Context: an optimization exercise on an open-source flow, tuned for small area. The choices shown serve that exercise and are no tape-out recipe. RTL that was checked went through simulation tests only; none was proved equivalent to the original. The series may have gaps, and a smaller design here may also do less where the tests do not look. Function not checked in runs 5 to 8: the RTL went through the layout flow alone. Power figures rest on the tool's default switching activity, not on a simulated workload.

run_1/wires.png
Only two layers are drawn.
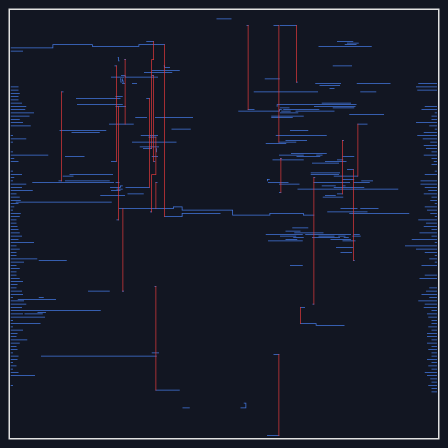
run_1/layer_met3.png
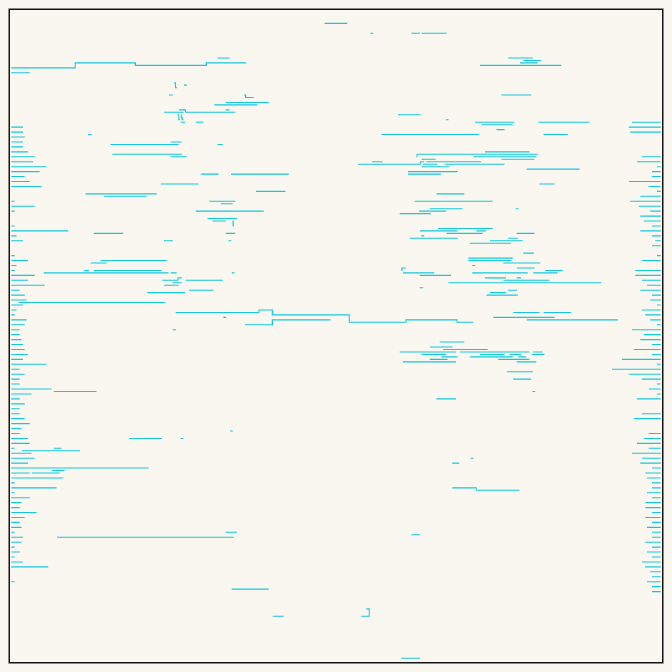
run_1/logic_types.png
Bar = 50 um.
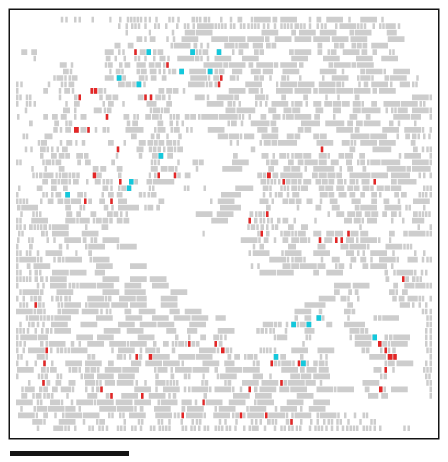
run_1/clock_tree.png
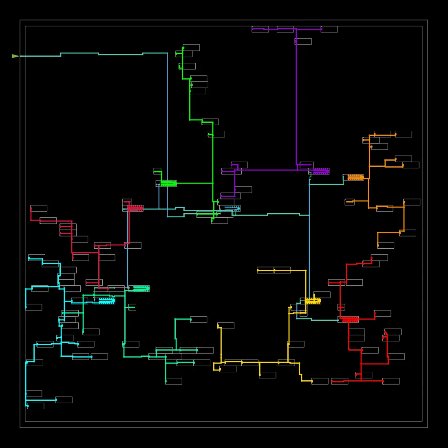
File: flow/config.mk
export PLATFORM = sky130hd
export DESIGN_NAME = vlt
export DESIGN_NICKNAME = vlt
export VERILOG_FILES = /design/flow/design.v
export SDC_FILE = /design/flow/constraint.sdc
export NUM_CORES = 4
export LEC_CHECK = 0
export ABC_AREA = 1
export CAP_MARGIN = 20
export CORE_MARGIN = 2
export CORE_UTILIZATION = 40
export PLACE_DENSITY = 0.6
export SLEW_MARGIN = 20
export SYNTH_HIERARCHICAL = 1
export SYNTH_MINIMUM_KEEP_SIZE = 0
File: flow/constraint.sdc
create_clock -name core_clock -period 9.0 [get_ports {clock}]
set_input_delay 1.8000 -clock core_clock [delete_from_list [all_inputs] [get_ports {clock}]]
set_output_delay 1.8000 -clock core_clock [all_outputs]
set_load 0.01 [all_outputs]
File: flow/flow/run.sh
#!/bin/bash
# Own layout flow: the standard synthesis (standard.sh, unchanged), then the
# combinational cells between the standard synthesis's registers and adder cells are
# re-mapped by ABC for area (remap.tcl), then the standard layout steps.
# Port buffers use sky130_fd_sc_hd__buf_1.
# Logs: synth.log (standard synthesis), remap.log (yosys/ABC re-map), standard.log (the
# layout steps); each ORFS step also keeps its own log under orfs/logs/.
set -euo pipefail
HERE=$(pwd)
R=$HERE/orfs/results/sky130hd/vlt/base
export BUFFER_PORTS_ARGS="-buffer_cell sky130_fd_sc_hd__buf_1"
bash standard.sh $R/1_2_yosys.v > synth.log 2>&1
cp $R/1_2_yosys.v std_1_2_yosys.v
YOSYS=$FLOW_HOME/../tools/install/yosys/bin/yosys
[ -x "$YOSYS" ] || YOSYS=yosys
LIB=$FLOW_HOME/platforms/sky130hd/lib/sky130_fd_sc_hd__tt_025C_1v80.lib
DU=$(grep -o -- "-dont_use [^ ]*" $HERE/orfs/logs/sky130hd/vlt/base/1_2_yosys.log | sort -u | tr '\n' ' ')
printf 'strash\ndch -f\nmap -a\namap\ntopo\n' > area.abc
cat > remap.ys <<Y
read_liberty -ignore_miss_func $LIB
read_verilog std_1_2_yosys.v
hierarchy -top $FLOW_TOP
select -module $FLOW_TOP -list
Y
KEEP=$(grep -o "sky130_fd_sc_hd__[a-z0-9_]*" std_1_2_yosys.v | sort -u | grep -E "__(fa|ha|df|sdf|edf|dl|conb)" | tr '\n' ' ')
cat > remap.ys <<Y
read_liberty -ignore_miss_func $LIB
read_verilog std_1_2_yosys.v
hierarchy -top $FLOW_TOP
setattr -mod -set keep_hierarchy 1 $KEEP
flatten
blackbox $KEEP
delete t:\$scopeinfo
opt_clean -purge
tee -o remap_before.txt stat -liberty $LIB
abc -script area.abc -liberty $LIB $DU
opt_clean -purge
splitnets
opt_clean -purge
hilomap -singleton -hicell sky130_fd_sc_hd__conb_1 HI -locell sky130_fd_sc_hd__conb_1 LO
insbuf -buf sky130_fd_sc_hd__buf_4 A X
opt_clean -purge
tee -o remap_after.txt stat -liberty $LIB
write_verilog -noattr -nohex -nodec -noexpr remap_1_2_yosys.v
Y
$YOSYS -l remap.log -q remap.ys > /dev/null 2>&1
grep -q "^module $FLOW_TOP" remap_1_2_yosys.v
cp remap_1_2_yosys.v $R/1_2_yosys.v
touch $R/1_2_yosys.v
bash standard.sh > standard.log 2>&1
File: flow/design.v
module vlt_tab ( 
    x0, x1, x2, x3, x4, x5, x6, x7, x8, x9,
    f0, f1, f2, f3, f4, f5, f6, f7, f8, f9, f10, f11, f12, f13, f14, f15,
    f16, f17, f18, f19, f20, f21, f22, f23, f24, c_iq0, c_iq1, c_iq2,
    c_iq3, c_rob0, c_rob1, c_rob2, c_lq0, c_lq1, c_sq0, c_sq1, c_sq2,
    c_instbuff0, c_instbuff1, c_instbuff2, c_instbuff3  );
  input  x0, x1, x2, x3, x4, x5, x6, x7, x8, x9;
  output f0, f1, f2, f3, f4, f5, f6, f7, f8, f9, f10, f11, f12, f13, f14, f15,
    f16, f17, f18, f19, f20, f21, f22, f23, f24, c_iq0, c_iq1, c_iq2,
    c_iq3, c_rob0, c_rob1, c_rob2, c_lq0, c_lq1, c_sq0, c_sq1, c_sq2,
    c_instbuff0, c_instbuff1, c_instbuff2, c_instbuff3;
  wire new_n52, new_n53, new_n54, new_n55, new_n56, new_n57, new_n58,
    new_n59, new_n60, new_n61, new_n62, new_n63, new_n64, new_n65, new_n66,
    new_n67, new_n68, new_n69, new_n70, new_n71, new_n72, new_n73, new_n74,
    new_n75, new_n76, new_n77, new_n78, new_n79, new_n80, new_n81, new_n82,
    new_n83, new_n84, new_n85, new_n86, new_n87, new_n88, new_n89, new_n90,
    new_n91, new_n92, new_n93, new_n94, new_n95, new_n96, new_n97, new_n98,
    new_n99, new_n100, new_n101, new_n102, new_n103, new_n104, new_n105,
    new_n106, new_n107, new_n108, new_n109, new_n110, new_n111, new_n112,
    new_n113, new_n114, new_n115, new_n116, new_n117, new_n118, new_n119,
    new_n120, new_n122, new_n123, new_n125, new_n126, new_n127, new_n128,
    new_n129, new_n130, new_n132, new_n133, new_n134, new_n135, new_n136,
    new_n137, new_n138, new_n139, new_n140, new_n141, new_n142, new_n143,
    new_n144, new_n145, new_n146, new_n147, new_n148, new_n149, new_n150,
    new_n151, new_n152, new_n153, new_n154, new_n155, new_n156, new_n157,
    new_n158, new_n159, new_n160, new_n161, new_n162, new_n163, new_n164,
    new_n165, new_n166, new_n167, new_n168, new_n169, new_n170, new_n171,
    new_n172, new_n173, new_n174, new_n175, new_n176, new_n177, new_n178,
    new_n179, new_n180, new_n181, new_n182, new_n183, new_n184, new_n185,
    new_n186, new_n187, new_n188, new_n189, new_n190, new_n191, new_n192,
    new_n194, new_n195, new_n196, new_n197, new_n198, new_n199, new_n200,
    new_n201, new_n202, new_n203, new_n204, new_n205, new_n206, new_n207,
    new_n208, new_n209, new_n210, new_n211, new_n212, new_n214, new_n215,
    new_n216, new_n217, new_n218, new_n220, new_n221, new_n222, new_n223,
    new_n224, new_n226, new_n227, new_n228, new_n232, new_n233, new_n234,
    new_n235, new_n236, new_n237, new_n238, new_n239, new_n240, new_n241,
    new_n242, new_n243, new_n244, new_n245, new_n246, new_n247, new_n248,
    new_n249, new_n250, new_n251, new_n252, new_n253, new_n254, new_n255,
    new_n256, new_n257, new_n259, new_n261, new_n262, new_n263, new_n264,
    new_n265, new_n266, new_n267, new_n268, new_n269, new_n270, new_n271,
    new_n272, new_n273, new_n274, new_n275, new_n276, new_n277, new_n278,
    new_n279, new_n280, new_n281, new_n282, new_n284, new_n285, new_n286,
    new_n287, new_n288, new_n289, new_n290, new_n292, new_n294, new_n296,
    new_n297, new_n298, new_n299, new_n300, new_n306, new_n309, new_n310,
    new_n311, new_n312, new_n313, new_n314, new_n316, new_n317, new_n318,
    new_n319, new_n320, new_n322, new_n323, new_n324, new_n326, new_n327,
    new_n330, new_n331, new_n332, new_n333, new_n335, new_n336, new_n337,
    new_n338, new_n343, new_n345, new_n346, new_n347, new_n349, new_n351,
    new_n352, new_n353, new_n354;
  assign new_n52 = ~x3 & ~x4;
  assign new_n53 = ~x1 & new_n52;
  assign new_n54 = ~x7 & x9;
  assign new_n55 = ~x8 & new_n54;
  assign new_n56 = ~x8 & ~x9;
  assign new_n57 = ~x5 & ~new_n56;
  assign new_n58 = ~new_n55 & ~new_n57;
  assign new_n59 = x6 & ~new_n58;
  assign new_n60 = x7 & ~x8;
  assign new_n61 = ~x5 & new_n60;
  assign new_n62 = ~x6 & ~x7;
  assign new_n63 = x5 & new_n62;
  assign new_n64 = ~new_n61 & ~new_n63;
  assign new_n65 = ~new_n59 & new_n64;
  assign new_n66 = new_n53 & ~new_n65;
  assign new_n67 = ~x1 & ~x2;
  assign new_n68 = ~x3 & new_n67;
  assign new_n69 = x4 & ~x9;
  assign new_n70 = ~x7 & new_n69;
  assign new_n71 = new_n59 & new_n70;
  assign new_n72 = ~x5 & x9;
  assign new_n73 = new_n62 & new_n72;
  assign new_n74 = x7 & x8;
  assign new_n75 = x5 & ~x6;
  assign new_n76 = new_n74 & new_n75;
  assign new_n77 = x5 & x6;
  assign new_n78 = ~x8 & new_n77;
  assign new_n79 = ~new_n76 & ~new_n78;
  assign new_n80 = ~x4 & ~new_n79;
  assign new_n81 = x8 & x9;
  assign new_n82 = ~new_n60 & ~new_n81;
  assign new_n83 = new_n80 & new_n82;
  assign new_n84 = ~new_n73 & ~new_n83;
  assign new_n85 = ~new_n71 & new_n84;
  assign new_n86 = new_n68 & ~new_n85;
  assign new_n87 = new_n52 & new_n67;
  assign new_n88 = ~new_n77 & new_n87;
  assign new_n89 = ~new_n86 & ~new_n88;
  assign new_n90 = x5 & ~x8;
  assign new_n91 = x3 & new_n67;
  assign new_n92 = new_n90 & new_n91;
  assign new_n93 = x7 & new_n92;
  assign new_n94 = ~x6 & new_n93;
  assign new_n95 = x3 & x4;
  assign new_n96 = ~x2 & new_n95;
  assign new_n97 = ~x1 & new_n96;
  assign new_n98 = ~new_n94 & new_n97;
  assign new_n99 = new_n89 & ~new_n98;
  assign new_n100 = x6 & x7;
  assign new_n101 = ~new_n62 & ~new_n100;
  assign new_n102 = new_n81 & new_n101;
  assign new_n103 = x7 & ~x9;
  assign new_n104 = ~x8 & ~new_n103;
  assign new_n105 = ~new_n101 & new_n104;
  assign new_n106 = ~new_n102 & ~new_n105;
  assign new_n107 = new_n92 & ~new_n106;
  assign new_n108 = x6 & new_n61;
  assign new_n109 = ~x4 & ~new_n108;
  assign new_n110 = x5 & ~new_n62;
  assign new_n111 = x4 & ~new_n110;
  assign new_n112 = new_n91 & ~new_n111;
  assign new_n113 = ~new_n109 & new_n112;
  assign new_n114 = ~new_n107 & ~new_n113;
  assign new_n115 = new_n99 & ~new_n114;
  assign new_n116 = ~x4 & x6;
  assign new_n117 = x2 & ~x5;
  assign new_n118 = new_n53 & new_n117;
  assign new_n119 = ~new_n116 & new_n118;
  assign new_n120 = x7 & new_n119;
  assign c_rob2 = new_n115 | new_n120;
  assign new_n122 = ~x5 & new_n62;
  assign new_n123 = new_n53 & new_n122;
  assign f8 = ~new_n99 | new_n123;
  assign new_n125 = new_n67 & ~f8;
  assign new_n126 = ~c_rob2 & new_n125;
  assign new_n127 = ~new_n66 & ~new_n126;
  assign new_n128 = ~x0 & ~new_n127;
  assign new_n129 = ~x9 & new_n80;
  assign new_n130 = new_n67 & new_n129;
  assign f20 = x0 & f8;
  assign new_n132 = ~x6 & ~new_n56;
  assign new_n133 = new_n113 & ~new_n132;
  assign new_n134 = ~new_n119 & ~new_n133;
  assign new_n135 = f20 & ~new_n134;
  assign new_n136 = ~new_n130 & ~new_n135;
  assign new_n137 = ~x0 & new_n67;
  assign new_n138 = x4 & ~new_n56;
  assign new_n139 = new_n67 & ~new_n81;
  assign new_n140 = new_n138 & new_n139;
  assign new_n141 = new_n60 & ~new_n75;
  assign new_n142 = new_n140 & new_n141;
  assign new_n143 = ~new_n137 & ~new_n142;
  assign new_n144 = new_n97 & ~new_n110;
  assign new_n145 = ~new_n88 & ~new_n144;
  assign new_n146 = ~new_n129 & ~new_n145;
  assign new_n147 = new_n107 & new_n116;
  assign new_n148 = ~new_n146 & ~new_n147;
  assign new_n149 = x3 & new_n148;
  assign new_n150 = ~new_n143 & ~new_n149;
  assign new_n151 = x2 & x5;
  assign new_n152 = new_n66 & new_n151;
  assign new_n153 = ~new_n56 & new_n152;
  assign new_n154 = ~x3 & ~new_n69;
  assign new_n155 = new_n67 & ~new_n95;
  assign new_n156 = new_n101 & new_n155;
  assign new_n157 = ~new_n154 & new_n156;
  assign new_n158 = new_n63 & new_n140;
  assign new_n159 = x0 & new_n91;
  assign new_n160 = ~new_n110 & ~new_n122;
  assign new_n161 = new_n159 & new_n160;
  assign new_n162 = ~new_n158 & ~new_n161;
  assign new_n163 = ~new_n157 & new_n162;
  assign new_n164 = ~new_n153 & new_n163;
  assign new_n165 = ~new_n150 & new_n164;
  assign new_n166 = new_n136 & new_n165;
  assign new_n167 = ~new_n128 & new_n166;
  assign new_n168 = ~x6 & ~new_n81;
  assign new_n169 = ~x5 & ~new_n168;
  assign new_n170 = x4 & ~new_n75;
  assign new_n171 = new_n56 & ~new_n170;
  assign new_n172 = ~new_n169 & ~new_n171;
  assign new_n173 = x3 & x5;
  assign new_n174 = ~new_n116 & ~new_n173;
  assign new_n175 = new_n155 & new_n174;
  assign new_n176 = ~new_n172 & new_n175;
  assign new_n177 = ~new_n52 & new_n176;
  assign new_n178 = ~x5 & x7;
  assign new_n179 = ~new_n56 & ~new_n178;
  assign new_n180 = new_n60 & new_n179;
  assign new_n181 = ~new_n122 & ~new_n180;
  assign new_n182 = x0 & new_n97;
  assign new_n183 = ~new_n181 & new_n182;
  assign new_n184 = ~new_n177 & ~new_n183;
  assign new_n185 = new_n167 & new_n184;
  assign new_n186 = ~x6 & ~new_n90;
  assign new_n187 = ~new_n110 & ~new_n186;
  assign new_n188 = ~new_n74 & ~new_n82;
  assign new_n189 = ~new_n56 & ~new_n72;
  assign new_n190 = ~new_n188 & ~new_n189;
  assign new_n191 = new_n187 & new_n190;
  assign new_n192 = new_n96 & new_n191;
  assign f0 = ~new_n185 | new_n192;
  assign new_n194 = x0 & ~new_n166;
  assign new_n195 = ~new_n113 & ~new_n194;
  assign new_n196 = new_n74 & new_n77;
  assign new_n197 = ~new_n111 & ~new_n196;
  assign new_n198 = new_n91 & ~new_n197;
  assign new_n199 = x2 & x6;
  assign new_n200 = ~new_n167 & new_n199;
  assign new_n201 = new_n136 & new_n184;
  assign new_n202 = ~new_n93 & ~new_n142;
  assign new_n203 = ~new_n157 & new_n202;
  assign new_n204 = ~new_n192 & new_n203;
  assign new_n205 = ~new_n97 & ~new_n204;
  assign new_n206 = new_n201 & ~new_n205;
  assign new_n207 = ~new_n200 & new_n206;
  assign new_n208 = ~f8 & ~new_n207;
  assign new_n209 = ~new_n198 & ~new_n208;
  assign new_n210 = x0 & ~new_n209;
  assign new_n211 = x0 & ~x5;
  assign new_n212 = ~new_n201 & new_n211;
  assign f5 = new_n210 | new_n212;
  assign new_n214 = ~new_n195 & ~f5;
  assign new_n215 = x6 & new_n118;
  assign new_n216 = x1 & new_n192;
  assign new_n217 = ~new_n152 & ~new_n216;
  assign new_n218 = ~new_n126 & new_n217;
  assign f7 = new_n215 | ~new_n218;
  assign new_n220 = new_n103 & ~new_n132;
  assign new_n221 = ~new_n54 & ~new_n60;
  assign new_n222 = ~new_n122 & new_n221;
  assign new_n223 = ~new_n90 & ~new_n222;
  assign new_n224 = ~new_n220 & ~new_n223;
  assign f11 = new_n88 & ~new_n224;
  assign new_n226 = ~new_n106 & new_n144;
  assign new_n227 = ~new_n191 & new_n226;
  assign new_n228 = ~f11 & ~new_n227;
  assign f9 = new_n86 | ~new_n228;
  assign c_rob0 = f7 | f9;
  assign f15 = new_n68 & ~c_rob0;
  assign new_n232 = ~x7 & new_n115;
  assign new_n233 = new_n74 & new_n116;
  assign new_n234 = new_n159 & new_n233;
  assign new_n235 = ~new_n123 & ~f11;
  assign new_n236 = ~x4 & new_n198;
  assign new_n237 = ~new_n227 & ~new_n236;
  assign new_n238 = new_n235 & new_n237;
  assign new_n239 = ~x0 & ~new_n238;
  assign new_n240 = x4 & new_n239;
  assign new_n241 = ~new_n234 & ~new_n240;
  assign new_n242 = ~new_n232 & new_n241;
  assign new_n243 = ~new_n176 & new_n235;
  assign new_n244 = ~new_n205 & new_n243;
  assign new_n245 = ~x0 & ~new_n244;
  assign new_n246 = ~new_n183 & ~new_n245;
  assign new_n247 = new_n115 & new_n246;
  assign new_n248 = ~new_n115 & ~new_n246;
  assign new_n249 = x2 & ~new_n221;
  assign new_n250 = new_n53 & ~new_n55;
  assign new_n251 = ~new_n249 & new_n250;
  assign new_n252 = new_n187 & new_n251;
  assign new_n253 = ~new_n120 & ~new_n252;
  assign new_n254 = ~new_n248 & new_n253;
  assign new_n255 = ~new_n247 & new_n254;
  assign new_n256 = new_n242 & new_n255;
  assign new_n257 = ~f15 & new_n256;
  assign f3 = new_n214 | ~new_n257;
  assign new_n259 = x0 & f11;
  assign f10 = f3 & new_n259;
  assign new_n261 = x7 & ~new_n172;
  assign new_n262 = ~new_n187 & ~new_n261;
  assign new_n263 = new_n251 & ~new_n262;
  assign new_n264 = x6 & ~new_n151;
  assign new_n265 = ~x6 & new_n151;
  assign new_n266 = ~new_n264 & ~new_n265;
  assign new_n267 = new_n66 & new_n266;
  assign new_n268 = ~new_n263 & ~new_n267;
  assign new_n269 = new_n66 & ~new_n268;
  assign new_n270 = new_n67 & ~new_n146;
  assign new_n271 = ~new_n118 & ~new_n270;
  assign new_n272 = ~new_n269 & ~new_n271;
  assign new_n273 = ~new_n253 & new_n272;
  assign new_n274 = new_n161 & ~new_n205;
  assign new_n275 = ~new_n273 & ~new_n274;
  assign new_n276 = ~new_n214 & new_n275;
  assign new_n277 = ~f10 & new_n276;
  assign new_n278 = ~new_n107 & ~new_n234;
  assign new_n279 = new_n277 & new_n278;
  assign new_n280 = ~new_n97 & new_n268;
  assign new_n281 = ~f3 & new_n280;
  assign new_n282 = ~x0 & ~new_n281;
  assign c_iq0 = ~new_n279 | new_n282;
  assign new_n284 = ~f0 & new_n272;
  assign new_n285 = ~c_iq0 & new_n284;
  assign new_n286 = ~new_n54 & new_n269;
  assign new_n287 = new_n148 & ~new_n286;
  assign new_n288 = x0 & ~new_n287;
  assign new_n289 = ~new_n285 & ~new_n288;
  assign new_n290 = ~f0 & new_n210;
  assign f1 = ~new_n289 | new_n290;
  assign new_n292 = ~new_n118 & new_n218;
  assign f2 = new_n67 | ~new_n292;
  assign new_n294 = ~new_n232 & ~new_n239;
  assign f4 = ~new_n277 | ~new_n294;
  assign new_n296 = new_n89 & ~f0;
  assign new_n297 = ~c_iq0 & ~new_n296;
  assign new_n298 = ~f3 & ~new_n297;
  assign new_n299 = ~new_n285 & ~new_n298;
  assign new_n300 = x0 & ~new_n279;
  assign f6 = new_n299 | new_n300;
  assign f13 = new_n60 & new_n119;
  assign f12 = f11 | f13;
  assign f18 = x0 & f15;
  assign f14 = new_n179 & f18;
  assign new_n306 = x0 & new_n189;
  assign f16 = f15 & ~new_n306;
  assign f17 = ~x0 & f15;
  assign new_n309 = ~x0 & new_n237;
  assign new_n310 = ~new_n99 & ~new_n183;
  assign new_n311 = f1 & new_n310;
  assign new_n312 = ~f20 & f0;
  assign new_n313 = new_n127 & ~new_n312;
  assign new_n314 = ~new_n311 & new_n313;
  assign f19 = ~new_n309 & ~new_n314;
  assign new_n316 = ~c_rob0 & new_n299;
  assign new_n317 = new_n67 & new_n237;
  assign new_n318 = ~new_n316 & new_n317;
  assign new_n319 = ~new_n152 & ~new_n318;
  assign new_n320 = ~x0 & ~new_n319;
  assign f21 = ~new_n207 | new_n320;
  assign new_n322 = f2 & new_n309;
  assign new_n323 = ~new_n94 & ~new_n273;
  assign new_n324 = ~new_n322 & new_n323;
  assign f22 = new_n208 | ~new_n324;
  assign new_n326 = f20 & ~new_n311;
  assign new_n327 = ~new_n289 & ~new_n292;
  assign f23 = new_n326 | new_n327;
  assign f24 = f2 & ~new_n311;
  assign new_n330 = f2 & ~f6;
  assign new_n331 = ~new_n288 & ~new_n309;
  assign new_n332 = f0 & new_n331;
  assign new_n333 = ~f11 & ~new_n332;
  assign c_iq1 = new_n330 | ~new_n333;
  assign new_n335 = f0 & ~f3;
  assign new_n336 = f5 & new_n335;
  assign new_n337 = ~f5 & ~new_n284;
  assign new_n338 = ~new_n335 & new_n337;
  assign c_iq2 = ~new_n336 & ~new_n338;
  assign c_iq3 = new_n236 | new_n288;
  assign c_lq1 = f10 | f13;
  assign c_sq1 = ~new_n103 & f18;
  assign new_n343 = new_n103 & new_n185;
  assign c_sq2 = f15 & new_n343;
  assign new_n345 = ~x0 & f21;
  assign new_n346 = ~new_n201 & new_n326;
  assign new_n347 = new_n289 & ~new_n346;
  assign c_instbuff0 = new_n345 | ~new_n347;
  assign new_n349 = x0 & ~new_n296;
  assign c_instbuff1 = ~new_n237 | new_n349;
  assign new_n351 = ~new_n137 & ~f7;
  assign new_n352 = ~f21 & ~new_n351;
  assign new_n353 = new_n134 & new_n242;
  assign new_n354 = ~new_n346 & new_n353;
  assign c_instbuff2 = new_n352 | ~new_n354;
  assign c_instbuff3 = new_n76 & new_n182;
  assign c_rob1 = f8;
  assign c_lq0 = f11;
  assign c_sq0 = f16;
endmodule
module vlt (
    input clock
  , input reset
  , input important
  , input [8:0] opcode
  , input [9:0] start_ts
  , input [9:0] end_ts
  , input [11:0] prev_vbits
  , output [3:0] iq_shift1
  , output [3:0] iq_shift2
  , output iq_shift1_v
  , output iq_shift2_v
  , output [17:0] iq_vbits
  , output [3:0] rob_shift1
  , output [3:0] rob_shift2
  , output rob_shift1_v
  , output rob_shift2_v
  , output [17:0] rob_vbits
  , output [3:0] lq_shift1
  , output [3:0] lq_shift2
  , output lq_shift1_v
  , output lq_shift2_v
  , output [17:0] lq_vbits
  , output [3:0] sq_shift1
  , output [3:0] sq_shift2
  , output sq_shift1_v
  , output sq_shift2_v
  , output [17:0] sq_vbits
  , output [3:0] instbuff_shift1
  , output [3:0] instbuff_shift2
  , output instbuff_shift1_v
  , output instbuff_shift2_v
  , output [17:0] instbuff_vbits
  , input [11:0] total_qvbits0
  , input [11:0] total_qvbits1
  , input [11:0] total_qvbits2
  , input [11:0] total_qvbits3
  , input [9:0] rf_vbits_adj
  , input rf_vbits_adj_mode
  , input [11:0] total_sq_vbits
  , input [31:0] rf_live_vector
  , input [31:0] rf_kill_vector
  , output [19:0] total_svf
  , output [9:0] counter_iq
  , output [9:0] counter_rob
  , output [9:0] counter_lq
  , output [9:0] counter_sq
  , output [9:0] counter_instbuff
  );
wire [40:0] t;
vlt_tab u_tab (.x0(important), .x1(opcode[8]), .x2(opcode[7]), .x3(opcode[6]), .x4(opcode[5]), .x5(opcode[4]), .x6(opcode[3]), .x7(opcode[2]), .x8(opcode[1]), .x9(opcode[0]), .f0(t[0]), .f1(t[1]), .f2(t[2]), .f3(t[3]), .f4(t[4]), .f5(t[5]), .f6(t[6]), .f7(t[7]), .f8(t[8]), .f9(t[9]), .f10(t[10]), .f11(t[11]), .f12(t[12]), .f13(t[13]), .f14(t[14]), .f15(t[15]), .f16(t[16]), .f17(t[17]), .f18(t[18]), .f19(t[19]), .f20(t[20]), .f21(t[21]), .f22(t[22]), .f23(t[23]), .f24(t[24]), .c_iq0(t[25]), .c_iq1(t[26]), .c_iq2(t[27]), .c_iq3(t[28]), .c_rob0(t[29]), .c_rob1(t[30]), .c_rob2(t[31]), .c_lq0(t[32]), .c_lq1(t[33]), .c_sq0(t[34]), .c_sq1(t[35]), .c_sq2(t[36]), .c_instbuff0(t[37]), .c_instbuff1(t[38]), .c_instbuff2(t[39]), .c_instbuff3(t[40]));
assign iq_shift1 = {1'b0, t[2], t[1], t[0]};
assign iq_shift2 = {1'b0, t[5], t[4], t[3]};
assign iq_shift1_v = t[2];
assign iq_shift2_v = t[6];
assign rob_shift1 = {1'b0, t[2], t[8], t[7]};
assign rob_shift2 = {1'b0, t[8], 1'b0, t[9]};
assign rob_shift1_v = t[2];
assign rob_shift2_v = t[8];
assign lq_shift1 = {1'b0, t[12], t[11], t[10]};
assign lq_shift2 = {1'b0, t[11], t[13], t[11]};
assign lq_shift1_v = t[12];
assign lq_shift2_v = t[12];
assign sq_shift1 = {1'b0, t[15], t[15], t[14]};
assign sq_shift2 = {1'b0, t[18], t[17], t[16]};
assign sq_shift1_v = t[15];
assign sq_shift2_v = t[15];
assign instbuff_shift1 = {1'b0, t[2], t[20], t[19]};
assign instbuff_shift2 = {1'b0, t[23], t[22], t[21]};
assign instbuff_shift1_v = t[2];
assign instbuff_shift2_v = t[24];
wire [3:0] iq_c = t[28:25];
reg [3:0] iq_cr;
wire [2:0] rob_c = t[31:29];
reg [2:0] rob_cr;
wire [1:0] lq_c = t[33:32];
reg [1:0] lq_cr;
wire [2:0] sq_c = t[36:34];
reg [2:0] sq_cr;
wire [3:0] instbuff_c = t[40:37];
reg [3:0] instbuff_cr;
reg [9:0] dur_r; reg [11:0] prev_r; reg [9:0] cnt;
always @(posedge clock) begin
  if (reset) begin
    dur_r <= 10'd0; prev_r <= 12'd0; cnt <= 10'd0;
    iq_cr <= 4'd0;
    rob_cr <= 3'd0;
    lq_cr <= 2'd0;
    sq_cr <= 3'd0;
    instbuff_cr <= 4'd0;
  end else begin
    dur_r <= end_ts - start_ts; prev_r <= prev_vbits; cnt <= cnt + 10'd1;
    iq_cr <= iq_c;
    rob_cr <= rob_c;
    lq_cr <= lq_c;
    sq_cr <= sq_c;
    instbuff_cr <= instbuff_c;
  end
end
assign counter_iq = cnt;
assign counter_rob = cnt;
assign counter_lq = cnt;
assign counter_sq = cnt;
assign counter_instbuff = cnt;
wire iq_a16 = (iq_cr == 4'd5) | (iq_cr == 4'd7);
wire iq_a32 = (iq_cr == 4'd1) | (iq_cr == 4'd2) | (iq_cr == 4'd3) | (iq_cr == 4'd4) | (iq_cr == 4'd6) | (iq_cr == 4'd14);
wire iq_a64 = (iq_cr == 4'd8) | (iq_cr == 4'd10) | (iq_cr == 4'd11) | (iq_cr == 4'd13);
wire iq_a128 = (iq_cr == 4'd9) | (iq_cr == 4'd12);
wire iq_b1 = (iq_cr == 4'd4) | (iq_cr == 4'd10);
wire iq_b2 = (iq_cr == 4'd1) | (iq_cr == 4'd8);
wire iq_b4 = (iq_cr == 4'd14);
wire iq_b8 = (iq_cr == 4'd3) | (iq_cr == 4'd5) | (iq_cr == 4'd11);
wire iq_b16 = (iq_cr == 4'd2) | (iq_cr == 4'd7);
wire iq_b32 = (iq_cr == 4'd6) | (iq_cr == 4'd12) | (iq_cr == 4'd13);
wire iq_b64 = (iq_cr == 4'd9);
wire [17:0] iq_ta = ({18{iq_a16}} & ({8'd0, dur_r} << 4)) | ({18{iq_a32}} & ({8'd0, dur_r} << 5)) | ({18{iq_a64}} & ({8'd0, dur_r} << 6)) | ({18{iq_a128}} & ({8'd0, dur_r} << 7));
wire [17:0] iq_tb = ({18{iq_b1}} & ({8'd0, dur_r} << 0)) | ({18{iq_b2}} & ({8'd0, dur_r} << 1)) | ({18{iq_b4}} & ({8'd0, dur_r} << 2)) | ({18{iq_b8}} & ({8'd0, dur_r} << 3)) | ({18{iq_b16}} & ({8'd0, dur_r} << 4)) | ({18{iq_b32}} & ({8'd0, dur_r} << 5)) | ({18{iq_b64}} & ({8'd0, dur_r} << 6));
wire iq_n1, iq_n2; vha u_iq_n1 (iq_ta[4], iq_tb[4], iq_n1, iq_n2);
wire iq_n3, iq_n4; vfa u_iq_n3 (iq_ta[5], iq_tb[5], prev_r[5], iq_n3, iq_n4);
wire iq_n5, iq_n6; vfa u_iq_n5 (iq_ta[6], iq_tb[6], prev_r[6], iq_n5, iq_n6);
wire iq_n7, iq_n8; vfa u_iq_n7 (iq_ta[7], iq_tb[7], prev_r[7], iq_n7, iq_n8);
wire iq_n9, iq_n10; vfa u_iq_n9 (iq_ta[8], iq_tb[8], prev_r[8], iq_n9, iq_n10);
wire iq_n11, iq_n12; vfa u_iq_n11 (iq_ta[9], iq_tb[9], prev_r[9], iq_n11, iq_n12);
wire iq_n13, iq_n14; vfa u_iq_n13 (iq_ta[10], iq_tb[10], prev_r[10], iq_n13, iq_n14);
wire iq_n15, iq_n16; vfa u_iq_n15 (iq_ta[11], iq_tb[11], prev_r[11], iq_n15, iq_n16);
wire iq_n17, iq_n18; vha u_iq_n17 (iq_ta[12], iq_tb[12], iq_n17, iq_n18);
wire iq_n19, iq_n20; vha u_iq_n19 (iq_ta[13], iq_tb[13], iq_n19, iq_n20);
wire iq_n21, iq_n22; vha u_iq_n21 (iq_ta[14], iq_tb[14], iq_n21, iq_n22);
wire iq_n23, iq_n24; vha u_iq_n23 (iq_ta[15], iq_tb[15], iq_n23, iq_n24);
wire [17:0] iq_sum;
wire iq_n25, iq_n26; vha u_iq_n25 (iq_tb[0], prev_r[0], iq_n25, iq_n26);
assign iq_sum[0] = iq_n25;
wire iq_n27, iq_n28; vfa u_iq_n27 (iq_tb[1], prev_r[1], iq_n26, iq_n27, iq_n28);
assign iq_sum[1] = iq_n27;
wire iq_n29, iq_n30; vfa u_iq_n29 (iq_tb[2], prev_r[2], iq_n28, iq_n29, iq_n30);
assign iq_sum[2] = iq_n29;
wire iq_n31, iq_n32; vfa u_iq_n31 (iq_tb[3], prev_r[3], iq_n30, iq_n31, iq_n32);
assign iq_sum[3] = iq_n31;
wire iq_n33, iq_n34; vfa u_iq_n33 (prev_r[4], iq_n1, iq_n32, iq_n33, iq_n34);
assign iq_sum[4] = iq_n33;
wire iq_n35, iq_n36; vfa u_iq_n35 (iq_n2, iq_n3, iq_n34, iq_n35, iq_n36);
assign iq_sum[5] = iq_n35;
wire iq_n37, iq_n38; vfa u_iq_n37 (iq_n4, iq_n5, iq_n36, iq_n37, iq_n38);
assign iq_sum[6] = iq_n37;
wire iq_n39, iq_n40; vfa u_iq_n39 (iq_n6, iq_n7, iq_n38, iq_n39, iq_n40);
assign iq_sum[7] = iq_n39;
wire iq_n41, iq_n42; vfa u_iq_n41 (iq_n8, iq_n9, iq_n40, iq_n41, iq_n42);
assign iq_sum[8] = iq_n41;
wire iq_n43, iq_n44; vfa u_iq_n43 (iq_n10, iq_n11, iq_n42, iq_n43, iq_n44);
assign iq_sum[9] = iq_n43;
wire iq_n45, iq_n46; vfa u_iq_n45 (iq_n12, iq_n13, iq_n44, iq_n45, iq_n46);
assign iq_sum[10] = iq_n45;
wire iq_n47, iq_n48; vfa u_iq_n47 (iq_n14, iq_n15, iq_n46, iq_n47, iq_n48);
assign iq_sum[11] = iq_n47;
wire iq_n49, iq_n50; vfa u_iq_n49 (iq_n16, iq_n17, iq_n48, iq_n49, iq_n50);
assign iq_sum[12] = iq_n49;
wire iq_n51, iq_n52; vfa u_iq_n51 (iq_n18, iq_n19, iq_n50, iq_n51, iq_n52);
assign iq_sum[13] = iq_n51;
wire iq_n53, iq_n54; vfa u_iq_n53 (iq_n20, iq_n21, iq_n52, iq_n53, iq_n54);
assign iq_sum[14] = iq_n53;
wire iq_n55, iq_n56; vfa u_iq_n55 (iq_n22, iq_n23, iq_n54, iq_n55, iq_n56);
assign iq_sum[15] = iq_n55;
wire iq_n57, iq_n58; vfa u_iq_n57 (iq_ta[16], iq_n24, iq_n56, iq_n57, iq_n58);
assign iq_sum[16] = iq_n57;
assign iq_sum[17] = iq_n58;
assign iq_vbits = iq_sum;
wire rob_a16 = (rob_cr == 3'd1) | (rob_cr == 3'd4);
wire rob_a64 = (rob_cr == 3'd2) | (rob_cr == 3'd3);
wire rob_b16 = (rob_cr == 3'd1) | (rob_cr == 3'd2);
wire rob_b32 = (rob_cr == 3'd3);
wire [17:0] rob_ta = ({18{rob_a16}} & ({8'd0, dur_r} << 4)) | ({18{rob_a64}} & ({8'd0, dur_r} << 6));
wire [17:0] rob_tb = ({18{rob_b16}} & ({8'd0, dur_r} << 4)) | ({18{rob_b32}} & ({8'd0, dur_r} << 5));
wire rob_n59, rob_n60; vha u_rob_n59 (rob_ta[4], rob_tb[4], rob_n59, rob_n60);
wire rob_n61, rob_n62; vfa u_rob_n61 (rob_ta[5], rob_tb[5], prev_r[5], rob_n61, rob_n62);
wire rob_n63, rob_n64; vfa u_rob_n63 (rob_ta[6], rob_tb[6], prev_r[6], rob_n63, rob_n64);
wire rob_n65, rob_n66; vfa u_rob_n65 (rob_ta[7], rob_tb[7], prev_r[7], rob_n65, rob_n66);
wire rob_n67, rob_n68; vfa u_rob_n67 (rob_ta[8], rob_tb[8], prev_r[8], rob_n67, rob_n68);
wire rob_n69, rob_n70; vfa u_rob_n69 (rob_ta[9], rob_tb[9], prev_r[9], rob_n69, rob_n70);
wire rob_n71, rob_n72; vfa u_rob_n71 (rob_ta[10], rob_tb[10], prev_r[10], rob_n71, rob_n72);
wire rob_n73, rob_n74; vfa u_rob_n73 (rob_ta[11], rob_tb[11], prev_r[11], rob_n73, rob_n74);
wire rob_n75, rob_n76; vha u_rob_n75 (rob_ta[12], rob_tb[12], rob_n75, rob_n76);
wire rob_n77, rob_n78; vha u_rob_n77 (rob_ta[13], rob_tb[13], rob_n77, rob_n78);
wire rob_n79, rob_n80; vha u_rob_n79 (rob_ta[14], rob_tb[14], rob_n79, rob_n80);
wire [17:0] rob_sum;
assign rob_sum[0] = prev_r[0];
assign rob_sum[1] = prev_r[1];
assign rob_sum[2] = prev_r[2];
assign rob_sum[3] = prev_r[3];
wire rob_n81, rob_n82; vha u_rob_n81 (prev_r[4], rob_n59, rob_n81, rob_n82);
assign rob_sum[4] = rob_n81;
wire rob_n83, rob_n84; vfa u_rob_n83 (rob_n60, rob_n61, rob_n82, rob_n83, rob_n84);
assign rob_sum[5] = rob_n83;
wire rob_n85, rob_n86; vfa u_rob_n85 (rob_n62, rob_n63, rob_n84, rob_n85, rob_n86);
assign rob_sum[6] = rob_n85;
wire rob_n87, rob_n88; vfa u_rob_n87 (rob_n64, rob_n65, rob_n86, rob_n87, rob_n88);
assign rob_sum[7] = rob_n87;
wire rob_n89, rob_n90; vfa u_rob_n89 (rob_n66, rob_n67, rob_n88, rob_n89, rob_n90);
assign rob_sum[8] = rob_n89;
wire rob_n91, rob_n92; vfa u_rob_n91 (rob_n68, rob_n69, rob_n90, rob_n91, rob_n92);
assign rob_sum[9] = rob_n91;
wire rob_n93, rob_n94; vfa u_rob_n93 (rob_n70, rob_n71, rob_n92, rob_n93, rob_n94);
assign rob_sum[10] = rob_n93;
wire rob_n95, rob_n96; vfa u_rob_n95 (rob_n72, rob_n73, rob_n94, rob_n95, rob_n96);
assign rob_sum[11] = rob_n95;
wire rob_n97, rob_n98; vfa u_rob_n97 (rob_n74, rob_n75, rob_n96, rob_n97, rob_n98);
assign rob_sum[12] = rob_n97;
wire rob_n99, rob_n100; vfa u_rob_n99 (rob_n76, rob_n77, rob_n98, rob_n99, rob_n100);
assign rob_sum[13] = rob_n99;
wire rob_n101, rob_n102; vfa u_rob_n101 (rob_n78, rob_n79, rob_n100, rob_n101, rob_n102);
assign rob_sum[14] = rob_n101;
wire rob_n103, rob_n104; vfa u_rob_n103 (rob_ta[15], rob_n80, rob_n102, rob_n103, rob_n104);
assign rob_sum[15] = rob_n103;
assign rob_sum[16] = rob_n104;
assign rob_sum[17] = 1'b0;
assign rob_vbits = rob_sum;
wire lq_a16 = (lq_cr == 2'd2);
wire lq_a64 = (lq_cr == 2'd1);
wire lq_a128 = (lq_cr == 2'd3);
wire lq_b4 = (lq_cr == 2'd2);
wire lq_b32 = (lq_cr == 2'd1) | (lq_cr == 2'd3);
wire [17:0] lq_ta = ({18{lq_a16}} & ({8'd0, dur_r} << 4)) | ({18{lq_a64}} & ({8'd0, dur_r} << 6)) | ({18{lq_a128}} & ({8'd0, dur_r} << 7));
wire [17:0] lq_tb = ({18{lq_b4}} & ({8'd0, dur_r} << 2)) | ({18{lq_b32}} & ({8'd0, dur_r} << 5));
wire lq_n105, lq_n106; vha u_lq_n105 (lq_ta[4], lq_tb[4], lq_n105, lq_n106);
wire lq_n107, lq_n108; vfa u_lq_n107 (lq_ta[5], lq_tb[5], prev_r[5], lq_n107, lq_n108);
wire lq_n109, lq_n110; vfa u_lq_n109 (lq_ta[6], lq_tb[6], prev_r[6], lq_n109, lq_n110);
wire lq_n111, lq_n112; vfa u_lq_n111 (lq_ta[7], lq_tb[7], prev_r[7], lq_n111, lq_n112);
wire lq_n113, lq_n114; vfa u_lq_n113 (lq_ta[8], lq_tb[8], prev_r[8], lq_n113, lq_n114);
wire lq_n115, lq_n116; vfa u_lq_n115 (lq_ta[9], lq_tb[9], prev_r[9], lq_n115, lq_n116);
wire lq_n117, lq_n118; vfa u_lq_n117 (lq_ta[10], lq_tb[10], prev_r[10], lq_n117, lq_n118);
wire lq_n119, lq_n120; vfa u_lq_n119 (lq_ta[11], lq_tb[11], prev_r[11], lq_n119, lq_n120);
wire lq_n121, lq_n122; vha u_lq_n121 (lq_ta[12], lq_tb[12], lq_n121, lq_n122);
wire lq_n123, lq_n124; vha u_lq_n123 (lq_ta[13], lq_tb[13], lq_n123, lq_n124);
wire lq_n125, lq_n126; vha u_lq_n125 (lq_ta[14], lq_tb[14], lq_n125, lq_n126);
wire [17:0] lq_sum;
assign lq_sum[0] = prev_r[0];
assign lq_sum[1] = prev_r[1];
wire lq_n127, lq_n128; vha u_lq_n127 (lq_tb[2], prev_r[2], lq_n127, lq_n128);
assign lq_sum[2] = lq_n127;
wire lq_n129, lq_n130; vfa u_lq_n129 (lq_tb[3], prev_r[3], lq_n128, lq_n129, lq_n130);
assign lq_sum[3] = lq_n129;
wire lq_n131, lq_n132; vfa u_lq_n131 (prev_r[4], lq_n105, lq_n130, lq_n131, lq_n132);
assign lq_sum[4] = lq_n131;
wire lq_n133, lq_n134; vfa u_lq_n133 (lq_n106, lq_n107, lq_n132, lq_n133, lq_n134);
assign lq_sum[5] = lq_n133;
wire lq_n135, lq_n136; vfa u_lq_n135 (lq_n108, lq_n109, lq_n134, lq_n135, lq_n136);
assign lq_sum[6] = lq_n135;
wire lq_n137, lq_n138; vfa u_lq_n137 (lq_n110, lq_n111, lq_n136, lq_n137, lq_n138);
assign lq_sum[7] = lq_n137;
wire lq_n139, lq_n140; vfa u_lq_n139 (lq_n112, lq_n113, lq_n138, lq_n139, lq_n140);
assign lq_sum[8] = lq_n139;
wire lq_n141, lq_n142; vfa u_lq_n141 (lq_n114, lq_n115, lq_n140, lq_n141, lq_n142);
assign lq_sum[9] = lq_n141;
wire lq_n143, lq_n144; vfa u_lq_n143 (lq_n116, lq_n117, lq_n142, lq_n143, lq_n144);
assign lq_sum[10] = lq_n143;
wire lq_n145, lq_n146; vfa u_lq_n145 (lq_n118, lq_n119, lq_n144, lq_n145, lq_n146);
assign lq_sum[11] = lq_n145;
wire lq_n147, lq_n148; vfa u_lq_n147 (lq_n120, lq_n121, lq_n146, lq_n147, lq_n148);
assign lq_sum[12] = lq_n147;
wire lq_n149, lq_n150; vfa u_lq_n149 (lq_n122, lq_n123, lq_n148, lq_n149, lq_n150);
assign lq_sum[13] = lq_n149;
wire lq_n151, lq_n152; vfa u_lq_n151 (lq_n124, lq_n125, lq_n150, lq_n151, lq_n152);
assign lq_sum[14] = lq_n151;
wire lq_n153, lq_n154; vfa u_lq_n153 (lq_ta[15], lq_n126, lq_n152, lq_n153, lq_n154);
assign lq_sum[15] = lq_n153;
wire lq_n155, lq_n156; vha u_lq_n155 (lq_ta[16], lq_n154, lq_n155, lq_n156);
assign lq_sum[16] = lq_n155;
assign lq_sum[17] = lq_n156;
assign lq_vbits = lq_sum;
wire sq_a64 = (sq_cr == 3'd1) | (sq_cr == 3'd3) | (sq_cr == 3'd4);
wire sq_a128 = (sq_cr == 3'd2);
wire sq_b8 = (sq_cr == 3'd1);
wire sq_b16 = (sq_cr == 3'd2) | (sq_cr == 3'd4);
wire sq_b32 = (sq_cr == 3'd3);
wire [17:0] sq_ta = ({18{sq_a64}} & ({8'd0, dur_r} << 6)) | ({18{sq_a128}} & ({8'd0, dur_r} << 7));
wire [17:0] sq_tb = ({18{sq_b8}} & ({8'd0, dur_r} << 3)) | ({18{sq_b16}} & ({8'd0, dur_r} << 4)) | ({18{sq_b32}} & ({8'd0, dur_r} << 5));
wire sq_n157, sq_n158; vha u_sq_n157 (sq_ta[6], sq_tb[6], sq_n157, sq_n158);
wire sq_n159, sq_n160; vfa u_sq_n159 (sq_ta[7], sq_tb[7], prev_r[7], sq_n159, sq_n160);
wire sq_n161, sq_n162; vfa u_sq_n161 (sq_ta[8], sq_tb[8], prev_r[8], sq_n161, sq_n162);
wire sq_n163, sq_n164; vfa u_sq_n163 (sq_ta[9], sq_tb[9], prev_r[9], sq_n163, sq_n164);
wire sq_n165, sq_n166; vfa u_sq_n165 (sq_ta[10], sq_tb[10], prev_r[10], sq_n165, sq_n166);
wire sq_n167, sq_n168; vfa u_sq_n167 (sq_ta[11], sq_tb[11], prev_r[11], sq_n167, sq_n168);
wire sq_n169, sq_n170; vha u_sq_n169 (sq_ta[12], sq_tb[12], sq_n169, sq_n170);
wire sq_n171, sq_n172; vha u_sq_n171 (sq_ta[13], sq_tb[13], sq_n171, sq_n172);
wire sq_n173, sq_n174; vha u_sq_n173 (sq_ta[14], sq_tb[14], sq_n173, sq_n174);
wire [17:0] sq_sum;
assign sq_sum[0] = prev_r[0];
assign sq_sum[1] = prev_r[1];
assign sq_sum[2] = prev_r[2];
wire sq_n175, sq_n176; vha u_sq_n175 (sq_tb[3], prev_r[3], sq_n175, sq_n176);
assign sq_sum[3] = sq_n175;
wire sq_n177, sq_n178; vfa u_sq_n177 (sq_tb[4], prev_r[4], sq_n176, sq_n177, sq_n178);
assign sq_sum[4] = sq_n177;
wire sq_n179, sq_n180; vfa u_sq_n179 (sq_tb[5], prev_r[5], sq_n178, sq_n179, sq_n180);
assign sq_sum[5] = sq_n179;
wire sq_n181, sq_n182; vfa u_sq_n181 (prev_r[6], sq_n157, sq_n180, sq_n181, sq_n182);
assign sq_sum[6] = sq_n181;
wire sq_n183, sq_n184; vfa u_sq_n183 (sq_n158, sq_n159, sq_n182, sq_n183, sq_n184);
assign sq_sum[7] = sq_n183;
wire sq_n185, sq_n186; vfa u_sq_n185 (sq_n160, sq_n161, sq_n184, sq_n185, sq_n186);
assign sq_sum[8] = sq_n185;
wire sq_n187, sq_n188; vfa u_sq_n187 (sq_n162, sq_n163, sq_n186, sq_n187, sq_n188);
assign sq_sum[9] = sq_n187;
wire sq_n189, sq_n190; vfa u_sq_n189 (sq_n164, sq_n165, sq_n188, sq_n189, sq_n190);
assign sq_sum[10] = sq_n189;
wire sq_n191, sq_n192; vfa u_sq_n191 (sq_n166, sq_n167, sq_n190, sq_n191, sq_n192);
assign sq_sum[11] = sq_n191;
wire sq_n193, sq_n194; vfa u_sq_n193 (sq_n168, sq_n169, sq_n192, sq_n193, sq_n194);
assign sq_sum[12] = sq_n193;
wire sq_n195, sq_n196; vfa u_sq_n195 (sq_n170, sq_n171, sq_n194, sq_n195, sq_n196);
assign sq_sum[13] = sq_n195;
wire sq_n197, sq_n198; vfa u_sq_n197 (sq_n172, sq_n173, sq_n196, sq_n197, sq_n198);
assign sq_sum[14] = sq_n197;
wire sq_n199, sq_n200; vfa u_sq_n199 (sq_ta[15], sq_n174, sq_n198, sq_n199, sq_n200);
assign sq_sum[15] = sq_n199;
wire sq_n201, sq_n202; vha u_sq_n201 (sq_ta[16], sq_n200, sq_n201, sq_n202);
assign sq_sum[16] = sq_n201;
assign sq_sum[17] = sq_n202;
assign sq_vbits = sq_sum;
wire instbuff_a16 = (instbuff_cr == 4'd1) | (instbuff_cr == 4'd4);
wire instbuff_a32 = (instbuff_cr == 4'd2) | (instbuff_cr == 4'd5) | (instbuff_cr == 4'd6);
wire instbuff_a64 = (instbuff_cr == 4'd3) | (instbuff_cr == 4'd7) | (instbuff_cr == 4'd8);
wire instbuff_b1 = (instbuff_cr == 4'd6);
wire instbuff_b4 = (instbuff_cr == 4'd4);
wire instbuff_b8 = (instbuff_cr == 4'd1) | (instbuff_cr == 4'd2);
wire instbuff_b16 = (instbuff_cr == 4'd5) | (instbuff_cr == 4'd8);
wire instbuff_b32 = (instbuff_cr == 4'd7);
wire instbuff_b64 = (instbuff_cr == 4'd3);
wire [17:0] instbuff_ta = ({18{instbuff_a16}} & ({8'd0, dur_r} << 4)) | ({18{instbuff_a32}} & ({8'd0, dur_r} << 5)) | ({18{instbuff_a64}} & ({8'd0, dur_r} << 6));
wire [17:0] instbuff_tb = ({18{instbuff_b1}} & ({8'd0, dur_r} << 0)) | ({18{instbuff_b4}} & ({8'd0, dur_r} << 2)) | ({18{instbuff_b8}} & ({8'd0, dur_r} << 3)) | ({18{instbuff_b16}} & ({8'd0, dur_r} << 4)) | ({18{instbuff_b32}} & ({8'd0, dur_r} << 5)) | ({18{instbuff_b64}} & ({8'd0, dur_r} << 6));
wire [17:0] instbuff_sum;
assign instbuff_sum[0] = instbuff_tb[0];
assign instbuff_sum[1] = instbuff_tb[1];
assign instbuff_sum[2] = instbuff_tb[2];
assign instbuff_sum[3] = instbuff_tb[3];
wire instbuff_n203, instbuff_n204; vha u_instbuff_n203 (instbuff_ta[4], instbuff_tb[4], instbuff_n203, instbuff_n204);
assign instbuff_sum[4] = instbuff_n203;
wire instbuff_n205, instbuff_n206; vfa u_instbuff_n205 (instbuff_ta[5], instbuff_tb[5], instbuff_n204, instbuff_n205, instbuff_n206);
assign instbuff_sum[5] = instbuff_n205;
wire instbuff_n207, instbuff_n208; vfa u_instbuff_n207 (instbuff_ta[6], instbuff_tb[6], instbuff_n206, instbuff_n207, instbuff_n208);
assign instbuff_sum[6] = instbuff_n207;
wire instbuff_n209, instbuff_n210; vfa u_instbuff_n209 (instbuff_ta[7], instbuff_tb[7], instbuff_n208, instbuff_n209, instbuff_n210);
assign instbuff_sum[7] = instbuff_n209;
wire instbuff_n211, instbuff_n212; vfa u_instbuff_n211 (instbuff_ta[8], instbuff_tb[8], instbuff_n210, instbuff_n211, instbuff_n212);
assign instbuff_sum[8] = instbuff_n211;
wire instbuff_n213, instbuff_n214; vfa u_instbuff_n213 (instbuff_ta[9], instbuff_tb[9], instbuff_n212, instbuff_n213, instbuff_n214);
assign instbuff_sum[9] = instbuff_n213;
wire instbuff_n215, instbuff_n216; vfa u_instbuff_n215 (instbuff_ta[10], instbuff_tb[10], instbuff_n214, instbuff_n215, instbuff_n216);
assign instbuff_sum[10] = instbuff_n215;
wire instbuff_n217, instbuff_n218; vfa u_instbuff_n217 (instbuff_ta[11], instbuff_tb[11], instbuff_n216, instbuff_n217, instbuff_n218);
assign instbuff_sum[11] = instbuff_n217;
wire instbuff_n219, instbuff_n220; vfa u_instbuff_n219 (instbuff_ta[12], instbuff_tb[12], instbuff_n218, instbuff_n219, instbuff_n220);
assign instbuff_sum[12] = instbuff_n219;
wire instbuff_n221, instbuff_n222; vfa u_instbuff_n221 (instbuff_ta[13], instbuff_tb[13], instbuff_n220, instbuff_n221, instbuff_n222);
assign instbuff_sum[13] = instbuff_n221;
wire instbuff_n223, instbuff_n224; vfa u_instbuff_n223 (instbuff_ta[14], instbuff_tb[14], instbuff_n222, instbuff_n223, instbuff_n224);
assign instbuff_sum[14] = instbuff_n223;
wire instbuff_n225, instbuff_n226; vfa u_instbuff_n225 (instbuff_ta[15], instbuff_tb[15], instbuff_n224, instbuff_n225, instbuff_n226);
assign instbuff_sum[15] = instbuff_n225;
assign instbuff_sum[16] = instbuff_n226;
assign instbuff_sum[17] = 1'b0;
assign instbuff_vbits = instbuff_sum;
reg [31:0] live; reg [19:0] svf;
wire nm = ~rf_vbits_adj_mode;
wire [9:0] adjx = rf_vbits_adj ^ {10{nm}};
wire svfa_n227, svfa_n228; vfa u_svfa_n227 (svf[6], total_qvbits0[6], total_qvbits1[6], svfa_n227, svfa_n228);
wire svfa_n229, svfa_n230; vfa u_svfa_n229 (total_qvbits2[6], total_qvbits3[6], total_sq_vbits[6], svfa_n229, svfa_n230);
wire svfa_n231, svfa_n232; vfa u_svfa_n231 (adjx[6], live[0], live[1], svfa_n231, svfa_n232);
wire svfa_n233, svfa_n234; vfa u_svfa_n233 (live[2], live[3], live[4], svfa_n233, svfa_n234);
wire svfa_n235, svfa_n236; vfa u_svfa_n235 (live[5], live[6], live[7], svfa_n235, svfa_n236);
wire svfa_n237, svfa_n238; vha u_svfa_n237 (live[8], live[9], svfa_n237, svfa_n238);
wire svfa_n239, svfa_n240; vfa u_svfa_n239 (live[10], live[11], live[12], svfa_n239, svfa_n240);
wire svfa_n241, svfa_n242; vfa u_svfa_n241 (live[13], live[14], live[15], svfa_n241, svfa_n242);
wire svfa_n243, svfa_n244; vfa u_svfa_n243 (live[16], live[17], live[18], svfa_n243, svfa_n244);
wire svfa_n245, svfa_n246; vfa u_svfa_n245 (live[19], live[20], live[21], svfa_n245, svfa_n246);
wire svfa_n247, svfa_n248; vha u_svfa_n247 (live[22], live[23], svfa_n247, svfa_n248);
wire svfa_n249, svfa_n250; vfa u_svfa_n249 (live[24], live[25], live[26], svfa_n249, svfa_n250);
wire svfa_n251, svfa_n252; vfa u_svfa_n251 (live[27], live[28], live[29], svfa_n251, svfa_n252);
wire svfa_n253, svfa_n254; vfa u_svfa_n253 (live[30], live[31], svfa_n227, svfa_n253, svfa_n254);
wire svfa_n255, svfa_n256; vfa u_svfa_n255 (svf[7], total_qvbits0[7], total_qvbits1[7], svfa_n255, svfa_n256);
wire svfa_n257, svfa_n258; vfa u_svfa_n257 (total_qvbits2[7], total_qvbits3[7], total_sq_vbits[7], svfa_n257, svfa_n258);
wire svfa_n259, svfa_n260; vfa u_svfa_n259 (adjx[7], svfa_n228, svfa_n230, svfa_n259, svfa_n260);
wire svfa_n261, svfa_n262; vfa u_svfa_n261 (svfa_n232, svfa_n234, svfa_n236, svfa_n261, svfa_n262);
wire svfa_n263, svfa_n264; vfa u_svfa_n263 (svfa_n229, svfa_n231, svfa_n233, svfa_n263, svfa_n264);
wire svfa_n265, svfa_n266; vfa u_svfa_n265 (svfa_n235, svfa_n237, svfa_n239, svfa_n265, svfa_n266);
wire svfa_n267, svfa_n268; vfa u_svfa_n267 (svfa_n238, svfa_n240, svfa_n242, svfa_n267, svfa_n268);
wire svfa_n269, svfa_n270; vfa u_svfa_n269 (svfa_n244, svfa_n246, svfa_n248, svfa_n269, svfa_n270);
wire svfa_n271, svfa_n272; vfa u_svfa_n271 (svfa_n250, svfa_n252, svfa_n254, svfa_n271, svfa_n272);
wire svfa_n273, svfa_n274; vfa u_svfa_n273 (svf[8], total_qvbits0[8], total_qvbits1[8], svfa_n273, svfa_n274);
wire svfa_n275, svfa_n276; vfa u_svfa_n275 (total_qvbits2[8], total_qvbits3[8], total_sq_vbits[8], svfa_n275, svfa_n276);
wire svfa_n277, svfa_n278; vha u_svfa_n277 (adjx[8], svfa_n256, svfa_n277, svfa_n278);
wire svfa_n279, svfa_n280; vha u_svfa_n279 (svf[9], total_qvbits0[9], svfa_n279, svfa_n280);
wire svfa_n281, svfa_n282; vfa u_svfa_n281 (svf[0], total_qvbits0[0], total_qvbits1[0], svfa_n281, svfa_n282);
wire svfa_n283, svfa_n284; vfa u_svfa_n283 (svf[1], total_qvbits0[1], total_qvbits1[1], svfa_n283, svfa_n284);
wire svfa_n285, svfa_n286; vfa u_svfa_n285 (svf[2], total_qvbits0[2], total_qvbits1[2], svfa_n285, svfa_n286);
wire svfa_n287, svfa_n288; vfa u_svfa_n287 (svf[3], total_qvbits0[3], total_qvbits1[3], svfa_n287, svfa_n288);
wire svfa_n289, svfa_n290; vfa u_svfa_n289 (svf[4], total_qvbits0[4], total_qvbits1[4], svfa_n289, svfa_n290);
wire svfa_n291, svfa_n292; vfa u_svfa_n291 (svf[5], total_qvbits0[5], total_qvbits1[5], svfa_n291, svfa_n292);
wire svfa_n293, svfa_n294; vfa u_svfa_n293 (svfa_n241, svfa_n243, svfa_n245, svfa_n293, svfa_n294);
wire svfa_n295, svfa_n296; vfa u_svfa_n295 (svfa_n247, svfa_n249, svfa_n251, svfa_n295, svfa_n296);
wire svfa_n297, svfa_n298; vfa u_svfa_n297 (svfa_n255, svfa_n257, svfa_n259, svfa_n297, svfa_n298);
wire svfa_n299, svfa_n300; vfa u_svfa_n299 (svfa_n261, svfa_n264, svfa_n266, svfa_n299, svfa_n300);
wire svfa_n301, svfa_n302; vha u_svfa_n301 (svfa_n267, svfa_n269, svfa_n301, svfa_n302);
wire svfa_n303, svfa_n304; vfa u_svfa_n303 (svfa_n258, svfa_n260, svfa_n262, svfa_n303, svfa_n304);
wire svfa_n305, svfa_n306; vfa u_svfa_n305 (svfa_n268, svfa_n270, svfa_n272, svfa_n305, svfa_n306);
wire svfa_n307, svfa_n308; vfa u_svfa_n307 (svfa_n273, svfa_n275, svfa_n277, svfa_n307, svfa_n308);
wire svfa_n309, svfa_n310; vfa u_svfa_n309 (total_qvbits1[9], total_qvbits2[9], total_qvbits3[9], svfa_n309, svfa_n310);
wire svfa_n311, svfa_n312; vfa u_svfa_n311 (total_sq_vbits[9], adjx[9], svfa_n274, svfa_n311, svfa_n312);
wire svfa_n313, svfa_n314; vfa u_svfa_n313 (svfa_n276, svfa_n278, svfa_n279, svfa_n313, svfa_n314);
wire svfa_n315, svfa_n316; vfa u_svfa_n315 (svf[10], total_qvbits0[10], total_qvbits1[10], svfa_n315, svfa_n316);
wire svfa_n317, svfa_n318; vfa u_svfa_n317 (total_qvbits2[10], total_qvbits3[10], total_sq_vbits[10], svfa_n317, svfa_n318);
wire svfa_n319 = ~(rf_vbits_adj_mode ^ svfa_n280); wire svfa_n320 = rf_vbits_adj_mode | svfa_n280;
wire svfa_n321, svfa_n322; vfa u_svfa_n321 (svf[11], total_qvbits0[11], total_qvbits1[11], svfa_n321, svfa_n322);
wire svfa_n323, svfa_n324; vfa u_svfa_n323 (total_qvbits2[11], total_qvbits3[11], total_sq_vbits[11], svfa_n323, svfa_n324);
wire svfa_n325, svfa_n326; vfa u_svfa_n325 (total_qvbits2[0], total_qvbits3[0], total_sq_vbits[0], svfa_n325, svfa_n326);
wire svfa_n327, svfa_n328; vfa u_svfa_n327 (total_qvbits2[1], total_qvbits3[1], total_sq_vbits[1], svfa_n327, svfa_n328);
wire svfa_n329, svfa_n330; vha u_svfa_n329 (adjx[1], svfa_n282, svfa_n329, svfa_n330);
wire svfa_n331, svfa_n332; vfa u_svfa_n331 (total_qvbits2[2], total_qvbits3[2], total_sq_vbits[2], svfa_n331, svfa_n332);
wire svfa_n333, svfa_n334; vfa u_svfa_n333 (adjx[2], svfa_n284, svfa_n285, svfa_n333, svfa_n334);
wire svfa_n335, svfa_n336; vfa u_svfa_n335 (total_qvbits2[3], total_qvbits3[3], total_sq_vbits[3], svfa_n335, svfa_n336);
wire svfa_n337, svfa_n338; vfa u_svfa_n337 (adjx[3], svfa_n286, svfa_n287, svfa_n337, svfa_n338);
wire svfa_n339, svfa_n340; vfa u_svfa_n339 (total_qvbits2[4], total_qvbits3[4], total_sq_vbits[4], svfa_n339, svfa_n340);
wire svfa_n341, svfa_n342; vfa u_svfa_n341 (adjx[4], svfa_n288, svfa_n289, svfa_n341, svfa_n342);
wire svfa_n343, svfa_n344; vfa u_svfa_n343 (total_qvbits2[5], total_qvbits3[5], total_sq_vbits[5], svfa_n343, svfa_n344);
wire svfa_n345, svfa_n346; vfa u_svfa_n345 (adjx[5], svfa_n290, svfa_n291, svfa_n345, svfa_n346);
wire svfa_n347, svfa_n348; vfa u_svfa_n347 (svfa_n253, svfa_n263, svfa_n265, svfa_n347, svfa_n348);
wire svfa_n349, svfa_n350; vfa u_svfa_n349 (svfa_n292, svfa_n293, svfa_n295, svfa_n349, svfa_n350);
wire svfa_n351, svfa_n352; vfa u_svfa_n351 (svfa_n271, svfa_n294, svfa_n296, svfa_n351, svfa_n352);
wire svfa_n353, svfa_n354; vfa u_svfa_n353 (svfa_n297, svfa_n299, svfa_n301, svfa_n353, svfa_n354);
wire svfa_n355, svfa_n356; vfa u_svfa_n355 (svfa_n298, svfa_n300, svfa_n302, svfa_n355, svfa_n356);
wire svfa_n357, svfa_n358; vfa u_svfa_n357 (svfa_n303, svfa_n305, svfa_n307, svfa_n357, svfa_n358);
wire svfa_n359, svfa_n360; vfa u_svfa_n359 (svfa_n304, svfa_n306, svfa_n308, svfa_n359, svfa_n360);
wire svfa_n361, svfa_n362; vfa u_svfa_n361 (svfa_n309, svfa_n311, svfa_n313, svfa_n361, svfa_n362);
wire svfa_n363, svfa_n364; vfa u_svfa_n363 (svfa_n310, svfa_n312, svfa_n314, svfa_n363, svfa_n364);
wire svfa_n365, svfa_n366; vfa u_svfa_n365 (svfa_n315, svfa_n317, svfa_n319, svfa_n365, svfa_n366);
wire svfa_n367, svfa_n368; vfa u_svfa_n367 (svfa_n316, svfa_n318, svfa_n320, svfa_n367, svfa_n368);
wire svfa_n369 = ~(svfa_n321 ^ svfa_n323); wire svfa_n370 = svfa_n321 | svfa_n323;
wire svfa_n371, svfa_n372; vfa u_svfa_n371 (svf[12], svfa_n322, svfa_n324, svfa_n371, svfa_n372);
wire svfa_n373, svfa_n374; vha u_svfa_n373 (adjx[0], nm, svfa_n373, svfa_n374);
wire svfa_n375, svfa_n376; vfa u_svfa_n375 (svfa_n283, svfa_n326, svfa_n327, svfa_n375, svfa_n376);
wire svfa_n377, svfa_n378; vfa u_svfa_n377 (svfa_n328, svfa_n330, svfa_n331, svfa_n377, svfa_n378);
wire svfa_n379, svfa_n380; vfa u_svfa_n379 (svfa_n332, svfa_n334, svfa_n335, svfa_n379, svfa_n380);
wire svfa_n381, svfa_n382; vfa u_svfa_n381 (svfa_n336, svfa_n338, svfa_n339, svfa_n381, svfa_n382);
wire svfa_n383, svfa_n384; vfa u_svfa_n383 (svfa_n340, svfa_n342, svfa_n343, svfa_n383, svfa_n384);
wire svfa_n385, svfa_n386; vfa u_svfa_n385 (svfa_n344, svfa_n346, svfa_n347, svfa_n385, svfa_n386);
wire svfa_n387, svfa_n388; vfa u_svfa_n387 (svfa_n348, svfa_n350, svfa_n351, svfa_n387, svfa_n388);
wire svfa_n389, svfa_n390; vfa u_svfa_n389 (svfa_n352, svfa_n354, svfa_n355, svfa_n389, svfa_n390);
wire svfa_n391, svfa_n392; vfa u_svfa_n391 (svfa_n356, svfa_n358, svfa_n359, svfa_n391, svfa_n392);
wire svfa_n393, svfa_n394; vfa u_svfa_n393 (svfa_n360, svfa_n362, svfa_n363, svfa_n393, svfa_n394);
wire svfa_n395, svfa_n396; vfa u_svfa_n395 (svfa_n364, svfa_n366, svfa_n367, svfa_n395, svfa_n396);
wire svfa_n397, svfa_n398; vfa u_svfa_n397 (svfa_n368, svfa_n370, svfa_n371, svfa_n397, svfa_n398);
wire svfa_n399, svfa_n400; vha u_svfa_n399 (svf[13], svfa_n372, svfa_n399, svfa_n400);
wire svfa_n401, svfa_n402; vha u_svfa_n401 (svfa_n281, svfa_n325, svfa_n401, svfa_n402);
wire svfa_n403, svfa_n404; vfa u_svfa_n403 (svfa_n329, svfa_n374, svfa_n375, svfa_n403, svfa_n404);
wire svfa_n405, svfa_n406; vfa u_svfa_n405 (svfa_n333, svfa_n376, svfa_n377, svfa_n405, svfa_n406);
wire svfa_n407, svfa_n408; vfa u_svfa_n407 (svfa_n337, svfa_n378, svfa_n379, svfa_n407, svfa_n408);
wire svfa_n409, svfa_n410; vfa u_svfa_n409 (svfa_n341, svfa_n380, svfa_n381, svfa_n409, svfa_n410);
wire svfa_n411, svfa_n412; vfa u_svfa_n411 (svfa_n345, svfa_n382, svfa_n383, svfa_n411, svfa_n412);
wire svfa_n413, svfa_n414; vfa u_svfa_n413 (svfa_n349, svfa_n384, svfa_n385, svfa_n413, svfa_n414);
wire svfa_n415, svfa_n416; vfa u_svfa_n415 (svfa_n353, svfa_n386, svfa_n387, svfa_n415, svfa_n416);
wire svfa_n417, svfa_n418; vfa u_svfa_n417 (svfa_n357, svfa_n388, svfa_n389, svfa_n417, svfa_n418);
wire svfa_n419, svfa_n420; vfa u_svfa_n419 (svfa_n361, svfa_n390, svfa_n391, svfa_n419, svfa_n420);
wire svfa_n421, svfa_n422; vfa u_svfa_n421 (svfa_n365, svfa_n392, svfa_n393, svfa_n421, svfa_n422);
wire svfa_n423, svfa_n424; vfa u_svfa_n423 (svfa_n369, svfa_n394, svfa_n395, svfa_n423, svfa_n424);
wire svfa_n425 = ~(svfa_n396 ^ svfa_n397); wire svfa_n426 = svfa_n396 | svfa_n397;
wire svfa_n427 = ~(svfa_n398 ^ svfa_n399); wire svfa_n428 = svfa_n398 | svfa_n399;
wire svfa_n429 = ~(svf[14] ^ svfa_n400); wire svfa_n430 = svf[14] | svfa_n400;
wire svfa_n431 = ~svf[15]; wire svfa_n432 = svf[15];
wire svfa_n433 = ~svf[16]; wire svfa_n434 = svf[16];
wire svfa_n435 = ~svf[17]; wire svfa_n436 = svf[17];
wire svfa_n437 = ~svf[18]; wire svfa_n438 = svf[18];
wire svfa_n439 = ~svf[19]; wire svfa_n440 = svf[19];
wire [19:0] svfa_sum;
assign svfa_sum = {svfa_n438, svfa_n436, svfa_n434, svfa_n432, svfa_n430, svfa_n428, svfa_n426, svfa_n424, svfa_n422, svfa_n420, svfa_n418, svfa_n416, svfa_n414, svfa_n412, svfa_n410, svfa_n408, svfa_n406, svfa_n404, svfa_n402, svfa_n373} + {svfa_n439, svfa_n437, svfa_n435, svfa_n433, svfa_n431, svfa_n429, svfa_n427, svfa_n425, svfa_n423, svfa_n421, svfa_n419, svfa_n417, svfa_n415, svfa_n413, svfa_n411, svfa_n409, svfa_n407, svfa_n405, svfa_n403, svfa_n401};
always @(posedge clock) begin
  if (reset) begin live <= 32'd0; svf <= 20'd0; end
  else begin
    live <= (live & ~rf_kill_vector) | rf_live_vector;
    svf <= svfa_sum;
  end
end
assign total_svf = svf;
endmodule
module vfa(input a, input b, input c, output s, output co); assign {co, s} = a + b + c; endmodule
module vha(input a, input b, output s, output co); assign {co, s} = a + b; endmodule
File: flow/standard.sh
#!/bin/bash
# synth_recipe.tcl (not shown) runs the flow's synth.tcl, then flattens the netlist and writes it again
# the make line also repeats each setting of config.mk as NAME=value (left out here)
make -C /OpenROAD-flow-scripts/flow DESIGN_CONFIG=/design/flow/config.mk WORK_HOME=/design/flow/orfs CLKGATE_MAP_FILE= SYNTH_SCRIPT=/design/flow/synth_recipe.tcl "${@:-finish}"
==> impl_metrics.env, run 1 <==
export IMPL_num_nonclk_inverters=213
export IMPL_final_max_slew_violation_count=0
export IMPL_via_count_of_the_first_global_routing_pass=11200
export IMPL_port_buffer_count=375
export IMPL_route_vias_total=11200
export IMPL_crit_path_frequent_cell="sky130_fd_sc_hd__fa_2"
export IMPL_route_top_layer_used="met4"
export IMPL_worst_path_max_fanout=4
export IMPL_timing_critical_path_cells="inv_4 -> nor2_4 -> o221ai_4 -> nor2_2 -> ha_2 -> fa_2 -> fa_2 -> fa_2 -> fa_2 -> fa_2 -> fa_2 -> fa_2 -> fa_2 -> fa_2 -> fa_2 -> fa_2 -> fa_2 -> fa_2 -> fa_2 -> fa_2 -> fa_1 -> buf_2"
export IMPL_tap_cells=396
export IMPL_worst_path_dominant_cell_family="adder cells"
export IMPL_rr_startpoint="svf[6]"
export IMPL_so_faults="negative setup slack"
export IMPL_clock_net_power_mw=0.406
export IMPL_synth_cells=1397
export IMPL_worstSkewPairLatency_ns=0.37
export IMPL_slew_limit_headroom_pct=33.6
export IMPL_viasPerCell=5.21
export IMPL_slowest_delay_ns=0.49
export IMPL_tritoncts_clock_tree="yes"
export IMPL_place_inst=2126
export IMPL_ioPinCount=389
export IMPL_crit_path_start="iq_cr[2]"
export IMPL_cts_buffers=9
export IMPL_area_growth_synth_to_final_pct=16.3
export IMPL_post_route_drc_count=0
export IMPL_setup_worst_path_class="reg2out"
export IMPL_final_antenna_violating_net_count=0
export IMPL_outcome="complete, but fails checks"
export IMPL_die_height_um=179
export IMPL_top_power_group="combinational logic"
export IMPL_initial_utilization_pct=40.5
export IMPL_fill_cell_instance_count_of_the_final_layout=3060
export IMPL_die_area_um2=32200
export IMPL_area_sequential_um2=2010
export IMPL_maxClockFrequency_mhz=111
export IMPL_grt_setup_unrepaired="yes"
export IMPL_wl_met2_mm=17.6
export IMPL_multi_input_cells=915
export IMPL_setup_ws_ns=-0.0184
export IMPL_rr_worst_depth=21
export IMPL_placement_rows=64
export IMPL_maxCapViolCount=0
export IMPL_setup_violations=1
export IMPL_number_of_logic_stages_on_the_critical_path_including_buffering=22
export IMPL_critical_path_slowest_cell="sky130_fd_sc_hd__fa_1"
export IMPL_clkPwrFrac_pct=11.2
export IMPL_place_detailed_hpwl_mm=31.0
export IMPL_powerDensity_nw_per_um2=252
export IMPL_cts_sink_count=100
export IMPL_leakagePower_nw=5.87
export IMPL_power_combinational_fraction_pct=72.4
export IMPL_cp_endpoint_kind="output port"
Back to the opening pictures, wires.png:
legend:
  red:
    layer: metal 4
    wire_length: 764 um
  blue:
    layer: metal 3
    wire_length: 2,220 um

Back to the opening pictures, layer_met3.png:
share of all routed wire: 6.0%
wire length on this layer: 2,220 um
nets with wire on the layer: 287
main direction: horizontal
longest straight run: 48.3 um

Back to the opening pictures, logic_types.png:
legend:
  red:
    family: nand cells
    cells: 58
    most_used: nand2_1
    where: all over the die
  cyan:
    family: and/or cells
    cells: 17
    most_used: or2_0

Back to the opening pictures, clock_tree.png:
maximum level of the CTS H-tree: 3
library cell used as clock root buffer: sky130_fd_sc_hd__clkbuf_16

[run 1: routing by layer]
| metal | up-vias | track usage (%) |
|---|---|---|
| met2 | 506 | 38.4 |
| met5 | - | 0 |
| li1 | 5337 | - |
| met4 | 0 | 5.76 |
| met1 | 5294 | 31.6 |
| met3 | 46 | 2.94 |
[run 1: registers in the layout, indices dropped and copies added (netlist names)]
register     cells
live            32
svf             20
prev_r          12
cnt             10
dur_r           10
instbuff_cr      4
iq_cr            4
rob_cr           3
sq_cr            3
lq_cr            2
[run 1: repair_timing]
| item | 4_1_cts | 5_1_grt |
|---|---|---|
| endpoints found under the setup margin | 4 | 8 |
| buffers inserted | 1 | 2 |
| hold buffers | 0 | 0 |
| resized for setup | 17 | 27 |
| pin swaps | 2 | 4 |
[run 1: worst min-delay path by stage]
| stage | from | slack [ns] | depth (start not counted) | endpoint |
|---|---|---|---|---|
| after floorplan | live[23] | 0.46 | 2 | live[23] |
| after global placement | live[22] | 0.49 | 2 | live[22] |
| after detailed placement | live[22] | 0.49 | 2 | live[22] |
| after CTS | live[22] | 0.52 | 2 | live[22] |
| after global routing | live[7] | 0.54 | 2 | live[7] |
| final | live[22] | 0.52 | 2 | live[22] |
run_1/io_placement.png
Pins as bars across the die edge, other pins in grey.
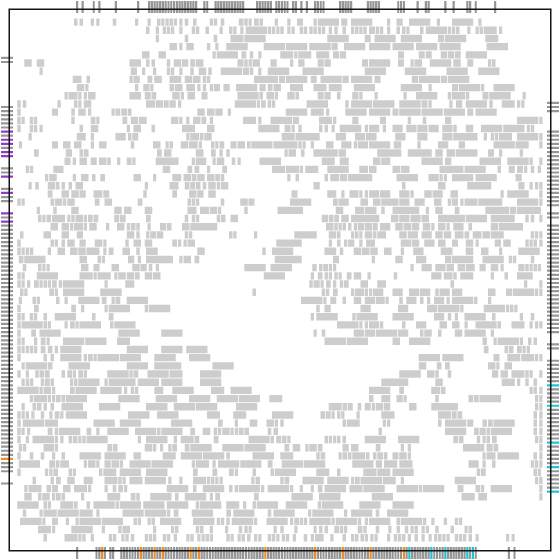

--- run 2 (diff from run 1) ---
==> flow/run.sh (new file) <==
#!/bin/bash
# synth_recipe.tcl (not shown) runs the flow's synth.tcl, then flattens the netlist and writes it again
# the make line also repeats each setting of config.mk as NAME=value (left out here)
make -C /OpenROAD-flow-scripts/flow DESIGN_CONFIG=/design/flow/config.mk WORK_HOME=/design/flow/orfs CLKGATE_MAP_FILE= SYNTH_SCRIPT=/design/flow/synth_recipe.tcl finish
removed: flow/flow/run.sh
removed: flow/standard.sh
run_2/io_placement.png
Pins as bars across the die edge, other pins in grey.
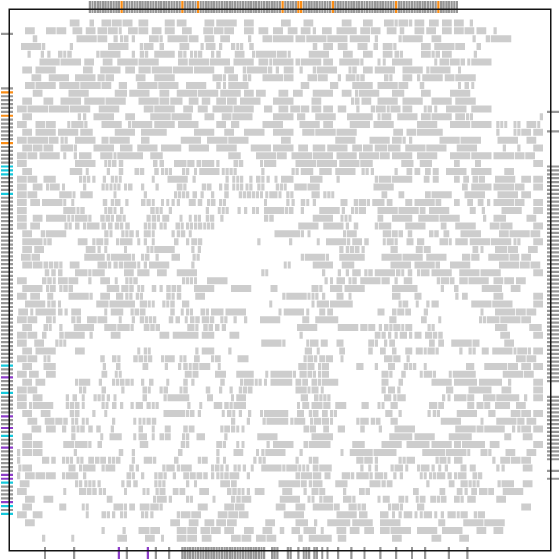
legend:
  cyan:
    port: `counter_instbuff`
    pins: 10
    direction: output
    edge: left
  purple:
    port: `opcode`
    pins: 9
    direction: input
    edge: 7 left, 2 bottom
  orange:
    port: `total_qvbits3`
    pins: 12
    direction: input
    edge: 9 top, 3 left
all pins by edge: 140 top, 111 left, 77 right, 61 bottom

==> run 2 against run 1 <==
  * Now clean on timing, DRC and antenna
  * Sequential power increased by 0.8%
  * Routed wire length up 19%
  * Clock power fell by 7.4%
  * Combinational power rose by about 50%
  * Clock-buffer cell count up 1
  * Setup slack improved by 0.11 ns
  * Highest routed layer unchanged
==> impl_metrics.env, run 2 <==
export IMPL_cp_data_arrival_time_ns=7.11
export IMPL_use_met1_pct=33.9
export IMPL_cts_hold_buffers=0
export IMPL_largest_registers="live (32), svf (20), prev_r (12)"
export IMPL_route_top_layer_used="met4"
export IMPL_top_power_group="combinational logic"
export IMPL_mostFrequentLayoutCell="sky130_fd_sc_hd__clkdlybuf4s50_1"
export IMPL_tritoncts_clock_tree="yes"
export IMPL_postCtsSetupBuffers=2
export IMPL_final_antenna_violating_net_count=0
export IMPL_grt_met3_usage_pct=4.25
export IMPL_finalWirelength_mm=44.2
export IMPL_maxClockFrequency_mhz=112
export IMPL_timing_clock_skew_ns=0.00584
export IMPL_clock_net_power_mw=0.376
export IMPL_grt_setup_unrepaired="yes"
export IMPL_cp_endpoint_kind="output port"
export IMPL_slew_limit_headroom_pct=43.1
export IMPL_drtPass1Iterations=5
export IMPL_largest_register="live"
export IMPL_cts_buffers=9
export IMPL_port_buffer_count=375
export IMPL_met3WireLength_mm=2.73
export IMPL_slowest_delay_ns=0.48
export IMPL_grt_util_met2_pct=41.6
export IMPL_fp_dieW_um=188
export IMPL_worst_path_max_fanout=3
export IMPL_clk_path_buf_depth=2
export IMPL_maxCapViolCount=0
export IMPL_outcome="timing/DRC/antenna clean"
export IMPL_power_combinational_fraction_pct=80.1
export IMPL_power_sequential_total_mw=0.596
export IMPL_hold_slack_ns=0.511
export IMPL_synth_mux_area_fraction_pct=0
export IMPL_wl_met2_mm=20.9
export IMPL_synth_yosys_seq_area_share_pct=14.8
export IMPL_viasPerCell=5.01
export IMPL_clk_pin_slew_ns=0.07
export IMPL_setup_ws_ns=0.0932
export IMPL_critical_path_slowest_cell="sky130_fd_sc_hd__fa_1"
export IMPL_switching_power_mw=2.64
export IMPL_powerComb_mw=3.92
export IMPL_place_inst=2421
export IMPL_place_area_um2=17000
export IMPL_yosys_area_share_simple_pct=19.0
export IMPL_cts_sink_count=100
export IMPL_area_growth_synth_to_final_pct=27.8
export IMPL_setup_worst_path_class="reg2out"
export IMPL_die_area_um2=35400
export IMPL_grt_pass1_wl_mm=69.2
export IMPL_critPathRequiredTime_ns=7.20
export IMPL_crit_path_frequent_cell="sky130_fd_sc_hd__fa_2"
export IMPL_top_usage_layer="met2"
export IMPL_cp_start_kind="flip-flop"
export IMPL_place_detailed_hpwl_mm=37.5
export IMPL_final_max_slew_violation_count=0
export IMPL_route_vias_total=12200
export IMPL_synth_cells=1736
export IMPL_via_count_of_the_first_global_routing_pass=12300
export IMPL_clock_tree_root_cell="sky130_fd_sc_hd__clkbuf_16"
export IMPL_clkPwrFrac_pct=7.7
export IMPL_yosys_area_top_type_share_pct=26.4
export IMPL_worstSkewPairLatency_ns=0.37
export IMPL_ioPinCount=389
export IMPL_largest_register_ff_count=32
export IMPL_setup_total_negative_slack_ns=0
export IMPL_yosysUniqueCellTypes=51
export IMPL_timing_critical_path_cells="inv_2 -> nand2_2 -> nor2_2 -> nor2_4 -> nor2_2 -> ha_2 -> fa_2 -> fa_2 -> fa_2 -> fa_2 -> fa_2 -> fa_2 -> fa_2 -> fa_2 -> fa_2 -> fa_2 -> fa_2 -> fa_2 -> fa_2 -> fa_2 -> fa_2 -> fa_1 -> buf_2"
export IMPL_drt_wirelength_per_cell_um=18.1
export IMPL_post_synth_top_area_cell="sky130_fd_sc_hd__fa_1"
export IMPL_placement_rows=67
export IMPL_die_height_um=188
export IMPL_powerDensity_nw_per_um2=282
export IMPL_initial_utilization_pct=40.6
export IMPL_leakagePower_nw=8.00
export IMPL_setup_violations=0
export IMPL_cp_num_buf_inv=2
export IMPL_post_route_drc_count=0
export IMPL_post_cts_resize_count=31
export IMPL_synth_edf_count=0
export IMPL_htree_num_levels=3
export IMPL_worst_path_dominant_cell_family="adder cells"
run_2/logic_types.png
Bar = 50 um.
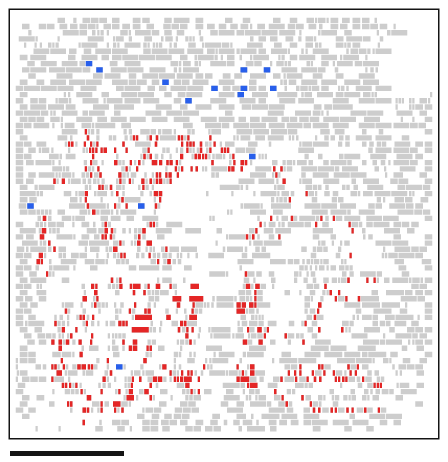
legend:
  red:
    family: nand cells
    cells: 350
    most_used: nand2_1
  blue:
    family: xor and xnor cells
    cells: 14
    most_used: xnor2_1

==> run 2: path summary, 6_finish.rpt <==
kind,from,end,cells after the start
min,live[23],live[23],2
max reg2reg,svf[6],svf[14],15
min reg2reg,live[23],live[23],2
max,iq_cr[3],iq_vbits[16],23
==> run 2: cells by family after synthesis <==
| kind of cell | Yosys count |
|---|---|
| other cells | 1 |
| fa+ha+maj | 250 |
| flops | 100 |
| xor+xnor | 14 |
| simple gates | 584 |
| buf+inv | 468 |
| compound gates | 319 |
==> run 2: modules after synthesis (local to each module, per instance) <==
module,flops+latches,times used,cells
vha,0,33,1
vlt,100,1,1229
vlt_tab,0,1,297
vfa,0,177,1
==> run 2: worst register-to-register path: cells and delay by family (launching register included) <==
family	cells	cell delay, ns
flip-flops	1	0.34
adder cells (fa/ha/maj)	8	3.56
AO/OA/AOI/OAI	1	0.15
AND/OR/NAND/NOR	6	0.79
==> run 2: final cells by class <==
class | instances | area (um^2)
repair buffers | 441 | 4240
flip-flops and latches | 100 | 2010
fillers | 3186 | 16100
inverters | 255 | 960
well taps | 448 | 561
multi-input cells | 1180 | 9290
clock buffers | 10 | 229
diodes | 2 | 5.00
clock inverters | 5 | 37.5
--- run 3 (diff from run 2) ---
==> flow/flow/run.sh (new file) <==
#!/bin/bash
# The standard layout (standard.sh, unchanged synthesis and steps), except that
# buffer_ports puts a sky130_fd_sc_hd__buf_1 on each input and output port instead of the
# cell it would pick itself. Each tool's output goes to the ORFS logs under orfs/logs/ and
# make's own output to standard.log.
set -euo pipefail
export BUFFER_PORTS_ARGS="-buffer_cell sky130_fd_sc_hd__buf_1"
bash standard.sh > standard.log 2>&1
==> flow/standard.sh (new file) <==
#!/bin/bash
# synth_recipe.tcl (not shown) runs the flow's synth.tcl, then flattens the netlist and writes it again
# the make line also repeats each setting of config.mk as NAME=value (left out here)
make -C /OpenROAD-flow-scripts/flow DESIGN_CONFIG=/design/flow/config.mk WORK_HOME=/design/flow/orfs CLKGATE_MAP_FILE= SYNTH_SCRIPT=/design/flow/synth_recipe.tcl "${@:-finish}"
--- a/flow/config.mk
+++ b/flow/config.mk
@@ -9,6 +9,7 @@
 export CAP_MARGIN = 20
 export CORE_MARGIN = 2
 export CORE_UTILIZATION = 40
+export GPL_TIMING_DRIVEN = 0
 export PLACE_DENSITY = 0.6
 export SLEW_MARGIN = 20
 export SYNTH_HIERARCHICAL = 1
removed: flow/run.sh
run_3/io_placement.png
Pins as bars across the die edge, other pins in grey.
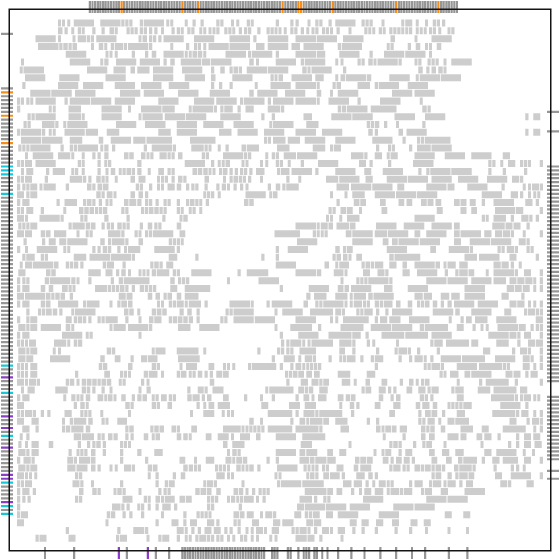
legend:
  orange:
    port: `total_qvbits3`
    pins: 12
    direction: input
    edge: 9 top, 3 left
  purple:
    port: `opcode`
    pins: 9
    direction: input
    edge: 7 left, 2 bottom
  cyan:
    port: `counter_instbuff`
    pins: 10
    direction: output
    edge: left
all pins by edge: 140 top, 111 left, 77 right, 61 bottom

==> run 3 against run 2 <==
  * Now fails the layout checks on negative setup slack
  * Combinational power decreased by 2%
  * First-iteration DRC count rose by 22%
  * Power down 1.4%
  * Clock skew up 0.0019 ns
  * Global-route usage shrank 0.95 points
  * Fmax down 1.6%
  * Routed wire length shrank 2.2%
  * Non-clock buffer count up 149
  * Clock power rose by 4%
  * Largest cell class unchanged
  * Highest routed layer unchanged
==> impl_metrics.env, run 3 <==
export IMPL_outcome="complete, but fails checks"
export IMPL_so_faults="negative setup slack"
export IMPL_share_of_the_clock_period_used_by_the_worst_path_pct=101
export IMPL_synth_common_cells="264 x sky130_fd_sc_hd__nand2_1, 234 x sky130_fd_sc_hd__inv_1, 193 x sky130_fd_sc_hd__nor2_1, 179 x sky130_fd_sc_hd__fa_1, 166 x sky130_fd_sc_hd__buf_4"
export IMPL_maxCapViolCount=0
export IMPL_place_inst=2569
export IMPL_use_met1_pct=33.0
export IMPL_top_usage_layer="met2"
export IMPL_largest_register_ff_count=32
export IMPL_hold_slack_ns=0.507
export IMPL_worstSkewPairLatency_ns=0.36
export IMPL_multi_input_cells=1180
export IMPL_post_cts_resize_count=49
export IMPL_finalWirelength_mm=43.3
export IMPL_cp_start_kind="flip-flop"
export IMPL_power_combinational_fraction_pct=79.5
export IMPL_leakagePower_nw=7.71
export IMPL_synthesized_flop_and_latch_total=100
export IMPL_slowest_delay_ns=0.56
export IMPL_place_area_um2=15600
export IMPL_slew_limit_headroom_pct=48.0
export IMPL_timing_clock_skew_ns=0.00777
export IMPL_floorplan_core_area_um2=33400
export IMPL_ioPinCount=389
export IMPL_initialDrtViolationCount=1025
export IMPL_area_growth_synth_to_final_pct=18.5
export IMPL_die_area_um2=35400
export IMPL_initial_utilization_pct=40.6
export IMPL_final_max_slew_violation_count=0
export IMPL_synth_cells=1736
export IMPL_grt_overflow_total=0
export IMPL_viasPerCell=4.97
export IMPL_yosys_area_top_type_share_pct=26.4
export IMPL_non_clock_buffer_area_share_pct=18.2
export IMPL_mostFrequentLayoutCell="sky130_fd_sc_hd__buf_1"
export IMPL_cp_num_buf_inv=3
export IMPL_grt_setup_unrepaired="yes"
export IMPL_clkPwrFrac_pct=8.1
export IMPL_netlist_top_cells_area="sky130_fd_sc_hd__fa_1 26%, sky130_fd_sc_hd__dfxtp_1 15%, sky130_fd_sc_hd__buf_4 9.2%"
export IMPL_cp_data_arrival_time_ns=7.25
export IMPL_drtPass1Iterations=8
export IMPL_setup_total_negative_slack_ns=-0.0515
export IMPL_sequential_fraction_of_total_cell_area_pct=12.6
export IMPL_fill_cell_instance_count_of_the_final_layout=3437
export IMPL_multi_input_gate_share_of_total_cell_area_pct=57.9
export IMPL_drt_wirelength_per_cell_um=16.7
export IMPL_grt_pass1_wl_mm=67.0
export IMPL_switching_power_mw=2.68
export IMPL_critical_path_slowest_cell="sky130_fd_sc_hd__fa_2"
export IMPL_powerDensity_nw_per_um2=300
export IMPL_syn_area_per_cell_um2=7.81
export IMPL_area_sequential_um2=2020
export IMPL_clock_cell_area_share_pct=1.74
export IMPL_min_delay_path_class="reg2reg"
export IMPL_grt_met3_usage_pct=3.78
export IMPL_totalPowerFinal_mw=4.82
export IMPL_setup_worst_path_class="reg2out"
export IMPL_placement_rows=67
export IMPL_maxClockFrequency_mhz=110
export IMPL_post_synth_top_area_cell="sky130_fd_sc_hd__fa_1"
export IMPL_die_height_um=188
export IMPL_largest_registers="live (32), svf (20), prev_r (12)"
export IMPL_grt_util_met2_pct=39.7
export IMPL_tritoncts_clock_tree="yes"
export IMPL_final_antenna_violating_net_count=0
export IMPL_worst_path_dominant_cell_family="adder cells"
export IMPL_largest_cell_class="multi-input combinational cells"
export IMPL_post_route_drc_count=0
export IMPL_synth_edf_count=0
export IMPL_cp_endpoint_kind="output port"
export IMPL_synthArstFlopShare_pct=0
export IMPL_pre_cts_ws_ns=-0.688
export IMPL_port_buffer_count=373
export IMPL_synth_yosys_seq_area_share_pct=14.8
export IMPL_timing_hold_violations_final=0
export IMPL_tap_cells=448
export IMPL_postCtsSetupBuffers=5
export IMPL_layout_common_cells="378 x sky130_fd_sc_hd__buf_1, 261 x sky130_fd_sc_hd__nand2_1, 231 x sky130_fd_sc_hd__inv_1, 190 x sky130_fd_sc_hd__nor2_1, 171 x sky130_fd_sc_hd__buf_4"
export IMPL_antenna_found_initial=2
export IMPL_internal_power_mw=2.14
export IMPL_final_cells=2591
export IMPL_worst_path_max_fanout=4
export IMPL_yosysUniqueCellTypes=51
export IMPL_setup_ws_ns=-0.0515
export IMPL_antennaDiodeCount=2
export IMPL_multi_input_area_um2=9300
export IMPL_clkbuf_count=13
export IMPL_largest_register="live"
export IMPL_timing_critical_path_cells="inv_2 -> nand2_4 -> nor2_2 -> nor2_4 -> nor2_2 -> ha_2 -> fa_2 -> fa_2 -> fa_2 -> fa_2 -> fa_2 -> fa_2 -> fa_2 -> fa_2 -> fa_2 -> fa_2 -> fa_2 -> fa_2 -> fa_2 -> fa_2 -> fa_2 -> fa_2 -> buf_6 -> buf_4"
export IMPL_place_detailed_hpwl_mm=36.9
export IMPL_grtUsageTotal_pct=24.1
export IMPL_mappedNetlistArea_um2=13600
export IMPL_cts_hold_buffers=0
export IMPL_route_vias_total=12900
export IMPL_num_nonclk_inverters=255
export IMPL_htree_num_levels=3
export IMPL_clock_tree_root_cell="sky130_fd_sc_hd__clkbuf_16"
export IMPL_non_clock_buffer_count=590
export IMPL_clk_path_buf_depth=2
export IMPL_critPathRequiredTime_ns=7.20
export IMPL_clk_pin_slew_ns=0.07
export IMPL_crit_path_frequent_cell="sky130_fd_sc_hd__fa_2"
export IMPL_fp_dieW_um=188
export IMPL_via_count_of_the_first_global_routing_pass=12300
export IMPL_setup_violations=1
run_3/clock_tree.png
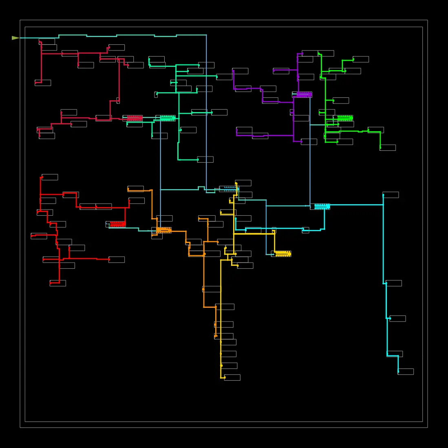
total clock buffers created by CTS: 9
num sequential: 100
clock sink count: 100

run 3: power groups by stage:
| stage | registers [mW] | clock network (mW) | logic, mW |
|---|---|---|---|
| 6_report | 0.597 | 0.390 | 3.83 |
| 3_3_place_gp | 0.607 | 0 | 3.75 |
| 4_1_cts | 0.598 | 0.403 | 3.82 |
| 3_5_place_dp | 0.607 | 0 | 3.77 |
| 5_1_grt | 0.607 | 0.417 | 4.40 |
| 2_1_floorplan | 0.597 | 0 | 2.83 |
run 3: path summary, 6_finish.rpt:
path	from	to	slack [ns]	cells after the start
setup reg to reg	svf[6]	svf[10]	4.05	14
hold / removal	live[23]	live[23]	0.51	2
setup / recovery	iq_cr[2]	iq_vbits[16]	-0.05	24
hold reg to reg	live[23]	live[23]	0.51	2
run 3: logic make-up (layout without fill, tap and decap cells):
logic type	Yosys count	count (layout)	synth area share, %
AO/OA/AOI/OAI	319	319	14.6
XOR/XNOR	14	14	0.904
adder cells (fa/ha/maj)	250	250	33.0
buffers and inverters	468	861	17.7
flip-flops	100	100	14.8
other	1	15	0.0276
AND/OR/NAND/NOR	584	584	19.0
run 3: routing by layer:
metal  vias up  wire (um)
met5         -          0
met4         0        901
met3        53       3010
met2       512      20400
met1      6075      19000
li1       6238          -
run_3/clocks.png
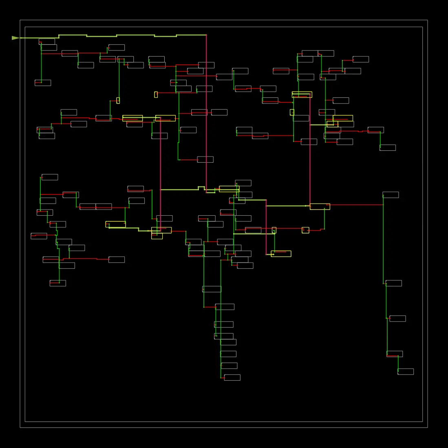

--- run 4 (diff from run 3) ---
--- a/flow/config.mk
+++ b/flow/config.mk
@@ -9,7 +9,6 @@
 export CAP_MARGIN = 20
 export CORE_MARGIN = 2
 export CORE_UTILIZATION = 40
-export GPL_TIMING_DRIVEN = 0
 export PLACE_DENSITY = 0.6
 export SLEW_MARGIN = 20
 export SYNTH_HIERARCHICAL = 1
run_4/clocks.png
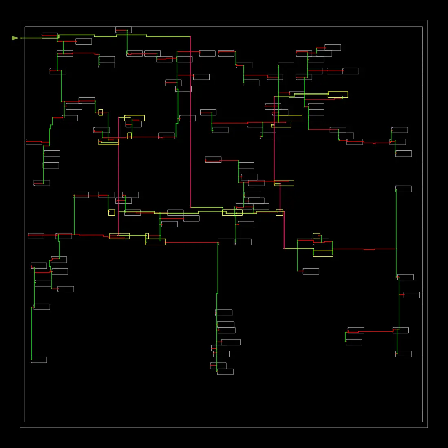
reported clock group power: 0.410 mW
Clock Buffer Count: 10
clock latency on the worst-skew pair: 0.36 ns

==> run 4 against run 3 <==
  * The run now finishes clean
  * Sequential power grew 0.7%
  * Register-to-register slack barely moved
  * Clock-buffer cell count decreased by 3
  * Critical path depth down 1
  * Combinational power down 4%
  * Sequential share of layout area rose by 1.0 points
  * Clock power up 5.1%
  * Design area is 7.9% lower
  * Critical endpoint unchanged
==> impl_metrics.env, run 4 <==
export IMPL_grtUsageTotal_pct=23.2
export IMPL_timing_critical_path_cells="inv_2 -> nand2_2 -> nor2_2 -> nor2_4 -> nor2_2 -> ha_2 -> fa_2 -> fa_2 -> fa_2 -> fa_2 -> fa_2 -> fa_2 -> fa_2 -> fa_2 -> fa_2 -> fa_2 -> fa_2 -> fa_2 -> fa_2 -> fa_2 -> fa_2 -> fa_1 -> buf_2"
export IMPL_place_area_um2=14400
export IMPL_placement_rows=67
export IMPL_ioPinCount=389
export IMPL_area_growth_synth_to_final_pct=9.08
export IMPL_rr_worst_depth=16
export IMPL_grt_pass1_wl_mm=64.6
export IMPL_largest_register_ff_count=32
export IMPL_synth_edf_count=0
export IMPL_final_max_slew_violation_count=0
export IMPL_clkPwrFrac_pct=8.7
export IMPL_largest_registers="live (32), svf (20), prev_r (12)"
export IMPL_multi_input_cells=1180
export IMPL_yosysUniqueCellTypes=51
export IMPL_cts_hold_buffers=0
export IMPL_synthArstFlopShare_pct=0
export IMPL_multi_input_gate_share_of_total_cell_area_pct=62.6
export IMPL_tritoncts_clock_tree="yes"
export IMPL_synthesized_flop_and_latch_total=100
export IMPL_fp_dieW_um=188
export IMPL_slowest_delay_ns=0.48
export IMPL_share_of_the_clock_period_used_by_the_worst_path_pct=99.2
export IMPL_peakVddDrop_mv=0.495
export IMPL_final_cells=2414
export IMPL_yosys_area_top_type_share_pct=26.4
export IMPL_crit_path_frequent_cell="sky130_fd_sc_hd__fa_2"
export IMPL_htree_num_levels=3
export IMPL_drt_wirelength_per_cell_um=17.1
export IMPL_hold_path_endpoint="live[8]"
export IMPL_initial_utilization_pct=40.6
export IMPL_fill_cell_instance_count_of_the_final_layout=3490
export IMPL_powerComb_mw=3.69
export IMPL_area_sequential_um2=2010
export IMPL_worstHoldStart="live[8]"
export IMPL_clk_path_buf_depth=2
export IMPL_non_clock_buffer_area_share_pct=11.6
export IMPL_min_delay_path_class="reg2reg"
export IMPL_die_height_um=188
export IMPL_synth_cells=1736
export IMPL_post_synth_top_area_cell="sky130_fd_sc_hd__fa_1"
export IMPL_critical_path_slowest_cell="sky130_fd_sc_hd__fa_1"
export IMPL_largest_register="live"
export IMPL_port_buffer_count=375
export IMPL_internal_power_mw=2.06
export IMPL_drtPass1Iterations=5
export IMPL_clk_pin_slew_ns=0.07
export IMPL_place_inst=2398
export IMPL_largest_cell_class="multi-input combinational cells"
export IMPL_worst_r2r_setup_slack_ns=4.06
export IMPL_switching_power_mw=2.63
export IMPL_leakagePower_nw=6.88
export IMPL_setup_violations=0
export IMPL_final_antenna_violating_net_count=0
export IMPL_post_route_drc_count=0
export IMPL_capture_point_of_the_worst_reg_to_reg_path="svf[18]"
export IMPL_powerDensity_nw_per_um2=318
export IMPL_sequential_fraction_of_total_cell_area_pct=13.6
export IMPL_clock_cell_area_share_pct=1.99
export IMPL_top_power_group="combinational logic"
export IMPL_cp_start_kind="flip-flop"
export IMPL_outcome="timing/DRC/antenna clean"
export IMPL_number_of_logic_stages_on_the_critical_path_including_buffering=23
export IMPL_cp_endpoint_kind="output port"
export IMPL_power_combinational_fraction_pct=78.5
export IMPL_initialDrtViolationCount=703
export IMPL_critPathRequiredTime_ns=7.20
export IMPL_cp_data_arrival_time_ns=7.12
export IMPL_totalPowerFinal_mw=4.70
export IMPL_die_area_um2=35400
export IMPL_setup_total_negative_slack_ns=0
export IMPL_synth_yosys_seq_area_share_pct=14.8
export IMPL_hold_depth=2
export IMPL_cts_buffers=9
export IMPL_postCtsSetupBuffers=0
export IMPL_hold_slack_ns=0.507
export IMPL_tap_cells=448
export IMPL_crit_path_start="iq_cr[3]"
export IMPL_timing_clock_skew_ns=0.00974
export IMPL_antennaDiodeCount=0
export IMPL_floorplan_core_area_um2=33400
export IMPL_mostFrequentLayoutCell="sky130_fd_sc_hd__buf_1"
export IMPL_maxClockFrequency_mhz=112
export IMPL_worst_path_dominant_cell_family="adder cells"
export IMPL_layout_common_cells="372 x sky130_fd_sc_hd__buf_1, 262 x sky130_fd_sc_hd__nand2_1, 232 x sky130_fd_sc_hd__inv_1, 190 x sky130_fd_sc_hd__nor2_1, 164 x sky130_fd_sc_hd__fa_1"
export IMPL_cts_sink_count=100
export IMPL_viasPerCell=5.05
export IMPL_synth_common_cells="264 x sky130_fd_sc_hd__nand2_1, 234 x sky130_fd_sc_hd__inv_1, 193 x sky130_fd_sc_hd__nor2_1, 179 x sky130_fd_sc_hd__fa_1, 166 x sky130_fd_sc_hd__buf_4"
export IMPL_flops_and_latches=100
export IMPL_maxCapViolCount=0
export IMPL_finalWirelength_mm=41.3
run_4/layer_met3.png
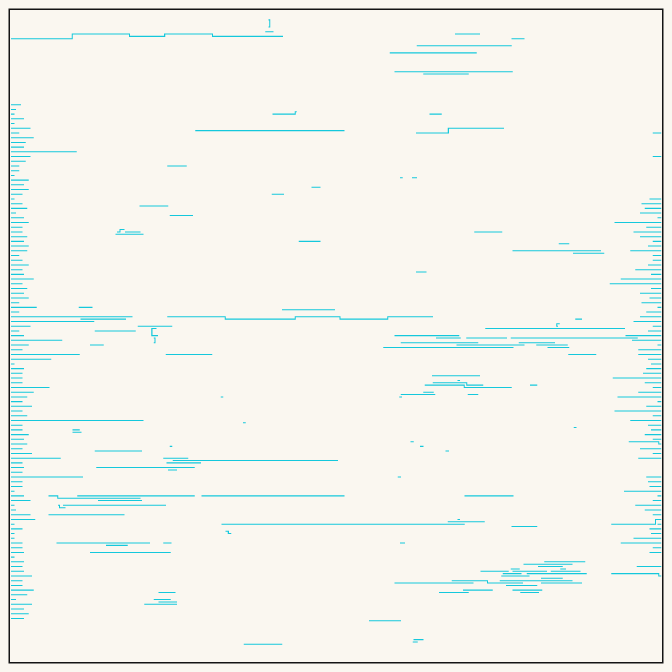
longest straight run: 69.9 um
share of all routed wire: 6.0%
wire length on this layer: 2,480 um
nets with wire on the layer: 280

[run 4: cell counts after synthesis]
Identical to the previous run, type by type.
[run 4: layer usage]
| metal | GRT usage, % | share of wire [%] | up-vias |
|---|---|---|---|
| met1 | 32.6 | 46 | 5848 |
| met3 | 3.61 | 6.0 | 41 |
| met5 | 0 | 0.031 | - |
| met4 | 5.33 | 1.7 | 2 |
| li1 | - | - | 5879 |
| met2 | 37.5 | 47 | 418 |
[run 4: timing repair]
| action | CTS | global route |
|---|---|---|
| endpoints found under the setup margin | 3 | 5 |
| resized for setup | 17 | 11 |
| pin swaps | 2 | 2 |
[run 4: per-module statistics from Yosys, one instance, submodules excluded]
module	times used	area, um^2
vha	33	12.5
vfa	177	20.0
vlt	1	8080
vlt_tab	1	1530
[run 4: cell families after synthesis]
| group | count (synthesis) | share of synthesized area, % |
|---|---|---|
| compound gates | 319 | 14.6 |
| xor+xnor | 14 | 0.904 |
| fa+ha+maj | 250 | 33.0 |
| buf+inv | 468 | 17.7 |
| flops | 100 | 14.8 |
| other cells | 1 | 0.0276 |
| simple gates | 584 | 19.0 |
--- run 5 (changed files replaced; the others as in run 4) ---
==> flow/design.v <==
module vlt_tab ( 
    x0, x1, x2, x3, x4, x5, x6, x7, x8, x9,
    f0, f1, f2, f3, f4, f5, f6, f7, f8, f9, f10, f11, f12, f13, f14, f15,
    f16, f17, f18, f19, f20, f21, f22, f23, f24, c_iq0, c_iq1, c_iq2,
    c_iq3, c_rob0, c_rob1, c_rob2, c_lsq0, c_lsq1, c_lsq2, c_instbuff0,
    c_instbuff1, c_instbuff2, c_instbuff3  );
  input  x0, x1, x2, x3, x4, x5, x6, x7, x8, x9;
  output f0, f1, f2, f3, f4, f5, f6, f7, f8, f9, f10, f11, f12, f13, f14, f15,
    f16, f17, f18, f19, f20, f21, f22, f23, f24, c_iq0, c_iq1, c_iq2,
    c_iq3, c_rob0, c_rob1, c_rob2, c_lsq0, c_lsq1, c_lsq2, c_instbuff0,
    c_instbuff1, c_instbuff2, c_instbuff3;
  wire new_n50, new_n51, new_n52, new_n53, new_n54, new_n55, new_n56,
    new_n57, new_n58, new_n59, new_n60, new_n61, new_n62, new_n63, new_n64,
    new_n65, new_n66, new_n67, new_n68, new_n69, new_n70, new_n71, new_n72,
    new_n73, new_n74, new_n75, new_n76, new_n77, new_n78, new_n79, new_n80,
    new_n81, new_n82, new_n83, new_n84, new_n85, new_n86, new_n87, new_n88,
    new_n89, new_n90, new_n91, new_n92, new_n93, new_n94, new_n95, new_n96,
    new_n97, new_n98, new_n99, new_n100, new_n101, new_n102, new_n103,
    new_n104, new_n105, new_n106, new_n107, new_n108, new_n109, new_n110,
    new_n112, new_n113, new_n114, new_n115, new_n116, new_n117, new_n118,
    new_n119, new_n120, new_n121, new_n122, new_n123, new_n124, new_n125,
    new_n126, new_n127, new_n129, new_n130, new_n131, new_n132, new_n133,
    new_n134, new_n135, new_n136, new_n137, new_n138, new_n139, new_n140,
    new_n141, new_n142, new_n143, new_n145, new_n147, new_n148, new_n149,
    new_n150, new_n151, new_n152, new_n153, new_n154, new_n155, new_n156,
    new_n157, new_n158, new_n159, new_n160, new_n161, new_n162, new_n163,
    new_n164, new_n165, new_n166, new_n169, new_n170, new_n171, new_n172,
    new_n173, new_n174, new_n175, new_n176, new_n177, new_n178, new_n179,
    new_n180, new_n181, new_n182, new_n183, new_n184, new_n185, new_n186,
    new_n187, new_n188, new_n189, new_n190, new_n191, new_n192, new_n193,
    new_n194, new_n195, new_n196, new_n197, new_n198, new_n199, new_n200,
    new_n201, new_n202, new_n203, new_n204, new_n205, new_n207, new_n208,
    new_n209, new_n210, new_n212, new_n213, new_n214, new_n215, new_n216,
    new_n217, new_n218, new_n219, new_n220, new_n221, new_n222, new_n223,
    new_n224, new_n225, new_n226, new_n227, new_n228, new_n229, new_n230,
    new_n231, new_n232, new_n233, new_n234, new_n235, new_n237, new_n238,
    new_n239, new_n240, new_n241, new_n242, new_n243, new_n244, new_n245,
    new_n246, new_n248, new_n249, new_n250, new_n251, new_n252, new_n253,
    new_n254, new_n255, new_n257, new_n258, new_n259, new_n260, new_n261,
    new_n263, new_n264, new_n265, new_n266, new_n267, new_n269, new_n270,
    new_n272, new_n273, new_n274, new_n275, new_n276, new_n278, new_n279,
    new_n280, new_n281, new_n282, new_n283, new_n284, new_n285, new_n286,
    new_n287, new_n288, new_n289, new_n290, new_n291, new_n292, new_n293,
    new_n294, new_n295, new_n296, new_n297, new_n299, new_n300, new_n301,
    new_n302, new_n303, new_n304, new_n306, new_n307, new_n308, new_n309,
    new_n310, new_n311, new_n313, new_n314, new_n318, new_n321, new_n322,
    new_n326, new_n327, new_n328, new_n329, new_n330, new_n332, new_n333,
    new_n334, new_n335, new_n337, new_n338, new_n339, new_n340, new_n341,
    new_n342, new_n343, new_n344, new_n346, new_n348, new_n349, new_n350,
    new_n351, new_n352, new_n354, new_n355, new_n356, new_n358, new_n360,
    new_n362, new_n363, new_n364, new_n365, new_n367, new_n368, new_n369,
    new_n371, new_n372, new_n373, new_n374, new_n376;
  assign new_n50 = ~x1 & ~x2;
  assign new_n51 = ~x6 & ~x7;
  assign new_n52 = x5 & ~new_n51;
  assign new_n53 = x6 & x7;
  assign new_n54 = ~new_n51 & ~new_n53;
  assign new_n55 = ~new_n52 & ~new_n54;
  assign new_n56 = x4 & ~x5;
  assign new_n57 = ~new_n55 & ~new_n56;
  assign new_n58 = x3 & new_n50;
  assign new_n59 = ~x5 & new_n51;
  assign new_n60 = new_n58 & ~new_n59;
  assign new_n61 = ~new_n57 & new_n60;
  assign new_n62 = x4 & new_n58;
  assign new_n63 = ~new_n52 & new_n62;
  assign new_n64 = ~x3 & ~x4;
  assign new_n65 = ~x1 & new_n64;
  assign new_n66 = x2 & ~x5;
  assign new_n67 = new_n65 & new_n66;
  assign new_n68 = ~x6 & ~x8;
  assign new_n69 = x7 & new_n68;
  assign new_n70 = x0 & new_n51;
  assign new_n71 = x6 & x8;
  assign new_n72 = ~new_n70 & ~new_n71;
  assign new_n73 = ~new_n69 & new_n72;
  assign new_n74 = new_n67 & new_n73;
  assign new_n75 = x5 & x8;
  assign new_n76 = ~x9 & ~new_n75;
  assign new_n77 = ~new_n52 & new_n65;
  assign new_n78 = ~new_n50 & ~new_n77;
  assign new_n79 = x2 & ~x7;
  assign new_n80 = x5 & x7;
  assign new_n81 = ~x4 & new_n80;
  assign new_n82 = ~new_n79 & ~new_n81;
  assign new_n83 = x6 & ~new_n82;
  assign new_n84 = ~new_n78 & new_n83;
  assign new_n85 = ~new_n76 & new_n84;
  assign new_n86 = ~new_n74 & ~new_n85;
  assign new_n87 = x3 & ~new_n86;
  assign new_n88 = ~new_n63 & ~new_n87;
  assign new_n89 = ~x6 & x8;
  assign new_n90 = ~x8 & x9;
  assign new_n91 = ~new_n89 & ~new_n90;
  assign new_n92 = new_n65 & new_n79;
  assign new_n93 = ~new_n91 & new_n92;
  assign new_n94 = ~x7 & ~x8;
  assign new_n95 = ~x5 & x6;
  assign new_n96 = new_n94 & new_n95;
  assign new_n97 = ~x7 & x9;
  assign new_n98 = new_n89 & new_n97;
  assign new_n99 = x7 & ~new_n89;
  assign new_n100 = new_n76 & new_n99;
  assign new_n101 = ~new_n98 & ~new_n100;
  assign new_n102 = ~new_n59 & new_n91;
  assign new_n103 = new_n55 & new_n102;
  assign new_n104 = new_n101 & new_n103;
  assign new_n105 = ~new_n96 & ~new_n104;
  assign new_n106 = x3 & x4;
  assign new_n107 = x1 & ~x2;
  assign new_n108 = new_n106 & new_n107;
  assign new_n109 = ~new_n105 & new_n108;
  assign new_n110 = ~new_n93 & ~new_n109;
  assign f2 = ~new_n78 | ~new_n110;
  assign new_n112 = new_n58 & new_n80;
  assign new_n113 = new_n68 & new_n112;
  assign new_n114 = x9 & new_n59;
  assign new_n115 = x8 & ~x9;
  assign new_n116 = x6 & ~x7;
  assign new_n117 = new_n115 & new_n116;
  assign new_n118 = ~new_n114 & ~new_n117;
  assign new_n119 = x4 & new_n118;
  assign new_n120 = x5 & x6;
  assign new_n121 = ~new_n94 & new_n120;
  assign new_n122 = ~x3 & new_n50;
  assign new_n123 = ~new_n121 & new_n122;
  assign new_n124 = ~new_n119 & new_n123;
  assign new_n125 = new_n51 & new_n67;
  assign new_n126 = ~new_n62 & ~new_n125;
  assign new_n127 = ~new_n124 & new_n126;
  assign f8 = ~new_n113 & ~new_n127;
  assign new_n129 = ~new_n64 & ~new_n106;
  assign new_n130 = x7 & x9;
  assign new_n131 = ~x4 & ~new_n130;
  assign new_n132 = new_n52 & new_n131;
  assign new_n133 = ~new_n129 & ~new_n132;
  assign new_n134 = ~x8 & ~new_n133;
  assign new_n135 = new_n84 & new_n134;
  assign new_n136 = x9 & new_n135;
  assign new_n137 = ~x4 & ~x8;
  assign new_n138 = new_n61 & new_n137;
  assign new_n139 = x4 & new_n113;
  assign new_n140 = ~x6 & new_n67;
  assign new_n141 = x7 & new_n140;
  assign new_n142 = ~new_n139 & ~new_n141;
  assign new_n143 = ~new_n138 & new_n142;
  assign c_rob2 = new_n136 | ~new_n143;
  assign new_n145 = ~f8 & ~c_rob2;
  assign f7 = f2 & new_n145;
  assign new_n147 = ~x5 & x8;
  assign new_n148 = ~new_n51 & new_n147;
  assign new_n149 = new_n105 & ~new_n148;
  assign new_n150 = ~new_n97 & ~new_n149;
  assign new_n151 = ~x5 & ~new_n150;
  assign new_n152 = new_n101 & ~new_n151;
  assign new_n153 = new_n50 & new_n64;
  assign new_n154 = ~new_n152 & new_n153;
  assign new_n155 = x4 & x9;
  assign new_n156 = ~x8 & new_n155;
  assign new_n157 = new_n55 & new_n156;
  assign new_n158 = ~x7 & new_n56;
  assign new_n159 = new_n68 & new_n158;
  assign new_n160 = x8 & x9;
  assign new_n161 = new_n56 & new_n160;
  assign new_n162 = new_n54 & new_n161;
  assign new_n163 = ~new_n159 & ~new_n162;
  assign new_n164 = new_n133 & new_n163;
  assign new_n165 = ~new_n157 & new_n164;
  assign new_n166 = ~new_n154 & new_n165;
  assign f9 = f8 & ~new_n166;
  assign c_rob0 = f7 | f9;
  assign new_n169 = new_n50 & ~c_rob0;
  assign new_n170 = ~new_n150 & ~new_n169;
  assign new_n171 = new_n65 & new_n95;
  assign new_n172 = ~new_n153 & ~new_n171;
  assign new_n173 = ~new_n51 & ~new_n172;
  assign new_n174 = new_n170 & new_n173;
  assign new_n175 = new_n110 & ~new_n174;
  assign new_n176 = ~x6 & new_n106;
  assign new_n177 = new_n50 & ~new_n64;
  assign new_n178 = ~new_n176 & new_n177;
  assign new_n179 = new_n88 & new_n178;
  assign new_n180 = new_n175 & ~new_n179;
  assign new_n181 = x0 & ~new_n180;
  assign new_n182 = x0 & new_n62;
  assign new_n183 = new_n59 & new_n182;
  assign new_n184 = new_n86 & ~new_n183;
  assign new_n185 = ~new_n181 & new_n184;
  assign new_n186 = ~x9 & new_n94;
  assign new_n187 = new_n65 & new_n186;
  assign new_n188 = ~new_n185 & new_n187;
  assign new_n189 = c_rob0 & ~new_n188;
  assign new_n190 = new_n88 & ~new_n189;
  assign new_n191 = ~new_n88 & new_n189;
  assign new_n192 = ~x0 & ~new_n191;
  assign new_n193 = ~new_n190 & new_n192;
  assign new_n194 = new_n61 & ~new_n193;
  assign new_n195 = x8 & new_n141;
  assign new_n196 = ~new_n188 & ~new_n195;
  assign new_n197 = x0 & x5;
  assign new_n198 = ~new_n76 & new_n197;
  assign new_n199 = x4 & new_n50;
  assign new_n200 = ~new_n160 & new_n199;
  assign new_n201 = new_n198 & new_n200;
  assign new_n202 = ~new_n74 & ~new_n201;
  assign new_n203 = new_n51 & ~new_n202;
  assign new_n204 = ~x6 & new_n198;
  assign new_n205 = ~new_n175 & new_n204;
  assign f15 = ~x3 & new_n169;
  assign new_n207 = ~new_n94 & new_n95;
  assign new_n208 = ~new_n150 & ~new_n207;
  assign new_n209 = x0 & ~new_n208;
  assign new_n210 = new_n153 & new_n209;
  assign f10 = ~f15 & new_n210;
  assign new_n212 = ~new_n56 & ~new_n186;
  assign new_n213 = ~new_n158 & ~new_n212;
  assign new_n214 = ~new_n53 & ~new_n95;
  assign new_n215 = new_n90 & ~new_n214;
  assign new_n216 = new_n97 & new_n147;
  assign new_n217 = new_n54 & ~new_n155;
  assign new_n218 = ~new_n216 & ~new_n217;
  assign new_n219 = ~new_n215 & new_n218;
  assign new_n220 = ~new_n213 & new_n219;
  assign new_n221 = ~new_n64 & ~new_n220;
  assign new_n222 = ~new_n124 & ~f7;
  assign new_n223 = new_n221 & ~new_n222;
  assign new_n224 = new_n113 & new_n198;
  assign new_n225 = x0 & new_n125;
  assign new_n226 = ~new_n224 & ~new_n225;
  assign new_n227 = ~new_n63 & new_n226;
  assign new_n228 = ~new_n223 & new_n227;
  assign new_n229 = new_n53 & new_n75;
  assign new_n230 = ~new_n159 & ~new_n229;
  assign new_n231 = new_n58 & ~new_n230;
  assign new_n232 = new_n93 & ~new_n133;
  assign new_n233 = ~new_n135 & ~new_n232;
  assign new_n234 = ~new_n231 & new_n233;
  assign new_n235 = new_n228 & new_n234;
  assign f5 = x0 & ~new_n235;
  assign new_n237 = new_n52 & new_n62;
  assign new_n238 = ~f5 & new_n237;
  assign new_n239 = ~f10 & ~new_n238;
  assign new_n240 = ~new_n205 & new_n239;
  assign new_n241 = ~new_n203 & new_n240;
  assign new_n242 = new_n196 & new_n241;
  assign new_n243 = ~new_n194 & new_n242;
  assign new_n244 = new_n50 & new_n243;
  assign new_n245 = new_n65 & ~new_n170;
  assign new_n246 = ~x8 & new_n245;
  assign f13 = ~x8 & new_n141;
  assign new_n248 = ~new_n63 & ~new_n171;
  assign new_n249 = ~f13 & new_n248;
  assign new_n250 = new_n246 & ~new_n249;
  assign new_n251 = ~new_n246 & new_n249;
  assign new_n252 = ~new_n250 & ~new_n251;
  assign new_n253 = ~new_n244 & ~new_n252;
  assign new_n254 = ~x0 & ~new_n253;
  assign new_n255 = x5 & new_n93;
  assign f20 = x0 & f8;
  assign new_n257 = ~new_n112 & ~new_n223;
  assign new_n258 = ~x0 & ~new_n88;
  assign new_n259 = new_n226 & ~new_n232;
  assign new_n260 = ~new_n258 & new_n259;
  assign new_n261 = ~new_n154 & new_n260;
  assign c_iq1 = new_n181 | ~new_n261;
  assign new_n263 = ~new_n257 & ~c_iq1;
  assign new_n264 = ~new_n141 & ~new_n183;
  assign new_n265 = ~new_n245 & new_n264;
  assign new_n266 = ~new_n188 & new_n265;
  assign new_n267 = ~new_n263 & new_n266;
  assign f11 = ~new_n120 & new_n154;
  assign new_n269 = ~new_n231 & ~f11;
  assign new_n270 = ~x0 & ~new_n269;
  assign f4 = ~new_n243 | new_n270;
  assign new_n272 = ~x0 & ~new_n120;
  assign new_n273 = f4 & new_n272;
  assign new_n274 = new_n267 & ~new_n273;
  assign new_n275 = new_n129 & ~new_n243;
  assign new_n276 = new_n240 & ~new_n275;
  assign f3 = ~new_n274 | ~new_n276;
  assign new_n278 = ~f5 & ~f3;
  assign new_n279 = new_n50 & ~f11;
  assign new_n280 = new_n278 & new_n279;
  assign new_n281 = ~new_n84 & new_n133;
  assign new_n282 = ~new_n135 & ~new_n281;
  assign new_n283 = new_n280 & new_n282;
  assign new_n284 = ~f20 & ~new_n283;
  assign new_n285 = x0 & new_n283;
  assign new_n286 = ~new_n284 & ~new_n285;
  assign new_n287 = new_n189 & ~new_n286;
  assign new_n288 = ~x6 & x7;
  assign new_n289 = f5 & ~new_n288;
  assign new_n290 = ~new_n253 & ~new_n289;
  assign new_n291 = ~new_n61 & ~new_n290;
  assign new_n292 = ~new_n287 & new_n291;
  assign new_n293 = ~new_n120 & ~new_n292;
  assign new_n294 = ~new_n93 & ~new_n238;
  assign new_n295 = ~new_n275 & new_n294;
  assign new_n296 = ~new_n181 & ~new_n295;
  assign new_n297 = new_n184 & ~new_n296;
  assign c_iq2 = new_n280 | ~new_n297;
  assign new_n299 = new_n50 & ~c_iq2;
  assign new_n300 = ~new_n293 & new_n299;
  assign new_n301 = ~new_n255 & ~new_n300;
  assign new_n302 = x0 & new_n275;
  assign new_n303 = new_n228 & ~new_n302;
  assign new_n304 = new_n301 & new_n303;
  assign f0 = new_n254 | ~new_n304;
  assign new_n306 = ~f15 & ~new_n252;
  assign new_n307 = ~new_n280 & new_n306;
  assign new_n308 = new_n86 & ~new_n249;
  assign new_n309 = ~new_n87 & ~new_n308;
  assign new_n310 = ~f11 & new_n309;
  assign new_n311 = new_n307 & new_n310;
  assign f1 = x0 & ~new_n311;
  assign new_n313 = ~x0 & new_n77;
  assign new_n314 = new_n278 & ~new_n313;
  assign f6 = new_n286 | ~new_n314;
  assign f12 = f13 | f11;
  assign f18 = x0 & f15;
  assign new_n318 = new_n118 & new_n210;
  assign c_lsq2 = f13 | new_n318;
  assign f14 = f18 & ~c_lsq2;
  assign new_n321 = ~new_n115 & new_n210;
  assign new_n322 = x0 & ~new_n321;
  assign f16 = f15 & ~new_n322;
  assign f17 = ~x0 & f15;
  assign f19 = ~new_n192 & ~new_n292;
  assign new_n326 = f7 & new_n221;
  assign new_n327 = new_n233 & ~new_n326;
  assign new_n328 = ~new_n183 & new_n226;
  assign new_n329 = new_n327 & new_n328;
  assign new_n330 = ~new_n193 & new_n329;
  assign f21 = new_n300 | ~new_n330;
  assign new_n332 = ~new_n113 & ~new_n192;
  assign new_n333 = ~new_n78 & ~new_n332;
  assign new_n334 = new_n327 & ~new_n333;
  assign new_n335 = ~new_n50 & ~new_n196;
  assign f22 = ~new_n334 | new_n335;
  assign new_n337 = f20 & new_n329;
  assign new_n338 = ~new_n78 & ~new_n337;
  assign new_n339 = new_n301 & ~new_n338;
  assign new_n340 = x0 & ~new_n307;
  assign new_n341 = ~f20 & ~new_n340;
  assign new_n342 = ~new_n339 & ~new_n341;
  assign new_n343 = new_n80 & new_n199;
  assign new_n344 = new_n334 & new_n343;
  assign f23 = new_n342 | new_n344;
  assign new_n346 = ~new_n109 & ~new_n343;
  assign f24 = ~new_n339 | ~new_n346;
  assign new_n348 = ~new_n235 & ~new_n267;
  assign new_n349 = x0 & ~new_n348;
  assign new_n350 = new_n235 & new_n274;
  assign new_n351 = ~new_n349 & ~new_n350;
  assign new_n352 = ~new_n286 & new_n351;
  assign c_iq0 = ~new_n243 | new_n352;
  assign new_n354 = ~new_n66 & new_n245;
  assign new_n355 = new_n310 & ~new_n354;
  assign new_n356 = ~x0 & ~new_n283;
  assign c_iq3 = ~new_n355 & ~new_n356;
  assign new_n358 = ~new_n209 & f11;
  assign c_lsq0 = f18 | new_n358;
  assign new_n360 = f15 & ~new_n321;
  assign c_lsq1 = f10 | new_n360;
  assign new_n362 = new_n84 & new_n90;
  assign new_n363 = ~f11 & ~new_n362;
  assign new_n364 = ~new_n193 & new_n363;
  assign new_n365 = ~new_n340 & new_n364;
  assign c_instbuff0 = new_n342 | ~new_n365;
  assign new_n367 = x0 & ~new_n304;
  assign new_n368 = ~x3 & f20;
  assign new_n369 = ~new_n191 & ~new_n368;
  assign c_instbuff1 = new_n367 | ~new_n369;
  assign new_n371 = ~new_n243 & ~f20;
  assign new_n372 = ~new_n140 & ~new_n231;
  assign new_n373 = ~f17 & new_n372;
  assign new_n374 = ~new_n371 & new_n373;
  assign c_instbuff2 = new_n342 | ~new_n374;
  assign new_n376 = new_n80 & new_n89;
  assign c_instbuff3 = new_n182 & new_n376;
  assign c_rob1 = f8;
endmodule
module vlt (
    input clock
  , input reset
  , input important
  , input [8:0] opcode
  , input [9:0] start_ts
  , input [9:0] end_ts
  , input [11:0] prev_vbits
  , output [3:0] iq_shift1
  , output [3:0] iq_shift2
  , output iq_shift1_v
  , output iq_shift2_v
  , output [17:0] iq_vbits
  , output [3:0] rob_shift1
  , output [3:0] rob_shift2
  , output rob_shift1_v
  , output rob_shift2_v
  , output [17:0] rob_vbits
  , output [3:0] lq_shift1
  , output [3:0] lq_shift2
  , output lq_shift1_v
  , output lq_shift2_v
  , output [17:0] lq_vbits
  , output [3:0] sq_shift1
  , output [3:0] sq_shift2
  , output sq_shift1_v
  , output sq_shift2_v
  , output [17:0] sq_vbits
  , output [3:0] instbuff_shift1
  , output [3:0] instbuff_shift2
  , output instbuff_shift1_v
  , output instbuff_shift2_v
  , output [17:0] instbuff_vbits
  , input [11:0] total_qvbits0
  , input [11:0] total_qvbits1
  , input [11:0] total_qvbits2
  , input [11:0] total_qvbits3
  , input [9:0] rf_vbits_adj
  , input rf_vbits_adj_mode
  , input [11:0] total_sq_vbits
  , input [31:0] rf_live_vector
  , input [31:0] rf_kill_vector
  , output [19:0] total_svf
  , output [9:0] counter_iq
  , output [9:0] counter_rob
  , output [9:0] counter_lq
  , output [9:0] counter_sq
  , output [9:0] counter_instbuff
  );
wire [38:0] t;
vlt_tab u_tab (.x0(important), .x1(opcode[8]), .x2(opcode[7]), .x3(opcode[6]), .x4(opcode[5]), .x5(opcode[4]), .x6(opcode[3]), .x7(opcode[2]), .x8(opcode[1]), .x9(opcode[0]), .f0(t[0]), .f1(t[1]), .f2(t[2]), .f3(t[3]), .f4(t[4]), .f5(t[5]), .f6(t[6]), .f7(t[7]), .f8(t[8]), .f9(t[9]), .f10(t[10]), .f11(t[11]), .f12(t[12]), .f13(t[13]), .f14(t[14]), .f15(t[15]), .f16(t[16]), .f17(t[17]), .f18(t[18]), .f19(t[19]), .f20(t[20]), .f21(t[21]), .f22(t[22]), .f23(t[23]), .f24(t[24]), .c_iq0(t[25]), .c_iq1(t[26]), .c_iq2(t[27]), .c_iq3(t[28]), .c_rob0(t[29]), .c_rob1(t[30]), .c_rob2(t[31]), .c_lsq0(t[32]), .c_lsq1(t[33]), .c_lsq2(t[34]), .c_instbuff0(t[35]), .c_instbuff1(t[36]), .c_instbuff2(t[37]), .c_instbuff3(t[38]));
assign iq_shift1 = {1'b0, t[2], t[1], t[0]};
assign iq_shift2 = {1'b0, t[5], t[4], t[3]};
assign iq_shift1_v = t[2];
assign iq_shift2_v = t[6];
assign rob_shift1 = {1'b0, t[2], t[8], t[7]};
assign rob_shift2 = {1'b0, t[8], 1'b0, t[9]};
assign rob_shift1_v = t[2];
assign rob_shift2_v = t[8];
assign lq_shift1 = {1'b0, t[12], t[11], t[10]};
assign lq_shift2 = {1'b0, t[11], t[13], t[11]};
assign lq_shift1_v = t[12];
assign lq_shift2_v = t[12];
assign sq_shift1 = {1'b0, t[15], t[15], t[14]};
assign sq_shift2 = {1'b0, t[18], t[17], t[16]};
assign sq_shift1_v = t[15];
assign sq_shift2_v = t[15];
assign instbuff_shift1 = {1'b0, t[2], t[20], t[19]};
assign instbuff_shift2 = {1'b0, t[23], t[22], t[21]};
assign instbuff_shift1_v = t[2];
assign instbuff_shift2_v = t[24];
wire [3:0] iq_c = t[28:25];
reg [3:0] iq_cr;
wire [2:0] rob_c = t[31:29];
reg [2:0] rob_cr;
wire [2:0] lsq_c = t[34:32];
reg [2:0] lsq_cr;
wire [3:0] instbuff_c = t[38:35];
reg [3:0] instbuff_cr;
reg [9:0] dur_r; reg [11:0] prev_r; reg [9:0] cnt;
wire [9:0] nstart = ~start_ts;
wire dur_n1, dur_n2; vha u_dur_n1 (end_ts[0], nstart[0], dur_n1, dur_n2);
wire dur_n3, dur_n4; vha u_dur_n3 (end_ts[1], nstart[1], dur_n3, dur_n4);
wire dur_n5, dur_n6; vha u_dur_n5 (end_ts[2], nstart[2], dur_n5, dur_n6);
wire dur_n7, dur_n8; vha u_dur_n7 (end_ts[3], nstart[3], dur_n7, dur_n8);
wire dur_n9, dur_n10; vha u_dur_n9 (end_ts[4], nstart[4], dur_n9, dur_n10);
wire dur_n11, dur_n12; vha u_dur_n11 (end_ts[5], nstart[5], dur_n11, dur_n12);
wire dur_n13, dur_n14; vha u_dur_n13 (end_ts[6], nstart[6], dur_n13, dur_n14);
wire dur_n15, dur_n16; vha u_dur_n15 (end_ts[7], nstart[7], dur_n15, dur_n16);
wire dur_n17, dur_n18; vha u_dur_n17 (end_ts[8], nstart[8], dur_n17, dur_n18);
wire dur_n19, dur_n20; vha u_dur_n19 (end_ts[9], nstart[9], dur_n19, dur_n20);
wire [9:0] dur_sum;
wire dur_n21 = ~dur_n1; wire dur_n22 = dur_n1;
assign dur_sum[0] = dur_n21;
wire dur_n23, dur_n24; vfa u_dur_n23 (dur_n2, dur_n3, dur_n22, dur_n23, dur_n24);
assign dur_sum[1] = dur_n23;
wire dur_n25, dur_n26; vfa u_dur_n25 (dur_n4, dur_n5, dur_n24, dur_n25, dur_n26);
assign dur_sum[2] = dur_n25;
wire dur_n27, dur_n28; vfa u_dur_n27 (dur_n6, dur_n7, dur_n26, dur_n27, dur_n28);
assign dur_sum[3] = dur_n27;
wire dur_n29, dur_n30; vfa u_dur_n29 (dur_n8, dur_n9, dur_n28, dur_n29, dur_n30);
assign dur_sum[4] = dur_n29;
wire dur_n31, dur_n32; vfa u_dur_n31 (dur_n10, dur_n11, dur_n30, dur_n31, dur_n32);
assign dur_sum[5] = dur_n31;
wire dur_n33, dur_n34; vfa u_dur_n33 (dur_n12, dur_n13, dur_n32, dur_n33, dur_n34);
assign dur_sum[6] = dur_n33;
wire dur_n35, dur_n36; vfa u_dur_n35 (dur_n14, dur_n15, dur_n34, dur_n35, dur_n36);
assign dur_sum[7] = dur_n35;
wire dur_n37, dur_n38; vfa u_dur_n37 (dur_n16, dur_n17, dur_n36, dur_n37, dur_n38);
assign dur_sum[8] = dur_n37;
wire dur_n39, dur_n40; vfa u_dur_n39 (dur_n18, dur_n19, dur_n38, dur_n39, dur_n40);
assign dur_sum[9] = dur_n39;
wire [9:0] cnt_sum;
wire cnt_n41 = ~cnt[0]; wire cnt_n42 = cnt[0];
assign cnt_sum[0] = cnt_n41;
wire cnt_n43, cnt_n44; vha u_cnt_n43 (cnt[1], cnt_n42, cnt_n43, cnt_n44);
assign cnt_sum[1] = cnt_n43;
wire cnt_n45, cnt_n46; vha u_cnt_n45 (cnt[2], cnt_n44, cnt_n45, cnt_n46);
assign cnt_sum[2] = cnt_n45;
wire cnt_n47, cnt_n48; vha u_cnt_n47 (cnt[3], cnt_n46, cnt_n47, cnt_n48);
assign cnt_sum[3] = cnt_n47;
wire cnt_n49, cnt_n50; vha u_cnt_n49 (cnt[4], cnt_n48, cnt_n49, cnt_n50);
assign cnt_sum[4] = cnt_n49;
wire cnt_n51, cnt_n52; vha u_cnt_n51 (cnt[5], cnt_n50, cnt_n51, cnt_n52);
assign cnt_sum[5] = cnt_n51;
wire cnt_n53, cnt_n54; vha u_cnt_n53 (cnt[6], cnt_n52, cnt_n53, cnt_n54);
assign cnt_sum[6] = cnt_n53;
wire cnt_n55, cnt_n56; vha u_cnt_n55 (cnt[7], cnt_n54, cnt_n55, cnt_n56);
assign cnt_sum[7] = cnt_n55;
wire cnt_n57, cnt_n58; vha u_cnt_n57 (cnt[8], cnt_n56, cnt_n57, cnt_n58);
assign cnt_sum[8] = cnt_n57;
wire cnt_n59, cnt_n60; vha u_cnt_n59 (cnt[9], cnt_n58, cnt_n59, cnt_n60);
assign cnt_sum[9] = cnt_n59;
always @(posedge clock) begin
  if (reset) begin
    prev_r <= 12'd0; cnt <= 10'd0; dur_r <= 10'd0;
    iq_cr <= 4'd0;
    rob_cr <= 3'd0;
    lsq_cr <= 3'd0;
    instbuff_cr <= 4'd0;
  end else begin
    prev_r <= prev_vbits; cnt <= cnt_sum; dur_r <= dur_sum;
    iq_cr <= iq_c;
    rob_cr <= rob_c;
    lsq_cr <= lsq_c;
    instbuff_cr <= instbuff_c;
  end
end
assign counter_iq = cnt;
assign counter_rob = cnt;
assign counter_lq = cnt;
assign counter_sq = cnt;
assign counter_instbuff = cnt;
wire iq_a16 = (iq_cr == 4'd5) | (iq_cr == 4'd7);
wire iq_a32 = (iq_cr == 4'd1) | (iq_cr == 4'd2) | (iq_cr == 4'd3) | (iq_cr == 4'd4) | (iq_cr == 4'd6) | (iq_cr == 4'd14);
wire iq_a64 = (iq_cr == 4'd8) | (iq_cr == 4'd10) | (iq_cr == 4'd11) | (iq_cr == 4'd13);
wire iq_a128 = (iq_cr == 4'd9) | (iq_cr == 4'd12);
wire iq_b1 = (iq_cr == 4'd4) | (iq_cr == 4'd10);
wire iq_b2 = (iq_cr == 4'd1) | (iq_cr == 4'd8);
wire iq_b4 = (iq_cr == 4'd14);
wire iq_b8 = (iq_cr == 4'd3) | (iq_cr == 4'd5) | (iq_cr == 4'd11);
wire iq_b16 = (iq_cr == 4'd2) | (iq_cr == 4'd7);
wire iq_b32 = (iq_cr == 4'd6) | (iq_cr == 4'd12) | (iq_cr == 4'd13);
wire iq_b64 = (iq_cr == 4'd9);
wire [17:0] iq_ta = ({18{iq_a16}} & ({8'd0, dur_r} << 4)) | ({18{iq_a32}} & ({8'd0, dur_r} << 5)) | ({18{iq_a64}} & ({8'd0, dur_r} << 6)) | ({18{iq_a128}} & ({8'd0, dur_r} << 7));
wire [17:0] iq_tb = ({18{iq_b1}} & ({8'd0, dur_r} << 0)) | ({18{iq_b2}} & ({8'd0, dur_r} << 1)) | ({18{iq_b4}} & ({8'd0, dur_r} << 2)) | ({18{iq_b8}} & ({8'd0, dur_r} << 3)) | ({18{iq_b16}} & ({8'd0, dur_r} << 4)) | ({18{iq_b32}} & ({8'd0, dur_r} << 5)) | ({18{iq_b64}} & ({8'd0, dur_r} << 6));
wire iq_n61, iq_n62; vha u_iq_n61 (iq_ta[4], iq_tb[4], iq_n61, iq_n62);
wire iq_n63, iq_n64; vfa u_iq_n63 (iq_ta[5], iq_tb[5], prev_r[5], iq_n63, iq_n64);
wire iq_n65, iq_n66; vfa u_iq_n65 (iq_ta[6], iq_tb[6], prev_r[6], iq_n65, iq_n66);
wire iq_n67, iq_n68; vfa u_iq_n67 (iq_ta[7], iq_tb[7], prev_r[7], iq_n67, iq_n68);
wire iq_n69, iq_n70; vfa u_iq_n69 (iq_ta[8], iq_tb[8], prev_r[8], iq_n69, iq_n70);
wire iq_n71, iq_n72; vfa u_iq_n71 (iq_ta[9], iq_tb[9], prev_r[9], iq_n71, iq_n72);
wire iq_n73, iq_n74; vfa u_iq_n73 (iq_ta[10], iq_tb[10], prev_r[10], iq_n73, iq_n74);
wire iq_n75, iq_n76; vfa u_iq_n75 (iq_ta[11], iq_tb[11], prev_r[11], iq_n75, iq_n76);
wire iq_n77, iq_n78; vha u_iq_n77 (iq_ta[12], iq_tb[12], iq_n77, iq_n78);
wire iq_n79, iq_n80; vha u_iq_n79 (iq_ta[13], iq_tb[13], iq_n79, iq_n80);
wire iq_n81, iq_n82; vha u_iq_n81 (iq_ta[14], iq_tb[14], iq_n81, iq_n82);
wire iq_n83, iq_n84; vha u_iq_n83 (iq_ta[15], iq_tb[15], iq_n83, iq_n84);
wire [17:0] iq_sum;
wire iq_n85, iq_n86; vha u_iq_n85 (iq_tb[0], prev_r[0], iq_n85, iq_n86);
wire iq_n87, iq_n88; vfa u_iq_n87 (iq_tb[1], prev_r[1], iq_n86, iq_n87, iq_n88);
wire iq_n89, iq_n90; vfa u_iq_n89 (iq_tb[2], prev_r[2], iq_n88, iq_n89, iq_n90);
wire iq_n91, iq_n92; vfa u_iq_n91 (iq_tb[3], prev_r[3], iq_n90, iq_n91, iq_n92);
wire iq_n93, iq_n94; vfa u_iq_n93 (prev_r[4], iq_n61, iq_n92, iq_n93, iq_n94);
wire iq_n95, iq_n96; vfa u_iq_n95 (iq_n62, iq_n63, iq_n94, iq_n95, iq_n96);
wire iq_n97, iq_n98; vfa u_iq_n97 (iq_n64, iq_n65, iq_n96, iq_n97, iq_n98);
wire iq_n99, iq_n100; vfa u_iq_n99 (iq_n66, iq_n67, iq_n98, iq_n99, iq_n100);
wire iq_n101, iq_n102; vfa u_iq_n101 (iq_n68, iq_n69, iq_n100, iq_n101, iq_n102);
wire iq_n103, iq_n104; vfa u_iq_n103 (iq_n70, iq_n71, iq_n102, iq_n103, iq_n104);
assign iq_sum[0] = iq_n85;
assign iq_sum[1] = iq_n87;
assign iq_sum[2] = iq_n89;
assign iq_sum[3] = iq_n91;
assign iq_sum[4] = iq_n93;
assign iq_sum[5] = iq_n95;
assign iq_sum[6] = iq_n97;
assign iq_sum[7] = iq_n99;
assign iq_sum[8] = iq_n101;
assign iq_sum[9] = iq_n103;
wire iq_n105, iq_n106; vha u_iq_n105 (iq_n72, iq_n73, iq_n105, iq_n106);
wire iq_n107, iq_n108; vfa u_iq_n107 (iq_n74, iq_n75, iq_n106, iq_n107, iq_n108);
wire iq_n109, iq_n110; vfa u_iq_n109 (iq_n76, iq_n77, iq_n108, iq_n109, iq_n110);
wire iq_n111, iq_n112; vfa u_iq_n111 (iq_n78, iq_n79, iq_n110, iq_n111, iq_n112);
wire iq_n113, iq_n114; vfa u_iq_n113 (iq_n80, iq_n81, iq_n112, iq_n113, iq_n114);
wire iq_n115, iq_n116; vfa u_iq_n115 (iq_n82, iq_n83, iq_n114, iq_n115, iq_n116);
wire iq_n117, iq_n118; vfa u_iq_n117 (iq_ta[16], iq_n84, iq_n116, iq_n117, iq_n118);
assign iq_sum[10] = iq_n105 ^ iq_n104;
wire iq_n119 = iq_n104 & iq_n105;
assign iq_sum[11] = iq_n107 ^ iq_n119;
wire iq_n120 = iq_n119 & iq_n107;
assign iq_sum[12] = iq_n109 ^ iq_n120;
wire iq_n121 = iq_n120 & iq_n109;
assign iq_sum[13] = iq_n111 ^ iq_n121;
wire iq_n122 = iq_n121 & iq_n111;
assign iq_sum[14] = iq_n113 ^ iq_n122;
wire iq_n123 = iq_n122 & iq_n113;
assign iq_sum[15] = iq_n115 ^ iq_n123;
wire iq_n124 = iq_n123 & iq_n115;
assign iq_sum[16] = iq_n117 ^ iq_n124;
wire iq_n125 = iq_n124 & iq_n117;
assign iq_sum[17] = iq_n118 ^ iq_n125;
wire iq_n126 = iq_n125 & iq_n118;
assign iq_vbits = iq_sum;
wire rob_a16 = (rob_cr == 3'd1) | (rob_cr == 3'd4);
wire rob_a64 = (rob_cr == 3'd2) | (rob_cr == 3'd3);
wire rob_b16 = (rob_cr == 3'd1) | (rob_cr == 3'd2);
wire rob_b32 = (rob_cr == 3'd3);
wire [17:0] rob_ta = ({18{rob_a16}} & ({8'd0, dur_r} << 4)) | ({18{rob_a64}} & ({8'd0, dur_r} << 6));
wire [17:0] rob_tb = ({18{rob_b16}} & ({8'd0, dur_r} << 4)) | ({18{rob_b32}} & ({8'd0, dur_r} << 5));
wire rob_n127, rob_n128; vha u_rob_n127 (rob_ta[4], rob_tb[4], rob_n127, rob_n128);
wire rob_n129, rob_n130; vfa u_rob_n129 (rob_ta[5], rob_tb[5], prev_r[5], rob_n129, rob_n130);
wire rob_n131, rob_n132; vfa u_rob_n131 (rob_ta[6], rob_tb[6], prev_r[6], rob_n131, rob_n132);
wire rob_n133, rob_n134; vfa u_rob_n133 (rob_ta[7], rob_tb[7], prev_r[7], rob_n133, rob_n134);
wire rob_n135, rob_n136; vfa u_rob_n135 (rob_ta[8], rob_tb[8], prev_r[8], rob_n135, rob_n136);
wire rob_n137, rob_n138; vfa u_rob_n137 (rob_ta[9], rob_tb[9], prev_r[9], rob_n137, rob_n138);
wire rob_n139, rob_n140; vfa u_rob_n139 (rob_ta[10], rob_tb[10], prev_r[10], rob_n139, rob_n140);
wire rob_n141, rob_n142; vfa u_rob_n141 (rob_ta[11], rob_tb[11], prev_r[11], rob_n141, rob_n142);
wire rob_n143, rob_n144; vha u_rob_n143 (rob_ta[12], rob_tb[12], rob_n143, rob_n144);
wire rob_n145, rob_n146; vha u_rob_n145 (rob_ta[13], rob_tb[13], rob_n145, rob_n146);
wire rob_n147, rob_n148; vha u_rob_n147 (rob_ta[14], rob_tb[14], rob_n147, rob_n148);
wire [17:0] rob_sum;
assign rob_sum[0] = prev_r[0];
assign rob_sum[1] = prev_r[1];
assign rob_sum[2] = prev_r[2];
assign rob_sum[3] = prev_r[3];
wire rob_n149, rob_n150; vha u_rob_n149 (prev_r[4], rob_n127, rob_n149, rob_n150);
assign rob_sum[4] = rob_n149;
wire rob_n151, rob_n152; vfa u_rob_n151 (rob_n128, rob_n129, rob_n150, rob_n151, rob_n152);
assign rob_sum[5] = rob_n151;
wire rob_n153, rob_n154; vfa u_rob_n153 (rob_n130, rob_n131, rob_n152, rob_n153, rob_n154);
assign rob_sum[6] = rob_n153;
wire rob_n155, rob_n156; vfa u_rob_n155 (rob_n132, rob_n133, rob_n154, rob_n155, rob_n156);
assign rob_sum[7] = rob_n155;
wire rob_n157, rob_n158; vfa u_rob_n157 (rob_n134, rob_n135, rob_n156, rob_n157, rob_n158);
assign rob_sum[8] = rob_n157;
wire rob_n159, rob_n160; vfa u_rob_n159 (rob_n136, rob_n137, rob_n158, rob_n159, rob_n160);
assign rob_sum[9] = rob_n159;
wire rob_n161, rob_n162; vfa u_rob_n161 (rob_n138, rob_n139, rob_n160, rob_n161, rob_n162);
assign rob_sum[10] = rob_n161;
wire rob_n163, rob_n164; vfa u_rob_n163 (rob_n140, rob_n141, rob_n162, rob_n163, rob_n164);
assign rob_sum[11] = rob_n163;
wire rob_n165, rob_n166; vfa u_rob_n165 (rob_n142, rob_n143, rob_n164, rob_n165, rob_n166);
assign rob_sum[12] = rob_n165;
wire rob_n167, rob_n168; vfa u_rob_n167 (rob_n144, rob_n145, rob_n166, rob_n167, rob_n168);
assign rob_sum[13] = rob_n167;
wire rob_n169, rob_n170; vfa u_rob_n169 (rob_n146, rob_n147, rob_n168, rob_n169, rob_n170);
assign rob_sum[14] = rob_n169;
wire rob_n171, rob_n172; vfa u_rob_n171 (rob_ta[15], rob_n148, rob_n170, rob_n171, rob_n172);
assign rob_sum[15] = rob_n171;
assign rob_sum[16] = rob_n172;
assign rob_sum[17] = 1'b0;
assign rob_vbits = rob_sum;
wire lsq_a16 = (lsq_cr == 3'd4);
wire lsq_a64 = (lsq_cr == 3'd1) | (lsq_cr == 3'd2) | (lsq_cr == 3'd5) | (lsq_cr == 3'd7);
wire lsq_a128 = (lsq_cr == 3'd3) | (lsq_cr == 3'd6);
wire lsq_b4 = (lsq_cr == 3'd4);
wire lsq_b8 = (lsq_cr == 3'd2);
wire lsq_b16 = (lsq_cr == 3'd3) | (lsq_cr == 3'd7);
wire lsq_b32 = (lsq_cr == 3'd1) | (lsq_cr == 3'd5) | (lsq_cr == 3'd6);
wire [17:0] lsq_ta = ({18{lsq_a16}} & ({8'd0, dur_r} << 4)) | ({18{lsq_a64}} & ({8'd0, dur_r} << 6)) | ({18{lsq_a128}} & ({8'd0, dur_r} << 7));
wire [17:0] lsq_tb = ({18{lsq_b4}} & ({8'd0, dur_r} << 2)) | ({18{lsq_b8}} & ({8'd0, dur_r} << 3)) | ({18{lsq_b16}} & ({8'd0, dur_r} << 4)) | ({18{lsq_b32}} & ({8'd0, dur_r} << 5));
wire lsq_n173, lsq_n174; vha u_lsq_n173 (lsq_ta[4], lsq_tb[4], lsq_n173, lsq_n174);
wire lsq_n175, lsq_n176; vfa u_lsq_n175 (lsq_ta[5], lsq_tb[5], prev_r[5], lsq_n175, lsq_n176);
wire lsq_n177, lsq_n178; vfa u_lsq_n177 (lsq_ta[6], lsq_tb[6], prev_r[6], lsq_n177, lsq_n178);
wire lsq_n179, lsq_n180; vfa u_lsq_n179 (lsq_ta[7], lsq_tb[7], prev_r[7], lsq_n179, lsq_n180);
wire lsq_n181, lsq_n182; vfa u_lsq_n181 (lsq_ta[8], lsq_tb[8], prev_r[8], lsq_n181, lsq_n182);
wire lsq_n183, lsq_n184; vfa u_lsq_n183 (lsq_ta[9], lsq_tb[9], prev_r[9], lsq_n183, lsq_n184);
wire lsq_n185, lsq_n186; vfa u_lsq_n185 (lsq_ta[10], lsq_tb[10], prev_r[10], lsq_n185, lsq_n186);
wire lsq_n187, lsq_n188; vfa u_lsq_n187 (lsq_ta[11], lsq_tb[11], prev_r[11], lsq_n187, lsq_n188);
wire lsq_n189, lsq_n190; vha u_lsq_n189 (lsq_ta[12], lsq_tb[12], lsq_n189, lsq_n190);
wire lsq_n191, lsq_n192; vha u_lsq_n191 (lsq_ta[13], lsq_tb[13], lsq_n191, lsq_n192);
wire lsq_n193, lsq_n194; vha u_lsq_n193 (lsq_ta[14], lsq_tb[14], lsq_n193, lsq_n194);
wire [17:0] lsq_sum;
assign lsq_sum[0] = prev_r[0];
assign lsq_sum[1] = prev_r[1];
wire lsq_n195, lsq_n196; vha u_lsq_n195 (lsq_tb[2], prev_r[2], lsq_n195, lsq_n196);
assign lsq_sum[2] = lsq_n195;
wire lsq_n197, lsq_n198; vfa u_lsq_n197 (lsq_tb[3], prev_r[3], lsq_n196, lsq_n197, lsq_n198);
assign lsq_sum[3] = lsq_n197;
wire lsq_n199, lsq_n200; vfa u_lsq_n199 (prev_r[4], lsq_n173, lsq_n198, lsq_n199, lsq_n200);
assign lsq_sum[4] = lsq_n199;
wire lsq_n201, lsq_n202; vfa u_lsq_n201 (lsq_n174, lsq_n175, lsq_n200, lsq_n201, lsq_n202);
assign lsq_sum[5] = lsq_n201;
wire lsq_n203, lsq_n204; vfa u_lsq_n203 (lsq_n176, lsq_n177, lsq_n202, lsq_n203, lsq_n204);
assign lsq_sum[6] = lsq_n203;
wire lsq_n205, lsq_n206; vfa u_lsq_n205 (lsq_n178, lsq_n179, lsq_n204, lsq_n205, lsq_n206);
assign lsq_sum[7] = lsq_n205;
wire lsq_n207, lsq_n208; vfa u_lsq_n207 (lsq_n180, lsq_n181, lsq_n206, lsq_n207, lsq_n208);
assign lsq_sum[8] = lsq_n207;
wire lsq_n209, lsq_n210; vfa u_lsq_n209 (lsq_n182, lsq_n183, lsq_n208, lsq_n209, lsq_n210);
assign lsq_sum[9] = lsq_n209;
wire lsq_n211, lsq_n212; vfa u_lsq_n211 (lsq_n184, lsq_n185, lsq_n210, lsq_n211, lsq_n212);
assign lsq_sum[10] = lsq_n211;
wire lsq_n213, lsq_n214; vfa u_lsq_n213 (lsq_n186, lsq_n187, lsq_n212, lsq_n213, lsq_n214);
assign lsq_sum[11] = lsq_n213;
wire lsq_n215, lsq_n216; vfa u_lsq_n215 (lsq_n188, lsq_n189, lsq_n214, lsq_n215, lsq_n216);
assign lsq_sum[12] = lsq_n215;
wire lsq_n217, lsq_n218; vfa u_lsq_n217 (lsq_n190, lsq_n191, lsq_n216, lsq_n217, lsq_n218);
assign lsq_sum[13] = lsq_n217;
wire lsq_n219, lsq_n220; vfa u_lsq_n219 (lsq_n192, lsq_n193, lsq_n218, lsq_n219, lsq_n220);
assign lsq_sum[14] = lsq_n219;
wire lsq_n221, lsq_n222; vfa u_lsq_n221 (lsq_ta[15], lsq_n194, lsq_n220, lsq_n221, lsq_n222);
assign lsq_sum[15] = lsq_n221;
wire lsq_n223, lsq_n224; vha u_lsq_n223 (lsq_ta[16], lsq_n222, lsq_n223, lsq_n224);
assign lsq_sum[16] = lsq_n223;
assign lsq_sum[17] = lsq_n224;
wire lsq_on0 = (lsq_cr == 3'd1) | (lsq_cr == 3'd4) | (lsq_cr == 3'd6);
wire lsq_on1 = (lsq_cr == 3'd2) | (lsq_cr == 3'd3) | (lsq_cr == 3'd5) | (lsq_cr == 3'd7);
assign lq_vbits = (lsq_on1) ? {6'd0, prev_r} : lsq_sum;
assign sq_vbits = (lsq_on0) ? {6'd0, prev_r} : lsq_sum;
wire instbuff_a16 = (instbuff_cr == 4'd1) | (instbuff_cr == 4'd4);
wire instbuff_a32 = (instbuff_cr == 4'd2) | (instbuff_cr == 4'd5) | (instbuff_cr == 4'd6);
wire instbuff_a64 = (instbuff_cr == 4'd3) | (instbuff_cr == 4'd7) | (instbuff_cr == 4'd8);
wire instbuff_b1 = (instbuff_cr == 4'd6);
wire instbuff_b4 = (instbuff_cr == 4'd4);
wire instbuff_b8 = (instbuff_cr == 4'd1) | (instbuff_cr == 4'd2);
wire instbuff_b16 = (instbuff_cr == 4'd5) | (instbuff_cr == 4'd8);
wire instbuff_b32 = (instbuff_cr == 4'd7);
wire instbuff_b64 = (instbuff_cr == 4'd3);
wire [17:0] instbuff_ta = ({18{instbuff_a16}} & ({8'd0, dur_r} << 4)) | ({18{instbuff_a32}} & ({8'd0, dur_r} << 5)) | ({18{instbuff_a64}} & ({8'd0, dur_r} << 6));
wire [17:0] instbuff_tb = ({18{instbuff_b1}} & ({8'd0, dur_r} << 0)) | ({18{instbuff_b4}} & ({8'd0, dur_r} << 2)) | ({18{instbuff_b8}} & ({8'd0, dur_r} << 3)) | ({18{instbuff_b16}} & ({8'd0, dur_r} << 4)) | ({18{instbuff_b32}} & ({8'd0, dur_r} << 5)) | ({18{instbuff_b64}} & ({8'd0, dur_r} << 6));
wire [17:0] instbuff_sum;
assign instbuff_sum[0] = instbuff_tb[0];
assign instbuff_sum[1] = instbuff_tb[1];
assign instbuff_sum[2] = instbuff_tb[2];
assign instbuff_sum[3] = instbuff_tb[3];
wire instbuff_n225, instbuff_n226; vha u_instbuff_n225 (instbuff_ta[4], instbuff_tb[4], instbuff_n225, instbuff_n226);
assign instbuff_sum[4] = instbuff_n225;
wire instbuff_n227, instbuff_n228; vfa u_instbuff_n227 (instbuff_ta[5], instbuff_tb[5], instbuff_n226, instbuff_n227, instbuff_n228);
assign instbuff_sum[5] = instbuff_n227;
wire instbuff_n229, instbuff_n230; vfa u_instbuff_n229 (instbuff_ta[6], instbuff_tb[6], instbuff_n228, instbuff_n229, instbuff_n230);
assign instbuff_sum[6] = instbuff_n229;
wire instbuff_n231, instbuff_n232; vfa u_instbuff_n231 (instbuff_ta[7], instbuff_tb[7], instbuff_n230, instbuff_n231, instbuff_n232);
assign instbuff_sum[7] = instbuff_n231;
wire instbuff_n233, instbuff_n234; vfa u_instbuff_n233 (instbuff_ta[8], instbuff_tb[8], instbuff_n232, instbuff_n233, instbuff_n234);
assign instbuff_sum[8] = instbuff_n233;
wire instbuff_n235, instbuff_n236; vfa u_instbuff_n235 (instbuff_ta[9], instbuff_tb[9], instbuff_n234, instbuff_n235, instbuff_n236);
assign instbuff_sum[9] = instbuff_n235;
wire instbuff_n237, instbuff_n238; vfa u_instbuff_n237 (instbuff_ta[10], instbuff_tb[10], instbuff_n236, instbuff_n237, instbuff_n238);
assign instbuff_sum[10] = instbuff_n237;
wire instbuff_n239, instbuff_n240; vfa u_instbuff_n239 (instbuff_ta[11], instbuff_tb[11], instbuff_n238, instbuff_n239, instbuff_n240);
assign instbuff_sum[11] = instbuff_n239;
wire instbuff_n241, instbuff_n242; vfa u_instbuff_n241 (instbuff_ta[12], instbuff_tb[12], instbuff_n240, instbuff_n241, instbuff_n242);
assign instbuff_sum[12] = instbuff_n241;
wire instbuff_n243, instbuff_n244; vfa u_instbuff_n243 (instbuff_ta[13], instbuff_tb[13], instbuff_n242, instbuff_n243, instbuff_n244);
assign instbuff_sum[13] = instbuff_n243;
wire instbuff_n245, instbuff_n246; vfa u_instbuff_n245 (instbuff_ta[14], instbuff_tb[14], instbuff_n244, instbuff_n245, instbuff_n246);
assign instbuff_sum[14] = instbuff_n245;
wire instbuff_n247, instbuff_n248; vfa u_instbuff_n247 (instbuff_ta[15], instbuff_tb[15], instbuff_n246, instbuff_n247, instbuff_n248);
assign instbuff_sum[15] = instbuff_n247;
assign instbuff_sum[16] = instbuff_n248;
assign instbuff_sum[17] = 1'b0;
assign instbuff_vbits = instbuff_sum;
reg [31:0] live; reg [19:0] svf;
wire nm = ~rf_vbits_adj_mode;
wire [9:0] adjx = rf_vbits_adj ^ {10{nm}};
wire svfa_n249, svfa_n250; vfa u_svfa_n249 (svf[6], total_qvbits0[6], total_qvbits1[6], svfa_n249, svfa_n250);
wire svfa_n251, svfa_n252; vfa u_svfa_n251 (total_qvbits2[6], total_qvbits3[6], total_sq_vbits[6], svfa_n251, svfa_n252);
wire svfa_n253, svfa_n254; vfa u_svfa_n253 (adjx[6], live[0], live[1], svfa_n253, svfa_n254);
wire svfa_n255, svfa_n256; vfa u_svfa_n255 (live[2], live[3], live[4], svfa_n255, svfa_n256);
wire svfa_n257, svfa_n258; vfa u_svfa_n257 (live[5], live[6], live[7], svfa_n257, svfa_n258);
wire svfa_n259, svfa_n260; vha u_svfa_n259 (live[8], live[9], svfa_n259, svfa_n260);
wire svfa_n261, svfa_n262; vfa u_svfa_n261 (live[10], live[11], live[12], svfa_n261, svfa_n262);
wire svfa_n263, svfa_n264; vfa u_svfa_n263 (live[13], live[14], live[15], svfa_n263, svfa_n264);
wire svfa_n265, svfa_n266; vfa u_svfa_n265 (live[16], live[17], live[18], svfa_n265, svfa_n266);
wire svfa_n267, svfa_n268; vfa u_svfa_n267 (live[19], live[20], live[21], svfa_n267, svfa_n268);
wire svfa_n269, svfa_n270; vha u_svfa_n269 (live[22], live[23], svfa_n269, svfa_n270);
wire svfa_n271, svfa_n272; vfa u_svfa_n271 (live[24], live[25], live[26], svfa_n271, svfa_n272);
wire svfa_n273, svfa_n274; vfa u_svfa_n273 (live[27], live[28], live[29], svfa_n273, svfa_n274);
wire svfa_n275, svfa_n276; vfa u_svfa_n275 (live[30], live[31], svfa_n249, svfa_n275, svfa_n276);
wire svfa_n277, svfa_n278; vfa u_svfa_n277 (svf[7], total_qvbits0[7], total_qvbits1[7], svfa_n277, svfa_n278);
wire svfa_n279, svfa_n280; vfa u_svfa_n279 (total_qvbits2[7], total_qvbits3[7], total_sq_vbits[7], svfa_n279, svfa_n280);
wire svfa_n281, svfa_n282; vfa u_svfa_n281 (adjx[7], svfa_n250, svfa_n252, svfa_n281, svfa_n282);
wire svfa_n283, svfa_n284; vfa u_svfa_n283 (svfa_n254, svfa_n256, svfa_n258, svfa_n283, svfa_n284);
wire svfa_n285, svfa_n286; vfa u_svfa_n285 (svfa_n251, svfa_n253, svfa_n255, svfa_n285, svfa_n286);
wire svfa_n287, svfa_n288; vfa u_svfa_n287 (svfa_n257, svfa_n259, svfa_n261, svfa_n287, svfa_n288);
wire svfa_n289, svfa_n290; vfa u_svfa_n289 (svfa_n260, svfa_n262, svfa_n264, svfa_n289, svfa_n290);
wire svfa_n291, svfa_n292; vfa u_svfa_n291 (svfa_n266, svfa_n268, svfa_n270, svfa_n291, svfa_n292);
wire svfa_n293, svfa_n294; vfa u_svfa_n293 (svfa_n272, svfa_n274, svfa_n276, svfa_n293, svfa_n294);
wire svfa_n295, svfa_n296; vfa u_svfa_n295 (svf[8], total_qvbits0[8], total_qvbits1[8], svfa_n295, svfa_n296);
wire svfa_n297, svfa_n298; vfa u_svfa_n297 (total_qvbits2[8], total_qvbits3[8], total_sq_vbits[8], svfa_n297, svfa_n298);
wire svfa_n299, svfa_n300; vha u_svfa_n299 (adjx[8], svfa_n278, svfa_n299, svfa_n300);
wire svfa_n301, svfa_n302; vha u_svfa_n301 (svf[9], total_qvbits0[9], svfa_n301, svfa_n302);
wire svfa_n303, svfa_n304; vfa u_svfa_n303 (svf[0], total_qvbits0[0], total_qvbits1[0], svfa_n303, svfa_n304);
wire svfa_n305, svfa_n306; vfa u_svfa_n305 (svf[1], total_qvbits0[1], total_qvbits1[1], svfa_n305, svfa_n306);
wire svfa_n307, svfa_n308; vfa u_svfa_n307 (svf[2], total_qvbits0[2], total_qvbits1[2], svfa_n307, svfa_n308);
wire svfa_n309, svfa_n310; vfa u_svfa_n309 (svf[3], total_qvbits0[3], total_qvbits1[3], svfa_n309, svfa_n310);
wire svfa_n311, svfa_n312; vfa u_svfa_n311 (svf[4], total_qvbits0[4], total_qvbits1[4], svfa_n311, svfa_n312);
wire svfa_n313, svfa_n314; vfa u_svfa_n313 (svf[5], total_qvbits0[5], total_qvbits1[5], svfa_n313, svfa_n314);
wire svfa_n315, svfa_n316; vfa u_svfa_n315 (svfa_n263, svfa_n265, svfa_n267, svfa_n315, svfa_n316);
wire svfa_n317, svfa_n318; vfa u_svfa_n317 (svfa_n269, svfa_n271, svfa_n273, svfa_n317, svfa_n318);
wire svfa_n319, svfa_n320; vfa u_svfa_n319 (svfa_n277, svfa_n279, svfa_n281, svfa_n319, svfa_n320);
wire svfa_n321, svfa_n322; vfa u_svfa_n321 (svfa_n283, svfa_n286, svfa_n288, svfa_n321, svfa_n322);
wire svfa_n323, svfa_n324; vha u_svfa_n323 (svfa_n289, svfa_n291, svfa_n323, svfa_n324);
wire svfa_n325, svfa_n326; vfa u_svfa_n325 (svfa_n280, svfa_n282, svfa_n284, svfa_n325, svfa_n326);
wire svfa_n327, svfa_n328; vfa u_svfa_n327 (svfa_n290, svfa_n292, svfa_n294, svfa_n327, svfa_n328);
wire svfa_n329, svfa_n330; vfa u_svfa_n329 (svfa_n295, svfa_n297, svfa_n299, svfa_n329, svfa_n330);
wire svfa_n331, svfa_n332; vfa u_svfa_n331 (total_qvbits1[9], total_qvbits2[9], total_qvbits3[9], svfa_n331, svfa_n332);
wire svfa_n333, svfa_n334; vfa u_svfa_n333 (total_sq_vbits[9], adjx[9], svfa_n296, svfa_n333, svfa_n334);
wire svfa_n335, svfa_n336; vfa u_svfa_n335 (svfa_n298, svfa_n300, svfa_n301, svfa_n335, svfa_n336);
wire svfa_n337, svfa_n338; vfa u_svfa_n337 (svf[10], total_qvbits0[10], total_qvbits1[10], svfa_n337, svfa_n338);
wire svfa_n339, svfa_n340; vfa u_svfa_n339 (total_qvbits2[10], total_qvbits3[10], total_sq_vbits[10], svfa_n339, svfa_n340);
wire svfa_n341 = ~(rf_vbits_adj_mode ^ svfa_n302); wire svfa_n342 = rf_vbits_adj_mode | svfa_n302;
wire svfa_n343, svfa_n344; vfa u_svfa_n343 (svf[11], total_qvbits0[11], total_qvbits1[11], svfa_n343, svfa_n344);
wire svfa_n345, svfa_n346; vfa u_svfa_n345 (total_qvbits2[11], total_qvbits3[11], total_sq_vbits[11], svfa_n345, svfa_n346);
wire svfa_n347, svfa_n348; vfa u_svfa_n347 (total_qvbits2[0], total_qvbits3[0], total_sq_vbits[0], svfa_n347, svfa_n348);
wire svfa_n349, svfa_n350; vfa u_svfa_n349 (total_qvbits2[1], total_qvbits3[1], total_sq_vbits[1], svfa_n349, svfa_n350);
wire svfa_n351, svfa_n352; vha u_svfa_n351 (adjx[1], svfa_n304, svfa_n351, svfa_n352);
wire svfa_n353, svfa_n354; vfa u_svfa_n353 (total_qvbits2[2], total_qvbits3[2], total_sq_vbits[2], svfa_n353, svfa_n354);
wire svfa_n355, svfa_n356; vfa u_svfa_n355 (adjx[2], svfa_n306, svfa_n307, svfa_n355, svfa_n356);
wire svfa_n357, svfa_n358; vfa u_svfa_n357 (total_qvbits2[3], total_qvbits3[3], total_sq_vbits[3], svfa_n357, svfa_n358);
wire svfa_n359, svfa_n360; vfa u_svfa_n359 (adjx[3], svfa_n308, svfa_n309, svfa_n359, svfa_n360);
wire svfa_n361, svfa_n362; vfa u_svfa_n361 (total_qvbits2[4], total_qvbits3[4], total_sq_vbits[4], svfa_n361, svfa_n362);
wire svfa_n363, svfa_n364; vfa u_svfa_n363 (adjx[4], svfa_n310, svfa_n311, svfa_n363, svfa_n364);
wire svfa_n365, svfa_n366; vfa u_svfa_n365 (total_qvbits2[5], total_qvbits3[5], total_sq_vbits[5], svfa_n365, svfa_n366);
wire svfa_n367, svfa_n368; vfa u_svfa_n367 (adjx[5], svfa_n312, svfa_n313, svfa_n367, svfa_n368);
wire svfa_n369, svfa_n370; vfa u_svfa_n369 (svfa_n275, svfa_n285, svfa_n287, svfa_n369, svfa_n370);
wire svfa_n371, svfa_n372; vfa u_svfa_n371 (svfa_n314, svfa_n315, svfa_n317, svfa_n371, svfa_n372);
wire svfa_n373, svfa_n374; vfa u_svfa_n373 (svfa_n293, svfa_n316, svfa_n318, svfa_n373, svfa_n374);
wire svfa_n375, svfa_n376; vfa u_svfa_n375 (svfa_n319, svfa_n321, svfa_n323, svfa_n375, svfa_n376);
wire svfa_n377, svfa_n378; vfa u_svfa_n377 (svfa_n320, svfa_n322, svfa_n324, svfa_n377, svfa_n378);
wire svfa_n379, svfa_n380; vfa u_svfa_n379 (svfa_n325, svfa_n327, svfa_n329, svfa_n379, svfa_n380);
wire svfa_n381, svfa_n382; vfa u_svfa_n381 (svfa_n326, svfa_n328, svfa_n330, svfa_n381, svfa_n382);
wire svfa_n383, svfa_n384; vfa u_svfa_n383 (svfa_n331, svfa_n333, svfa_n335, svfa_n383, svfa_n384);
wire svfa_n385, svfa_n386; vfa u_svfa_n385 (svfa_n332, svfa_n334, svfa_n336, svfa_n385, svfa_n386);
wire svfa_n387, svfa_n388; vfa u_svfa_n387 (svfa_n337, svfa_n339, svfa_n341, svfa_n387, svfa_n388);
wire svfa_n389, svfa_n390; vfa u_svfa_n389 (svfa_n338, svfa_n340, svfa_n342, svfa_n389, svfa_n390);
wire svfa_n391 = ~(svfa_n343 ^ svfa_n345); wire svfa_n392 = svfa_n343 | svfa_n345;
wire svfa_n393, svfa_n394; vfa u_svfa_n393 (svf[12], svfa_n344, svfa_n346, svfa_n393, svfa_n394);
wire svfa_n395, svfa_n396; vha u_svfa_n395 (adjx[0], nm, svfa_n395, svfa_n396);
wire svfa_n397, svfa_n398; vfa u_svfa_n397 (svfa_n305, svfa_n348, svfa_n349, svfa_n397, svfa_n398);
wire svfa_n399, svfa_n400; vfa u_svfa_n399 (svfa_n350, svfa_n352, svfa_n353, svfa_n399, svfa_n400);
wire svfa_n401, svfa_n402; vfa u_svfa_n401 (svfa_n354, svfa_n356, svfa_n357, svfa_n401, svfa_n402);
wire svfa_n403, svfa_n404; vfa u_svfa_n403 (svfa_n358, svfa_n360, svfa_n361, svfa_n403, svfa_n404);
wire svfa_n405, svfa_n406; vfa u_svfa_n405 (svfa_n362, svfa_n364, svfa_n365, svfa_n405, svfa_n406);
wire svfa_n407, svfa_n408; vfa u_svfa_n407 (svfa_n366, svfa_n368, svfa_n369, svfa_n407, svfa_n408);
wire svfa_n409, svfa_n410; vfa u_svfa_n409 (svfa_n370, svfa_n372, svfa_n373, svfa_n409, svfa_n410);
wire svfa_n411, svfa_n412; vfa u_svfa_n411 (svfa_n374, svfa_n376, svfa_n377, svfa_n411, svfa_n412);
wire svfa_n413, svfa_n414; vfa u_svfa_n413 (svfa_n378, svfa_n380, svfa_n381, svfa_n413, svfa_n414);
wire svfa_n415, svfa_n416; vfa u_svfa_n415 (svfa_n382, svfa_n384, svfa_n385, svfa_n415, svfa_n416);
wire svfa_n417, svfa_n418; vfa u_svfa_n417 (svfa_n386, svfa_n388, svfa_n389, svfa_n417, svfa_n418);
wire svfa_n419, svfa_n420; vfa u_svfa_n419 (svfa_n390, svfa_n392, svfa_n393, svfa_n419, svfa_n420);
wire svfa_n421, svfa_n422; vha u_svfa_n421 (svf[13], svfa_n394, svfa_n421, svfa_n422);
wire svfa_n423, svfa_n424; vha u_svfa_n423 (svfa_n303, svfa_n347, svfa_n423, svfa_n424);
wire svfa_n425, svfa_n426; vfa u_svfa_n425 (svfa_n351, svfa_n396, svfa_n397, svfa_n425, svfa_n426);
wire svfa_n427, svfa_n428; vfa u_svfa_n427 (svfa_n355, svfa_n398, svfa_n399, svfa_n427, svfa_n428);
wire svfa_n429, svfa_n430; vfa u_svfa_n429 (svfa_n359, svfa_n400, svfa_n401, svfa_n429, svfa_n430);
wire svfa_n431, svfa_n432; vfa u_svfa_n431 (svfa_n363, svfa_n402, svfa_n403, svfa_n431, svfa_n432);
wire svfa_n433, svfa_n434; vfa u_svfa_n433 (svfa_n367, svfa_n404, svfa_n405, svfa_n433, svfa_n434);
wire svfa_n435, svfa_n436; vfa u_svfa_n435 (svfa_n371, svfa_n406, svfa_n407, svfa_n435, svfa_n436);
wire svfa_n437, svfa_n438; vfa u_svfa_n437 (svfa_n375, svfa_n408, svfa_n409, svfa_n437, svfa_n438);
wire svfa_n439, svfa_n440; vfa u_svfa_n439 (svfa_n379, svfa_n410, svfa_n411, svfa_n439, svfa_n440);
wire svfa_n441, svfa_n442; vfa u_svfa_n441 (svfa_n383, svfa_n412, svfa_n413, svfa_n441, svfa_n442);
wire svfa_n443, svfa_n444; vfa u_svfa_n443 (svfa_n387, svfa_n414, svfa_n415, svfa_n443, svfa_n444);
wire svfa_n445, svfa_n446; vfa u_svfa_n445 (svfa_n391, svfa_n416, svfa_n417, svfa_n445, svfa_n446);
wire svfa_n447 = ~(svfa_n418 ^ svfa_n419); wire svfa_n448 = svfa_n418 | svfa_n419;
wire svfa_n449 = ~(svfa_n420 ^ svfa_n421); wire svfa_n450 = svfa_n420 | svfa_n421;
wire svfa_n451 = ~(svf[14] ^ svfa_n422); wire svfa_n452 = svf[14] | svfa_n422;
wire svfa_n453 = ~svf[15]; wire svfa_n454 = svf[15];
wire svfa_n455 = ~svf[16]; wire svfa_n456 = svf[16];
wire svfa_n457 = ~svf[17]; wire svfa_n458 = svf[17];
wire svfa_n459 = ~svf[18]; wire svfa_n460 = svf[18];
wire svfa_n461 = ~svf[19]; wire svfa_n462 = svf[19];
wire [19:0] svfa_sum;
wire svfa_n463, svfa_n464; vha u_svfa_n463 (svfa_n395, svfa_n423, svfa_n463, svfa_n464);
wire svfa_n465, svfa_n466; vfa u_svfa_n465 (svfa_n424, svfa_n425, svfa_n464, svfa_n465, svfa_n466);
wire svfa_n467, svfa_n468; vfa u_svfa_n467 (svfa_n426, svfa_n427, svfa_n466, svfa_n467, svfa_n468);
wire svfa_n469, svfa_n470; vfa u_svfa_n469 (svfa_n428, svfa_n429, svfa_n468, svfa_n469, svfa_n470);
wire svfa_n471, svfa_n472; vfa u_svfa_n471 (svfa_n430, svfa_n431, svfa_n470, svfa_n471, svfa_n472);
wire svfa_n473, svfa_n474; vfa u_svfa_n473 (svfa_n432, svfa_n433, svfa_n472, svfa_n473, svfa_n474);
wire svfa_n475, svfa_n476; vfa u_svfa_n475 (svfa_n434, svfa_n435, svfa_n474, svfa_n475, svfa_n476);
assign svfa_sum[0] = svfa_n463;
assign svfa_sum[1] = svfa_n465;
assign svfa_sum[2] = svfa_n467;
assign svfa_sum[3] = svfa_n469;
assign svfa_sum[4] = svfa_n471;
assign svfa_sum[5] = svfa_n473;
assign svfa_sum[6] = svfa_n475;
wire svfa_n477, svfa_n478; vha u_svfa_n477 (svfa_n436, svfa_n437, svfa_n477, svfa_n478);
wire svfa_n479, svfa_n480; vfa u_svfa_n479 (svfa_n438, svfa_n439, svfa_n478, svfa_n479, svfa_n480);
wire svfa_n481, svfa_n482; vfa u_svfa_n481 (svfa_n440, svfa_n441, svfa_n480, svfa_n481, svfa_n482);
wire svfa_n483, svfa_n484; vfa u_svfa_n483 (svfa_n442, svfa_n443, svfa_n482, svfa_n483, svfa_n484);
wire svfa_n485, svfa_n486; vfa u_svfa_n485 (svfa_n444, svfa_n445, svfa_n484, svfa_n485, svfa_n486);
wire svfa_n487, svfa_n488; vfa u_svfa_n487 (svfa_n446, svfa_n447, svfa_n486, svfa_n487, svfa_n488);
wire svfa_n489, svfa_n490; vfa u_svfa_n489 (svfa_n448, svfa_n449, svfa_n488, svfa_n489, svfa_n490);
assign svfa_sum[7] = svfa_n477 ^ svfa_n476;
wire svfa_n491 = svfa_n476 & svfa_n477;
assign svfa_sum[8] = svfa_n479 ^ svfa_n491;
wire svfa_n492 = svfa_n491 & svfa_n479;
assign svfa_sum[9] = svfa_n481 ^ svfa_n492;
wire svfa_n493 = svfa_n492 & svfa_n481;
assign svfa_sum[10] = svfa_n483 ^ svfa_n493;
wire svfa_n494 = svfa_n493 & svfa_n483;
assign svfa_sum[11] = svfa_n485 ^ svfa_n494;
wire svfa_n495 = svfa_n494 & svfa_n485;
assign svfa_sum[12] = svfa_n487 ^ svfa_n495;
wire svfa_n496 = svfa_n495 & svfa_n487;
assign svfa_sum[13] = svfa_n489 ^ svfa_n496;
wire svfa_n497 = svfa_n496 & svfa_n489;
wire svfa_n498 = svfa_n490 | svfa_n497;
wire svfa_n499, svfa_n500; vha u_svfa_n499 (svfa_n450, svfa_n451, svfa_n499, svfa_n500);
wire svfa_n501, svfa_n502; vfa u_svfa_n501 (svfa_n452, svfa_n453, svfa_n500, svfa_n501, svfa_n502);
wire svfa_n503, svfa_n504; vfa u_svfa_n503 (svfa_n454, svfa_n455, svfa_n502, svfa_n503, svfa_n504);
wire svfa_n505, svfa_n506; vfa u_svfa_n505 (svfa_n456, svfa_n457, svfa_n504, svfa_n505, svfa_n506);
wire svfa_n507, svfa_n508; vfa u_svfa_n507 (svfa_n458, svfa_n459, svfa_n506, svfa_n507, svfa_n508);
wire svfa_n509, svfa_n510; vfa u_svfa_n509 (svfa_n460, svfa_n461, svfa_n508, svfa_n509, svfa_n510);
assign svfa_sum[14] = svfa_n499 ^ svfa_n498;
wire svfa_n511 = svfa_n498 & svfa_n499;
assign svfa_sum[15] = svfa_n501 ^ svfa_n511;
wire svfa_n512 = svfa_n511 & svfa_n501;
assign svfa_sum[16] = svfa_n503 ^ svfa_n512;
wire svfa_n513 = svfa_n512 & svfa_n503;
assign svfa_sum[17] = svfa_n505 ^ svfa_n513;
wire svfa_n514 = svfa_n513 & svfa_n505;
assign svfa_sum[18] = svfa_n507 ^ svfa_n514;
wire svfa_n515 = svfa_n514 & svfa_n507;
assign svfa_sum[19] = svfa_n509 ^ svfa_n515;
wire svfa_n516 = svfa_n515 & svfa_n509;
always @(posedge clock) begin
  if (reset) begin live <= 32'd0; svf <= 20'd0; end
  else begin
    live <= (live & ~rf_kill_vector) | rf_live_vector;
    svf <= svfa_sum;
  end
end
assign total_svf = svf;
endmodule
module vfa(input a, input b, input c, output s, output co); assign {co, s} = a + b + c; endmodule
module vha(input a, input b, output s, output co); assign {co, s} = a + b; endmodule
==> flow/flow/run.sh <==
#!/bin/bash
# Own layout flow: the standard synthesis (standard.sh, unchanged), then the
# combinational cells between the standard synthesis's registers and adder cells are
# re-mapped by ABC for area (remap.tcl), then the standard layout steps.
# Port buffers use sky130_fd_sc_hd__buf_1.
# Logs: synth.log (standard synthesis), remap.log (yosys/ABC re-map), standard.log (the
# layout steps); each ORFS step also keeps its own log under orfs/logs/.
set -euo pipefail
HERE=$(pwd)
R=$HERE/orfs/results/sky130hd/vlt/base
export BUFFER_PORTS_ARGS="-buffer_cell sky130_fd_sc_hd__buf_1"
bash standard.sh $R/1_2_yosys.v > synth.log 2>&1
cp $R/1_2_yosys.v std_1_2_yosys.v
YOSYS=$FLOW_HOME/../tools/install/yosys/bin/yosys
[ -x "$YOSYS" ] || YOSYS=yosys
LIB=$FLOW_HOME/platforms/sky130hd/lib/sky130_fd_sc_hd__tt_025C_1v80.lib
DU=$(grep -o -- "-dont_use [^ ]*" $HERE/orfs/logs/sky130hd/vlt/base/1_2_yosys.log | sort -u | tr '\n' ' ')
printf 'strash\ndch -f\nmap -a\namap\ntopo\n' > area.abc
cat > remap.ys <<Y
read_liberty -ignore_miss_func $LIB
read_verilog std_1_2_yosys.v
hierarchy -top $FLOW_TOP
select -module $FLOW_TOP -list
Y
KEEP=$(grep -o "sky130_fd_sc_hd__[a-z0-9_]*" std_1_2_yosys.v | sort -u | grep -E "__(fa|ha|df|sdf|edf|dl|conb)" | tr '\n' ' ')
cat > remap.ys <<Y
read_liberty -ignore_miss_func $LIB
read_verilog std_1_2_yosys.v
hierarchy -top $FLOW_TOP
setattr -mod -set keep_hierarchy 1 $KEEP
flatten
blackbox $KEEP
delete t:\$scopeinfo
opt_clean -purge
tee -o remap_before.txt stat -liberty $LIB
abc -script area.abc -liberty $LIB $DU
opt_clean -purge
splitnets
opt_clean -purge
hilomap -singleton -hicell sky130_fd_sc_hd__conb_1 HI -locell sky130_fd_sc_hd__conb_1 LO
insbuf -buf sky130_fd_sc_hd__buf_4 A X
opt_clean -purge
tee -o remap_after.txt stat -liberty $LIB
write_verilog -noattr -nohex -nodec -noexpr remap_1_2_yosys.v
Y
$YOSYS -l remap.log -q remap.ys > /dev/null 2>&1
grep -q "^module $FLOW_TOP" remap_1_2_yosys.v
cp remap_1_2_yosys.v $R/1_2_yosys.v
touch $R/1_2_yosys.v
bash standard.sh > standard.log 2>&1
run_5/clocks.png
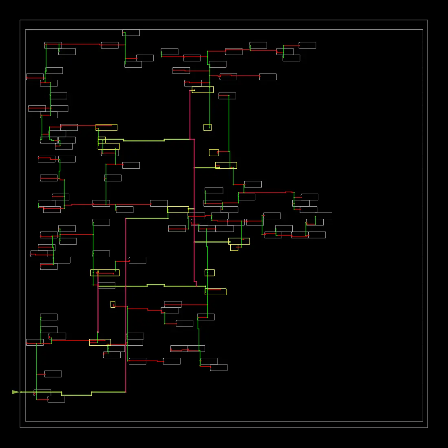
num sequential: 98
Clock Skews: 0.00988 ns
clock sink count: 98
reported clock group power: 0.388 mW
Clock Buffer Count: 9

==> run 5 against run 4 <==
  * Now fails the layout checks on negative setup slack
  * Register-to-register slack got worse by 2.6 ns
  * Design area decreased by 1.5%
  * Sequential share of layout area decreased by 0.095 points
  * Die area decreased by 13%
  * Clock power decreased by 5.4%
  * Combinational power decreased by 31%
  * Cell count decreased by 14%
  * Worst hold slack got worse by 0.0012 ns
  * Synthesized cell count decreased by 27%
  * Critical path type is now in2out
  * Critical endpoint is now instbuff_shift2_v
==> impl_metrics.env, run 5 <==
export IMPL_outcome="complete, but fails checks"
export IMPL_so_faults="negative setup slack"
export IMPL_clkPwrFrac_pct=11.0
export IMPL_largest_cell_class="multi-input combinational cells"
export IMPL_placement_rows=62
export IMPL_hold_path_endpoint="cnt[0]"
export IMPL_hold_slack_ns=0.506
export IMPL_worstSkewPairLatency_ns=0.36
export IMPL_cp_num_buf_inv=9
export IMPL_grt_pass1_wl_mm=60.5
export IMPL_leakagePower_nw=6.15
export IMPL_multi_input_gate_share_of_total_cell_area_pct=57.3
export IMPL_clock_cell_area_share_pct=1.97
export IMPL_area_sequential_um2=1970
export IMPL_area_growth_synth_to_final_pct=23.9
export IMPL_final_cells=2088
export IMPL_postLayoutCellArea_um2=14600
export IMPL_power_combinational_fraction_pct=71.9
export IMPL_port_buffer_count=375
export IMPL_setup_ws_ns=-0.255
export IMPL_worstHoldStart="cnt[0]"
export IMPL_non_clock_buffer_area_share_pct=19.2
export IMPL_setup_total_negative_slack_ns=-0.667
export IMPL_viasPerCell=5.33
export IMPL_postCtsSetupBuffers=31
export IMPL_largest_registers="live (32), svf (20), prev_r (12)"
export IMPL_grt_overflow_total=0
export IMPL_drtPass1Iterations=10
export IMPL_initial_utilization_pct=40.8
export IMPL_maxClockFrequency_mhz=108
export IMPL_fin_crit_ns=9.25
export IMPL_critPathRequiredTime_ns=7.20
export IMPL_drive_gt1_share_pct=15.4
export IMPL_powerDensity_nw_per_um2=242
export IMPL_post_route_drc_count=0
export IMPL_share_of_the_clock_period_used_by_the_worst_path_pct=103
export IMPL_cts_hold_buffers=0
export IMPL_crit_path_start="opcode[3]"
export IMPL_place_area_um2=13800
export IMPL_tritoncts_clock_tree="yes"
export IMPL_slew_limit_headroom_pct=32.9
export IMPL_grtUsageTotal_pct=25.5
export IMPL_pre_cts_ws_ns=-0.383
export IMPL_peakVddDrop_mv=0.391
export IMPL_min_delay_path_class="reg2reg"
export IMPL_cp_endpoint_kind="output port"
export IMPL_place_detailed_hpwl_mm=32.8
export IMPL_post_cts_resize_count=20
export IMPL_ioPinCount=389
export IMPL_setup_violations=5
export IMPL_largest_register_ff_count=32
export IMPL_tap_cells=384
export IMPL_rr_startpoint="svf[6]"
export IMPL_fp_dieW_um=175
export IMPL_sequential_fraction_of_total_cell_area_pct=13.5
export IMPL_worst_r2r_setup_slack_ns=1.48
export IMPL_htree_num_levels=3
export IMPL_final_antenna_violating_net_count=0
export IMPL_slowest_delay_ns=0.38
export IMPL_internal_power_mw=1.96
export IMPL_antennaDiodeCount=1
export IMPL_final_max_slew_violation_count=0
export IMPL_power_switching_share_pct=44.4
export IMPL_clk_pin_slew_ns=0.08
export IMPL_place_inst=2033
export IMPL_number_of_logic_stages_on_the_critical_path_including_buffering=37
export IMPL_mostFrequentLayoutCell="sky130_fd_sc_hd__buf_1"
export IMPL_cts_buffers=9
export IMPL_layout_common_cells="365 x sky130_fd_sc_hd__buf_1, 183 x sky130_fd_sc_hd__fa_1, 174 x sky130_fd_sc_hd__buf_4, 163 x sky130_fd_sc_hd__clkinv_1, 144 x sky130_fd_sc_hd__nor2_1"
export IMPL_maxCapViolCount=0
export IMPL_worst_path_dominant_cell_family="compound AO/OA/AOI/OAI gates"
export IMPL_fill_cell_instance_count_of_the_final_layout=2798
export IMPL_drt_wirelength_per_cell_um=19.0
export IMPL_via_count_of_the_first_global_routing_pass=11000
export IMPL_largest_register="live"
export IMPL_critical_path_slowest_cell="sky130_fd_sc_hd__or3_4"
export IMPL_cp_data_arrival_time_ns=7.45
export IMPL_die_height_um=175
export IMPL_initialDrtViolationCount=1213
export IMPL_floorplan_core_area_um2=28900
export IMPL_cp_start_kind="input port"
export IMPL_multi_input_cells=861
export IMPL_hold_depth=1
export IMPL_setup_worst_path_class="in2out"
export IMPL_switching_power_mw=1.57
export IMPL_clk_path_buf_depth=2
export IMPL_die_area_um2=30800
export IMPL_rr_worst_depth=21
export IMPL_capture_point_of_the_worst_reg_to_reg_path="svf[18]"
export IMPL_synth_cells=1264
export IMPL_totalPowerFinal_mw=3.53
run_5/layer_met3.png
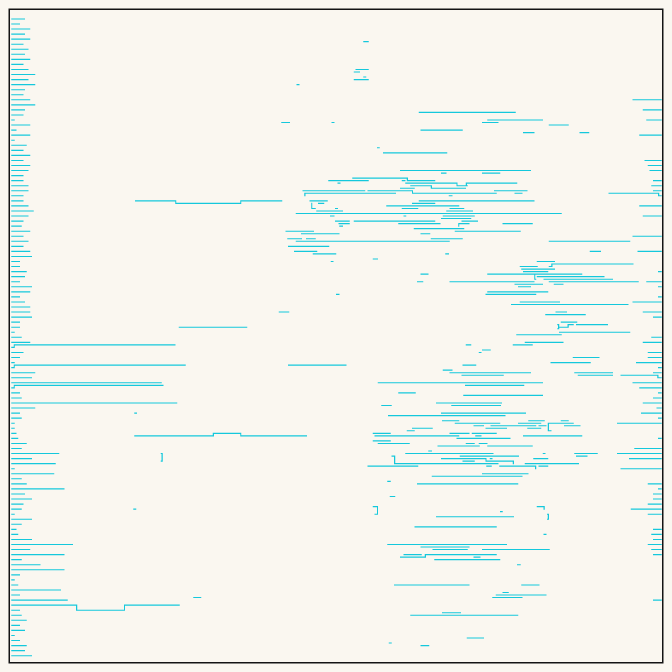
detailed-route via count: 11,100
met3 routing resource usage after global routing: 4.13%
sum of routed wire length over all layers: 39.7 mm

-- run 5: worst max path at each step --
stage / to
after floorplan: instbuff_shift2_v
after global placement: instbuff_shift2_v
after detailed placement: instbuff_shift2_v
after CTS: instbuff_shift2_v
after global routing: instbuff_shift2_v
final: instbuff_shift2_v
-- run 5: power by group through the flow --
stage | clock, mW | sequential, mW | combinational, mW
4_1_cts | 0.400 | 0.605 | 2.59
5_1_grt | 0.416 | 0.615 | 2.97
2_1_floorplan | 0 | 0.601 | 1.83
3_3_place_gp | 0 | 0.614 | 2.47
6_report | 0.388 | 0.605 | 2.54
3_5_place_dp | 0 | 0.614 | 2.53
-- run 5: per-layer routing --
| layer | GRT usage (%) | part of all wire, % |
|---|---|---|
| met5 | 0 | 0 |
| met4 | 7.13 | 2.4 |
| met3 | 4.13 | 7.7 |
| met2 | 45.0 | 51 |
| met1 | 32.2 | 39 |
-- run 5: worst reg2reg max path: cells and delay by family, from the launching register on --
| kind | cells | cell delay [ns] |
|---|---|---|
| DFF | 1 | 0.37 |
| adders and majority gates | 19 | 6.67 |
| and+or+nand+nor | 2 | 0.32 |
run_5/clock_tree.png
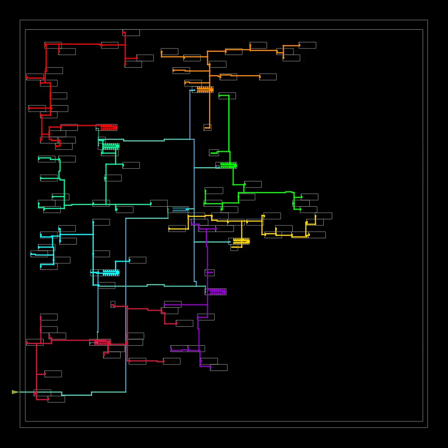

--- run 6: outline of the changes from run 5 ---
flow/design.v: 931 -> 908 lines; modules unchanged: 3
  vlt_tab: edited, 382 -> 359 lines
==> module vlt_tab as of run 6 <==
module vlt_tab ( 
    x0, x1, x2, x3, x4, x5, x6, x7, x8, x9,
    f0, f1, f2, f3, f4, f5, f6, f7, f8, f9, f10, f11, f12, f13, f14, f15,
    f16, f17, f18, f19, f20, f21, f22, f23, f24, c_iq0, c_iq1, c_iq2,
    c_iq3, c_rob0, c_rob1, c_rob2, c_lsq0, c_lsq1, c_lsq2, c_instbuff0,
    c_instbuff1, c_instbuff2, c_instbuff3  );
  input  x0, x1, x2, x3, x4, x5, x6, x7, x8, x9;
  output f0, f1, f2, f3, f4, f5, f6, f7, f8, f9, f10, f11, f12, f13, f14, f15,
    f16, f17, f18, f19, f20, f21, f22, f23, f24, c_iq0, c_iq1, c_iq2,
    c_iq3, c_rob0, c_rob1, c_rob2, c_lsq0, c_lsq1, c_lsq2, c_instbuff0,
    c_instbuff1, c_instbuff2, c_instbuff3;
  wire new_n50, new_n51, new_n52, new_n53, new_n54, new_n55, new_n56,
    new_n57, new_n58, new_n59, new_n60, new_n61, new_n62, new_n63, new_n64,
    new_n65, new_n66, new_n67, new_n68, new_n69, new_n70, new_n71, new_n72,
    new_n73, new_n74, new_n75, new_n76, new_n77, new_n78, new_n79, new_n80,
    new_n81, new_n82, new_n83, new_n84, new_n85, new_n87, new_n88, new_n89,
    new_n90, new_n91, new_n92, new_n93, new_n94, new_n95, new_n96, new_n97,
    new_n98, new_n99, new_n100, new_n101, new_n102, new_n103, new_n104,
    new_n105, new_n106, new_n107, new_n108, new_n109, new_n110, new_n111,
    new_n112, new_n113, new_n114, new_n115, new_n116, new_n117, new_n118,
    new_n119, new_n120, new_n121, new_n122, new_n123, new_n124, new_n125,
    new_n126, new_n128, new_n129, new_n130, new_n131, new_n132, new_n133,
    new_n134, new_n135, new_n136, new_n137, new_n138, new_n139, new_n140,
    new_n141, new_n142, new_n143, new_n144, new_n145, new_n146, new_n147,
    new_n148, new_n149, new_n150, new_n151, new_n152, new_n153, new_n154,
    new_n155, new_n156, new_n157, new_n158, new_n159, new_n160, new_n161,
    new_n162, new_n163, new_n164, new_n165, new_n166, new_n167, new_n168,
    new_n169, new_n170, new_n172, new_n173, new_n174, new_n175, new_n176,
    new_n177, new_n178, new_n179, new_n180, new_n181, new_n182, new_n183,
    new_n184, new_n185, new_n186, new_n187, new_n188, new_n190, new_n191,
    new_n192, new_n193, new_n194, new_n195, new_n196, new_n197, new_n198,
    new_n199, new_n200, new_n201, new_n202, new_n203, new_n204, new_n205,
    new_n206, new_n208, new_n209, new_n210, new_n211, new_n212, new_n213,
    new_n214, new_n216, new_n217, new_n218, new_n220, new_n221, new_n222,
    new_n226, new_n227, new_n228, new_n229, new_n230, new_n231, new_n232,
    new_n233, new_n234, new_n235, new_n236, new_n237, new_n238, new_n239,
    new_n240, new_n241, new_n242, new_n243, new_n244, new_n245, new_n246,
    new_n248, new_n249, new_n250, new_n251, new_n252, new_n253, new_n254,
    new_n256, new_n257, new_n258, new_n259, new_n261, new_n263, new_n264,
    new_n265, new_n266, new_n267, new_n270, new_n271, new_n272, new_n273,
    new_n274, new_n275, new_n276, new_n277, new_n278, new_n279, new_n280,
    new_n281, new_n283, new_n284, new_n289, new_n290, new_n292, new_n293,
    new_n296, new_n297, new_n298, new_n299, new_n300, new_n301, new_n302,
    new_n304, new_n305, new_n306, new_n307, new_n308, new_n309, new_n310,
    new_n312, new_n313, new_n314, new_n315, new_n316, new_n317, new_n320,
    new_n321, new_n322, new_n324, new_n325, new_n326, new_n327, new_n329,
    new_n330, new_n331, new_n332, new_n333, new_n334, new_n336, new_n337,
    new_n338, new_n339, new_n340, new_n342, new_n344, new_n345, new_n347,
    new_n348, new_n350, new_n351, new_n354, new_n355, new_n356;
  assign new_n50 = ~x3 & ~x4;
  assign new_n51 = ~x1 & new_n50;
  assign new_n52 = ~x6 & ~x7;
  assign new_n53 = x5 & ~new_n52;
  assign new_n54 = new_n51 & ~new_n53;
  assign new_n55 = x7 & ~x8;
  assign new_n56 = ~x5 & ~new_n55;
  assign new_n57 = new_n54 & ~new_n56;
  assign new_n58 = ~x7 & ~x8;
  assign new_n59 = x9 & new_n58;
  assign new_n60 = x8 & ~new_n53;
  assign new_n61 = ~new_n59 & ~new_n60;
  assign new_n62 = x6 & new_n51;
  assign new_n63 = ~new_n61 & new_n62;
  assign new_n64 = ~new_n57 & ~new_n63;
  assign new_n65 = ~x1 & ~x2;
  assign new_n66 = x3 & x4;
  assign new_n67 = x5 & ~x6;
  assign new_n68 = new_n55 & new_n67;
  assign new_n69 = new_n66 & ~new_n68;
  assign new_n70 = x6 & ~x7;
  assign new_n71 = x8 & ~x9;
  assign new_n72 = new_n70 & new_n71;
  assign new_n73 = ~x7 & x9;
  assign new_n74 = ~x5 & ~x6;
  assign new_n75 = new_n73 & new_n74;
  assign new_n76 = x4 & ~new_n75;
  assign new_n77 = ~new_n72 & new_n76;
  assign new_n78 = x5 & x6;
  assign new_n79 = ~new_n58 & new_n78;
  assign new_n80 = ~x3 & ~new_n79;
  assign new_n81 = ~new_n77 & new_n80;
  assign new_n82 = ~new_n69 & ~new_n81;
  assign new_n83 = new_n65 & ~new_n82;
  assign new_n84 = ~x5 & new_n51;
  assign new_n85 = new_n52 & new_n84;
  assign f8 = new_n83 | new_n85;
  assign new_n87 = new_n64 & ~new_n65;
  assign new_n88 = ~x9 & new_n55;
  assign new_n89 = new_n51 & new_n88;
  assign new_n90 = ~x2 & ~new_n89;
  assign new_n91 = new_n78 & ~new_n90;
  assign new_n92 = x8 & x9;
  assign new_n93 = ~x8 & ~x9;
  assign new_n94 = ~new_n92 & ~new_n93;
  assign new_n95 = x3 & ~x5;
  assign new_n96 = ~x7 & new_n95;
  assign new_n97 = ~new_n94 & new_n96;
  assign new_n98 = ~new_n91 & ~new_n97;
  assign new_n99 = ~new_n87 & ~new_n98;
  assign new_n100 = ~x4 & new_n65;
  assign new_n101 = x3 & x5;
  assign new_n102 = new_n100 & new_n101;
  assign new_n103 = new_n52 & new_n102;
  assign new_n104 = ~new_n59 & ~new_n88;
  assign new_n105 = new_n101 & ~new_n104;
  assign new_n106 = ~new_n50 & ~new_n66;
  assign new_n107 = ~new_n92 & ~new_n106;
  assign new_n108 = ~x6 & x7;
  assign new_n109 = ~new_n70 & ~new_n108;
  assign new_n110 = ~x3 & x9;
  assign new_n111 = ~new_n109 & ~new_n110;
  assign new_n112 = ~new_n107 & new_n111;
  assign new_n113 = ~new_n105 & ~new_n112;
  assign new_n114 = new_n102 & new_n113;
  assign new_n115 = ~new_n103 & ~new_n114;
  assign new_n116 = ~x8 & ~new_n115;
  assign new_n117 = x2 & new_n54;
  assign new_n118 = new_n108 & new_n117;
  assign new_n119 = x3 & new_n65;
  assign new_n120 = x4 & new_n119;
  assign new_n121 = x6 & new_n55;
  assign new_n122 = ~x5 & new_n100;
  assign new_n123 = new_n121 & new_n122;
  assign new_n124 = ~new_n120 & ~new_n123;
  assign new_n125 = new_n82 & ~new_n124;
  assign new_n126 = ~new_n118 & ~new_n125;
  assign c_rob2 = new_n116 | ~new_n126;
  assign new_n128 = new_n65 & new_n82;
  assign new_n129 = ~c_rob2 & new_n128;
  assign new_n130 = x4 & x9;
  assign new_n131 = new_n121 & new_n130;
  assign new_n132 = new_n113 & ~new_n131;
  assign new_n133 = new_n129 & ~new_n132;
  assign new_n134 = new_n52 & new_n120;
  assign new_n135 = new_n58 & new_n74;
  assign new_n136 = new_n132 & ~new_n135;
  assign new_n137 = ~new_n53 & new_n136;
  assign new_n138 = x7 & x8;
  assign new_n139 = ~new_n58 & ~new_n138;
  assign new_n140 = ~x2 & new_n66;
  assign new_n141 = ~new_n71 & new_n140;
  assign new_n142 = ~new_n139 & new_n141;
  assign new_n143 = new_n137 & new_n142;
  assign new_n144 = ~new_n134 & ~new_n143;
  assign new_n145 = ~new_n133 & new_n144;
  assign new_n146 = ~new_n99 & new_n145;
  assign new_n147 = ~f8 & ~new_n146;
  assign new_n148 = new_n55 & new_n102;
  assign new_n149 = ~new_n147 & ~new_n148;
  assign new_n150 = new_n64 & new_n149;
  assign new_n151 = ~x0 & ~new_n150;
  assign new_n152 = new_n52 & ~new_n92;
  assign new_n153 = ~x5 & ~new_n152;
  assign new_n154 = new_n67 & new_n93;
  assign new_n155 = ~new_n153 & ~new_n154;
  assign new_n156 = ~x4 & ~new_n78;
  assign new_n157 = new_n53 & new_n71;
  assign new_n158 = new_n156 & ~new_n157;
  assign new_n159 = new_n65 & ~new_n158;
  assign new_n160 = new_n81 & new_n159;
  assign new_n161 = ~x9 & new_n160;
  assign new_n162 = ~new_n74 & new_n117;
  assign new_n163 = ~new_n161 & ~new_n162;
  assign new_n164 = new_n155 & ~new_n163;
  assign new_n165 = ~new_n103 & ~new_n164;
  assign new_n166 = x0 & ~new_n165;
  assign new_n167 = ~x3 & new_n65;
  assign new_n168 = ~new_n129 & ~new_n167;
  assign new_n169 = ~x0 & ~new_n168;
  assign new_n170 = ~new_n166 & ~new_n169;
  assign f20 = x0 & f8;
  assign new_n172 = ~new_n65 & f20;
  assign new_n173 = ~new_n155 & new_n159;
  assign new_n174 = ~new_n172 & ~new_n173;
  assign new_n175 = ~new_n125 & ~new_n174;
  assign new_n176 = new_n125 & new_n155;
  assign new_n177 = x0 & new_n176;
  assign new_n178 = new_n145 & ~new_n177;
  assign new_n179 = ~new_n175 & new_n178;
  assign new_n180 = new_n170 & new_n179;
  assign new_n181 = ~new_n89 & ~new_n170;
  assign new_n182 = ~new_n55 & ~new_n73;
  assign new_n183 = ~new_n94 & ~new_n182;
  assign new_n184 = x5 & ~new_n183;
  assign new_n185 = new_n156 & new_n167;
  assign new_n186 = ~x9 & new_n109;
  assign new_n187 = new_n182 & ~new_n186;
  assign new_n188 = new_n185 & ~new_n187;
  assign f11 = ~new_n184 & new_n188;
  assign new_n190 = ~new_n181 & ~f11;
  assign new_n191 = new_n119 & new_n138;
  assign new_n192 = new_n78 & new_n191;
  assign new_n193 = ~new_n134 & ~new_n192;
  assign new_n194 = ~new_n99 & new_n193;
  assign new_n195 = ~new_n176 & new_n194;
  assign new_n196 = ~new_n175 & new_n195;
  assign new_n197 = new_n190 & ~new_n196;
  assign new_n198 = new_n149 & ~new_n167;
  assign new_n199 = ~new_n155 & ~new_n198;
  assign new_n200 = ~new_n93 & ~new_n110;
  assign new_n201 = new_n100 & ~new_n200;
  assign new_n202 = ~new_n84 & ~new_n201;
  assign new_n203 = ~x6 & ~new_n202;
  assign new_n204 = ~new_n199 & ~new_n203;
  assign new_n205 = ~x0 & ~new_n204;
  assign new_n206 = new_n149 & new_n196;
  assign f5 = x0 & ~new_n206;
  assign new_n208 = ~x4 & ~new_n137;
  assign new_n209 = x0 & x6;
  assign new_n210 = new_n137 & ~new_n209;
  assign new_n211 = new_n119 & ~new_n210;
  assign new_n212 = ~new_n208 & new_n211;
  assign new_n213 = ~f5 & new_n212;
  assign new_n214 = ~new_n58 & new_n209;
  assign f10 = f11 & new_n214;
  assign new_n216 = ~new_n166 & ~f10;
  assign new_n217 = ~new_n213 & new_n216;
  assign new_n218 = ~new_n129 & ~new_n162;
  assign f7 = new_n147 | ~new_n218;
  assign new_n220 = ~new_n53 & new_n120;
  assign new_n221 = ~new_n136 & new_n220;
  assign new_n222 = ~new_n160 & ~f11;
  assign f9 = new_n221 | ~new_n222;
  assign c_rob0 = f7 | f9;
  assign f15 = new_n167 & ~c_rob0;
  assign new_n226 = ~new_n52 & new_n114;
  assign new_n227 = ~new_n220 & ~new_n226;
  assign new_n228 = x0 & ~new_n227;
  assign new_n229 = ~x0 & ~new_n132;
  assign new_n230 = x0 & new_n67;
  assign new_n231 = ~x7 & new_n94;
  assign new_n232 = new_n230 & new_n231;
  assign new_n233 = ~new_n229 & ~new_n232;
  assign new_n234 = ~new_n228 & new_n233;
  assign new_n235 = new_n52 & new_n95;
  assign new_n236 = x0 & ~new_n235;
  assign new_n237 = new_n83 & new_n236;
  assign new_n238 = new_n65 & ~new_n237;
  assign new_n239 = ~new_n234 & new_n238;
  assign new_n240 = ~new_n155 & new_n182;
  assign new_n241 = new_n51 & new_n240;
  assign new_n242 = ~new_n118 & ~new_n123;
  assign new_n243 = ~new_n241 & new_n242;
  assign new_n244 = ~new_n239 & new_n243;
  assign new_n245 = ~f15 & new_n244;
  assign new_n246 = new_n217 & new_n245;
  assign f3 = new_n205 | ~new_n246;
  assign new_n248 = ~new_n197 & ~f3;
  assign new_n249 = new_n78 & new_n106;
  assign new_n250 = ~new_n78 & ~new_n106;
  assign new_n251 = x0 & ~new_n250;
  assign new_n252 = ~new_n249 & new_n251;
  assign new_n253 = ~new_n248 & new_n252;
  assign new_n254 = new_n180 & ~new_n253;
  assign f0 = new_n151 | ~new_n254;
  assign new_n256 = ~new_n220 & ~new_n254;
  assign new_n257 = x0 & ~new_n101;
  assign new_n258 = ~new_n87 & new_n257;
  assign new_n259 = ~f5 & ~new_n258;
  assign f1 = ~new_n256 & ~new_n259;
  assign new_n261 = ~f5 & ~f3;
  assign f2 = ~new_n87 | ~new_n261;
  assign new_n263 = f20 & new_n256;
  assign new_n264 = ~new_n237 & new_n258;
  assign new_n265 = ~new_n256 & new_n264;
  assign new_n266 = ~new_n263 & ~new_n265;
  assign new_n267 = x4 & new_n230;
  assign c_instbuff3 = new_n191 & new_n267;
  assign f23 = ~new_n266 | c_instbuff3;
  assign new_n270 = new_n237 & ~f23;
  assign new_n271 = ~new_n232 & ~new_n270;
  assign new_n272 = f0 & ~new_n271;
  assign new_n273 = new_n65 & ~f0;
  assign new_n274 = ~x0 & new_n273;
  assign new_n275 = new_n87 & new_n241;
  assign new_n276 = new_n217 & ~new_n275;
  assign new_n277 = ~new_n274 & new_n276;
  assign new_n278 = ~new_n272 & new_n277;
  assign new_n279 = ~new_n85 & ~new_n192;
  assign new_n280 = ~f11 & new_n279;
  assign new_n281 = ~x0 & ~new_n280;
  assign f4 = ~new_n278 | new_n281;
  assign new_n283 = ~x0 & new_n54;
  assign new_n284 = new_n190 & ~new_n283;
  assign f6 = ~new_n261 | ~new_n284;
  assign f13 = ~x8 & new_n118;
  assign f12 = f11 | f13;
  assign f18 = x0 & f15;
  assign new_n289 = ~x6 & ~new_n240;
  assign new_n290 = ~new_n231 & ~new_n289;
  assign f14 = f18 & ~new_n290;
  assign new_n292 = ~new_n71 & ~new_n155;
  assign new_n293 = x0 & ~new_n292;
  assign f16 = f15 & ~new_n293;
  assign f17 = ~x0 & f15;
  assign new_n296 = x0 & ~new_n254;
  assign new_n297 = ~x4 & new_n192;
  assign new_n298 = ~new_n221 & ~new_n297;
  assign new_n299 = ~new_n296 & new_n298;
  assign new_n300 = ~new_n237 & new_n299;
  assign new_n301 = f23 & new_n300;
  assign new_n302 = ~f23 & ~new_n300;
  assign f19 = new_n301 | new_n302;
  assign new_n304 = new_n237 & new_n256;
  assign new_n305 = ~new_n167 & f4;
  assign new_n306 = ~new_n74 & new_n283;
  assign new_n307 = new_n149 & ~new_n306;
  assign new_n308 = new_n180 & new_n307;
  assign new_n309 = ~f15 & ~new_n308;
  assign new_n310 = ~new_n305 & new_n309;
  assign f21 = new_n304 | new_n310;
  assign new_n312 = ~f15 & ~new_n273;
  assign new_n313 = x0 & ~new_n125;
  assign new_n314 = ~new_n312 & ~new_n313;
  assign new_n315 = ~new_n84 & ~new_n310;
  assign new_n316 = ~new_n237 & ~f23;
  assign new_n317 = ~new_n315 & new_n316;
  assign f22 = new_n314 | new_n317;
  assign f24 = f2 & ~new_n270;
  assign new_n320 = x0 & new_n115;
  assign new_n321 = ~new_n248 & ~new_n320;
  assign new_n322 = ~new_n116 & ~new_n321;
  assign c_iq0 = ~new_n278 | ~new_n322;
  assign new_n324 = new_n227 & ~new_n296;
  assign new_n325 = ~new_n228 & ~new_n324;
  assign new_n326 = ~f11 & f6;
  assign new_n327 = c_rob0 & ~new_n326;
  assign c_iq1 = new_n325 | new_n327;
  assign new_n329 = x8 & ~new_n115;
  assign new_n330 = ~x0 & ~new_n329;
  assign new_n331 = ~new_n87 & new_n241;
  assign new_n332 = new_n227 & ~f12;
  assign new_n333 = ~new_n331 & new_n332;
  assign new_n334 = ~new_n330 & ~new_n333;
  assign c_iq3 = f14 | new_n334;
  assign new_n336 = new_n270 & c_iq3;
  assign new_n337 = ~new_n254 & ~c_iq3;
  assign new_n338 = new_n64 & ~new_n337;
  assign new_n339 = ~new_n261 & ~new_n338;
  assign new_n340 = f2 & ~new_n339;
  assign c_iq2 = ~new_n336 & new_n340;
  assign new_n342 = f11 & ~new_n214;
  assign c_lsq0 = f18 | new_n342;
  assign new_n344 = x0 & new_n292;
  assign new_n345 = f15 & ~new_n344;
  assign c_lsq1 = f10 | new_n345;
  assign new_n347 = x0 & new_n185;
  assign new_n348 = new_n290 & new_n347;
  assign c_lsq2 = f13 | new_n348;
  assign new_n350 = ~new_n296 & new_n310;
  assign new_n351 = new_n266 & ~new_n270;
  assign c_instbuff0 = new_n350 | ~new_n351;
  assign c_instbuff1 = new_n270 | ~new_n299;
  assign new_n354 = ~new_n310 & new_n321;
  assign new_n355 = ~f8 & f4;
  assign new_n356 = new_n266 & ~new_n355;
  assign c_instbuff2 = new_n354 | ~new_n356;
  assign c_rob1 = f8;
endmodule
run_6/clock_tree.png
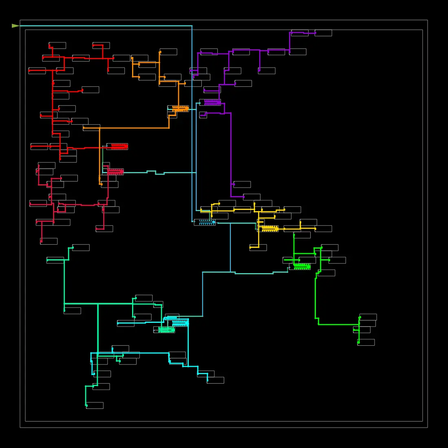

run_6/clocks.png
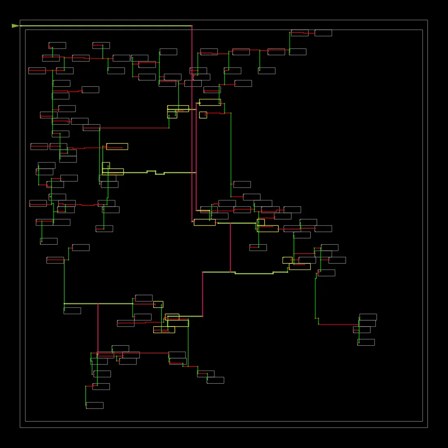
Clock Skews: 0.0110 ns
reported clock group power: 0.403 mW

==> run 6 against run 5 <==
  * Now clean on timing, DRC and antenna
  * Critical path type is now reg2out
  * Critical endpoint is now lq_vbits[16]
  * Area after synthesis rose by 0.12%
  * First-iteration DRC count down 24%
  * Fmax rose by 5.9%
  * Largest cell class unchanged
==> impl_metrics.env, run 6 <==
export IMPL_worstHoldStart="cnt[0]"
export IMPL_floorplan_core_area_um2=28900
export IMPL_cts_buffers=9
export IMPL_rr_startpoint="svf[6]"
export IMPL_final_antenna_violating_net_count=0
export IMPL_hold_path_endpoint="cnt[0]"
export IMPL_grtUsageTotal_pct=24.6
export IMPL_setup_worst_path_class="reg2out"
export IMPL_cp_num_buf_inv=2
export IMPL_clock_tree_root_cell="sky130_fd_sc_hd__clkbuf_16"
export IMPL_cp_data_arrival_time_ns=6.94
export IMPL_fp_dieW_um=176
export IMPL_worst_setup_path_end="lq_vbits[16]"
export IMPL_ioPinCount=389
export IMPL_drive_gt1_share_pct=9.01
export IMPL_clk_path_buf_depth=2
export IMPL_setup_ws_ns=0.259
export IMPL_synth_cells=1273
export IMPL_capture_point_of_the_worst_reg_to_reg_path="svf[18]"
export IMPL_cp_endpoint_kind="output port"
export IMPL_initial_utilization_pct=40.8
export IMPL_cts_sink_count=98
export IMPL_min_delay_path_class="reg2reg"
export IMPL_cts_hold_buffers=0
export IMPL_cp_start_kind="flip-flop"
export IMPL_htree_num_levels=3
export IMPL_route_vias_total=10600
export IMPL_post_route_drc_count=0
export IMPL_crit_path_frequent_cell="sky130_fd_sc_hd__fa_1"
export IMPL_critical_path_slowest_cell="sky130_fd_sc_hd__fa_1"
export IMPL_die_area_um2=30800
export IMPL_maxCapViolCount=0
export IMPL_via_count_of_the_first_global_routing_pass=10600
export IMPL_yosysWarnings=7
export IMPL_placement_rows=62
export IMPL_area_growth_synth_to_final_pct=17.5
export IMPL_clk_pin_slew_ns=0.08
export IMPL_antenna_found_initial=1
export IMPL_drtPass1Iterations=7
export IMPL_syn_area_per_cell_um2=9.25
export IMPL_tightestPinTransition_ns=1.07
export IMPL_maxClockFrequency_mhz=114
export IMPL_number_of_logic_stages_on_the_critical_path_including_buffering=20
export IMPL_critPathRequiredTime_ns=7.20
export IMPL_totalPowerFinal_mw=3.50
export IMPL_viasPerCell=5.24
export IMPL_drt_wirelength_per_cell_um=18.7
export IMPL_gp_routability_congestion=0.960
export IMPL_largest_registers="live (32), svf (20), prev_r (12)"
export IMPL_leakagePower_nw=5.73
export IMPL_grt_pass1_wl_mm=58.2
export IMPL_timing_hold_violations_final=0
export IMPL_place_detailed_hpwl_mm=32.2
export IMPL_powerDensity_nw_per_um2=253
export IMPL_hold_depth=1
export IMPL_final_max_slew_violation_count=0
export IMPL_share_of_the_clock_period_used_by_the_worst_path_pct=97.1
export IMPL_outcome="timing/DRC/antenna clean"
export IMPL_die_height_um=176
export IMPL_largest_register="live"
export IMPL_setup_violations=0
export IMPL_worst_path_max_fanout=5
export IMPL_initialDrtViolationCount=925
export IMPL_finalWirelength_mm=37.9
export IMPL_crit_path_start="lsq_cr[1]"
export IMPL_area_sequential_um2=1960
export IMPL_multi_input_area_um2=8150
export IMPL_slowest_delay_ns=0.41
export IMPL_tritoncts_clock_tree="yes"
export IMPL_rr_worst_depth=21
export IMPL_layout_common_cells="370 x sky130_fd_sc_hd__buf_1, 187 x sky130_fd_sc_hd__clkinv_1, 180 x sky130_fd_sc_hd__fa_1, 159 x sky130_fd_sc_hd__nor2_1, 108 x sky130_fd_sc_hd__buf_4"
export IMPL_mostFrequentLayoutCell="sky130_fd_sc_hd__buf_1"
export IMPL_peakVddDrop_mv=0.287
export IMPL_slew_limit_headroom_pct=28.1
export IMPL_pre_cts_ws_ns=-0.329
export IMPL_worst_r2r_setup_slack_ns=1.52
export IMPL_grt_overflow_total=0
export IMPL_fin_crit_ns=8.74
export IMPL_fill_cell_instance_count_of_the_final_layout=2909
export IMPL_timing_critical_path_cells="nor2_1 -> nand2_2 -> o221ai_1 -> ha_1 -> fa_1 -> fa_1 -> fa_1 -> fa_1 -> fa_1 -> fa_1 -> fa_1 -> fa_1 -> fa_2 -> fa_2 -> fa_2 -> fa_1 -> ha_1 -> clkinv_1 -> nor2_1 -> clkbuf_2"
export IMPL_worstSkewPairLatency_ns=0.36
export IMPL_worst_path_dominant_cell_family="adder cells"
export IMPL_mappedNetlistArea_um2=11800
export IMPL_layout_nets=2087
export IMPL_port_buffer_count=375
export IMPL_maximum_number_of_pins_on_one_net_before_global_route_repair=52
export IMPL_largest_register_ff_count=32
[run 6: final cells by class]
class	count	area share [%]
Clock inverter	7	0.552
Tap cell	384	3.47
Multi-Input combinational cell	857	58.9
Clock buffer	9	1.63
Timing Repair Buffer	483	16.1
Sequential cell	98	14.2
Antenna cell	1	0.0181
Inverter	189	5.13
[run 6: repair_timing]
action                     CTS  global route
pin swaps                    0             5
setup endpoints to repair    2            16
gates resized for setup      1            28
buffers inserted             0             1
[run 6: metrics by stage]
stage	utilization [%]	area (um^2)	hold WS (ns)	instances	setup TNS (ns)
global placement	46.6	13500	0.477	2010	-0.508
global route	47.9	13800	0.523	2027	-0.0151
finish	47.9	13800	0.503	2028	0
floorplan	-	11800	0.449	1285	0
detailed placement	46.6	13500	0.487	2010	-0.803
CTS	47.7	13800	0.508	2026	0
[run 6: report_power, final]
group / switching, mW / internal [mW]
logic: 1.27 / 1.21
registers: 0.0842 / 0.527
clock network: 0.205 / 0.198
[run 6: metal layers]
layer	share of wire, %	global-route usage [%]	wire, um	vias up
met5	0	0	0	-
met4	3.3	8.71	1270	0
met3	7.2	4.35	2710	74
met2	51	43.8	19200	499
met1	39	29.9	14800	5111
li1	-	-	-	4941
--- run 7 (diff from run 6) ---
--- a/flow/flow/run.sh
+++ b/flow/flow/run.sh
@@ -15,7 +15,7 @@
 [ -x "$YOSYS" ] || YOSYS=yosys
 LIB=$FLOW_HOME/platforms/sky130hd/lib/sky130_fd_sc_hd__tt_025C_1v80.lib
 DU=$(grep -o -- "-dont_use [^ ]*" $HERE/orfs/logs/sky130hd/vlt/base/1_2_yosys.log | sort -u | tr '\n' ' ')
-printf 'strash\ndch -f\nmap -a\namap\ntopo\n' > area.abc
+printf 'strash\ndch -f\nmap -a\namap\ntopo\nbuffer -c\nupsize -c\ndnsize -c\n' > area.abc
 cat > remap.ys <<Y
 read_liberty -ignore_miss_func $LIB
 read_verilog std_1_2_yosys.v
@@ -33,7 +33,7 @@
 delete t:\$scopeinfo
 opt_clean -purge
 tee -o remap_before.txt stat -liberty $LIB
-abc -script area.abc -liberty $LIB $DU
+abc -script area.abc -liberty $LIB $DU -constr $HERE/orfs/objects/sky130hd/vlt/base/abc.constr -D 9000
 opt_clean -purge
 splitnets
 opt_clean -purge
run_7/wires.png
Only two layers are drawn.
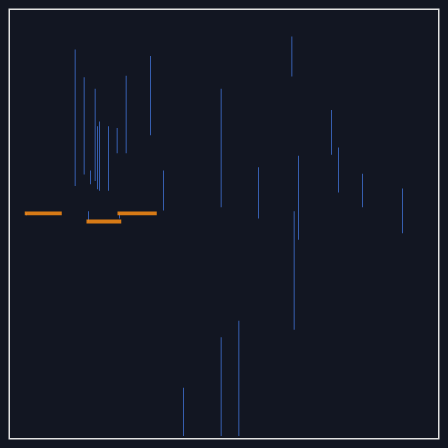
detailed-route via count: 10,400
WL/cell: 18.1 um
Global Route Usage Sum: 22.3%
sum of routed wire length over all layers: 35.5 mm

run_7/clocks.png
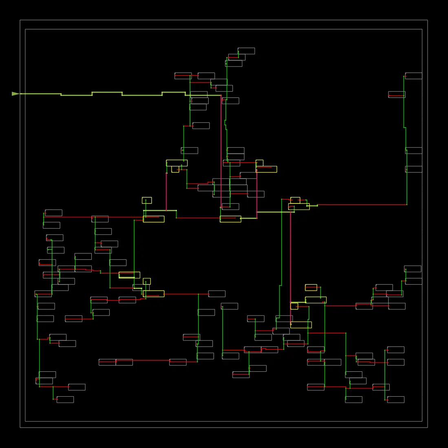
reported clock group power: 0.396 mW
clock latency on the worst-skew pair: 0.35 ns
Clock Buffer Count: 10
Clock Skews: 0.00950 ns

==> run 7 against run 6 <==
  * Combinational power is 2% higher
  * Non-clock buffer count is 66 lower
  * First-iteration DRC count is 14% higher
  * Area after synthesis is 3.0% higher
  * Via count is 2.2% lower
  * Die area is 2.9% higher
  * Clock-buffer cell count is 1 higher
  * Cell count is 3.0% lower
  * Sequential share of layout area is 0.39 points higher
  * Sequential power is 1% lower
  * Worst hold slack worse by 0.0072 ns
==> impl_metrics.env, run 7 <==
export IMPL_htree_num_levels=3
export IMPL_die_height_um=178
export IMPL_final_core_utilization_pct=45.3
export IMPL_drtPass1Iterations=12
export IMPL_clock_tree_root_cell="sky130_fd_sc_hd__clkbuf_16"
export IMPL_grt_overflow_total=0
export IMPL_cts_buffers=9
export IMPL_layout_nets=2021
export IMPL_largest_register_ff_count=32
export IMPL_cts_sink_count=98
export IMPL_slowest_delay_ns=0.42
export IMPL_cp_endpoint_kind="output port"
export IMPL_tritoncts_clock_tree="yes"
export IMPL_final_cells=1967
export IMPL_leakagePower_nw=6.04
export IMPL_share_of_the_clock_period_used_by_the_worst_path_pct=97.5
export IMPL_tightestPinTransition_ns=1.05
export IMPL_viasPerCell=5.28
export IMPL_worst_r2r_setup_slack_ns=1.48
export IMPL_fp_dieW_um=178
export IMPL_post_cts_resize_count=0
export IMPL_cp_data_arrival_time_ns=6.98
export IMPL_setup_violations=0
export IMPL_timing_critical_path_cells="nor2_2 -> nand2_1 -> o221ai_1 -> ha_1 -> fa_1 -> fa_1 -> fa_1 -> fa_1 -> fa_1 -> fa_1 -> fa_1 -> fa_1 -> fa_1 -> fa_1 -> fa_2 -> fa_1 -> ha_1 -> inv_1 -> nor2_1 -> clkbuf_2"
export IMPL_place_detailed_hpwl_mm=29.9
export IMPL_clk_path_buf_depth=2
export IMPL_yosysWarnings=7
export IMPL_setup_total_negative_slack_ns=0
export IMPL_critical_path_slowest_cell="sky130_fd_sc_hd__fa_1"
export IMPL_slew_limit_headroom_pct=29.8
export IMPL_final_antenna_violating_net_count=0
export IMPL_die_area_um2=31700
export IMPL_cts_hold_buffers=0
export IMPL_antenna_found_initial=3
export IMPL_hold_slack_ns=0.496
export IMPL_ioPinCount=389
export IMPL_postLayoutCellArea_um2=13500
export IMPL_postCtsSetupBuffers=0
export IMPL_critPathRequiredTime_ns=7.20
export IMPL_gp_routability_congestion=0.957
export IMPL_port_buffer_count=375
export IMPL_mostFrequentLayoutCell="sky130_fd_sc_hd__buf_1"
export IMPL_grt_pass1_wl_mm=54.5
export IMPL_setup_worst_path_class="reg2out"
export IMPL_fin_crit_ns=8.78
export IMPL_totalPowerFinal_mw=3.52
export IMPL_outcome="timing/DRC/antenna clean"
export IMPL_initial_utilization_pct=40.8
export IMPL_crit_path_frequent_cell="sky130_fd_sc_hd__fa_1"
export IMPL_powerDensity_nw_per_um2=261
export IMPL_mappedNetlistArea_um2=12100
export IMPL_clk_pin_slew_ns=0.08
export IMPL_drive_gt1_share_pct=8.05
export IMPL_initialDrtViolationCount=1056
export IMPL_min_delay_path_class="reg2reg"
export IMPL_peakVddDrop_mv=0.442
export IMPL_post_route_drc_count=0
export IMPL_setup_ws_ns=0.224
export IMPL_place_inst=1951
export IMPL_synth_cells=1323
export IMPL_cp_start_kind="flip-flop"
export IMPL_maxClockFrequency_mhz=114
export IMPL_floorplan_core_area_um2=29700
export IMPL_area_growth_synth_to_final_pct=11.0
export IMPL_timing_hold_violations_final=0
[run 7: worst paths after layout]
kind,startpoint,endpoint,cells after the start
min reg2reg,live[23],live[23],2
min,live[23],live[23],2
max,lsq_cr[0],lq_vbits[16],20
max reg2reg,svf[6],svf[18],21
[run 7: layout make-up]
type                            count  area [um^2]  share of cell area (%)
Tap cell                          390          488                    3.63
Clock inverter                      6         57.6                   0.428
Timing Repair Buffer              417         1730                    12.9
Clock buffer                       10          239                    1.78
Multi-Input combinational cell    857         8270                    61.4
Sequential cell                    98         1960                    14.6
Inverter                          189          712                    5.29
[run 7: critical path, delay by kind of cell (launching register included)]
kind,cells,cell delay (ns)
flops,1,0.33
buf+inv,2,0.21
compound gates,1,0.28
simple gates,3,0.48
fa+ha+maj,14,5.32
[run 7: power breakdown]
part,internal (mW),switching [mW],leakage (nW)
Clock,0.202,0.194,0.147
Sequential,0.527,0.0763,0.814
Combinational,1.22,1.30,5.08
[run 7: layer usage]
layer	part of all wire (%)	GRT usage, %
met5	0.12	0
met4	1.9	5.33
met3	8.1	4.58
met2	47	36.3
met1	43	30.4
--- run 8 (diff from run 7) ---
==> flow/flow/run.sh (replaced) <==
#!/bin/bash
# The standard layout (standard.sh, unchanged synthesis and steps), except that
# buffer_ports puts a sky130_fd_sc_hd__buf_1 on each input and output port instead of the
# cell it would pick itself. Each tool's output goes to the ORFS logs under orfs/logs/ and
# make's own output to standard.log.
set -euo pipefail
export BUFFER_PORTS_ARGS="-buffer_cell sky130_fd_sc_hd__buf_1"
bash standard.sh > standard.log 2>&1
run_8/logic_types.png
Bar = 50 um.
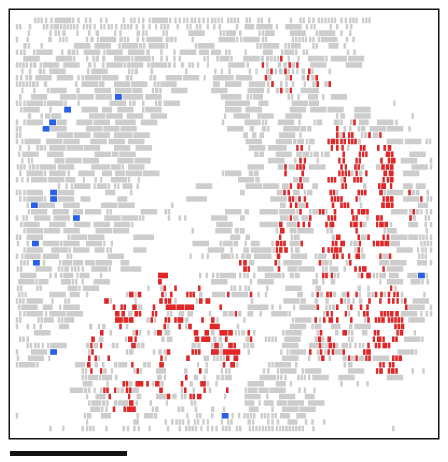
legend:
  red:
    family: nand cells
    cells: 432
    most_used: nand2_1
  blue:
    family: xor and xnor cells
    cells: 13
    most_used: xnor2_1

==> run 8 against run 7 <==
  * Still clean on timing, DRC and antenna
  * Setup slack improved by 0.028 ns
  * Die area increased by 5.1%
  * Cell count increased by 16%
  * Clock-buffer cell count decreased by 1
  * Sequential cell count unchanged
  * Register-to-register slack got worse by 0.06 ns
  * Utilization decreased by 0.56 points
  * Sequential share of layout area decreased by 0.65 points
  * Power increased by 6.4%
  * Global-route usage increased by 1.3 points
  * Area after synthesis increased by 5.2%
  * Critical path type is now in2reg
  * Largest cell class unchanged
  * Largest power group unchanged
==> impl_metrics.env, run 8 <==
export IMPL_outcome="timing/DRC/antenna clean"
export IMPL_powerDensity_nw_per_um2=266
export IMPL_grt_pass1_wl_mm=61.1
export IMPL_worstSkewPairLatency_ns=0.36
export IMPL_setup_violations=0
export IMPL_grt_util_met2_pct=40.5
export IMPL_power_switching_share_pct=48.6
export IMPL_place_detailed_hpwl_mm=33.5
export IMPL_die_height_um=183
export IMPL_route_top_layer_used="met5"
export IMPL_setup_total_negative_slack_ns=0
export IMPL_met3WireLength_mm=2.16
export IMPL_setup_worst_path_class="in2reg"
export IMPL_drive_gt1_share_pct=6.22
export IMPL_grt_met3_usage_pct=3.65
export IMPL_cp_endpoint_kind="flip-flop"
export IMPL_layout_nets=2324
export IMPL_final_cells=2283
export IMPL_use_met1_pct=30.0
export IMPL_yosysUniqueCellTypes=45
export IMPL_cp_start_kind="input port"
export IMPL_ioPinCount=389
export IMPL_synth_cells=1627
export IMPL_largest_register_ff_count=32
export IMPL_yosys_area_share_simple_pct=22.0
export IMPL_postCtsSetupBuffers=0
export IMPL_antenna_found_initial=2
export IMPL_tightestPinTransition_ns=0.988
export IMPL_share_of_the_clock_period_used_by_the_worst_path_pct=97.2
export IMPL_slew_limit_headroom_pct=34.1
export IMPL_switching_power_mw=1.82
export IMPL_cp_num_buf_inv=1
export IMPL_top_usage_layer="met2"
export IMPL_clk_pin_slew_ns=0.08
export IMPL_hold_slack_ns=0.511
export IMPL_yosysWarnings=7
export IMPL_area_growth_synth_to_final_pct=10.4
export IMPL_synthesized_flop_and_latch_total=98
export IMPL_floorplan_core_area_um2=31500
export IMPL_internal_power_mw=1.92
export IMPL_multi_input_area_um2=8790
export IMPL_drt_wirelength_per_cell_um=17.2
export IMPL_timing_critical_path_cells="clkbuf_2 -> xnor2_1 -> fa_1 -> fa_1 -> fa_1 -> fa_1 -> fa_1 -> fa_1 -> fa_1 -> fa_1 -> fa_2 -> fa_1 -> fa_1 -> fa_1 -> ha_1 -> or2_2 -> ha_1 -> ha_1 -> ha_1 -> ha_1 -> ha_1 -> xnor2_1 -> nor2_1"
export IMPL_htree_num_levels=3
export IMPL_timing_hold_violations_final=0
export IMPL_area_sequential_um2=1960
export IMPL_cts_buffers=9
export IMPL_tritoncts_clock_tree="yes"
export IMPL_totalPowerFinal_mw=3.74
export IMPL_initial_utilization_pct=40.5
export IMPL_drtPass1Iterations=7
export IMPL_pwr_share_seq_pct=16.7
export IMPL_critical_path_slowest_cell="sky130_fd_sc_hd__fa_1"
export IMPL_cts_sink_count=98
export IMPL_mappedNetlistArea_um2=12800
export IMPL_route_vias_total=11200
export IMPL_cts_hold_buffers=0
export IMPL_final_core_utilization_pct=44.7
export IMPL_post_cts_resize_count=3
export IMPL_viasPerCell=4.92
export IMPL_peakVddDrop_mv=0.393
export IMPL_maxClockFrequency_mhz=114
export IMPL_grt_setup_unrepaired="no"
export IMPL_final_max_slew_violation_count=0
export IMPL_wl_met2_mm=19.1
export IMPL_grt_overflow_total=0
export IMPL_route_layer_met1_wl_mm=16.6
export IMPL_clkPwrFrac_pct=11.3
export IMPL_die_area_um2=33300
export IMPL_mostFrequentLayoutCell="sky130_fd_sc_hd__buf_1"
export IMPL_grtUsageTotal_pct=23.6
export IMPL_slowest_delay_ns=0.53
export IMPL_fin_crit_ns=8.75
export IMPL_clock_tree_root_cell="sky130_fd_sc_hd__clkbuf_16"
export IMPL_timing_clock_skew_ns=0.0112
export IMPL_place_inst=2266
export IMPL_initialDrtViolationCount=655
export IMPL_postLayoutCellArea_um2=14100
export IMPL_crit_path_frequent_cell="sky130_fd_sc_hd__fa_1"
export IMPL_setup_ws_ns=0.252
export IMPL_clk_path_buf_depth=2
export IMPL_post_route_drc_count=0
export IMPL_min_delay_path_class="reg2reg"
export IMPL_finalWirelength_mm=39.2
export IMPL_gp_routability_congestion=0.944
export IMPL_fp_dieW_um=183
export IMPL_leakagePower_nw=6.75
export IMPL_synth_edf_count=0
export IMPL_cp_data_arrival_time_ns=8.98
export IMPL_power_combinational_fraction_pct=72.0
run_8/io_placement.png
Pins as bars across the die edge, other pins in grey.
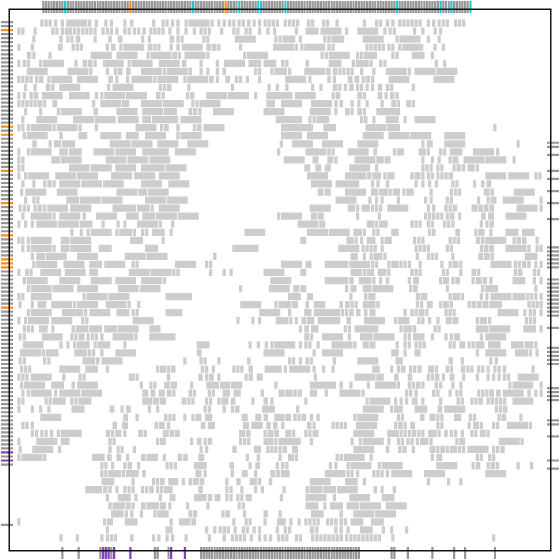
legend:
  orange:
    port: `total_qvbits3`
    pins: 12
    direction: input
    edge: 10 left, 2 top
  cyan:
    port: `counter_instbuff`
    pins: 10
    direction: output
    edge: top
  purple:
    port: `opcode`
    pins: 9
    direction: input
    edge: 7 bottom, 2 left
all pins by edge: 158 top, 112 left, 80 bottom, 39 right

==> run 8: changes by cell type in the layout (fill, tap and decap cells not counted), sizes merged, moves of 14 or more <==
cell / delta
nor2: +43
nand2: +302
nor2b: -52
nor3: -14
o22ai: -15
nand4: +23
nand3: +46
o221ai: -19
inv: +70
a222oi: -47
buf: -22
==> run 8: power by group through the flow <==
stage | clock network (mW) | logic (mW) | registers, mW
after detailed placement | 0 | 2.73 | 0.632
after global placement | 0 | 2.66 | 0.635
after CTS | 0.436 | 2.75 | 0.624
final | 0.422 | 2.69 | 0.626
after global routing | 0.454 | 3.17 | 0.635
after floorplan | 0 | 2.06 | 0.598
==> run 8: worst paths after layout <==
kind | start | end | slack (ns) | depth (start not counted)
worst max register to register | svf[6] | svf[19] | 1.42 | 22
worst min register to register | live[9] | live[9] | 0.51 | 2
worst min-delay path | live[9] | live[9] | 0.51 | 2
worst max-delay path | rf_vbits_adj_mode | svf[19] | 0.25 | 23
==> run 8: cell type report <==
type                            instances  area share [%]
Antenna cell                            1          0.0178
Multi-Input combinational cell       1119            62.4
Tap cell                              402            3.57
Timing Repair Buffer                  393            11.0
Sequential cell                        98            13.9
Clock buffer                            9            1.60
Clock inverter                          7           0.666
Inverter                              254            6.77
--- run 9: outline of the changes from run 8 ---
flow/design.v: 908 -> 902 lines; modules unchanged: 3
  vlt: edited, 547 -> 541 lines
==> flow/flow/run.sh (replaced) <==
#!/bin/bash
# Own layout flow: the standard synthesis (standard.sh, unchanged), then the
# combinational cells between the standard synthesis's registers and adder cells are
# re-mapped by ABC for area (remap.tcl), then the standard layout steps.
# Port buffers use sky130_fd_sc_hd__buf_1.
# Logs: synth.log (standard synthesis), remap.log (yosys/ABC re-map), standard.log (the
# layout steps); each ORFS step also keeps its own log under orfs/logs/.
set -euo pipefail
HERE=$(pwd)
R=$HERE/orfs/results/sky130hd/vlt/base
export BUFFER_PORTS_ARGS="-buffer_cell sky130_fd_sc_hd__buf_1"
bash standard.sh $R/1_2_yosys.v > synth.log 2>&1
cp $R/1_2_yosys.v std_1_2_yosys.v
YOSYS=$FLOW_HOME/../tools/install/yosys/bin/yosys
[ -x "$YOSYS" ] || YOSYS=yosys
LIB=$FLOW_HOME/platforms/sky130hd/lib/sky130_fd_sc_hd__tt_025C_1v80.lib
DU=$(grep -o -- "-dont_use [^ ]*" $HERE/orfs/logs/sky130hd/vlt/base/1_2_yosys.log | sort -u | tr '\n' ' ')
printf 'strash\ndch -f\nmap -a\namap\ntopo\nbuffer -c\nupsize -c\ndnsize -c\n' > area.abc
cat > remap.ys <<Y
read_liberty -ignore_miss_func $LIB
read_verilog std_1_2_yosys.v
hierarchy -top $FLOW_TOP
select -module $FLOW_TOP -list
Y
KEEP=$(grep -o "sky130_fd_sc_hd__[a-z0-9_]*" std_1_2_yosys.v | sort -u | grep -E "__(fa|ha|df|sdf|edf|dl|conb)" | tr '\n' ' ')
cat > remap.ys <<Y
read_liberty -ignore_miss_func $LIB
read_verilog std_1_2_yosys.v
hierarchy -top $FLOW_TOP
setattr -mod -set keep_hierarchy 1 $KEEP
flatten
blackbox $KEEP
delete t:\$scopeinfo
opt_clean -purge
tee -o remap_before.txt stat -liberty $LIB
abc -script area.abc -liberty $LIB $DU -constr $HERE/orfs/objects/sky130hd/vlt/base/abc.constr -D 9000
opt_clean -purge
splitnets
opt_clean -purge
hilomap -singleton -hicell sky130_fd_sc_hd__conb_1 HI -locell sky130_fd_sc_hd__conb_1 LO
insbuf -buf sky130_fd_sc_hd__buf_4 A X
opt_clean -purge
tee -o remap_after.txt stat -liberty $LIB
write_verilog -noattr -nohex -nodec -noexpr remap_1_2_yosys.v
Y
$YOSYS -l remap.log -q remap.ys > /dev/null 2>&1
grep -q "^module $FLOW_TOP" remap_1_2_yosys.v
cp remap_1_2_yosys.v $R/1_2_yosys.v
touch $R/1_2_yosys.v
bash standard.sh > standard.log 2>&1
--- a/flow/config.mk
+++ b/flow/config.mk
@@ -9,6 +9,6 @@
 export CAP_MARGIN = 20
 export CORE_MARGIN = 2
-export CORE_UTILIZATION = 40
-export PLACE_DENSITY = 0.6
+export CORE_UTILIZATION = 55
+export PLACE_DENSITY = 0.7
 export SLEW_MARGIN = 20
 export SYNTH_HIERARCHICAL = 1
run_9/layer_met3.png
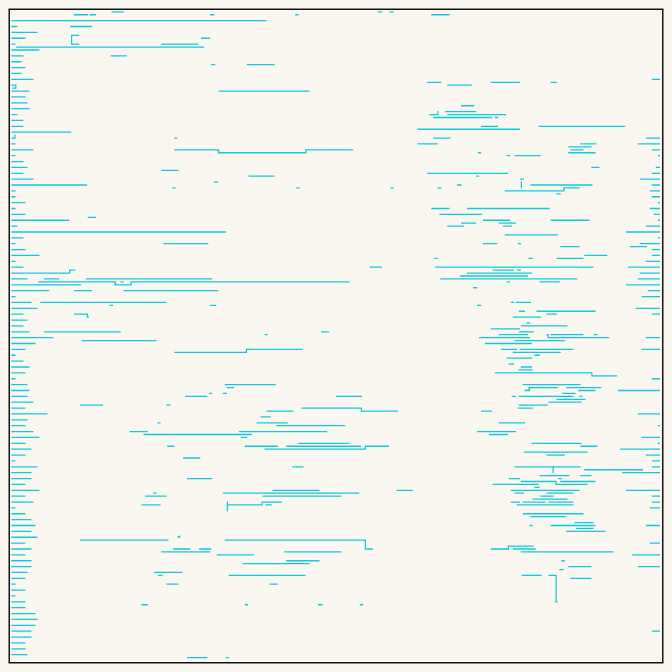
main direction: horizontal
nets with wire on the layer: 306
share of all routed wire: 7.0%

run_9/wires.png
Only two layers are drawn.
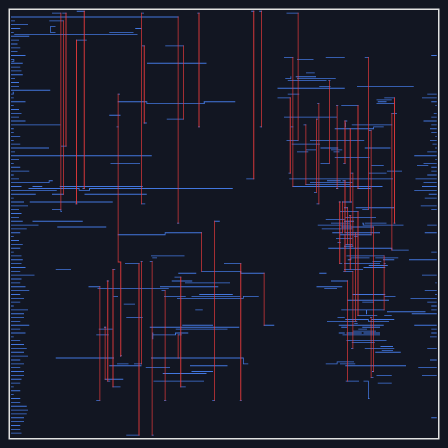
Global Route Usage Sum: 31.0%
detailed-route via count: 10,300
WL/cell: 19.6 um
sum of routed wire length over all layers: 35.8 mm

==> run 9 against run 8 <==
  * Still clean
  * Clock power shrank 2%
  * Area after synthesis shrank 6.8%
  * First-iteration DRC count grew 27%
  * Non-clock buffer count grew 21
  * Clock-buffer cell count is the same
  * Clock skew grew 0.0042 ns
  * Critical path type unchanged
==> impl_metrics.env, run 9 <==
export IMPL_outcome="timing/DRC/antenna clean"
export IMPL_worstSkewPairLatency_ns=0.36
export IMPL_viasPerCell=5.61
export IMPL_cts_sink_count=98
export IMPL_non_clock_buffer_area_share_pct=13.0
export IMPL_switching_power_mw=1.59
export IMPL_powerComb_mw=2.55
export IMPL_hold_depth=2
export IMPL_initial_utilization_pct=56.2
export IMPL_synth_cells=1287
export IMPL_htree_num_levels=3
export IMPL_setup_ws_ns=0.227
export IMPL_capture_point_of_the_worst_reg_to_reg_path="svf[18]"
export IMPL_peakVddDrop_mv=0.372
export IMPL_cts_hold_buffers=0
export IMPL_non_clock_buffer_count=414
export IMPL_die_height_um=151
export IMPL_cp_endpoint_kind="flip-flop"
export IMPL_clock_tree_root_cell="sky130_fd_sc_hd__clkbuf_16"
export IMPL_slowest_delay_ns=0.53
export IMPL_grt_setup_unrepaired="no"
export IMPL_slew_limit_headroom_pct=35.4
export IMPL_power_combinational_fraction_pct=71.4
export IMPL_min_delay_path_class="reg2reg"
export IMPL_num_nonclk_inverters=194
export IMPL_grt_overflow_total=0
export IMPL_totalPowerFinal_mw=3.57
export IMPL_antennaDiodeCount=5
export IMPL_cp_start_kind="input port"
export IMPL_multi_input_cells=824
export IMPL_setup_violations=0
export IMPL_drive_gt1_share_pct=8.60
export IMPL_flops_and_latches=98
export IMPL_share_of_the_clock_period_used_by_the_worst_path_pct=97.5
export IMPL_postLayoutCellArea_um2=13200
export IMPL_power_switching_share_pct=44.5
export IMPL_postCtsSetupBuffers=0
export IMPL_leakagePower_nw=6.03
export IMPL_pwr_share_seq_pct=16.9
export IMPL_die_area_um2=22800
export IMPL_worst_r2r_setup_slack_ns=1.48
export IMPL_tightestPinTransition_ns=0.968
export IMPL_area_growth_synth_to_final_pct=10.7
export IMPL_hold_path_endpoint="live[21]"
export IMPL_timing_clock_skew_ns=0.0153
export IMPL_top_power_group="combinational logic"
export IMPL_rr_startpoint="svf[6]"
export IMPL_largest_cell_class="multi-input combinational cells"
export IMPL_timing_hold_violations_final=0
export IMPL_layout_nets=1989
export IMPL_cts_buffers=9
export IMPL_tap_cells=275
export IMPL_place_detailed_hpwl_mm=30.2
export IMPL_clkPwrFrac_pct=11.6
export IMPL_largest_register_ff_count=32
export IMPL_cp_data_arrival_time_ns=8.99
export IMPL_drtPass1Iterations=10
export IMPL_multi_input_gate_share_of_total_cell_area_pct=61.4
export IMPL_clock_cell_area_share_pct=2.41
export IMPL_clkbuf_count=9
export IMPL_timing_critical_path_cells="buf_1 -> nand2_1 -> o21ai_1 -> fa_1 -> fa_1 -> fa_1 -> fa_1 -> fa_1 -> fa_1 -> fa_2 -> fa_1 -> fa_2 -> fa_1 -> fa_1 -> fa_1 -> ha_1 -> or2_2 -> ha_1 -> ha_1 -> ha_1 -> ha_1 -> ha_1 -> nor2b_1"
export IMPL_crit_path_frequent_cell="sky130_fd_sc_hd__fa_1"
export IMPL_power_sequential_total_mw=0.605
export IMPL_floorplan_core_area_um2=21200
export IMPL_setup_worst_path_class="in2reg"
[run 9: critical path: cells and delay by family]
kind                       cells  cell delay [ns]
and+or+nand+nor                3             0.46
adders and majority gates     18             6.54
AOI/OAI and AO/OA              1             0.09
buffers and inverters          1             0.10
[run 9: timing repair]
item / 4_1_cts / 5_1_grt
pin swaps: 1 / 3
resized for setup: 10 / 17
setup endpoints to repair: 6 / 9
[run 9: how the worst max path moves through the flow]
stage	startpoint	to	slack [ns]
after global routing	iq_cr[2]	iq_vbits[17]	0.0003
after global placement	rf_vbits_adj_mode	svf[18]	-0.10
after floorplan	rf_vbits_adj_mode	svf[18]	0.008
final	rf_vbits_adj_mode	svf[18]	0.23
after CTS	lsq_cr[1]	lq_vbits[16]	0.04
after detailed placement	rf_vbits_adj_mode	svf[18]	-0.27
[run 9: routing by layer]
metal	global-route usage, %	vias up	routed length [um]
met1	37.4	4925	13200
li1	-	4643	-
met5	0	-	0
met3	4.04	121	2490
met2	54.1	563	18000
met4	16.7	0	2100
[run 9: per-stage QoR]
step                TNS (ns)  utilization (%)
finish                     0             62.2
global route               0             62.2
CTS                        0             62.0
detailed placement    -0.577             60.3
global placement      -0.166             60.3
floorplan                  0                -
--- run 10 (diff from run 9) ---
--- a/flow/config.mk
+++ b/flow/config.mk
@@ -8,8 +8,9 @@
 export ABC_AREA = 1
 export CAP_MARGIN = 20
 export CORE_MARGIN = 2
-export CORE_UTILIZATION = 55
-export PLACE_DENSITY = 0.7
+export CORE_UTILIZATION = 40
+export CTS_BUF_LIST = sky130_fd_sc_hd__clkbuf_8
+export PLACE_DENSITY = 0.6
 export SLEW_MARGIN = 20
 export SYNTH_HIERARCHICAL = 1
 export SYNTH_MINIMUM_KEEP_SIZE = 0
run_10/wires.png
Only two layers are drawn.
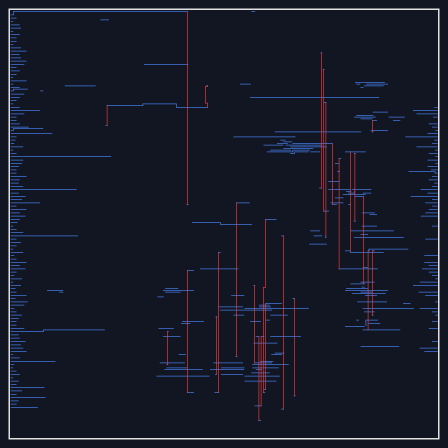
legend:
  blue:
    layer: metal 3
    wire_length: 2,050 um
  red:
    layer: metal 4
    wire_length: 1,030 um

run_10/layer_met3.png
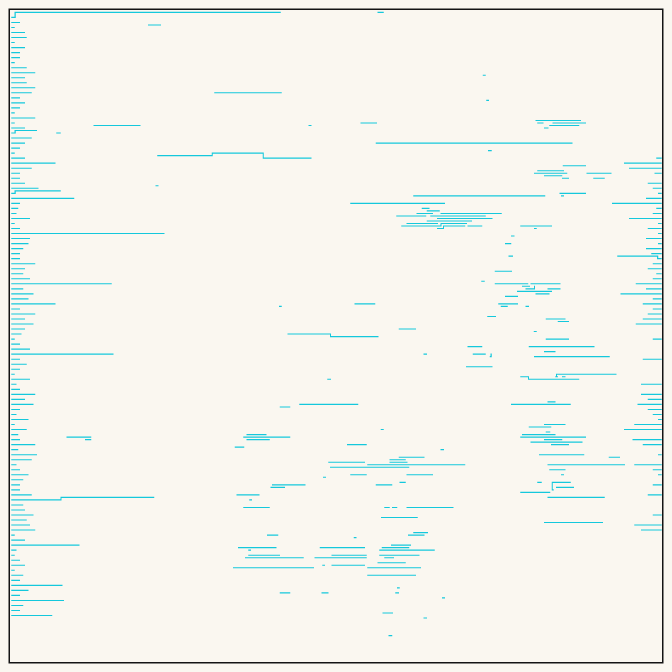
share of all routed wire: 5.8%
nets with wire on the layer: 289
wire length on this layer: 2,050 um

==> run 10 against run 9 <==
  * Utilization decreased by 17 points
  * Sequential power increased by 1%
  * Register-to-register slack got worse by 0.09 ns
  * Worst hold slack got worse by 0.0031 ns
  * Synthesized cell count unchanged
  * Non-clock buffer count increased by 1
  * Cell count increased by 6.1%
  * Setup slack improved by 0.032 ns
  * Critical path type unchanged
  * Critical endpoint unchanged
  * Largest power group unchanged
==> impl_metrics.env, run 10 <==
export IMPL_antenna_found_initial=1
export IMPL_layout_nets=1990
export IMPL_final_core_utilization_pct=44.7
export IMPL_power_combinational_fraction_pct=72.6
export IMPL_leakagePower_nw=5.97
export IMPL_cts_buffers=9
export IMPL_cp_start_kind="input port"
export IMPL_htree_num_levels=3
export IMPL_rr_worst_depth=21
export IMPL_grtUsageTotal_pct=22.5
export IMPL_top_usage_layer="met2"
export IMPL_clock_tree_root_cell="sky130_fd_sc_hd__clkbuf_8"
export IMPL_number_of_logic_stages_on_the_critical_path_including_buffering=23
export IMPL_place_detailed_hpwl_mm=30.1
export IMPL_timing_critical_path_cells="buf_1 -> nand2_1 -> o21ai_2 -> fa_2 -> fa_1 -> fa_1 -> fa_1 -> fa_1 -> fa_1 -> fa_1 -> fa_1 -> fa_1 -> fa_1 -> fa_1 -> fa_1 -> ha_1 -> or2_2 -> ha_1 -> ha_1 -> ha_1 -> ha_1 -> ha_1 -> nor2b_1"
export IMPL_grt_met3_usage_pct=3.38
export IMPL_timing_hold_violations_final=0
export IMPL_use_met1_pct=29.1
export IMPL_pwr_share_seq_pct=18.4
export IMPL_route_vias_total=9970
export IMPL_grt_overflow_total=0
export IMPL_viasPerCell=5.15
export IMPL_finalWirelength_mm=35.6
export IMPL_peakVddDrop_mv=0.289
export IMPL_setup_violations=0
export IMPL_share_of_the_clock_period_used_by_the_worst_path_pct=97.1
export IMPL_antennaDiodeCount=0
export IMPL_timing_clock_skew_ns=0.0191
export IMPL_power_switching_share_pct=45.4
export IMPL_setup_worst_path_class="in2reg"
export IMPL_cts_sink_count=98
export IMPL_setup_ws_ns=0.259
export IMPL_drt_wirelength_per_cell_um=18.4
export IMPL_die_height_um=176
export IMPL_worst_path_dominant_cell_family="adder cells"
export IMPL_drtPass1Iterations=13
export IMPL_clkPwrFrac_pct=9.0
export IMPL_grt_pass1_wl_mm=53.9
export IMPL_outcome="timing/DRC/antenna clean"
export IMPL_internal_power_mw=1.82
export IMPL_crit_path_frequent_cell="sky130_fd_sc_hd__fa_1"
export IMPL_grt_setup_unrepaired="no"
export IMPL_cp_endpoint_kind="flip-flop"
export IMPL_worstSkewPairLatency_ns=0.39
export IMPL_gp_routability_congestion=0.952
export IMPL_floorplan_core_area_um2=29500
export IMPL_totalPowerFinal_mw=3.33
export IMPL_drive_gt1_share_pct=8.86
export IMPL_slowest_delay_ns=0.53
export IMPL_slew_limit_headroom_pct=29.0
export IMPL_largest_register_ff_count=32
export IMPL_hold_depth=1
export IMPL_grt_util_met2_pct=38.5
export IMPL_cp_data_arrival_time_ns=8.99
export IMPL_setup_total_negative_slack_ns=0
export IMPL_postLayoutCellArea_um2=13200
export IMPL_area_growth_synth_to_final_pct=10.9
export IMPL_tightestPinTransition_ns=1.07
export IMPL_min_delay_path_class="reg2reg"
export IMPL_place_inst=1918
export IMPL_cp_num_buf_inv=1
export IMPL_cts_hold_buffers=0
export IMPL_switching_power_mw=1.51
export IMPL_die_area_um2=31100
export IMPL_synth_cells=1287
export IMPL_initial_utilization_pct=40.3
run 10: what timing repair did:
item	in CTS	in global routing
buffers inserted	0	3
pin swaps	1	7
resized for setup	12	20
cloned	0	0
setup endpoints to repair	6	9
run 10: cell type report:
type                    count  area, um^2
fillers                  2970       16300
repair buffers            415        1710
clock inverters             7        81.3
well taps                 390         488
flip-flops and latches     98        1970
clock buffers               9         124
inverters                 194         731
multi-input cells         824        8080
run 10: per-layer routing:
layer	vias to the layer above	wire length [um]
met3	54	2050
li1	4625	-
met2	477	17600
met1	4814	14900
met5	-	0
met4	0	1030
run 10: path summary, 6_finish.rpt:
| check | from | to | slack [ns] |
|---|---|---|---|
| max | rf_vbits_adj_mode | svf[18] | 0.26 |
| min | cnt[0] | cnt[0] | 0.52 |
| max reg2reg | svf[6] | svf[18] | 1.39 |
| min reg2reg | cnt[0] | cnt[0] | 0.52 |
run 10: power by group through the flow:
stage	Clock, mW	Combinational (mW)	Sequential [mW]
finish	0.300	2.42	0.612
global route	0.331	2.84	0.622
CTS	0.317	2.49	0.613
detailed placement	0	2.48	0.621
global placement	0	2.42	0.622
floorplan	0	1.91	0.581
--- run 11 (diff from run 10) ---
--- a/flow/config.mk
+++ b/flow/config.mk
@@ -9,7 +9,7 @@
 export CAP_MARGIN = 20
 export CORE_MARGIN = 2
 export CORE_UTILIZATION = 40
-export CTS_BUF_LIST = sky130_fd_sc_hd__clkbuf_8
+export CTS_CLUSTER_SIZE = 25
 export PLACE_DENSITY = 0.6
 export SLEW_MARGIN = 20
 export SYNTH_HIERARCHICAL = 1
run_11/clock_tree.png
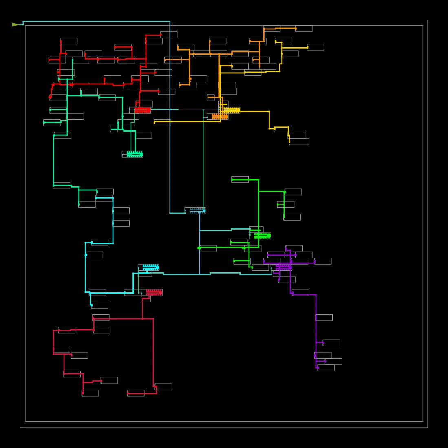

run_11/logic_types.png
Bar = 50 um.
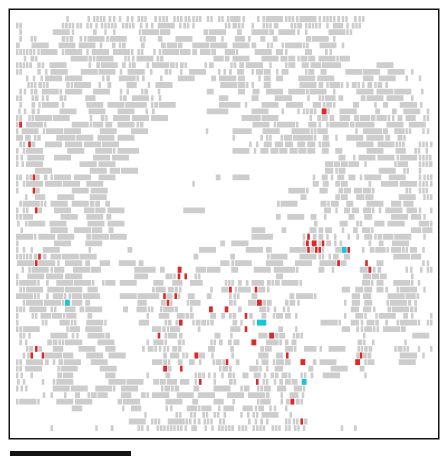
multi-input gate share of total cell area: 60.8%
commonest non-fill, non-tap cell in the layout: sky130_fd_sc_hd__buf_1
post-route insts no fill: 1,936

==> run 11 against run 10 <==
  * Still clean on timing, DRC and antenna
  * Fmax decreased by 0.62%
  * Via count decreased by 0.70%
  * Combinational power about the same
  * Power increased by 3.1%
  * Utilization increased by 0.28 points
  * Critical path depth unchanged
  * Area after synthesis unchanged
  * Design area increased by 0.64%
  * Die area unchanged
  * Register-to-register slack about the same
  * First-iteration DRC count decreased by 8.4%
  * Critical endpoint is now sq_vbits[16]
  * Largest cell class unchanged
==> impl_metrics.env, run 11 <==
export IMPL_worstSkewPairLatency_ns=0.36
export IMPL_drt_wirelength_per_cell_um=18.4
export IMPL_place_detailed_hpwl_mm=30.1
export IMPL_powerComb_mw=2.42
export IMPL_slew_limit_headroom_pct=28.8
export IMPL_timing_hold_violations_final=0
export IMPL_htree_num_levels=3
export IMPL_area_growth_synth_to_final_pct=11.6
export IMPL_worst_setup_path_end="sq_vbits[16]"
export IMPL_use_met1_pct=29.0
export IMPL_setup_worst_path_class="reg2out"
export IMPL_switching_power_mw=1.53
export IMPL_timing_critical_path_cells="inv_1 -> nor2_2 -> nand2_2 -> o21ai_2 -> inv_1 -> o22ai_2 -> fa_1 -> fa_1 -> fa_1 -> fa_1 -> fa_1 -> fa_1 -> fa_1 -> fa_2 -> fa_2 -> fa_2 -> fa_2 -> fa_2 -> fa_1 -> ha_1 -> inv_1 -> nor2_1 -> buf_1"
export IMPL_capture_point_of_the_worst_reg_to_reg_path="svf[18]"
export IMPL_grt_setup_unrepaired="no"
export IMPL_rr_startpoint="svf[6]"
export IMPL_floorplan_core_area_um2=29500
export IMPL_peakVddDrop_mv=0.293
export IMPL_route_top_layer_used="met4"
export IMPL_largest_register_ff_count=32
export IMPL_top_power_group="combinational logic"
export IMPL_final_core_utilization_pct=45.0
export IMPL_die_height_um=176
export IMPL_cp_start_kind="flip-flop"
export IMPL_internal_power_mw=1.90
export IMPL_cts_hold_buffers=0
export IMPL_layout_nets=1989
export IMPL_clock_net_power_mw=0.400
export IMPL_min_delay_path_class="reg2reg"
export IMPL_route_layer_met1_wl_mm=14.9
export IMPL_power_switching_share_pct=44.5
export IMPL_clkPwrFrac_pct=11.7
export IMPL_post_cts_resize_count=8
export IMPL_synth_cells=1287
export IMPL_timing_clock_skew_ns=0.0137
export IMPL_setup_total_negative_slack_ns=0
export IMPL_grt_pass1_wl_mm=53.8
export IMPL_share_of_the_clock_period_used_by_the_worst_path_pct=97.7
export IMPL_outcome="timing/DRC/antenna clean"
export IMPL_initial_utilization_pct=40.3
export IMPL_die_area_um2=31100
export IMPL_grt_overflow_total=0
export IMPL_cts_sink_count=98
export IMPL_antenna_found_initial=1
export IMPL_power_sequential_total_mw=0.613
export IMPL_worst_r2r_setup_slack_ns=1.38
export IMPL_grt_met3_usage_pct=3.19
export IMPL_drtPass1Iterations=10
export IMPL_cts_buffers=9
export IMPL_viasPerCell=5.11
export IMPL_setup_violations=0
run 11: metrics by stage:
stage | setup slack (ns) | total power [mW] | area (um^2) | hold WS (ns) | instances
finish | 0.204 | 3.43 | 13300 | 0.506 | 1936
global route | 0.00214 | 3.89 | 13300 | 0.540 | 1936
CTS | 0.00963 | 3.52 | 13200 | 0.503 | 1934
detailed placement | -0.312 | 3.10 | 12900 | 0.482 | 1918
global placement | -0.244 | 3.04 | 12900 | 0.478 | 1918
floorplan | 0.00803 | 2.50 | 11900 | 0.450 | 1299
run 11: worst min path at each step:
stage	endpoint	slack, ns	start	depth (start not counted)
after floorplan	cnt[0]	0.45	cnt[0]	1
after global placement	live[23]	0.48	live[23]	2
after detailed placement	cnt[0]	0.48	cnt[0]	1
after CTS	cnt[0]	0.50	cnt[0]	1
after global routing	live[22]	0.54	live[22]	2
final	cnt[0]	0.51	cnt[0]	1
run 11: cell type report:
class                      count  area (um^2)  area share [%]
sequential                    98         1970            14.8
clock buffer                   9          225            1.70
clock inverter                 7         81.3           0.613
multi-input combinational    824         8070            60.8
inverter                     194          731            5.51
timing repair buffer         414         1710            12.9
tap                          390          488            3.68
--- run 12 (diff from run 11) ---
--- a/flow/config.mk
+++ b/flow/config.mk
@@ -9,7 +9,6 @@
 export CAP_MARGIN = 20
 export CORE_MARGIN = 2
 export CORE_UTILIZATION = 40
-export CTS_CLUSTER_SIZE = 25
 export PLACE_DENSITY = 0.6
 export SLEW_MARGIN = 20
 export SYNTH_HIERARCHICAL = 1
run_12/io_placement.png
Pins as bars across the die edge, other pins in grey.
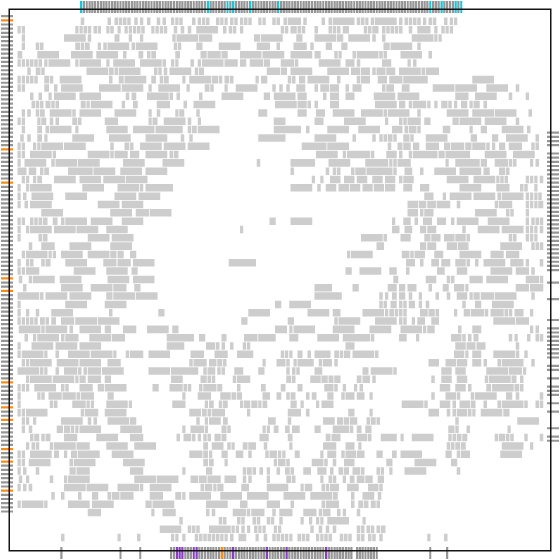
die height: 176 um
count of input and output buffers: 375
Die Span X: 176 um

==> run 12 against run 11 <==
  * Worst hold slack stayed put
  * Setup slack did not move
  * Sequential share of layout area unchanged
  * Clock-buffer cell count unchanged
  * Critical path type unchanged
  * Highest routed layer unchanged
==> impl_metrics.env, run 12 <==
export IMPL_grtUsageTotal_pct=22.5
export IMPL_viasPerCell=5.11
export IMPL_postLayoutCellArea_um2=13300
export IMPL_synth_cells=1287
export IMPL_timing_critical_path_cells="inv_1 -> nor2_2 -> nand2_2 -> o21ai_2 -> inv_1 -> o22ai_2 -> fa_1 -> fa_1 -> fa_1 -> fa_1 -> fa_1 -> fa_1 -> fa_1 -> fa_2 -> fa_2 -> fa_2 -> fa_2 -> fa_2 -> fa_1 -> ha_1 -> inv_1 -> nor2_1 -> buf_1"
export IMPL_route_layer_met1_wl_mm=14.9
export IMPL_cts_sink_count=98
export IMPL_peakVddDrop_mv=0.293
export IMPL_htree_num_levels=3
export IMPL_worst_r2r_setup_slack_ns=1.38
export IMPL_outcome="timing/DRC/antenna clean"
export IMPL_final_cells=1936
export IMPL_gp_routability_congestion=0.952
export IMPL_rr_startpoint="svf[6]"
export IMPL_route_top_layer_used="met4"
export IMPL_place_inst=1918
export IMPL_clk_pin_slew_ns=0.08
export IMPL_die_area_um2=31100
export IMPL_final_core_utilization_pct=45.0
export IMPL_timing_hold_violations_final=0
export IMPL_maxCapViolCount=0
export IMPL_final_max_slew_violation_count=0
export IMPL_setup_violations=0
export IMPL_min_delay_path_class="reg2reg"
export IMPL_hold_slack_ns=0.506
export IMPL_worstSkewPairLatency_ns=0.36
export IMPL_yosysWarnings=7
export IMPL_largest_register_ff_count=32
export IMPL_top_power_group="combinational logic"
export IMPL_mostFrequentLayoutCell="sky130_fd_sc_hd__buf_1"
export IMPL_power_switching_share_pct=44.5
export IMPL_drtPass1Iterations=10
export IMPL_worstHoldStart="cnt[0]"
export IMPL_drt_wirelength_per_cell_um=18.4
export IMPL_cts_hold_buffers=0
export IMPL_layout_nets=1989
export IMPL_use_met1_pct=29.0
export IMPL_share_of_the_clock_period_used_by_the_worst_path_pct=97.7
export IMPL_clock_net_power_mw=0.400
export IMPL_grt_pass1_wl_mm=53.8
export IMPL_internal_power_mw=1.90
export IMPL_floorplan_core_area_um2=29500
export IMPL_hold_path_endpoint="cnt[0]"
export IMPL_grt_setup_unrepaired="no"
export IMPL_switching_power_mw=1.53
export IMPL_setup_ws_ns=0.204
export IMPL_capture_point_of_the_worst_reg_to_reg_path="svf[18]"
export IMPL_antenna_found_initial=1
export IMPL_setup_worst_path_class="reg2out"
export IMPL_via_count_of_the_first_global_routing_pass=9825
export IMPL_cp_start_kind="flip-flop"
export IMPL_antennaDiodeCount=0
export IMPL_area_growth_synth_to_final_pct=11.6
export IMPL_fill_cell_instance_count_of_the_final_layout=2960
export IMPL_totalPowerFinal_mw=3.43
export IMPL_setup_total_negative_slack_ns=0
export IMPL_powerComb_mw=2.42
export IMPL_initial_utilization_pct=40.3
export IMPL_timing_clock_skew_ns=0.0137
export IMPL_clkPwrFrac_pct=11.7
export IMPL_pre_cts_ws_ns=-0.312
export IMPL_grt_met3_usage_pct=3.19
export IMPL_grt_overflow_total=0
export IMPL_maximum_number_of_pins_on_one_net_before_global_route_repair=99
run_12/layer_met3.png
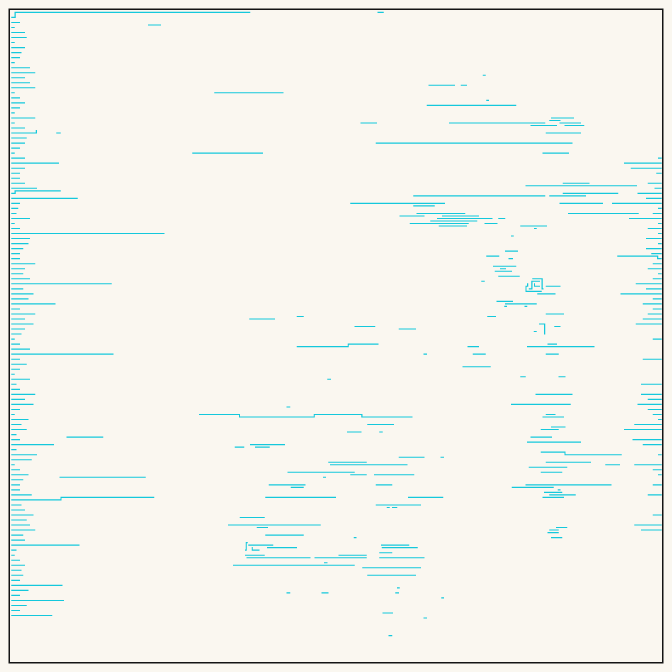
main direction: horizontal
longest straight run: 63.5 um
wire length on this layer: 2,140 um
nets with wire on the layer: 285
share of all routed wire: 6.0%

==> run 12: cell counts in the layout (fill, tap and decap cells not counted) <==
Identical to the previous run, type by type.
==> run 12: worst max path at each step <==
| stage | startpoint | end | slack, ns | depth (start not counted) |
|---|---|---|---|---|
| global route | iq_cr[2] | iq_vbits[17] | 0.002 | 23 |
| global placement | rf_vbits_adj_mode | svf[18] | -0.24 | 22 |
| finish | lsq_cr[2] | sq_vbits[16] | 0.20 | 23 |
| detailed placement | rf_vbits_adj_mode | svf[18] | -0.31 | 22 |
| CTS | lsq_cr[2] | sq_vbits[16] | 0.01 | 23 |
| floorplan | rf_vbits_adj_mode | svf[18] | 0.008 | 23 |
==> run 12: what timing repair did <==
action | CTS | global route
setup buffers | 0 | 2
gates resized for setup | 8 | 15
cloned | 0 | 0
pin swaps | 0 | 5
endpoints found under the setup margin | 2 | 8
==> run 12: area by class of cell <==
cell class | instances | area (um^2) | share of cell area (%)
Sequential cell | 98 | 1970 | 14.8
Multi-Input combinational cell | 824 | 8070 | 60.8
Clock inverter | 7 | 81.3 | 0.613
Timing Repair Buffer | 414 | 1710 | 12.9
Inverter | 194 | 731 | 5.51
Tap cell | 390 | 488 | 3.68
Clock buffer | 9 | 225 | 1.70
--- run 13 (diff from run 12) ---
--- a/flow/design.v
+++ b/flow/design.v
@@ -492,19 +492,20 @@
 assign cnt_sum[9] = cnt_n59;
 always @(posedge clock) begin
   if (reset) begin
-    prev_r <= 12'd0; cnt <= 10'd0; dur_r <= 10'd0;
+    prev_r <= 12'd0; cnt <= 10'd0;
     iq_cr <= 4'd0;
     rob_cr <= 3'd0;
     lsq_cr <= 3'd0;
     instbuff_cr <= 4'd0;
   end else begin
-    prev_r <= prev_vbits; cnt <= cnt_sum; dur_r <= dur_sum;
+    prev_r <= prev_vbits; cnt <= cnt_sum;
     iq_cr <= iq_c;
     rob_cr <= rob_c;
     lsq_cr <= lsq_c;
     instbuff_cr <= instbuff_c;
   end
 end
+always @(posedge clock) dur_r <= dur_sum;
 assign counter_iq = cnt;
 assign counter_rob = cnt;
 assign counter_lq = cnt;
==> run 13 against run 12 <==
  * Still clean
  * Synthesized cell count down 0.70%
  * Global-route usage is 1.1 points higher
  * Routed wire length is 0.29% higher
  * Worst hold slack better by 0.0041 ns
  * Critical path depth fell by 1
  * Non-clock buffer count rose by 10
  * Via count up 2.5%
  * Clock-buffer cell count did not move
  * Cell count fell by 0.21%
  * Clock skew fell by 0.0030 ns
==> impl_metrics.env, run 13 <==
export IMPL_slowest_delay_ns=0.58
export IMPL_gp_routability_congestion=1.01
export IMPL_maxCapViolCount=0
export IMPL_cp_num_buf_inv=1
export IMPL_setup_ws_ns=0.242
export IMPL_rr_startpoint="svf[6]"
export IMPL_totalPowerFinal_mw=3.71
export IMPL_worst_r2r_setup_slack_ns=1.37
export IMPL_drtPass1Iterations=10
export IMPL_postLayoutCellArea_um2=13200
export IMPL_hold_slack_ns=0.510
export IMPL_drt_wirelength_per_cell_um=18.5
export IMPL_mappedNetlistArea_um2=11800
export IMPL_clk_path_buf_depth=2
export IMPL_die_area_um2=30800
export IMPL_place_inst=1914
export IMPL_timing_critical_path_cells="buf_1 -> fa_1 -> fa_1 -> fa_1 -> fa_1 -> fa_1 -> fa_1 -> ha_1 -> fa_1 -> fa_1 -> fa_1 -> fa_1 -> fa_1 -> fa_1 -> ha_1 -> or2_2 -> ha_1 -> ha_1 -> ha_1 -> ha_1 -> ha_1 -> nor2b_1"
export IMPL_layout_nets=1991
export IMPL_timing_clock_skew_ns=0.0107
export IMPL_maximum_number_of_pins_on_one_net_before_global_route_repair=62
export IMPL_grtUsageTotal_pct=23.6
export IMPL_peakVddDrop_mv=0.251
export IMPL_htree_num_levels=3
export IMPL_cp_start_kind="input port"
export IMPL_setup_total_negative_slack_ns=0
export IMPL_synth_cells=1278
export IMPL_route_vias_total=10100
export IMPL_slew_limit_headroom_pct=33.1
export IMPL_largest_register="live"
export IMPL_grt_met3_usage_pct=3.05
export IMPL_place_area_um2=12800
export IMPL_hold_depth=2
export IMPL_cp_endpoint_kind="flip-flop"
export IMPL_fp_dieW_um=175
export IMPL_port_buffer_count=375
export IMPL_setup_violations=0
export IMPL_maxClockFrequency_mhz=114
export IMPL_timing_hold_violations_final=0
export IMPL_powerDensity_nw_per_um2=281
export IMPL_cts_hold_buffers=0
export IMPL_place_detailed_hpwl_mm=29.8
export IMPL_leakagePower_nw=6.07
export IMPL_drive_gt1_share_pct=7.95
export IMPL_grt_overflow_total=0
export IMPL_antenna_found_initial=0
export IMPL_viasPerCell=5.25
export IMPL_die_height_um=175
export IMPL_worstHoldStart="live[26]"
export IMPL_yosysWarnings=7
export IMPL_grt_setup_unrepaired="no"
export IMPL_fill_cell_instance_count_of_the_final_layout=2942
export IMPL_final_antenna_violating_net_count=0
export IMPL_setup_worst_path_class="in2reg"
export IMPL_multi_input_area_um2=7950
export IMPL_critPathRequiredTime_ns=9.23
export IMPL_worst_path_max_fanout=1
export IMPL_clk_pin_slew_ns=0.08
export IMPL_met3WireLength_mm=2.50
export IMPL_critical_path_slowest_cell="sky130_fd_sc_hd__fa_1"
export IMPL_share_of_the_clock_period_used_by_the_worst_path_pct=97.3
export IMPL_cts_buffers=9
export IMPL_worst_path_dominant_cell_family="adder cells"
export IMPL_min_delay_path_class="reg2reg"
export IMPL_placement_rows=62
export IMPL_ioPinCount=389
export IMPL_rr_worst_depth=21
export IMPL_crit_path_frequent_cell="sky130_fd_sc_hd__fa_1"
export IMPL_floorplan_core_area_um2=28900
export IMPL_tritoncts_clock_tree="yes"
export IMPL_clock_tree_root_cell="sky130_fd_sc_hd__clkbuf_16"
export IMPL_tightestPinTransition_ns=1.00
export IMPL_via_count_of_the_first_global_routing_pass=10300
export IMPL_final_max_slew_violation_count=0
export IMPL_grt_pass1_wl_mm=56.6
export IMPL_largest_register_ff_count=32
export IMPL_largest_registers="live (32), svf (20), prev_r (12)"
export IMPL_top_usage_layer="met2"
export IMPL_crit_path_start="total_qvbits0[6]"
export IMPL_initial_utilization_pct=40.7
export IMPL_layout_common_cells="371 x sky130_fd_sc_hd__buf_1, 180 x sky130_fd_sc_hd__inv_1, 176 x sky130_fd_sc_hd__fa_1, 151 x sky130_fd_sc_hd__nor2_1, 95 x sky130_fd_sc_hd__dfxtp_1"
export IMPL_area_sequential_um2=1970
export IMPL_fin_crit_ns=8.76
export IMPL_grt_util_met2_pct=38.9
export IMPL_outcome="timing/DRC/antenna clean"
export IMPL_number_of_logic_stages_on_the_critical_path_including_buffering=22
export IMPL_final_core_utilization_pct=45.8
export IMPL_wl_met2_mm=16.8
export IMPL_initialDrtViolationCount=955
export IMPL_cts_sink_count=98
export IMPL_post_route_drc_count=0
export IMPL_route_top_layer_used="met4"
export IMPL_use_met1_pct=31.7
export IMPL_antennaDiodeCount=0
export IMPL_area_growth_synth_to_final_pct=12.3
export IMPL_finalWirelength_mm=35.7
export IMPL_pre_cts_ws_ns=-0.271
export IMPL_route_layer_met1_wl_mm=15.2
export IMPL_syn_area_per_cell_um2=9.20
export IMPL_mostFrequentLayoutCell="sky130_fd_sc_hd__buf_1"
export IMPL_cp_data_arrival_time_ns=8.99
run 13: cell count changes in the layout (fill, tap and decap cells not counted), moves of 6 or more:
cell / delta
sky130_fd_sc_hd__nor3_1: -6
sky130_fd_sc_hd__o21ai_0: +6
sky130_fd_sc_hd__buf_4: +10
sky130_fd_sc_hd__nand2_1: +10
sky130_fd_sc_hd__nor2_1: -7
sky130_fd_sc_hd__nor2b_1: -9
sky130_fd_sc_hd__inv_1: +9
sky130_fd_sc_hd__inv_2: -6
run 13: power by group:
part           internal [mW]  leakage, nW  switching (mW)
logic                   1.29         5.12            1.40
clock network          0.193        0.140           0.194
registers              0.533        0.816           0.105
run 13: repair_timing:
item | in CTS | in global routing
endpoints found under the hold margin | 0 | 0
resized for setup | 12 | 13
buffers inserted | 2 | 0
pin swaps | 2 | 0
endpoints found under the setup margin | 6 | 9
run 13: layout make-up:
type | count | area share (%)
sequential | 98 | 14.9
multi-input combinational | 813 | 60.2
clock inverter | 7 | 0.464
clock buffer | 9 | 1.71
timing repair buffer | 424 | 13.5
tap | 384 | 3.64
inverter | 197 | 5.62
run 13: worst paths after layout:
path,endpoint
setup / recovery,svf[18]
hold / removal,live[26]
setup reg to reg,svf[18]
hold reg to reg,live[26]
run_13/logic_types.png
Bar = 50 um.
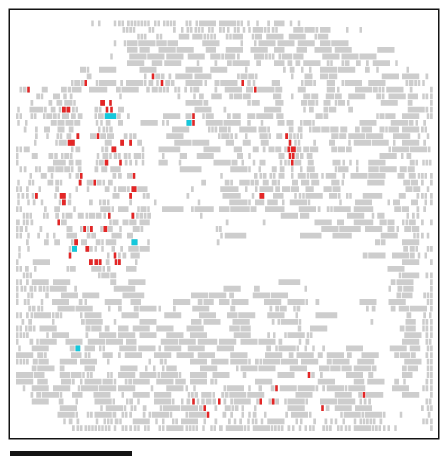
multi-input gate share of total cell area: 60.2%
post-route insts no fill: 1,932

run_13/clocks.png
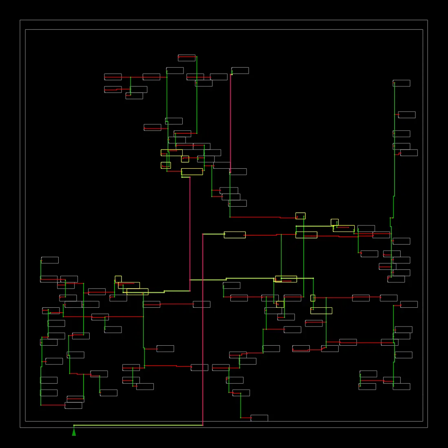
reported clock group power: 0.387 mW
clock latency on the worst-skew pair: 0.36 ns


==> notes/layouts.md <==
Pictures saved along the way, in no particular order.

M3 wires.
Plate I
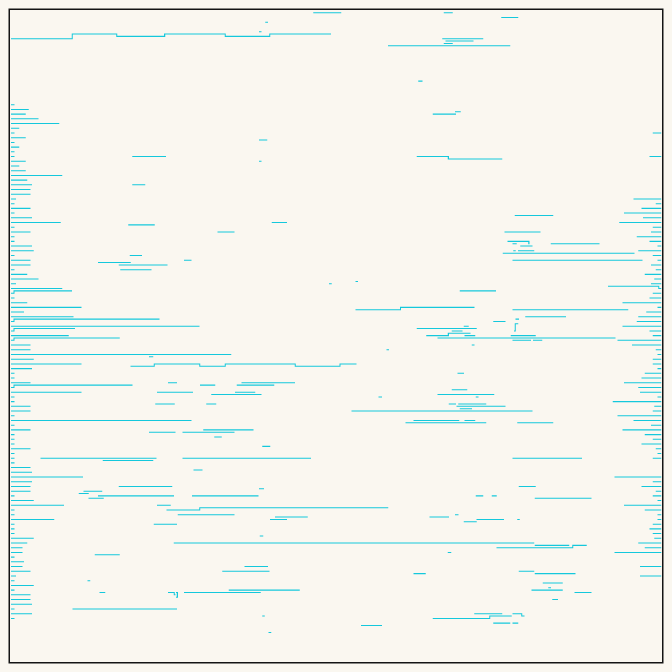
Plate II
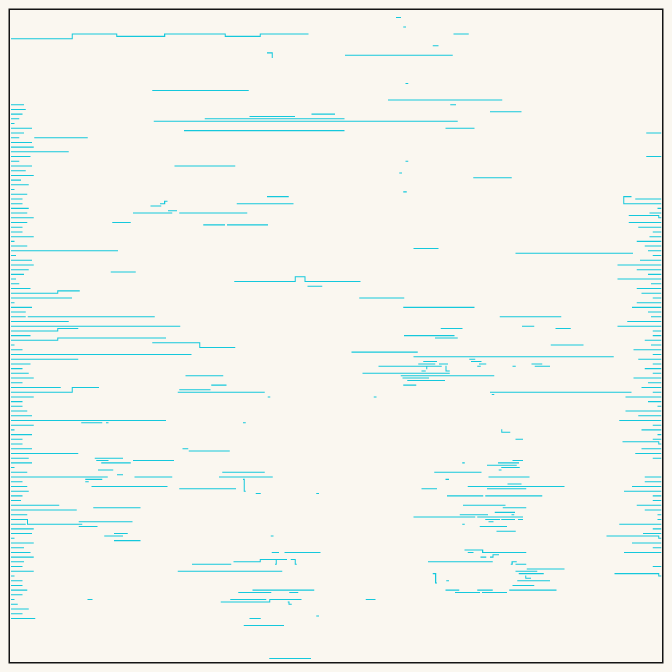
Plate III
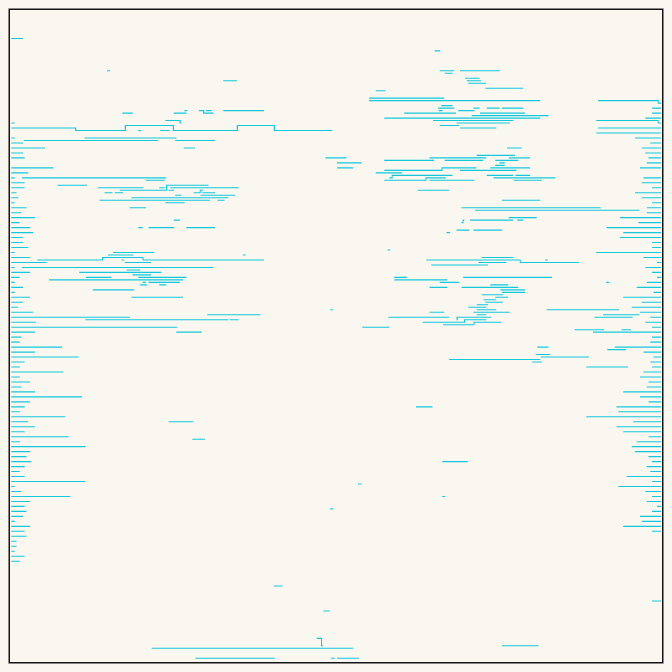
Plate IV
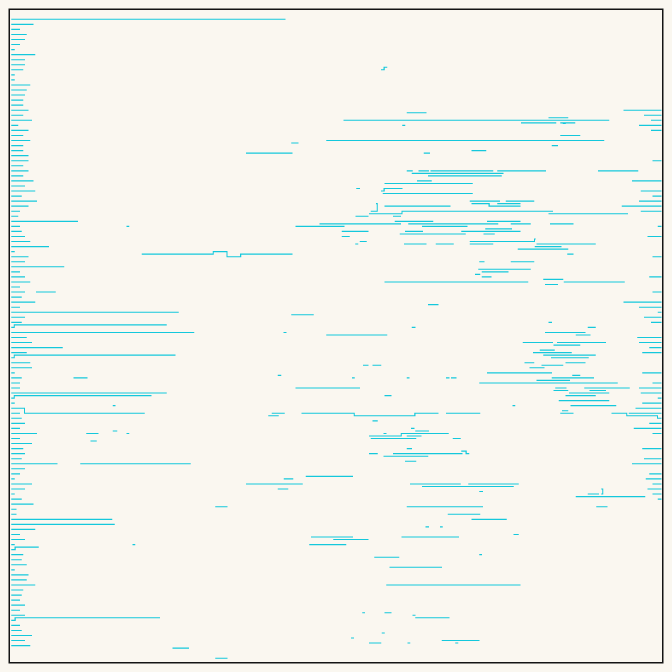
Plate V
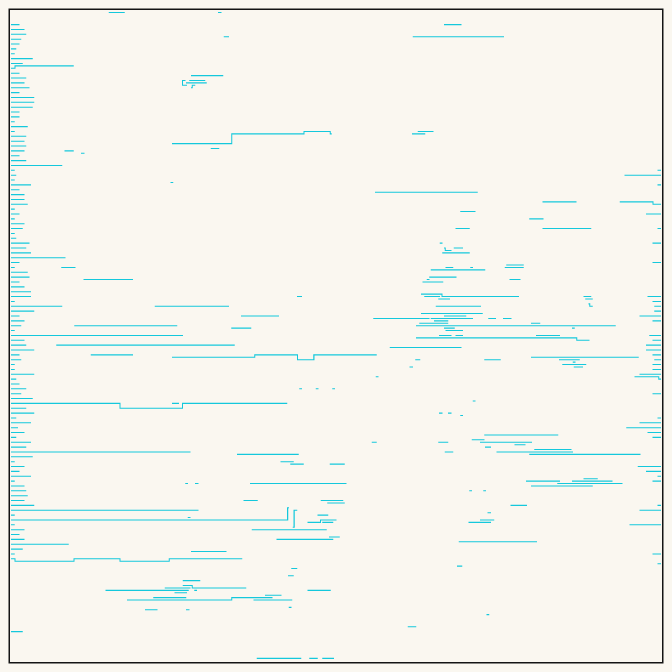
run 3: Plate II
run 6: Plate IV
run 7: Plate III
run 8: Plate V
run 2: Plate I


## Gallery

I/O pins on the die edge.
Pins as bars across the die edge, other pins in grey.
picture 1
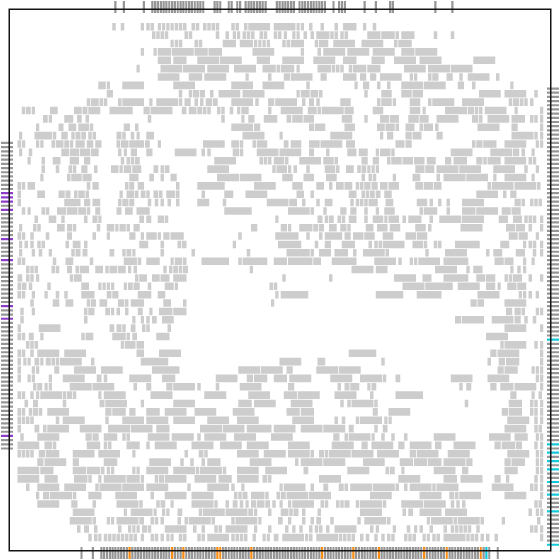
picture 2
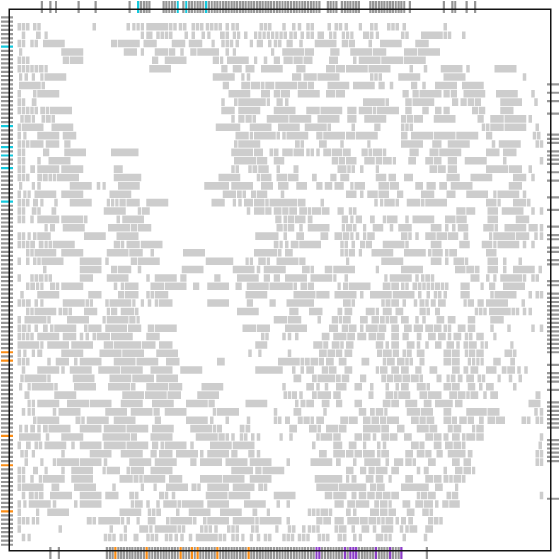
picture 3
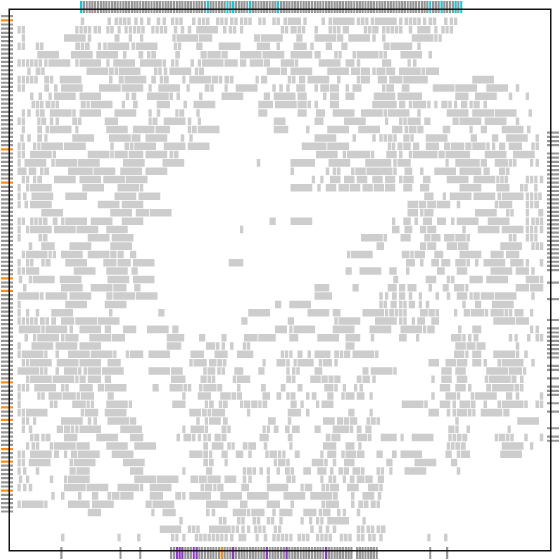
picture 4
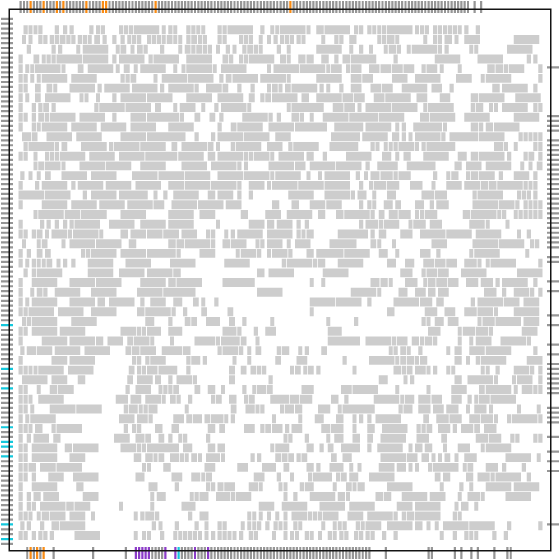
picture 5
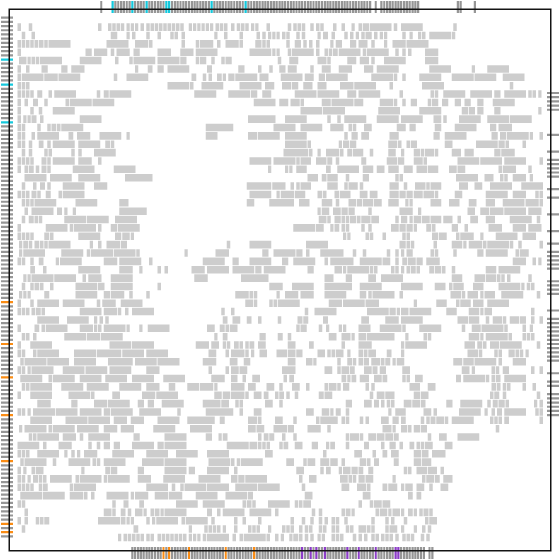
Run 5 is picture 2.
Run 9 is picture 4.
Run 13 is picture 1.
Run 10 is picture 3.
Run 6 is picture 5.

[afterwards: timing with drivers on the ports]
The results above use ideal ports. As a check the final layouts listed here were re-extracted and re-timed, cells and wires unchanged. Step 1 assumes that a clkbuf_16 drives the clock port and a buf_2 every other input. Step 2 adds t to the input delays and takes it off the output delays; t is the mean of the earliest and latest rising clock arrival at the registers after step 1. Input paths then give back, and output paths get back, about the clock's delay inside the block. Slacks: ideal ports / drivers / drivers and shift; pairs: ideal ports / drivers.
run | t, ns | slack for setup (ns) | worst data-port slew with drivers (ns)
run 1 | 0.413 | -0.018 / -0.070 / 0.344 | 0.06
run 2 | 0.414 | 0.093 / 0.041 / 0.455 | 0.08
run 3 | 0.409 | -0.052 / -0.105 / 0.305 | 0.09
run 4 | 0.411 | 0.076 / 0.024 / 0.435 | 0.07
run 5 | 0.402 | -0.255 / -0.291 / -0.291 | 0.08
run 6 | 0.403 | 0.259 / 0.213 / -0.098 | 0.08
run 7 | 0.396 | 0.224 / 0.175 / -0.042 | 0.07
run 8 | 0.403 | 0.252 / 0.243 / -0.127 | 0.09
run 9 | 0.398 | 0.227 / 0.223 / -0.145 | 0.11
run 10 | 0.418 | 0.259 / 0.236 / -0.139 | 0.07
run 11 | 0.396 | 0.204 / 0.159 / -0.127 | 0.08
run 12 | 0.396 | 0.204 / 0.159 / -0.127 | 0.08
run 13 | 0.399 | 0.242 / 0.269 / -0.130 | 0.07
With both steps, setup timing fails in 8 of these runs, where it was met with ideal ports. For run 10, which loses most, drivers alone change the setup slack by -0.023 ns; drivers and shift together by -0.398 ns.
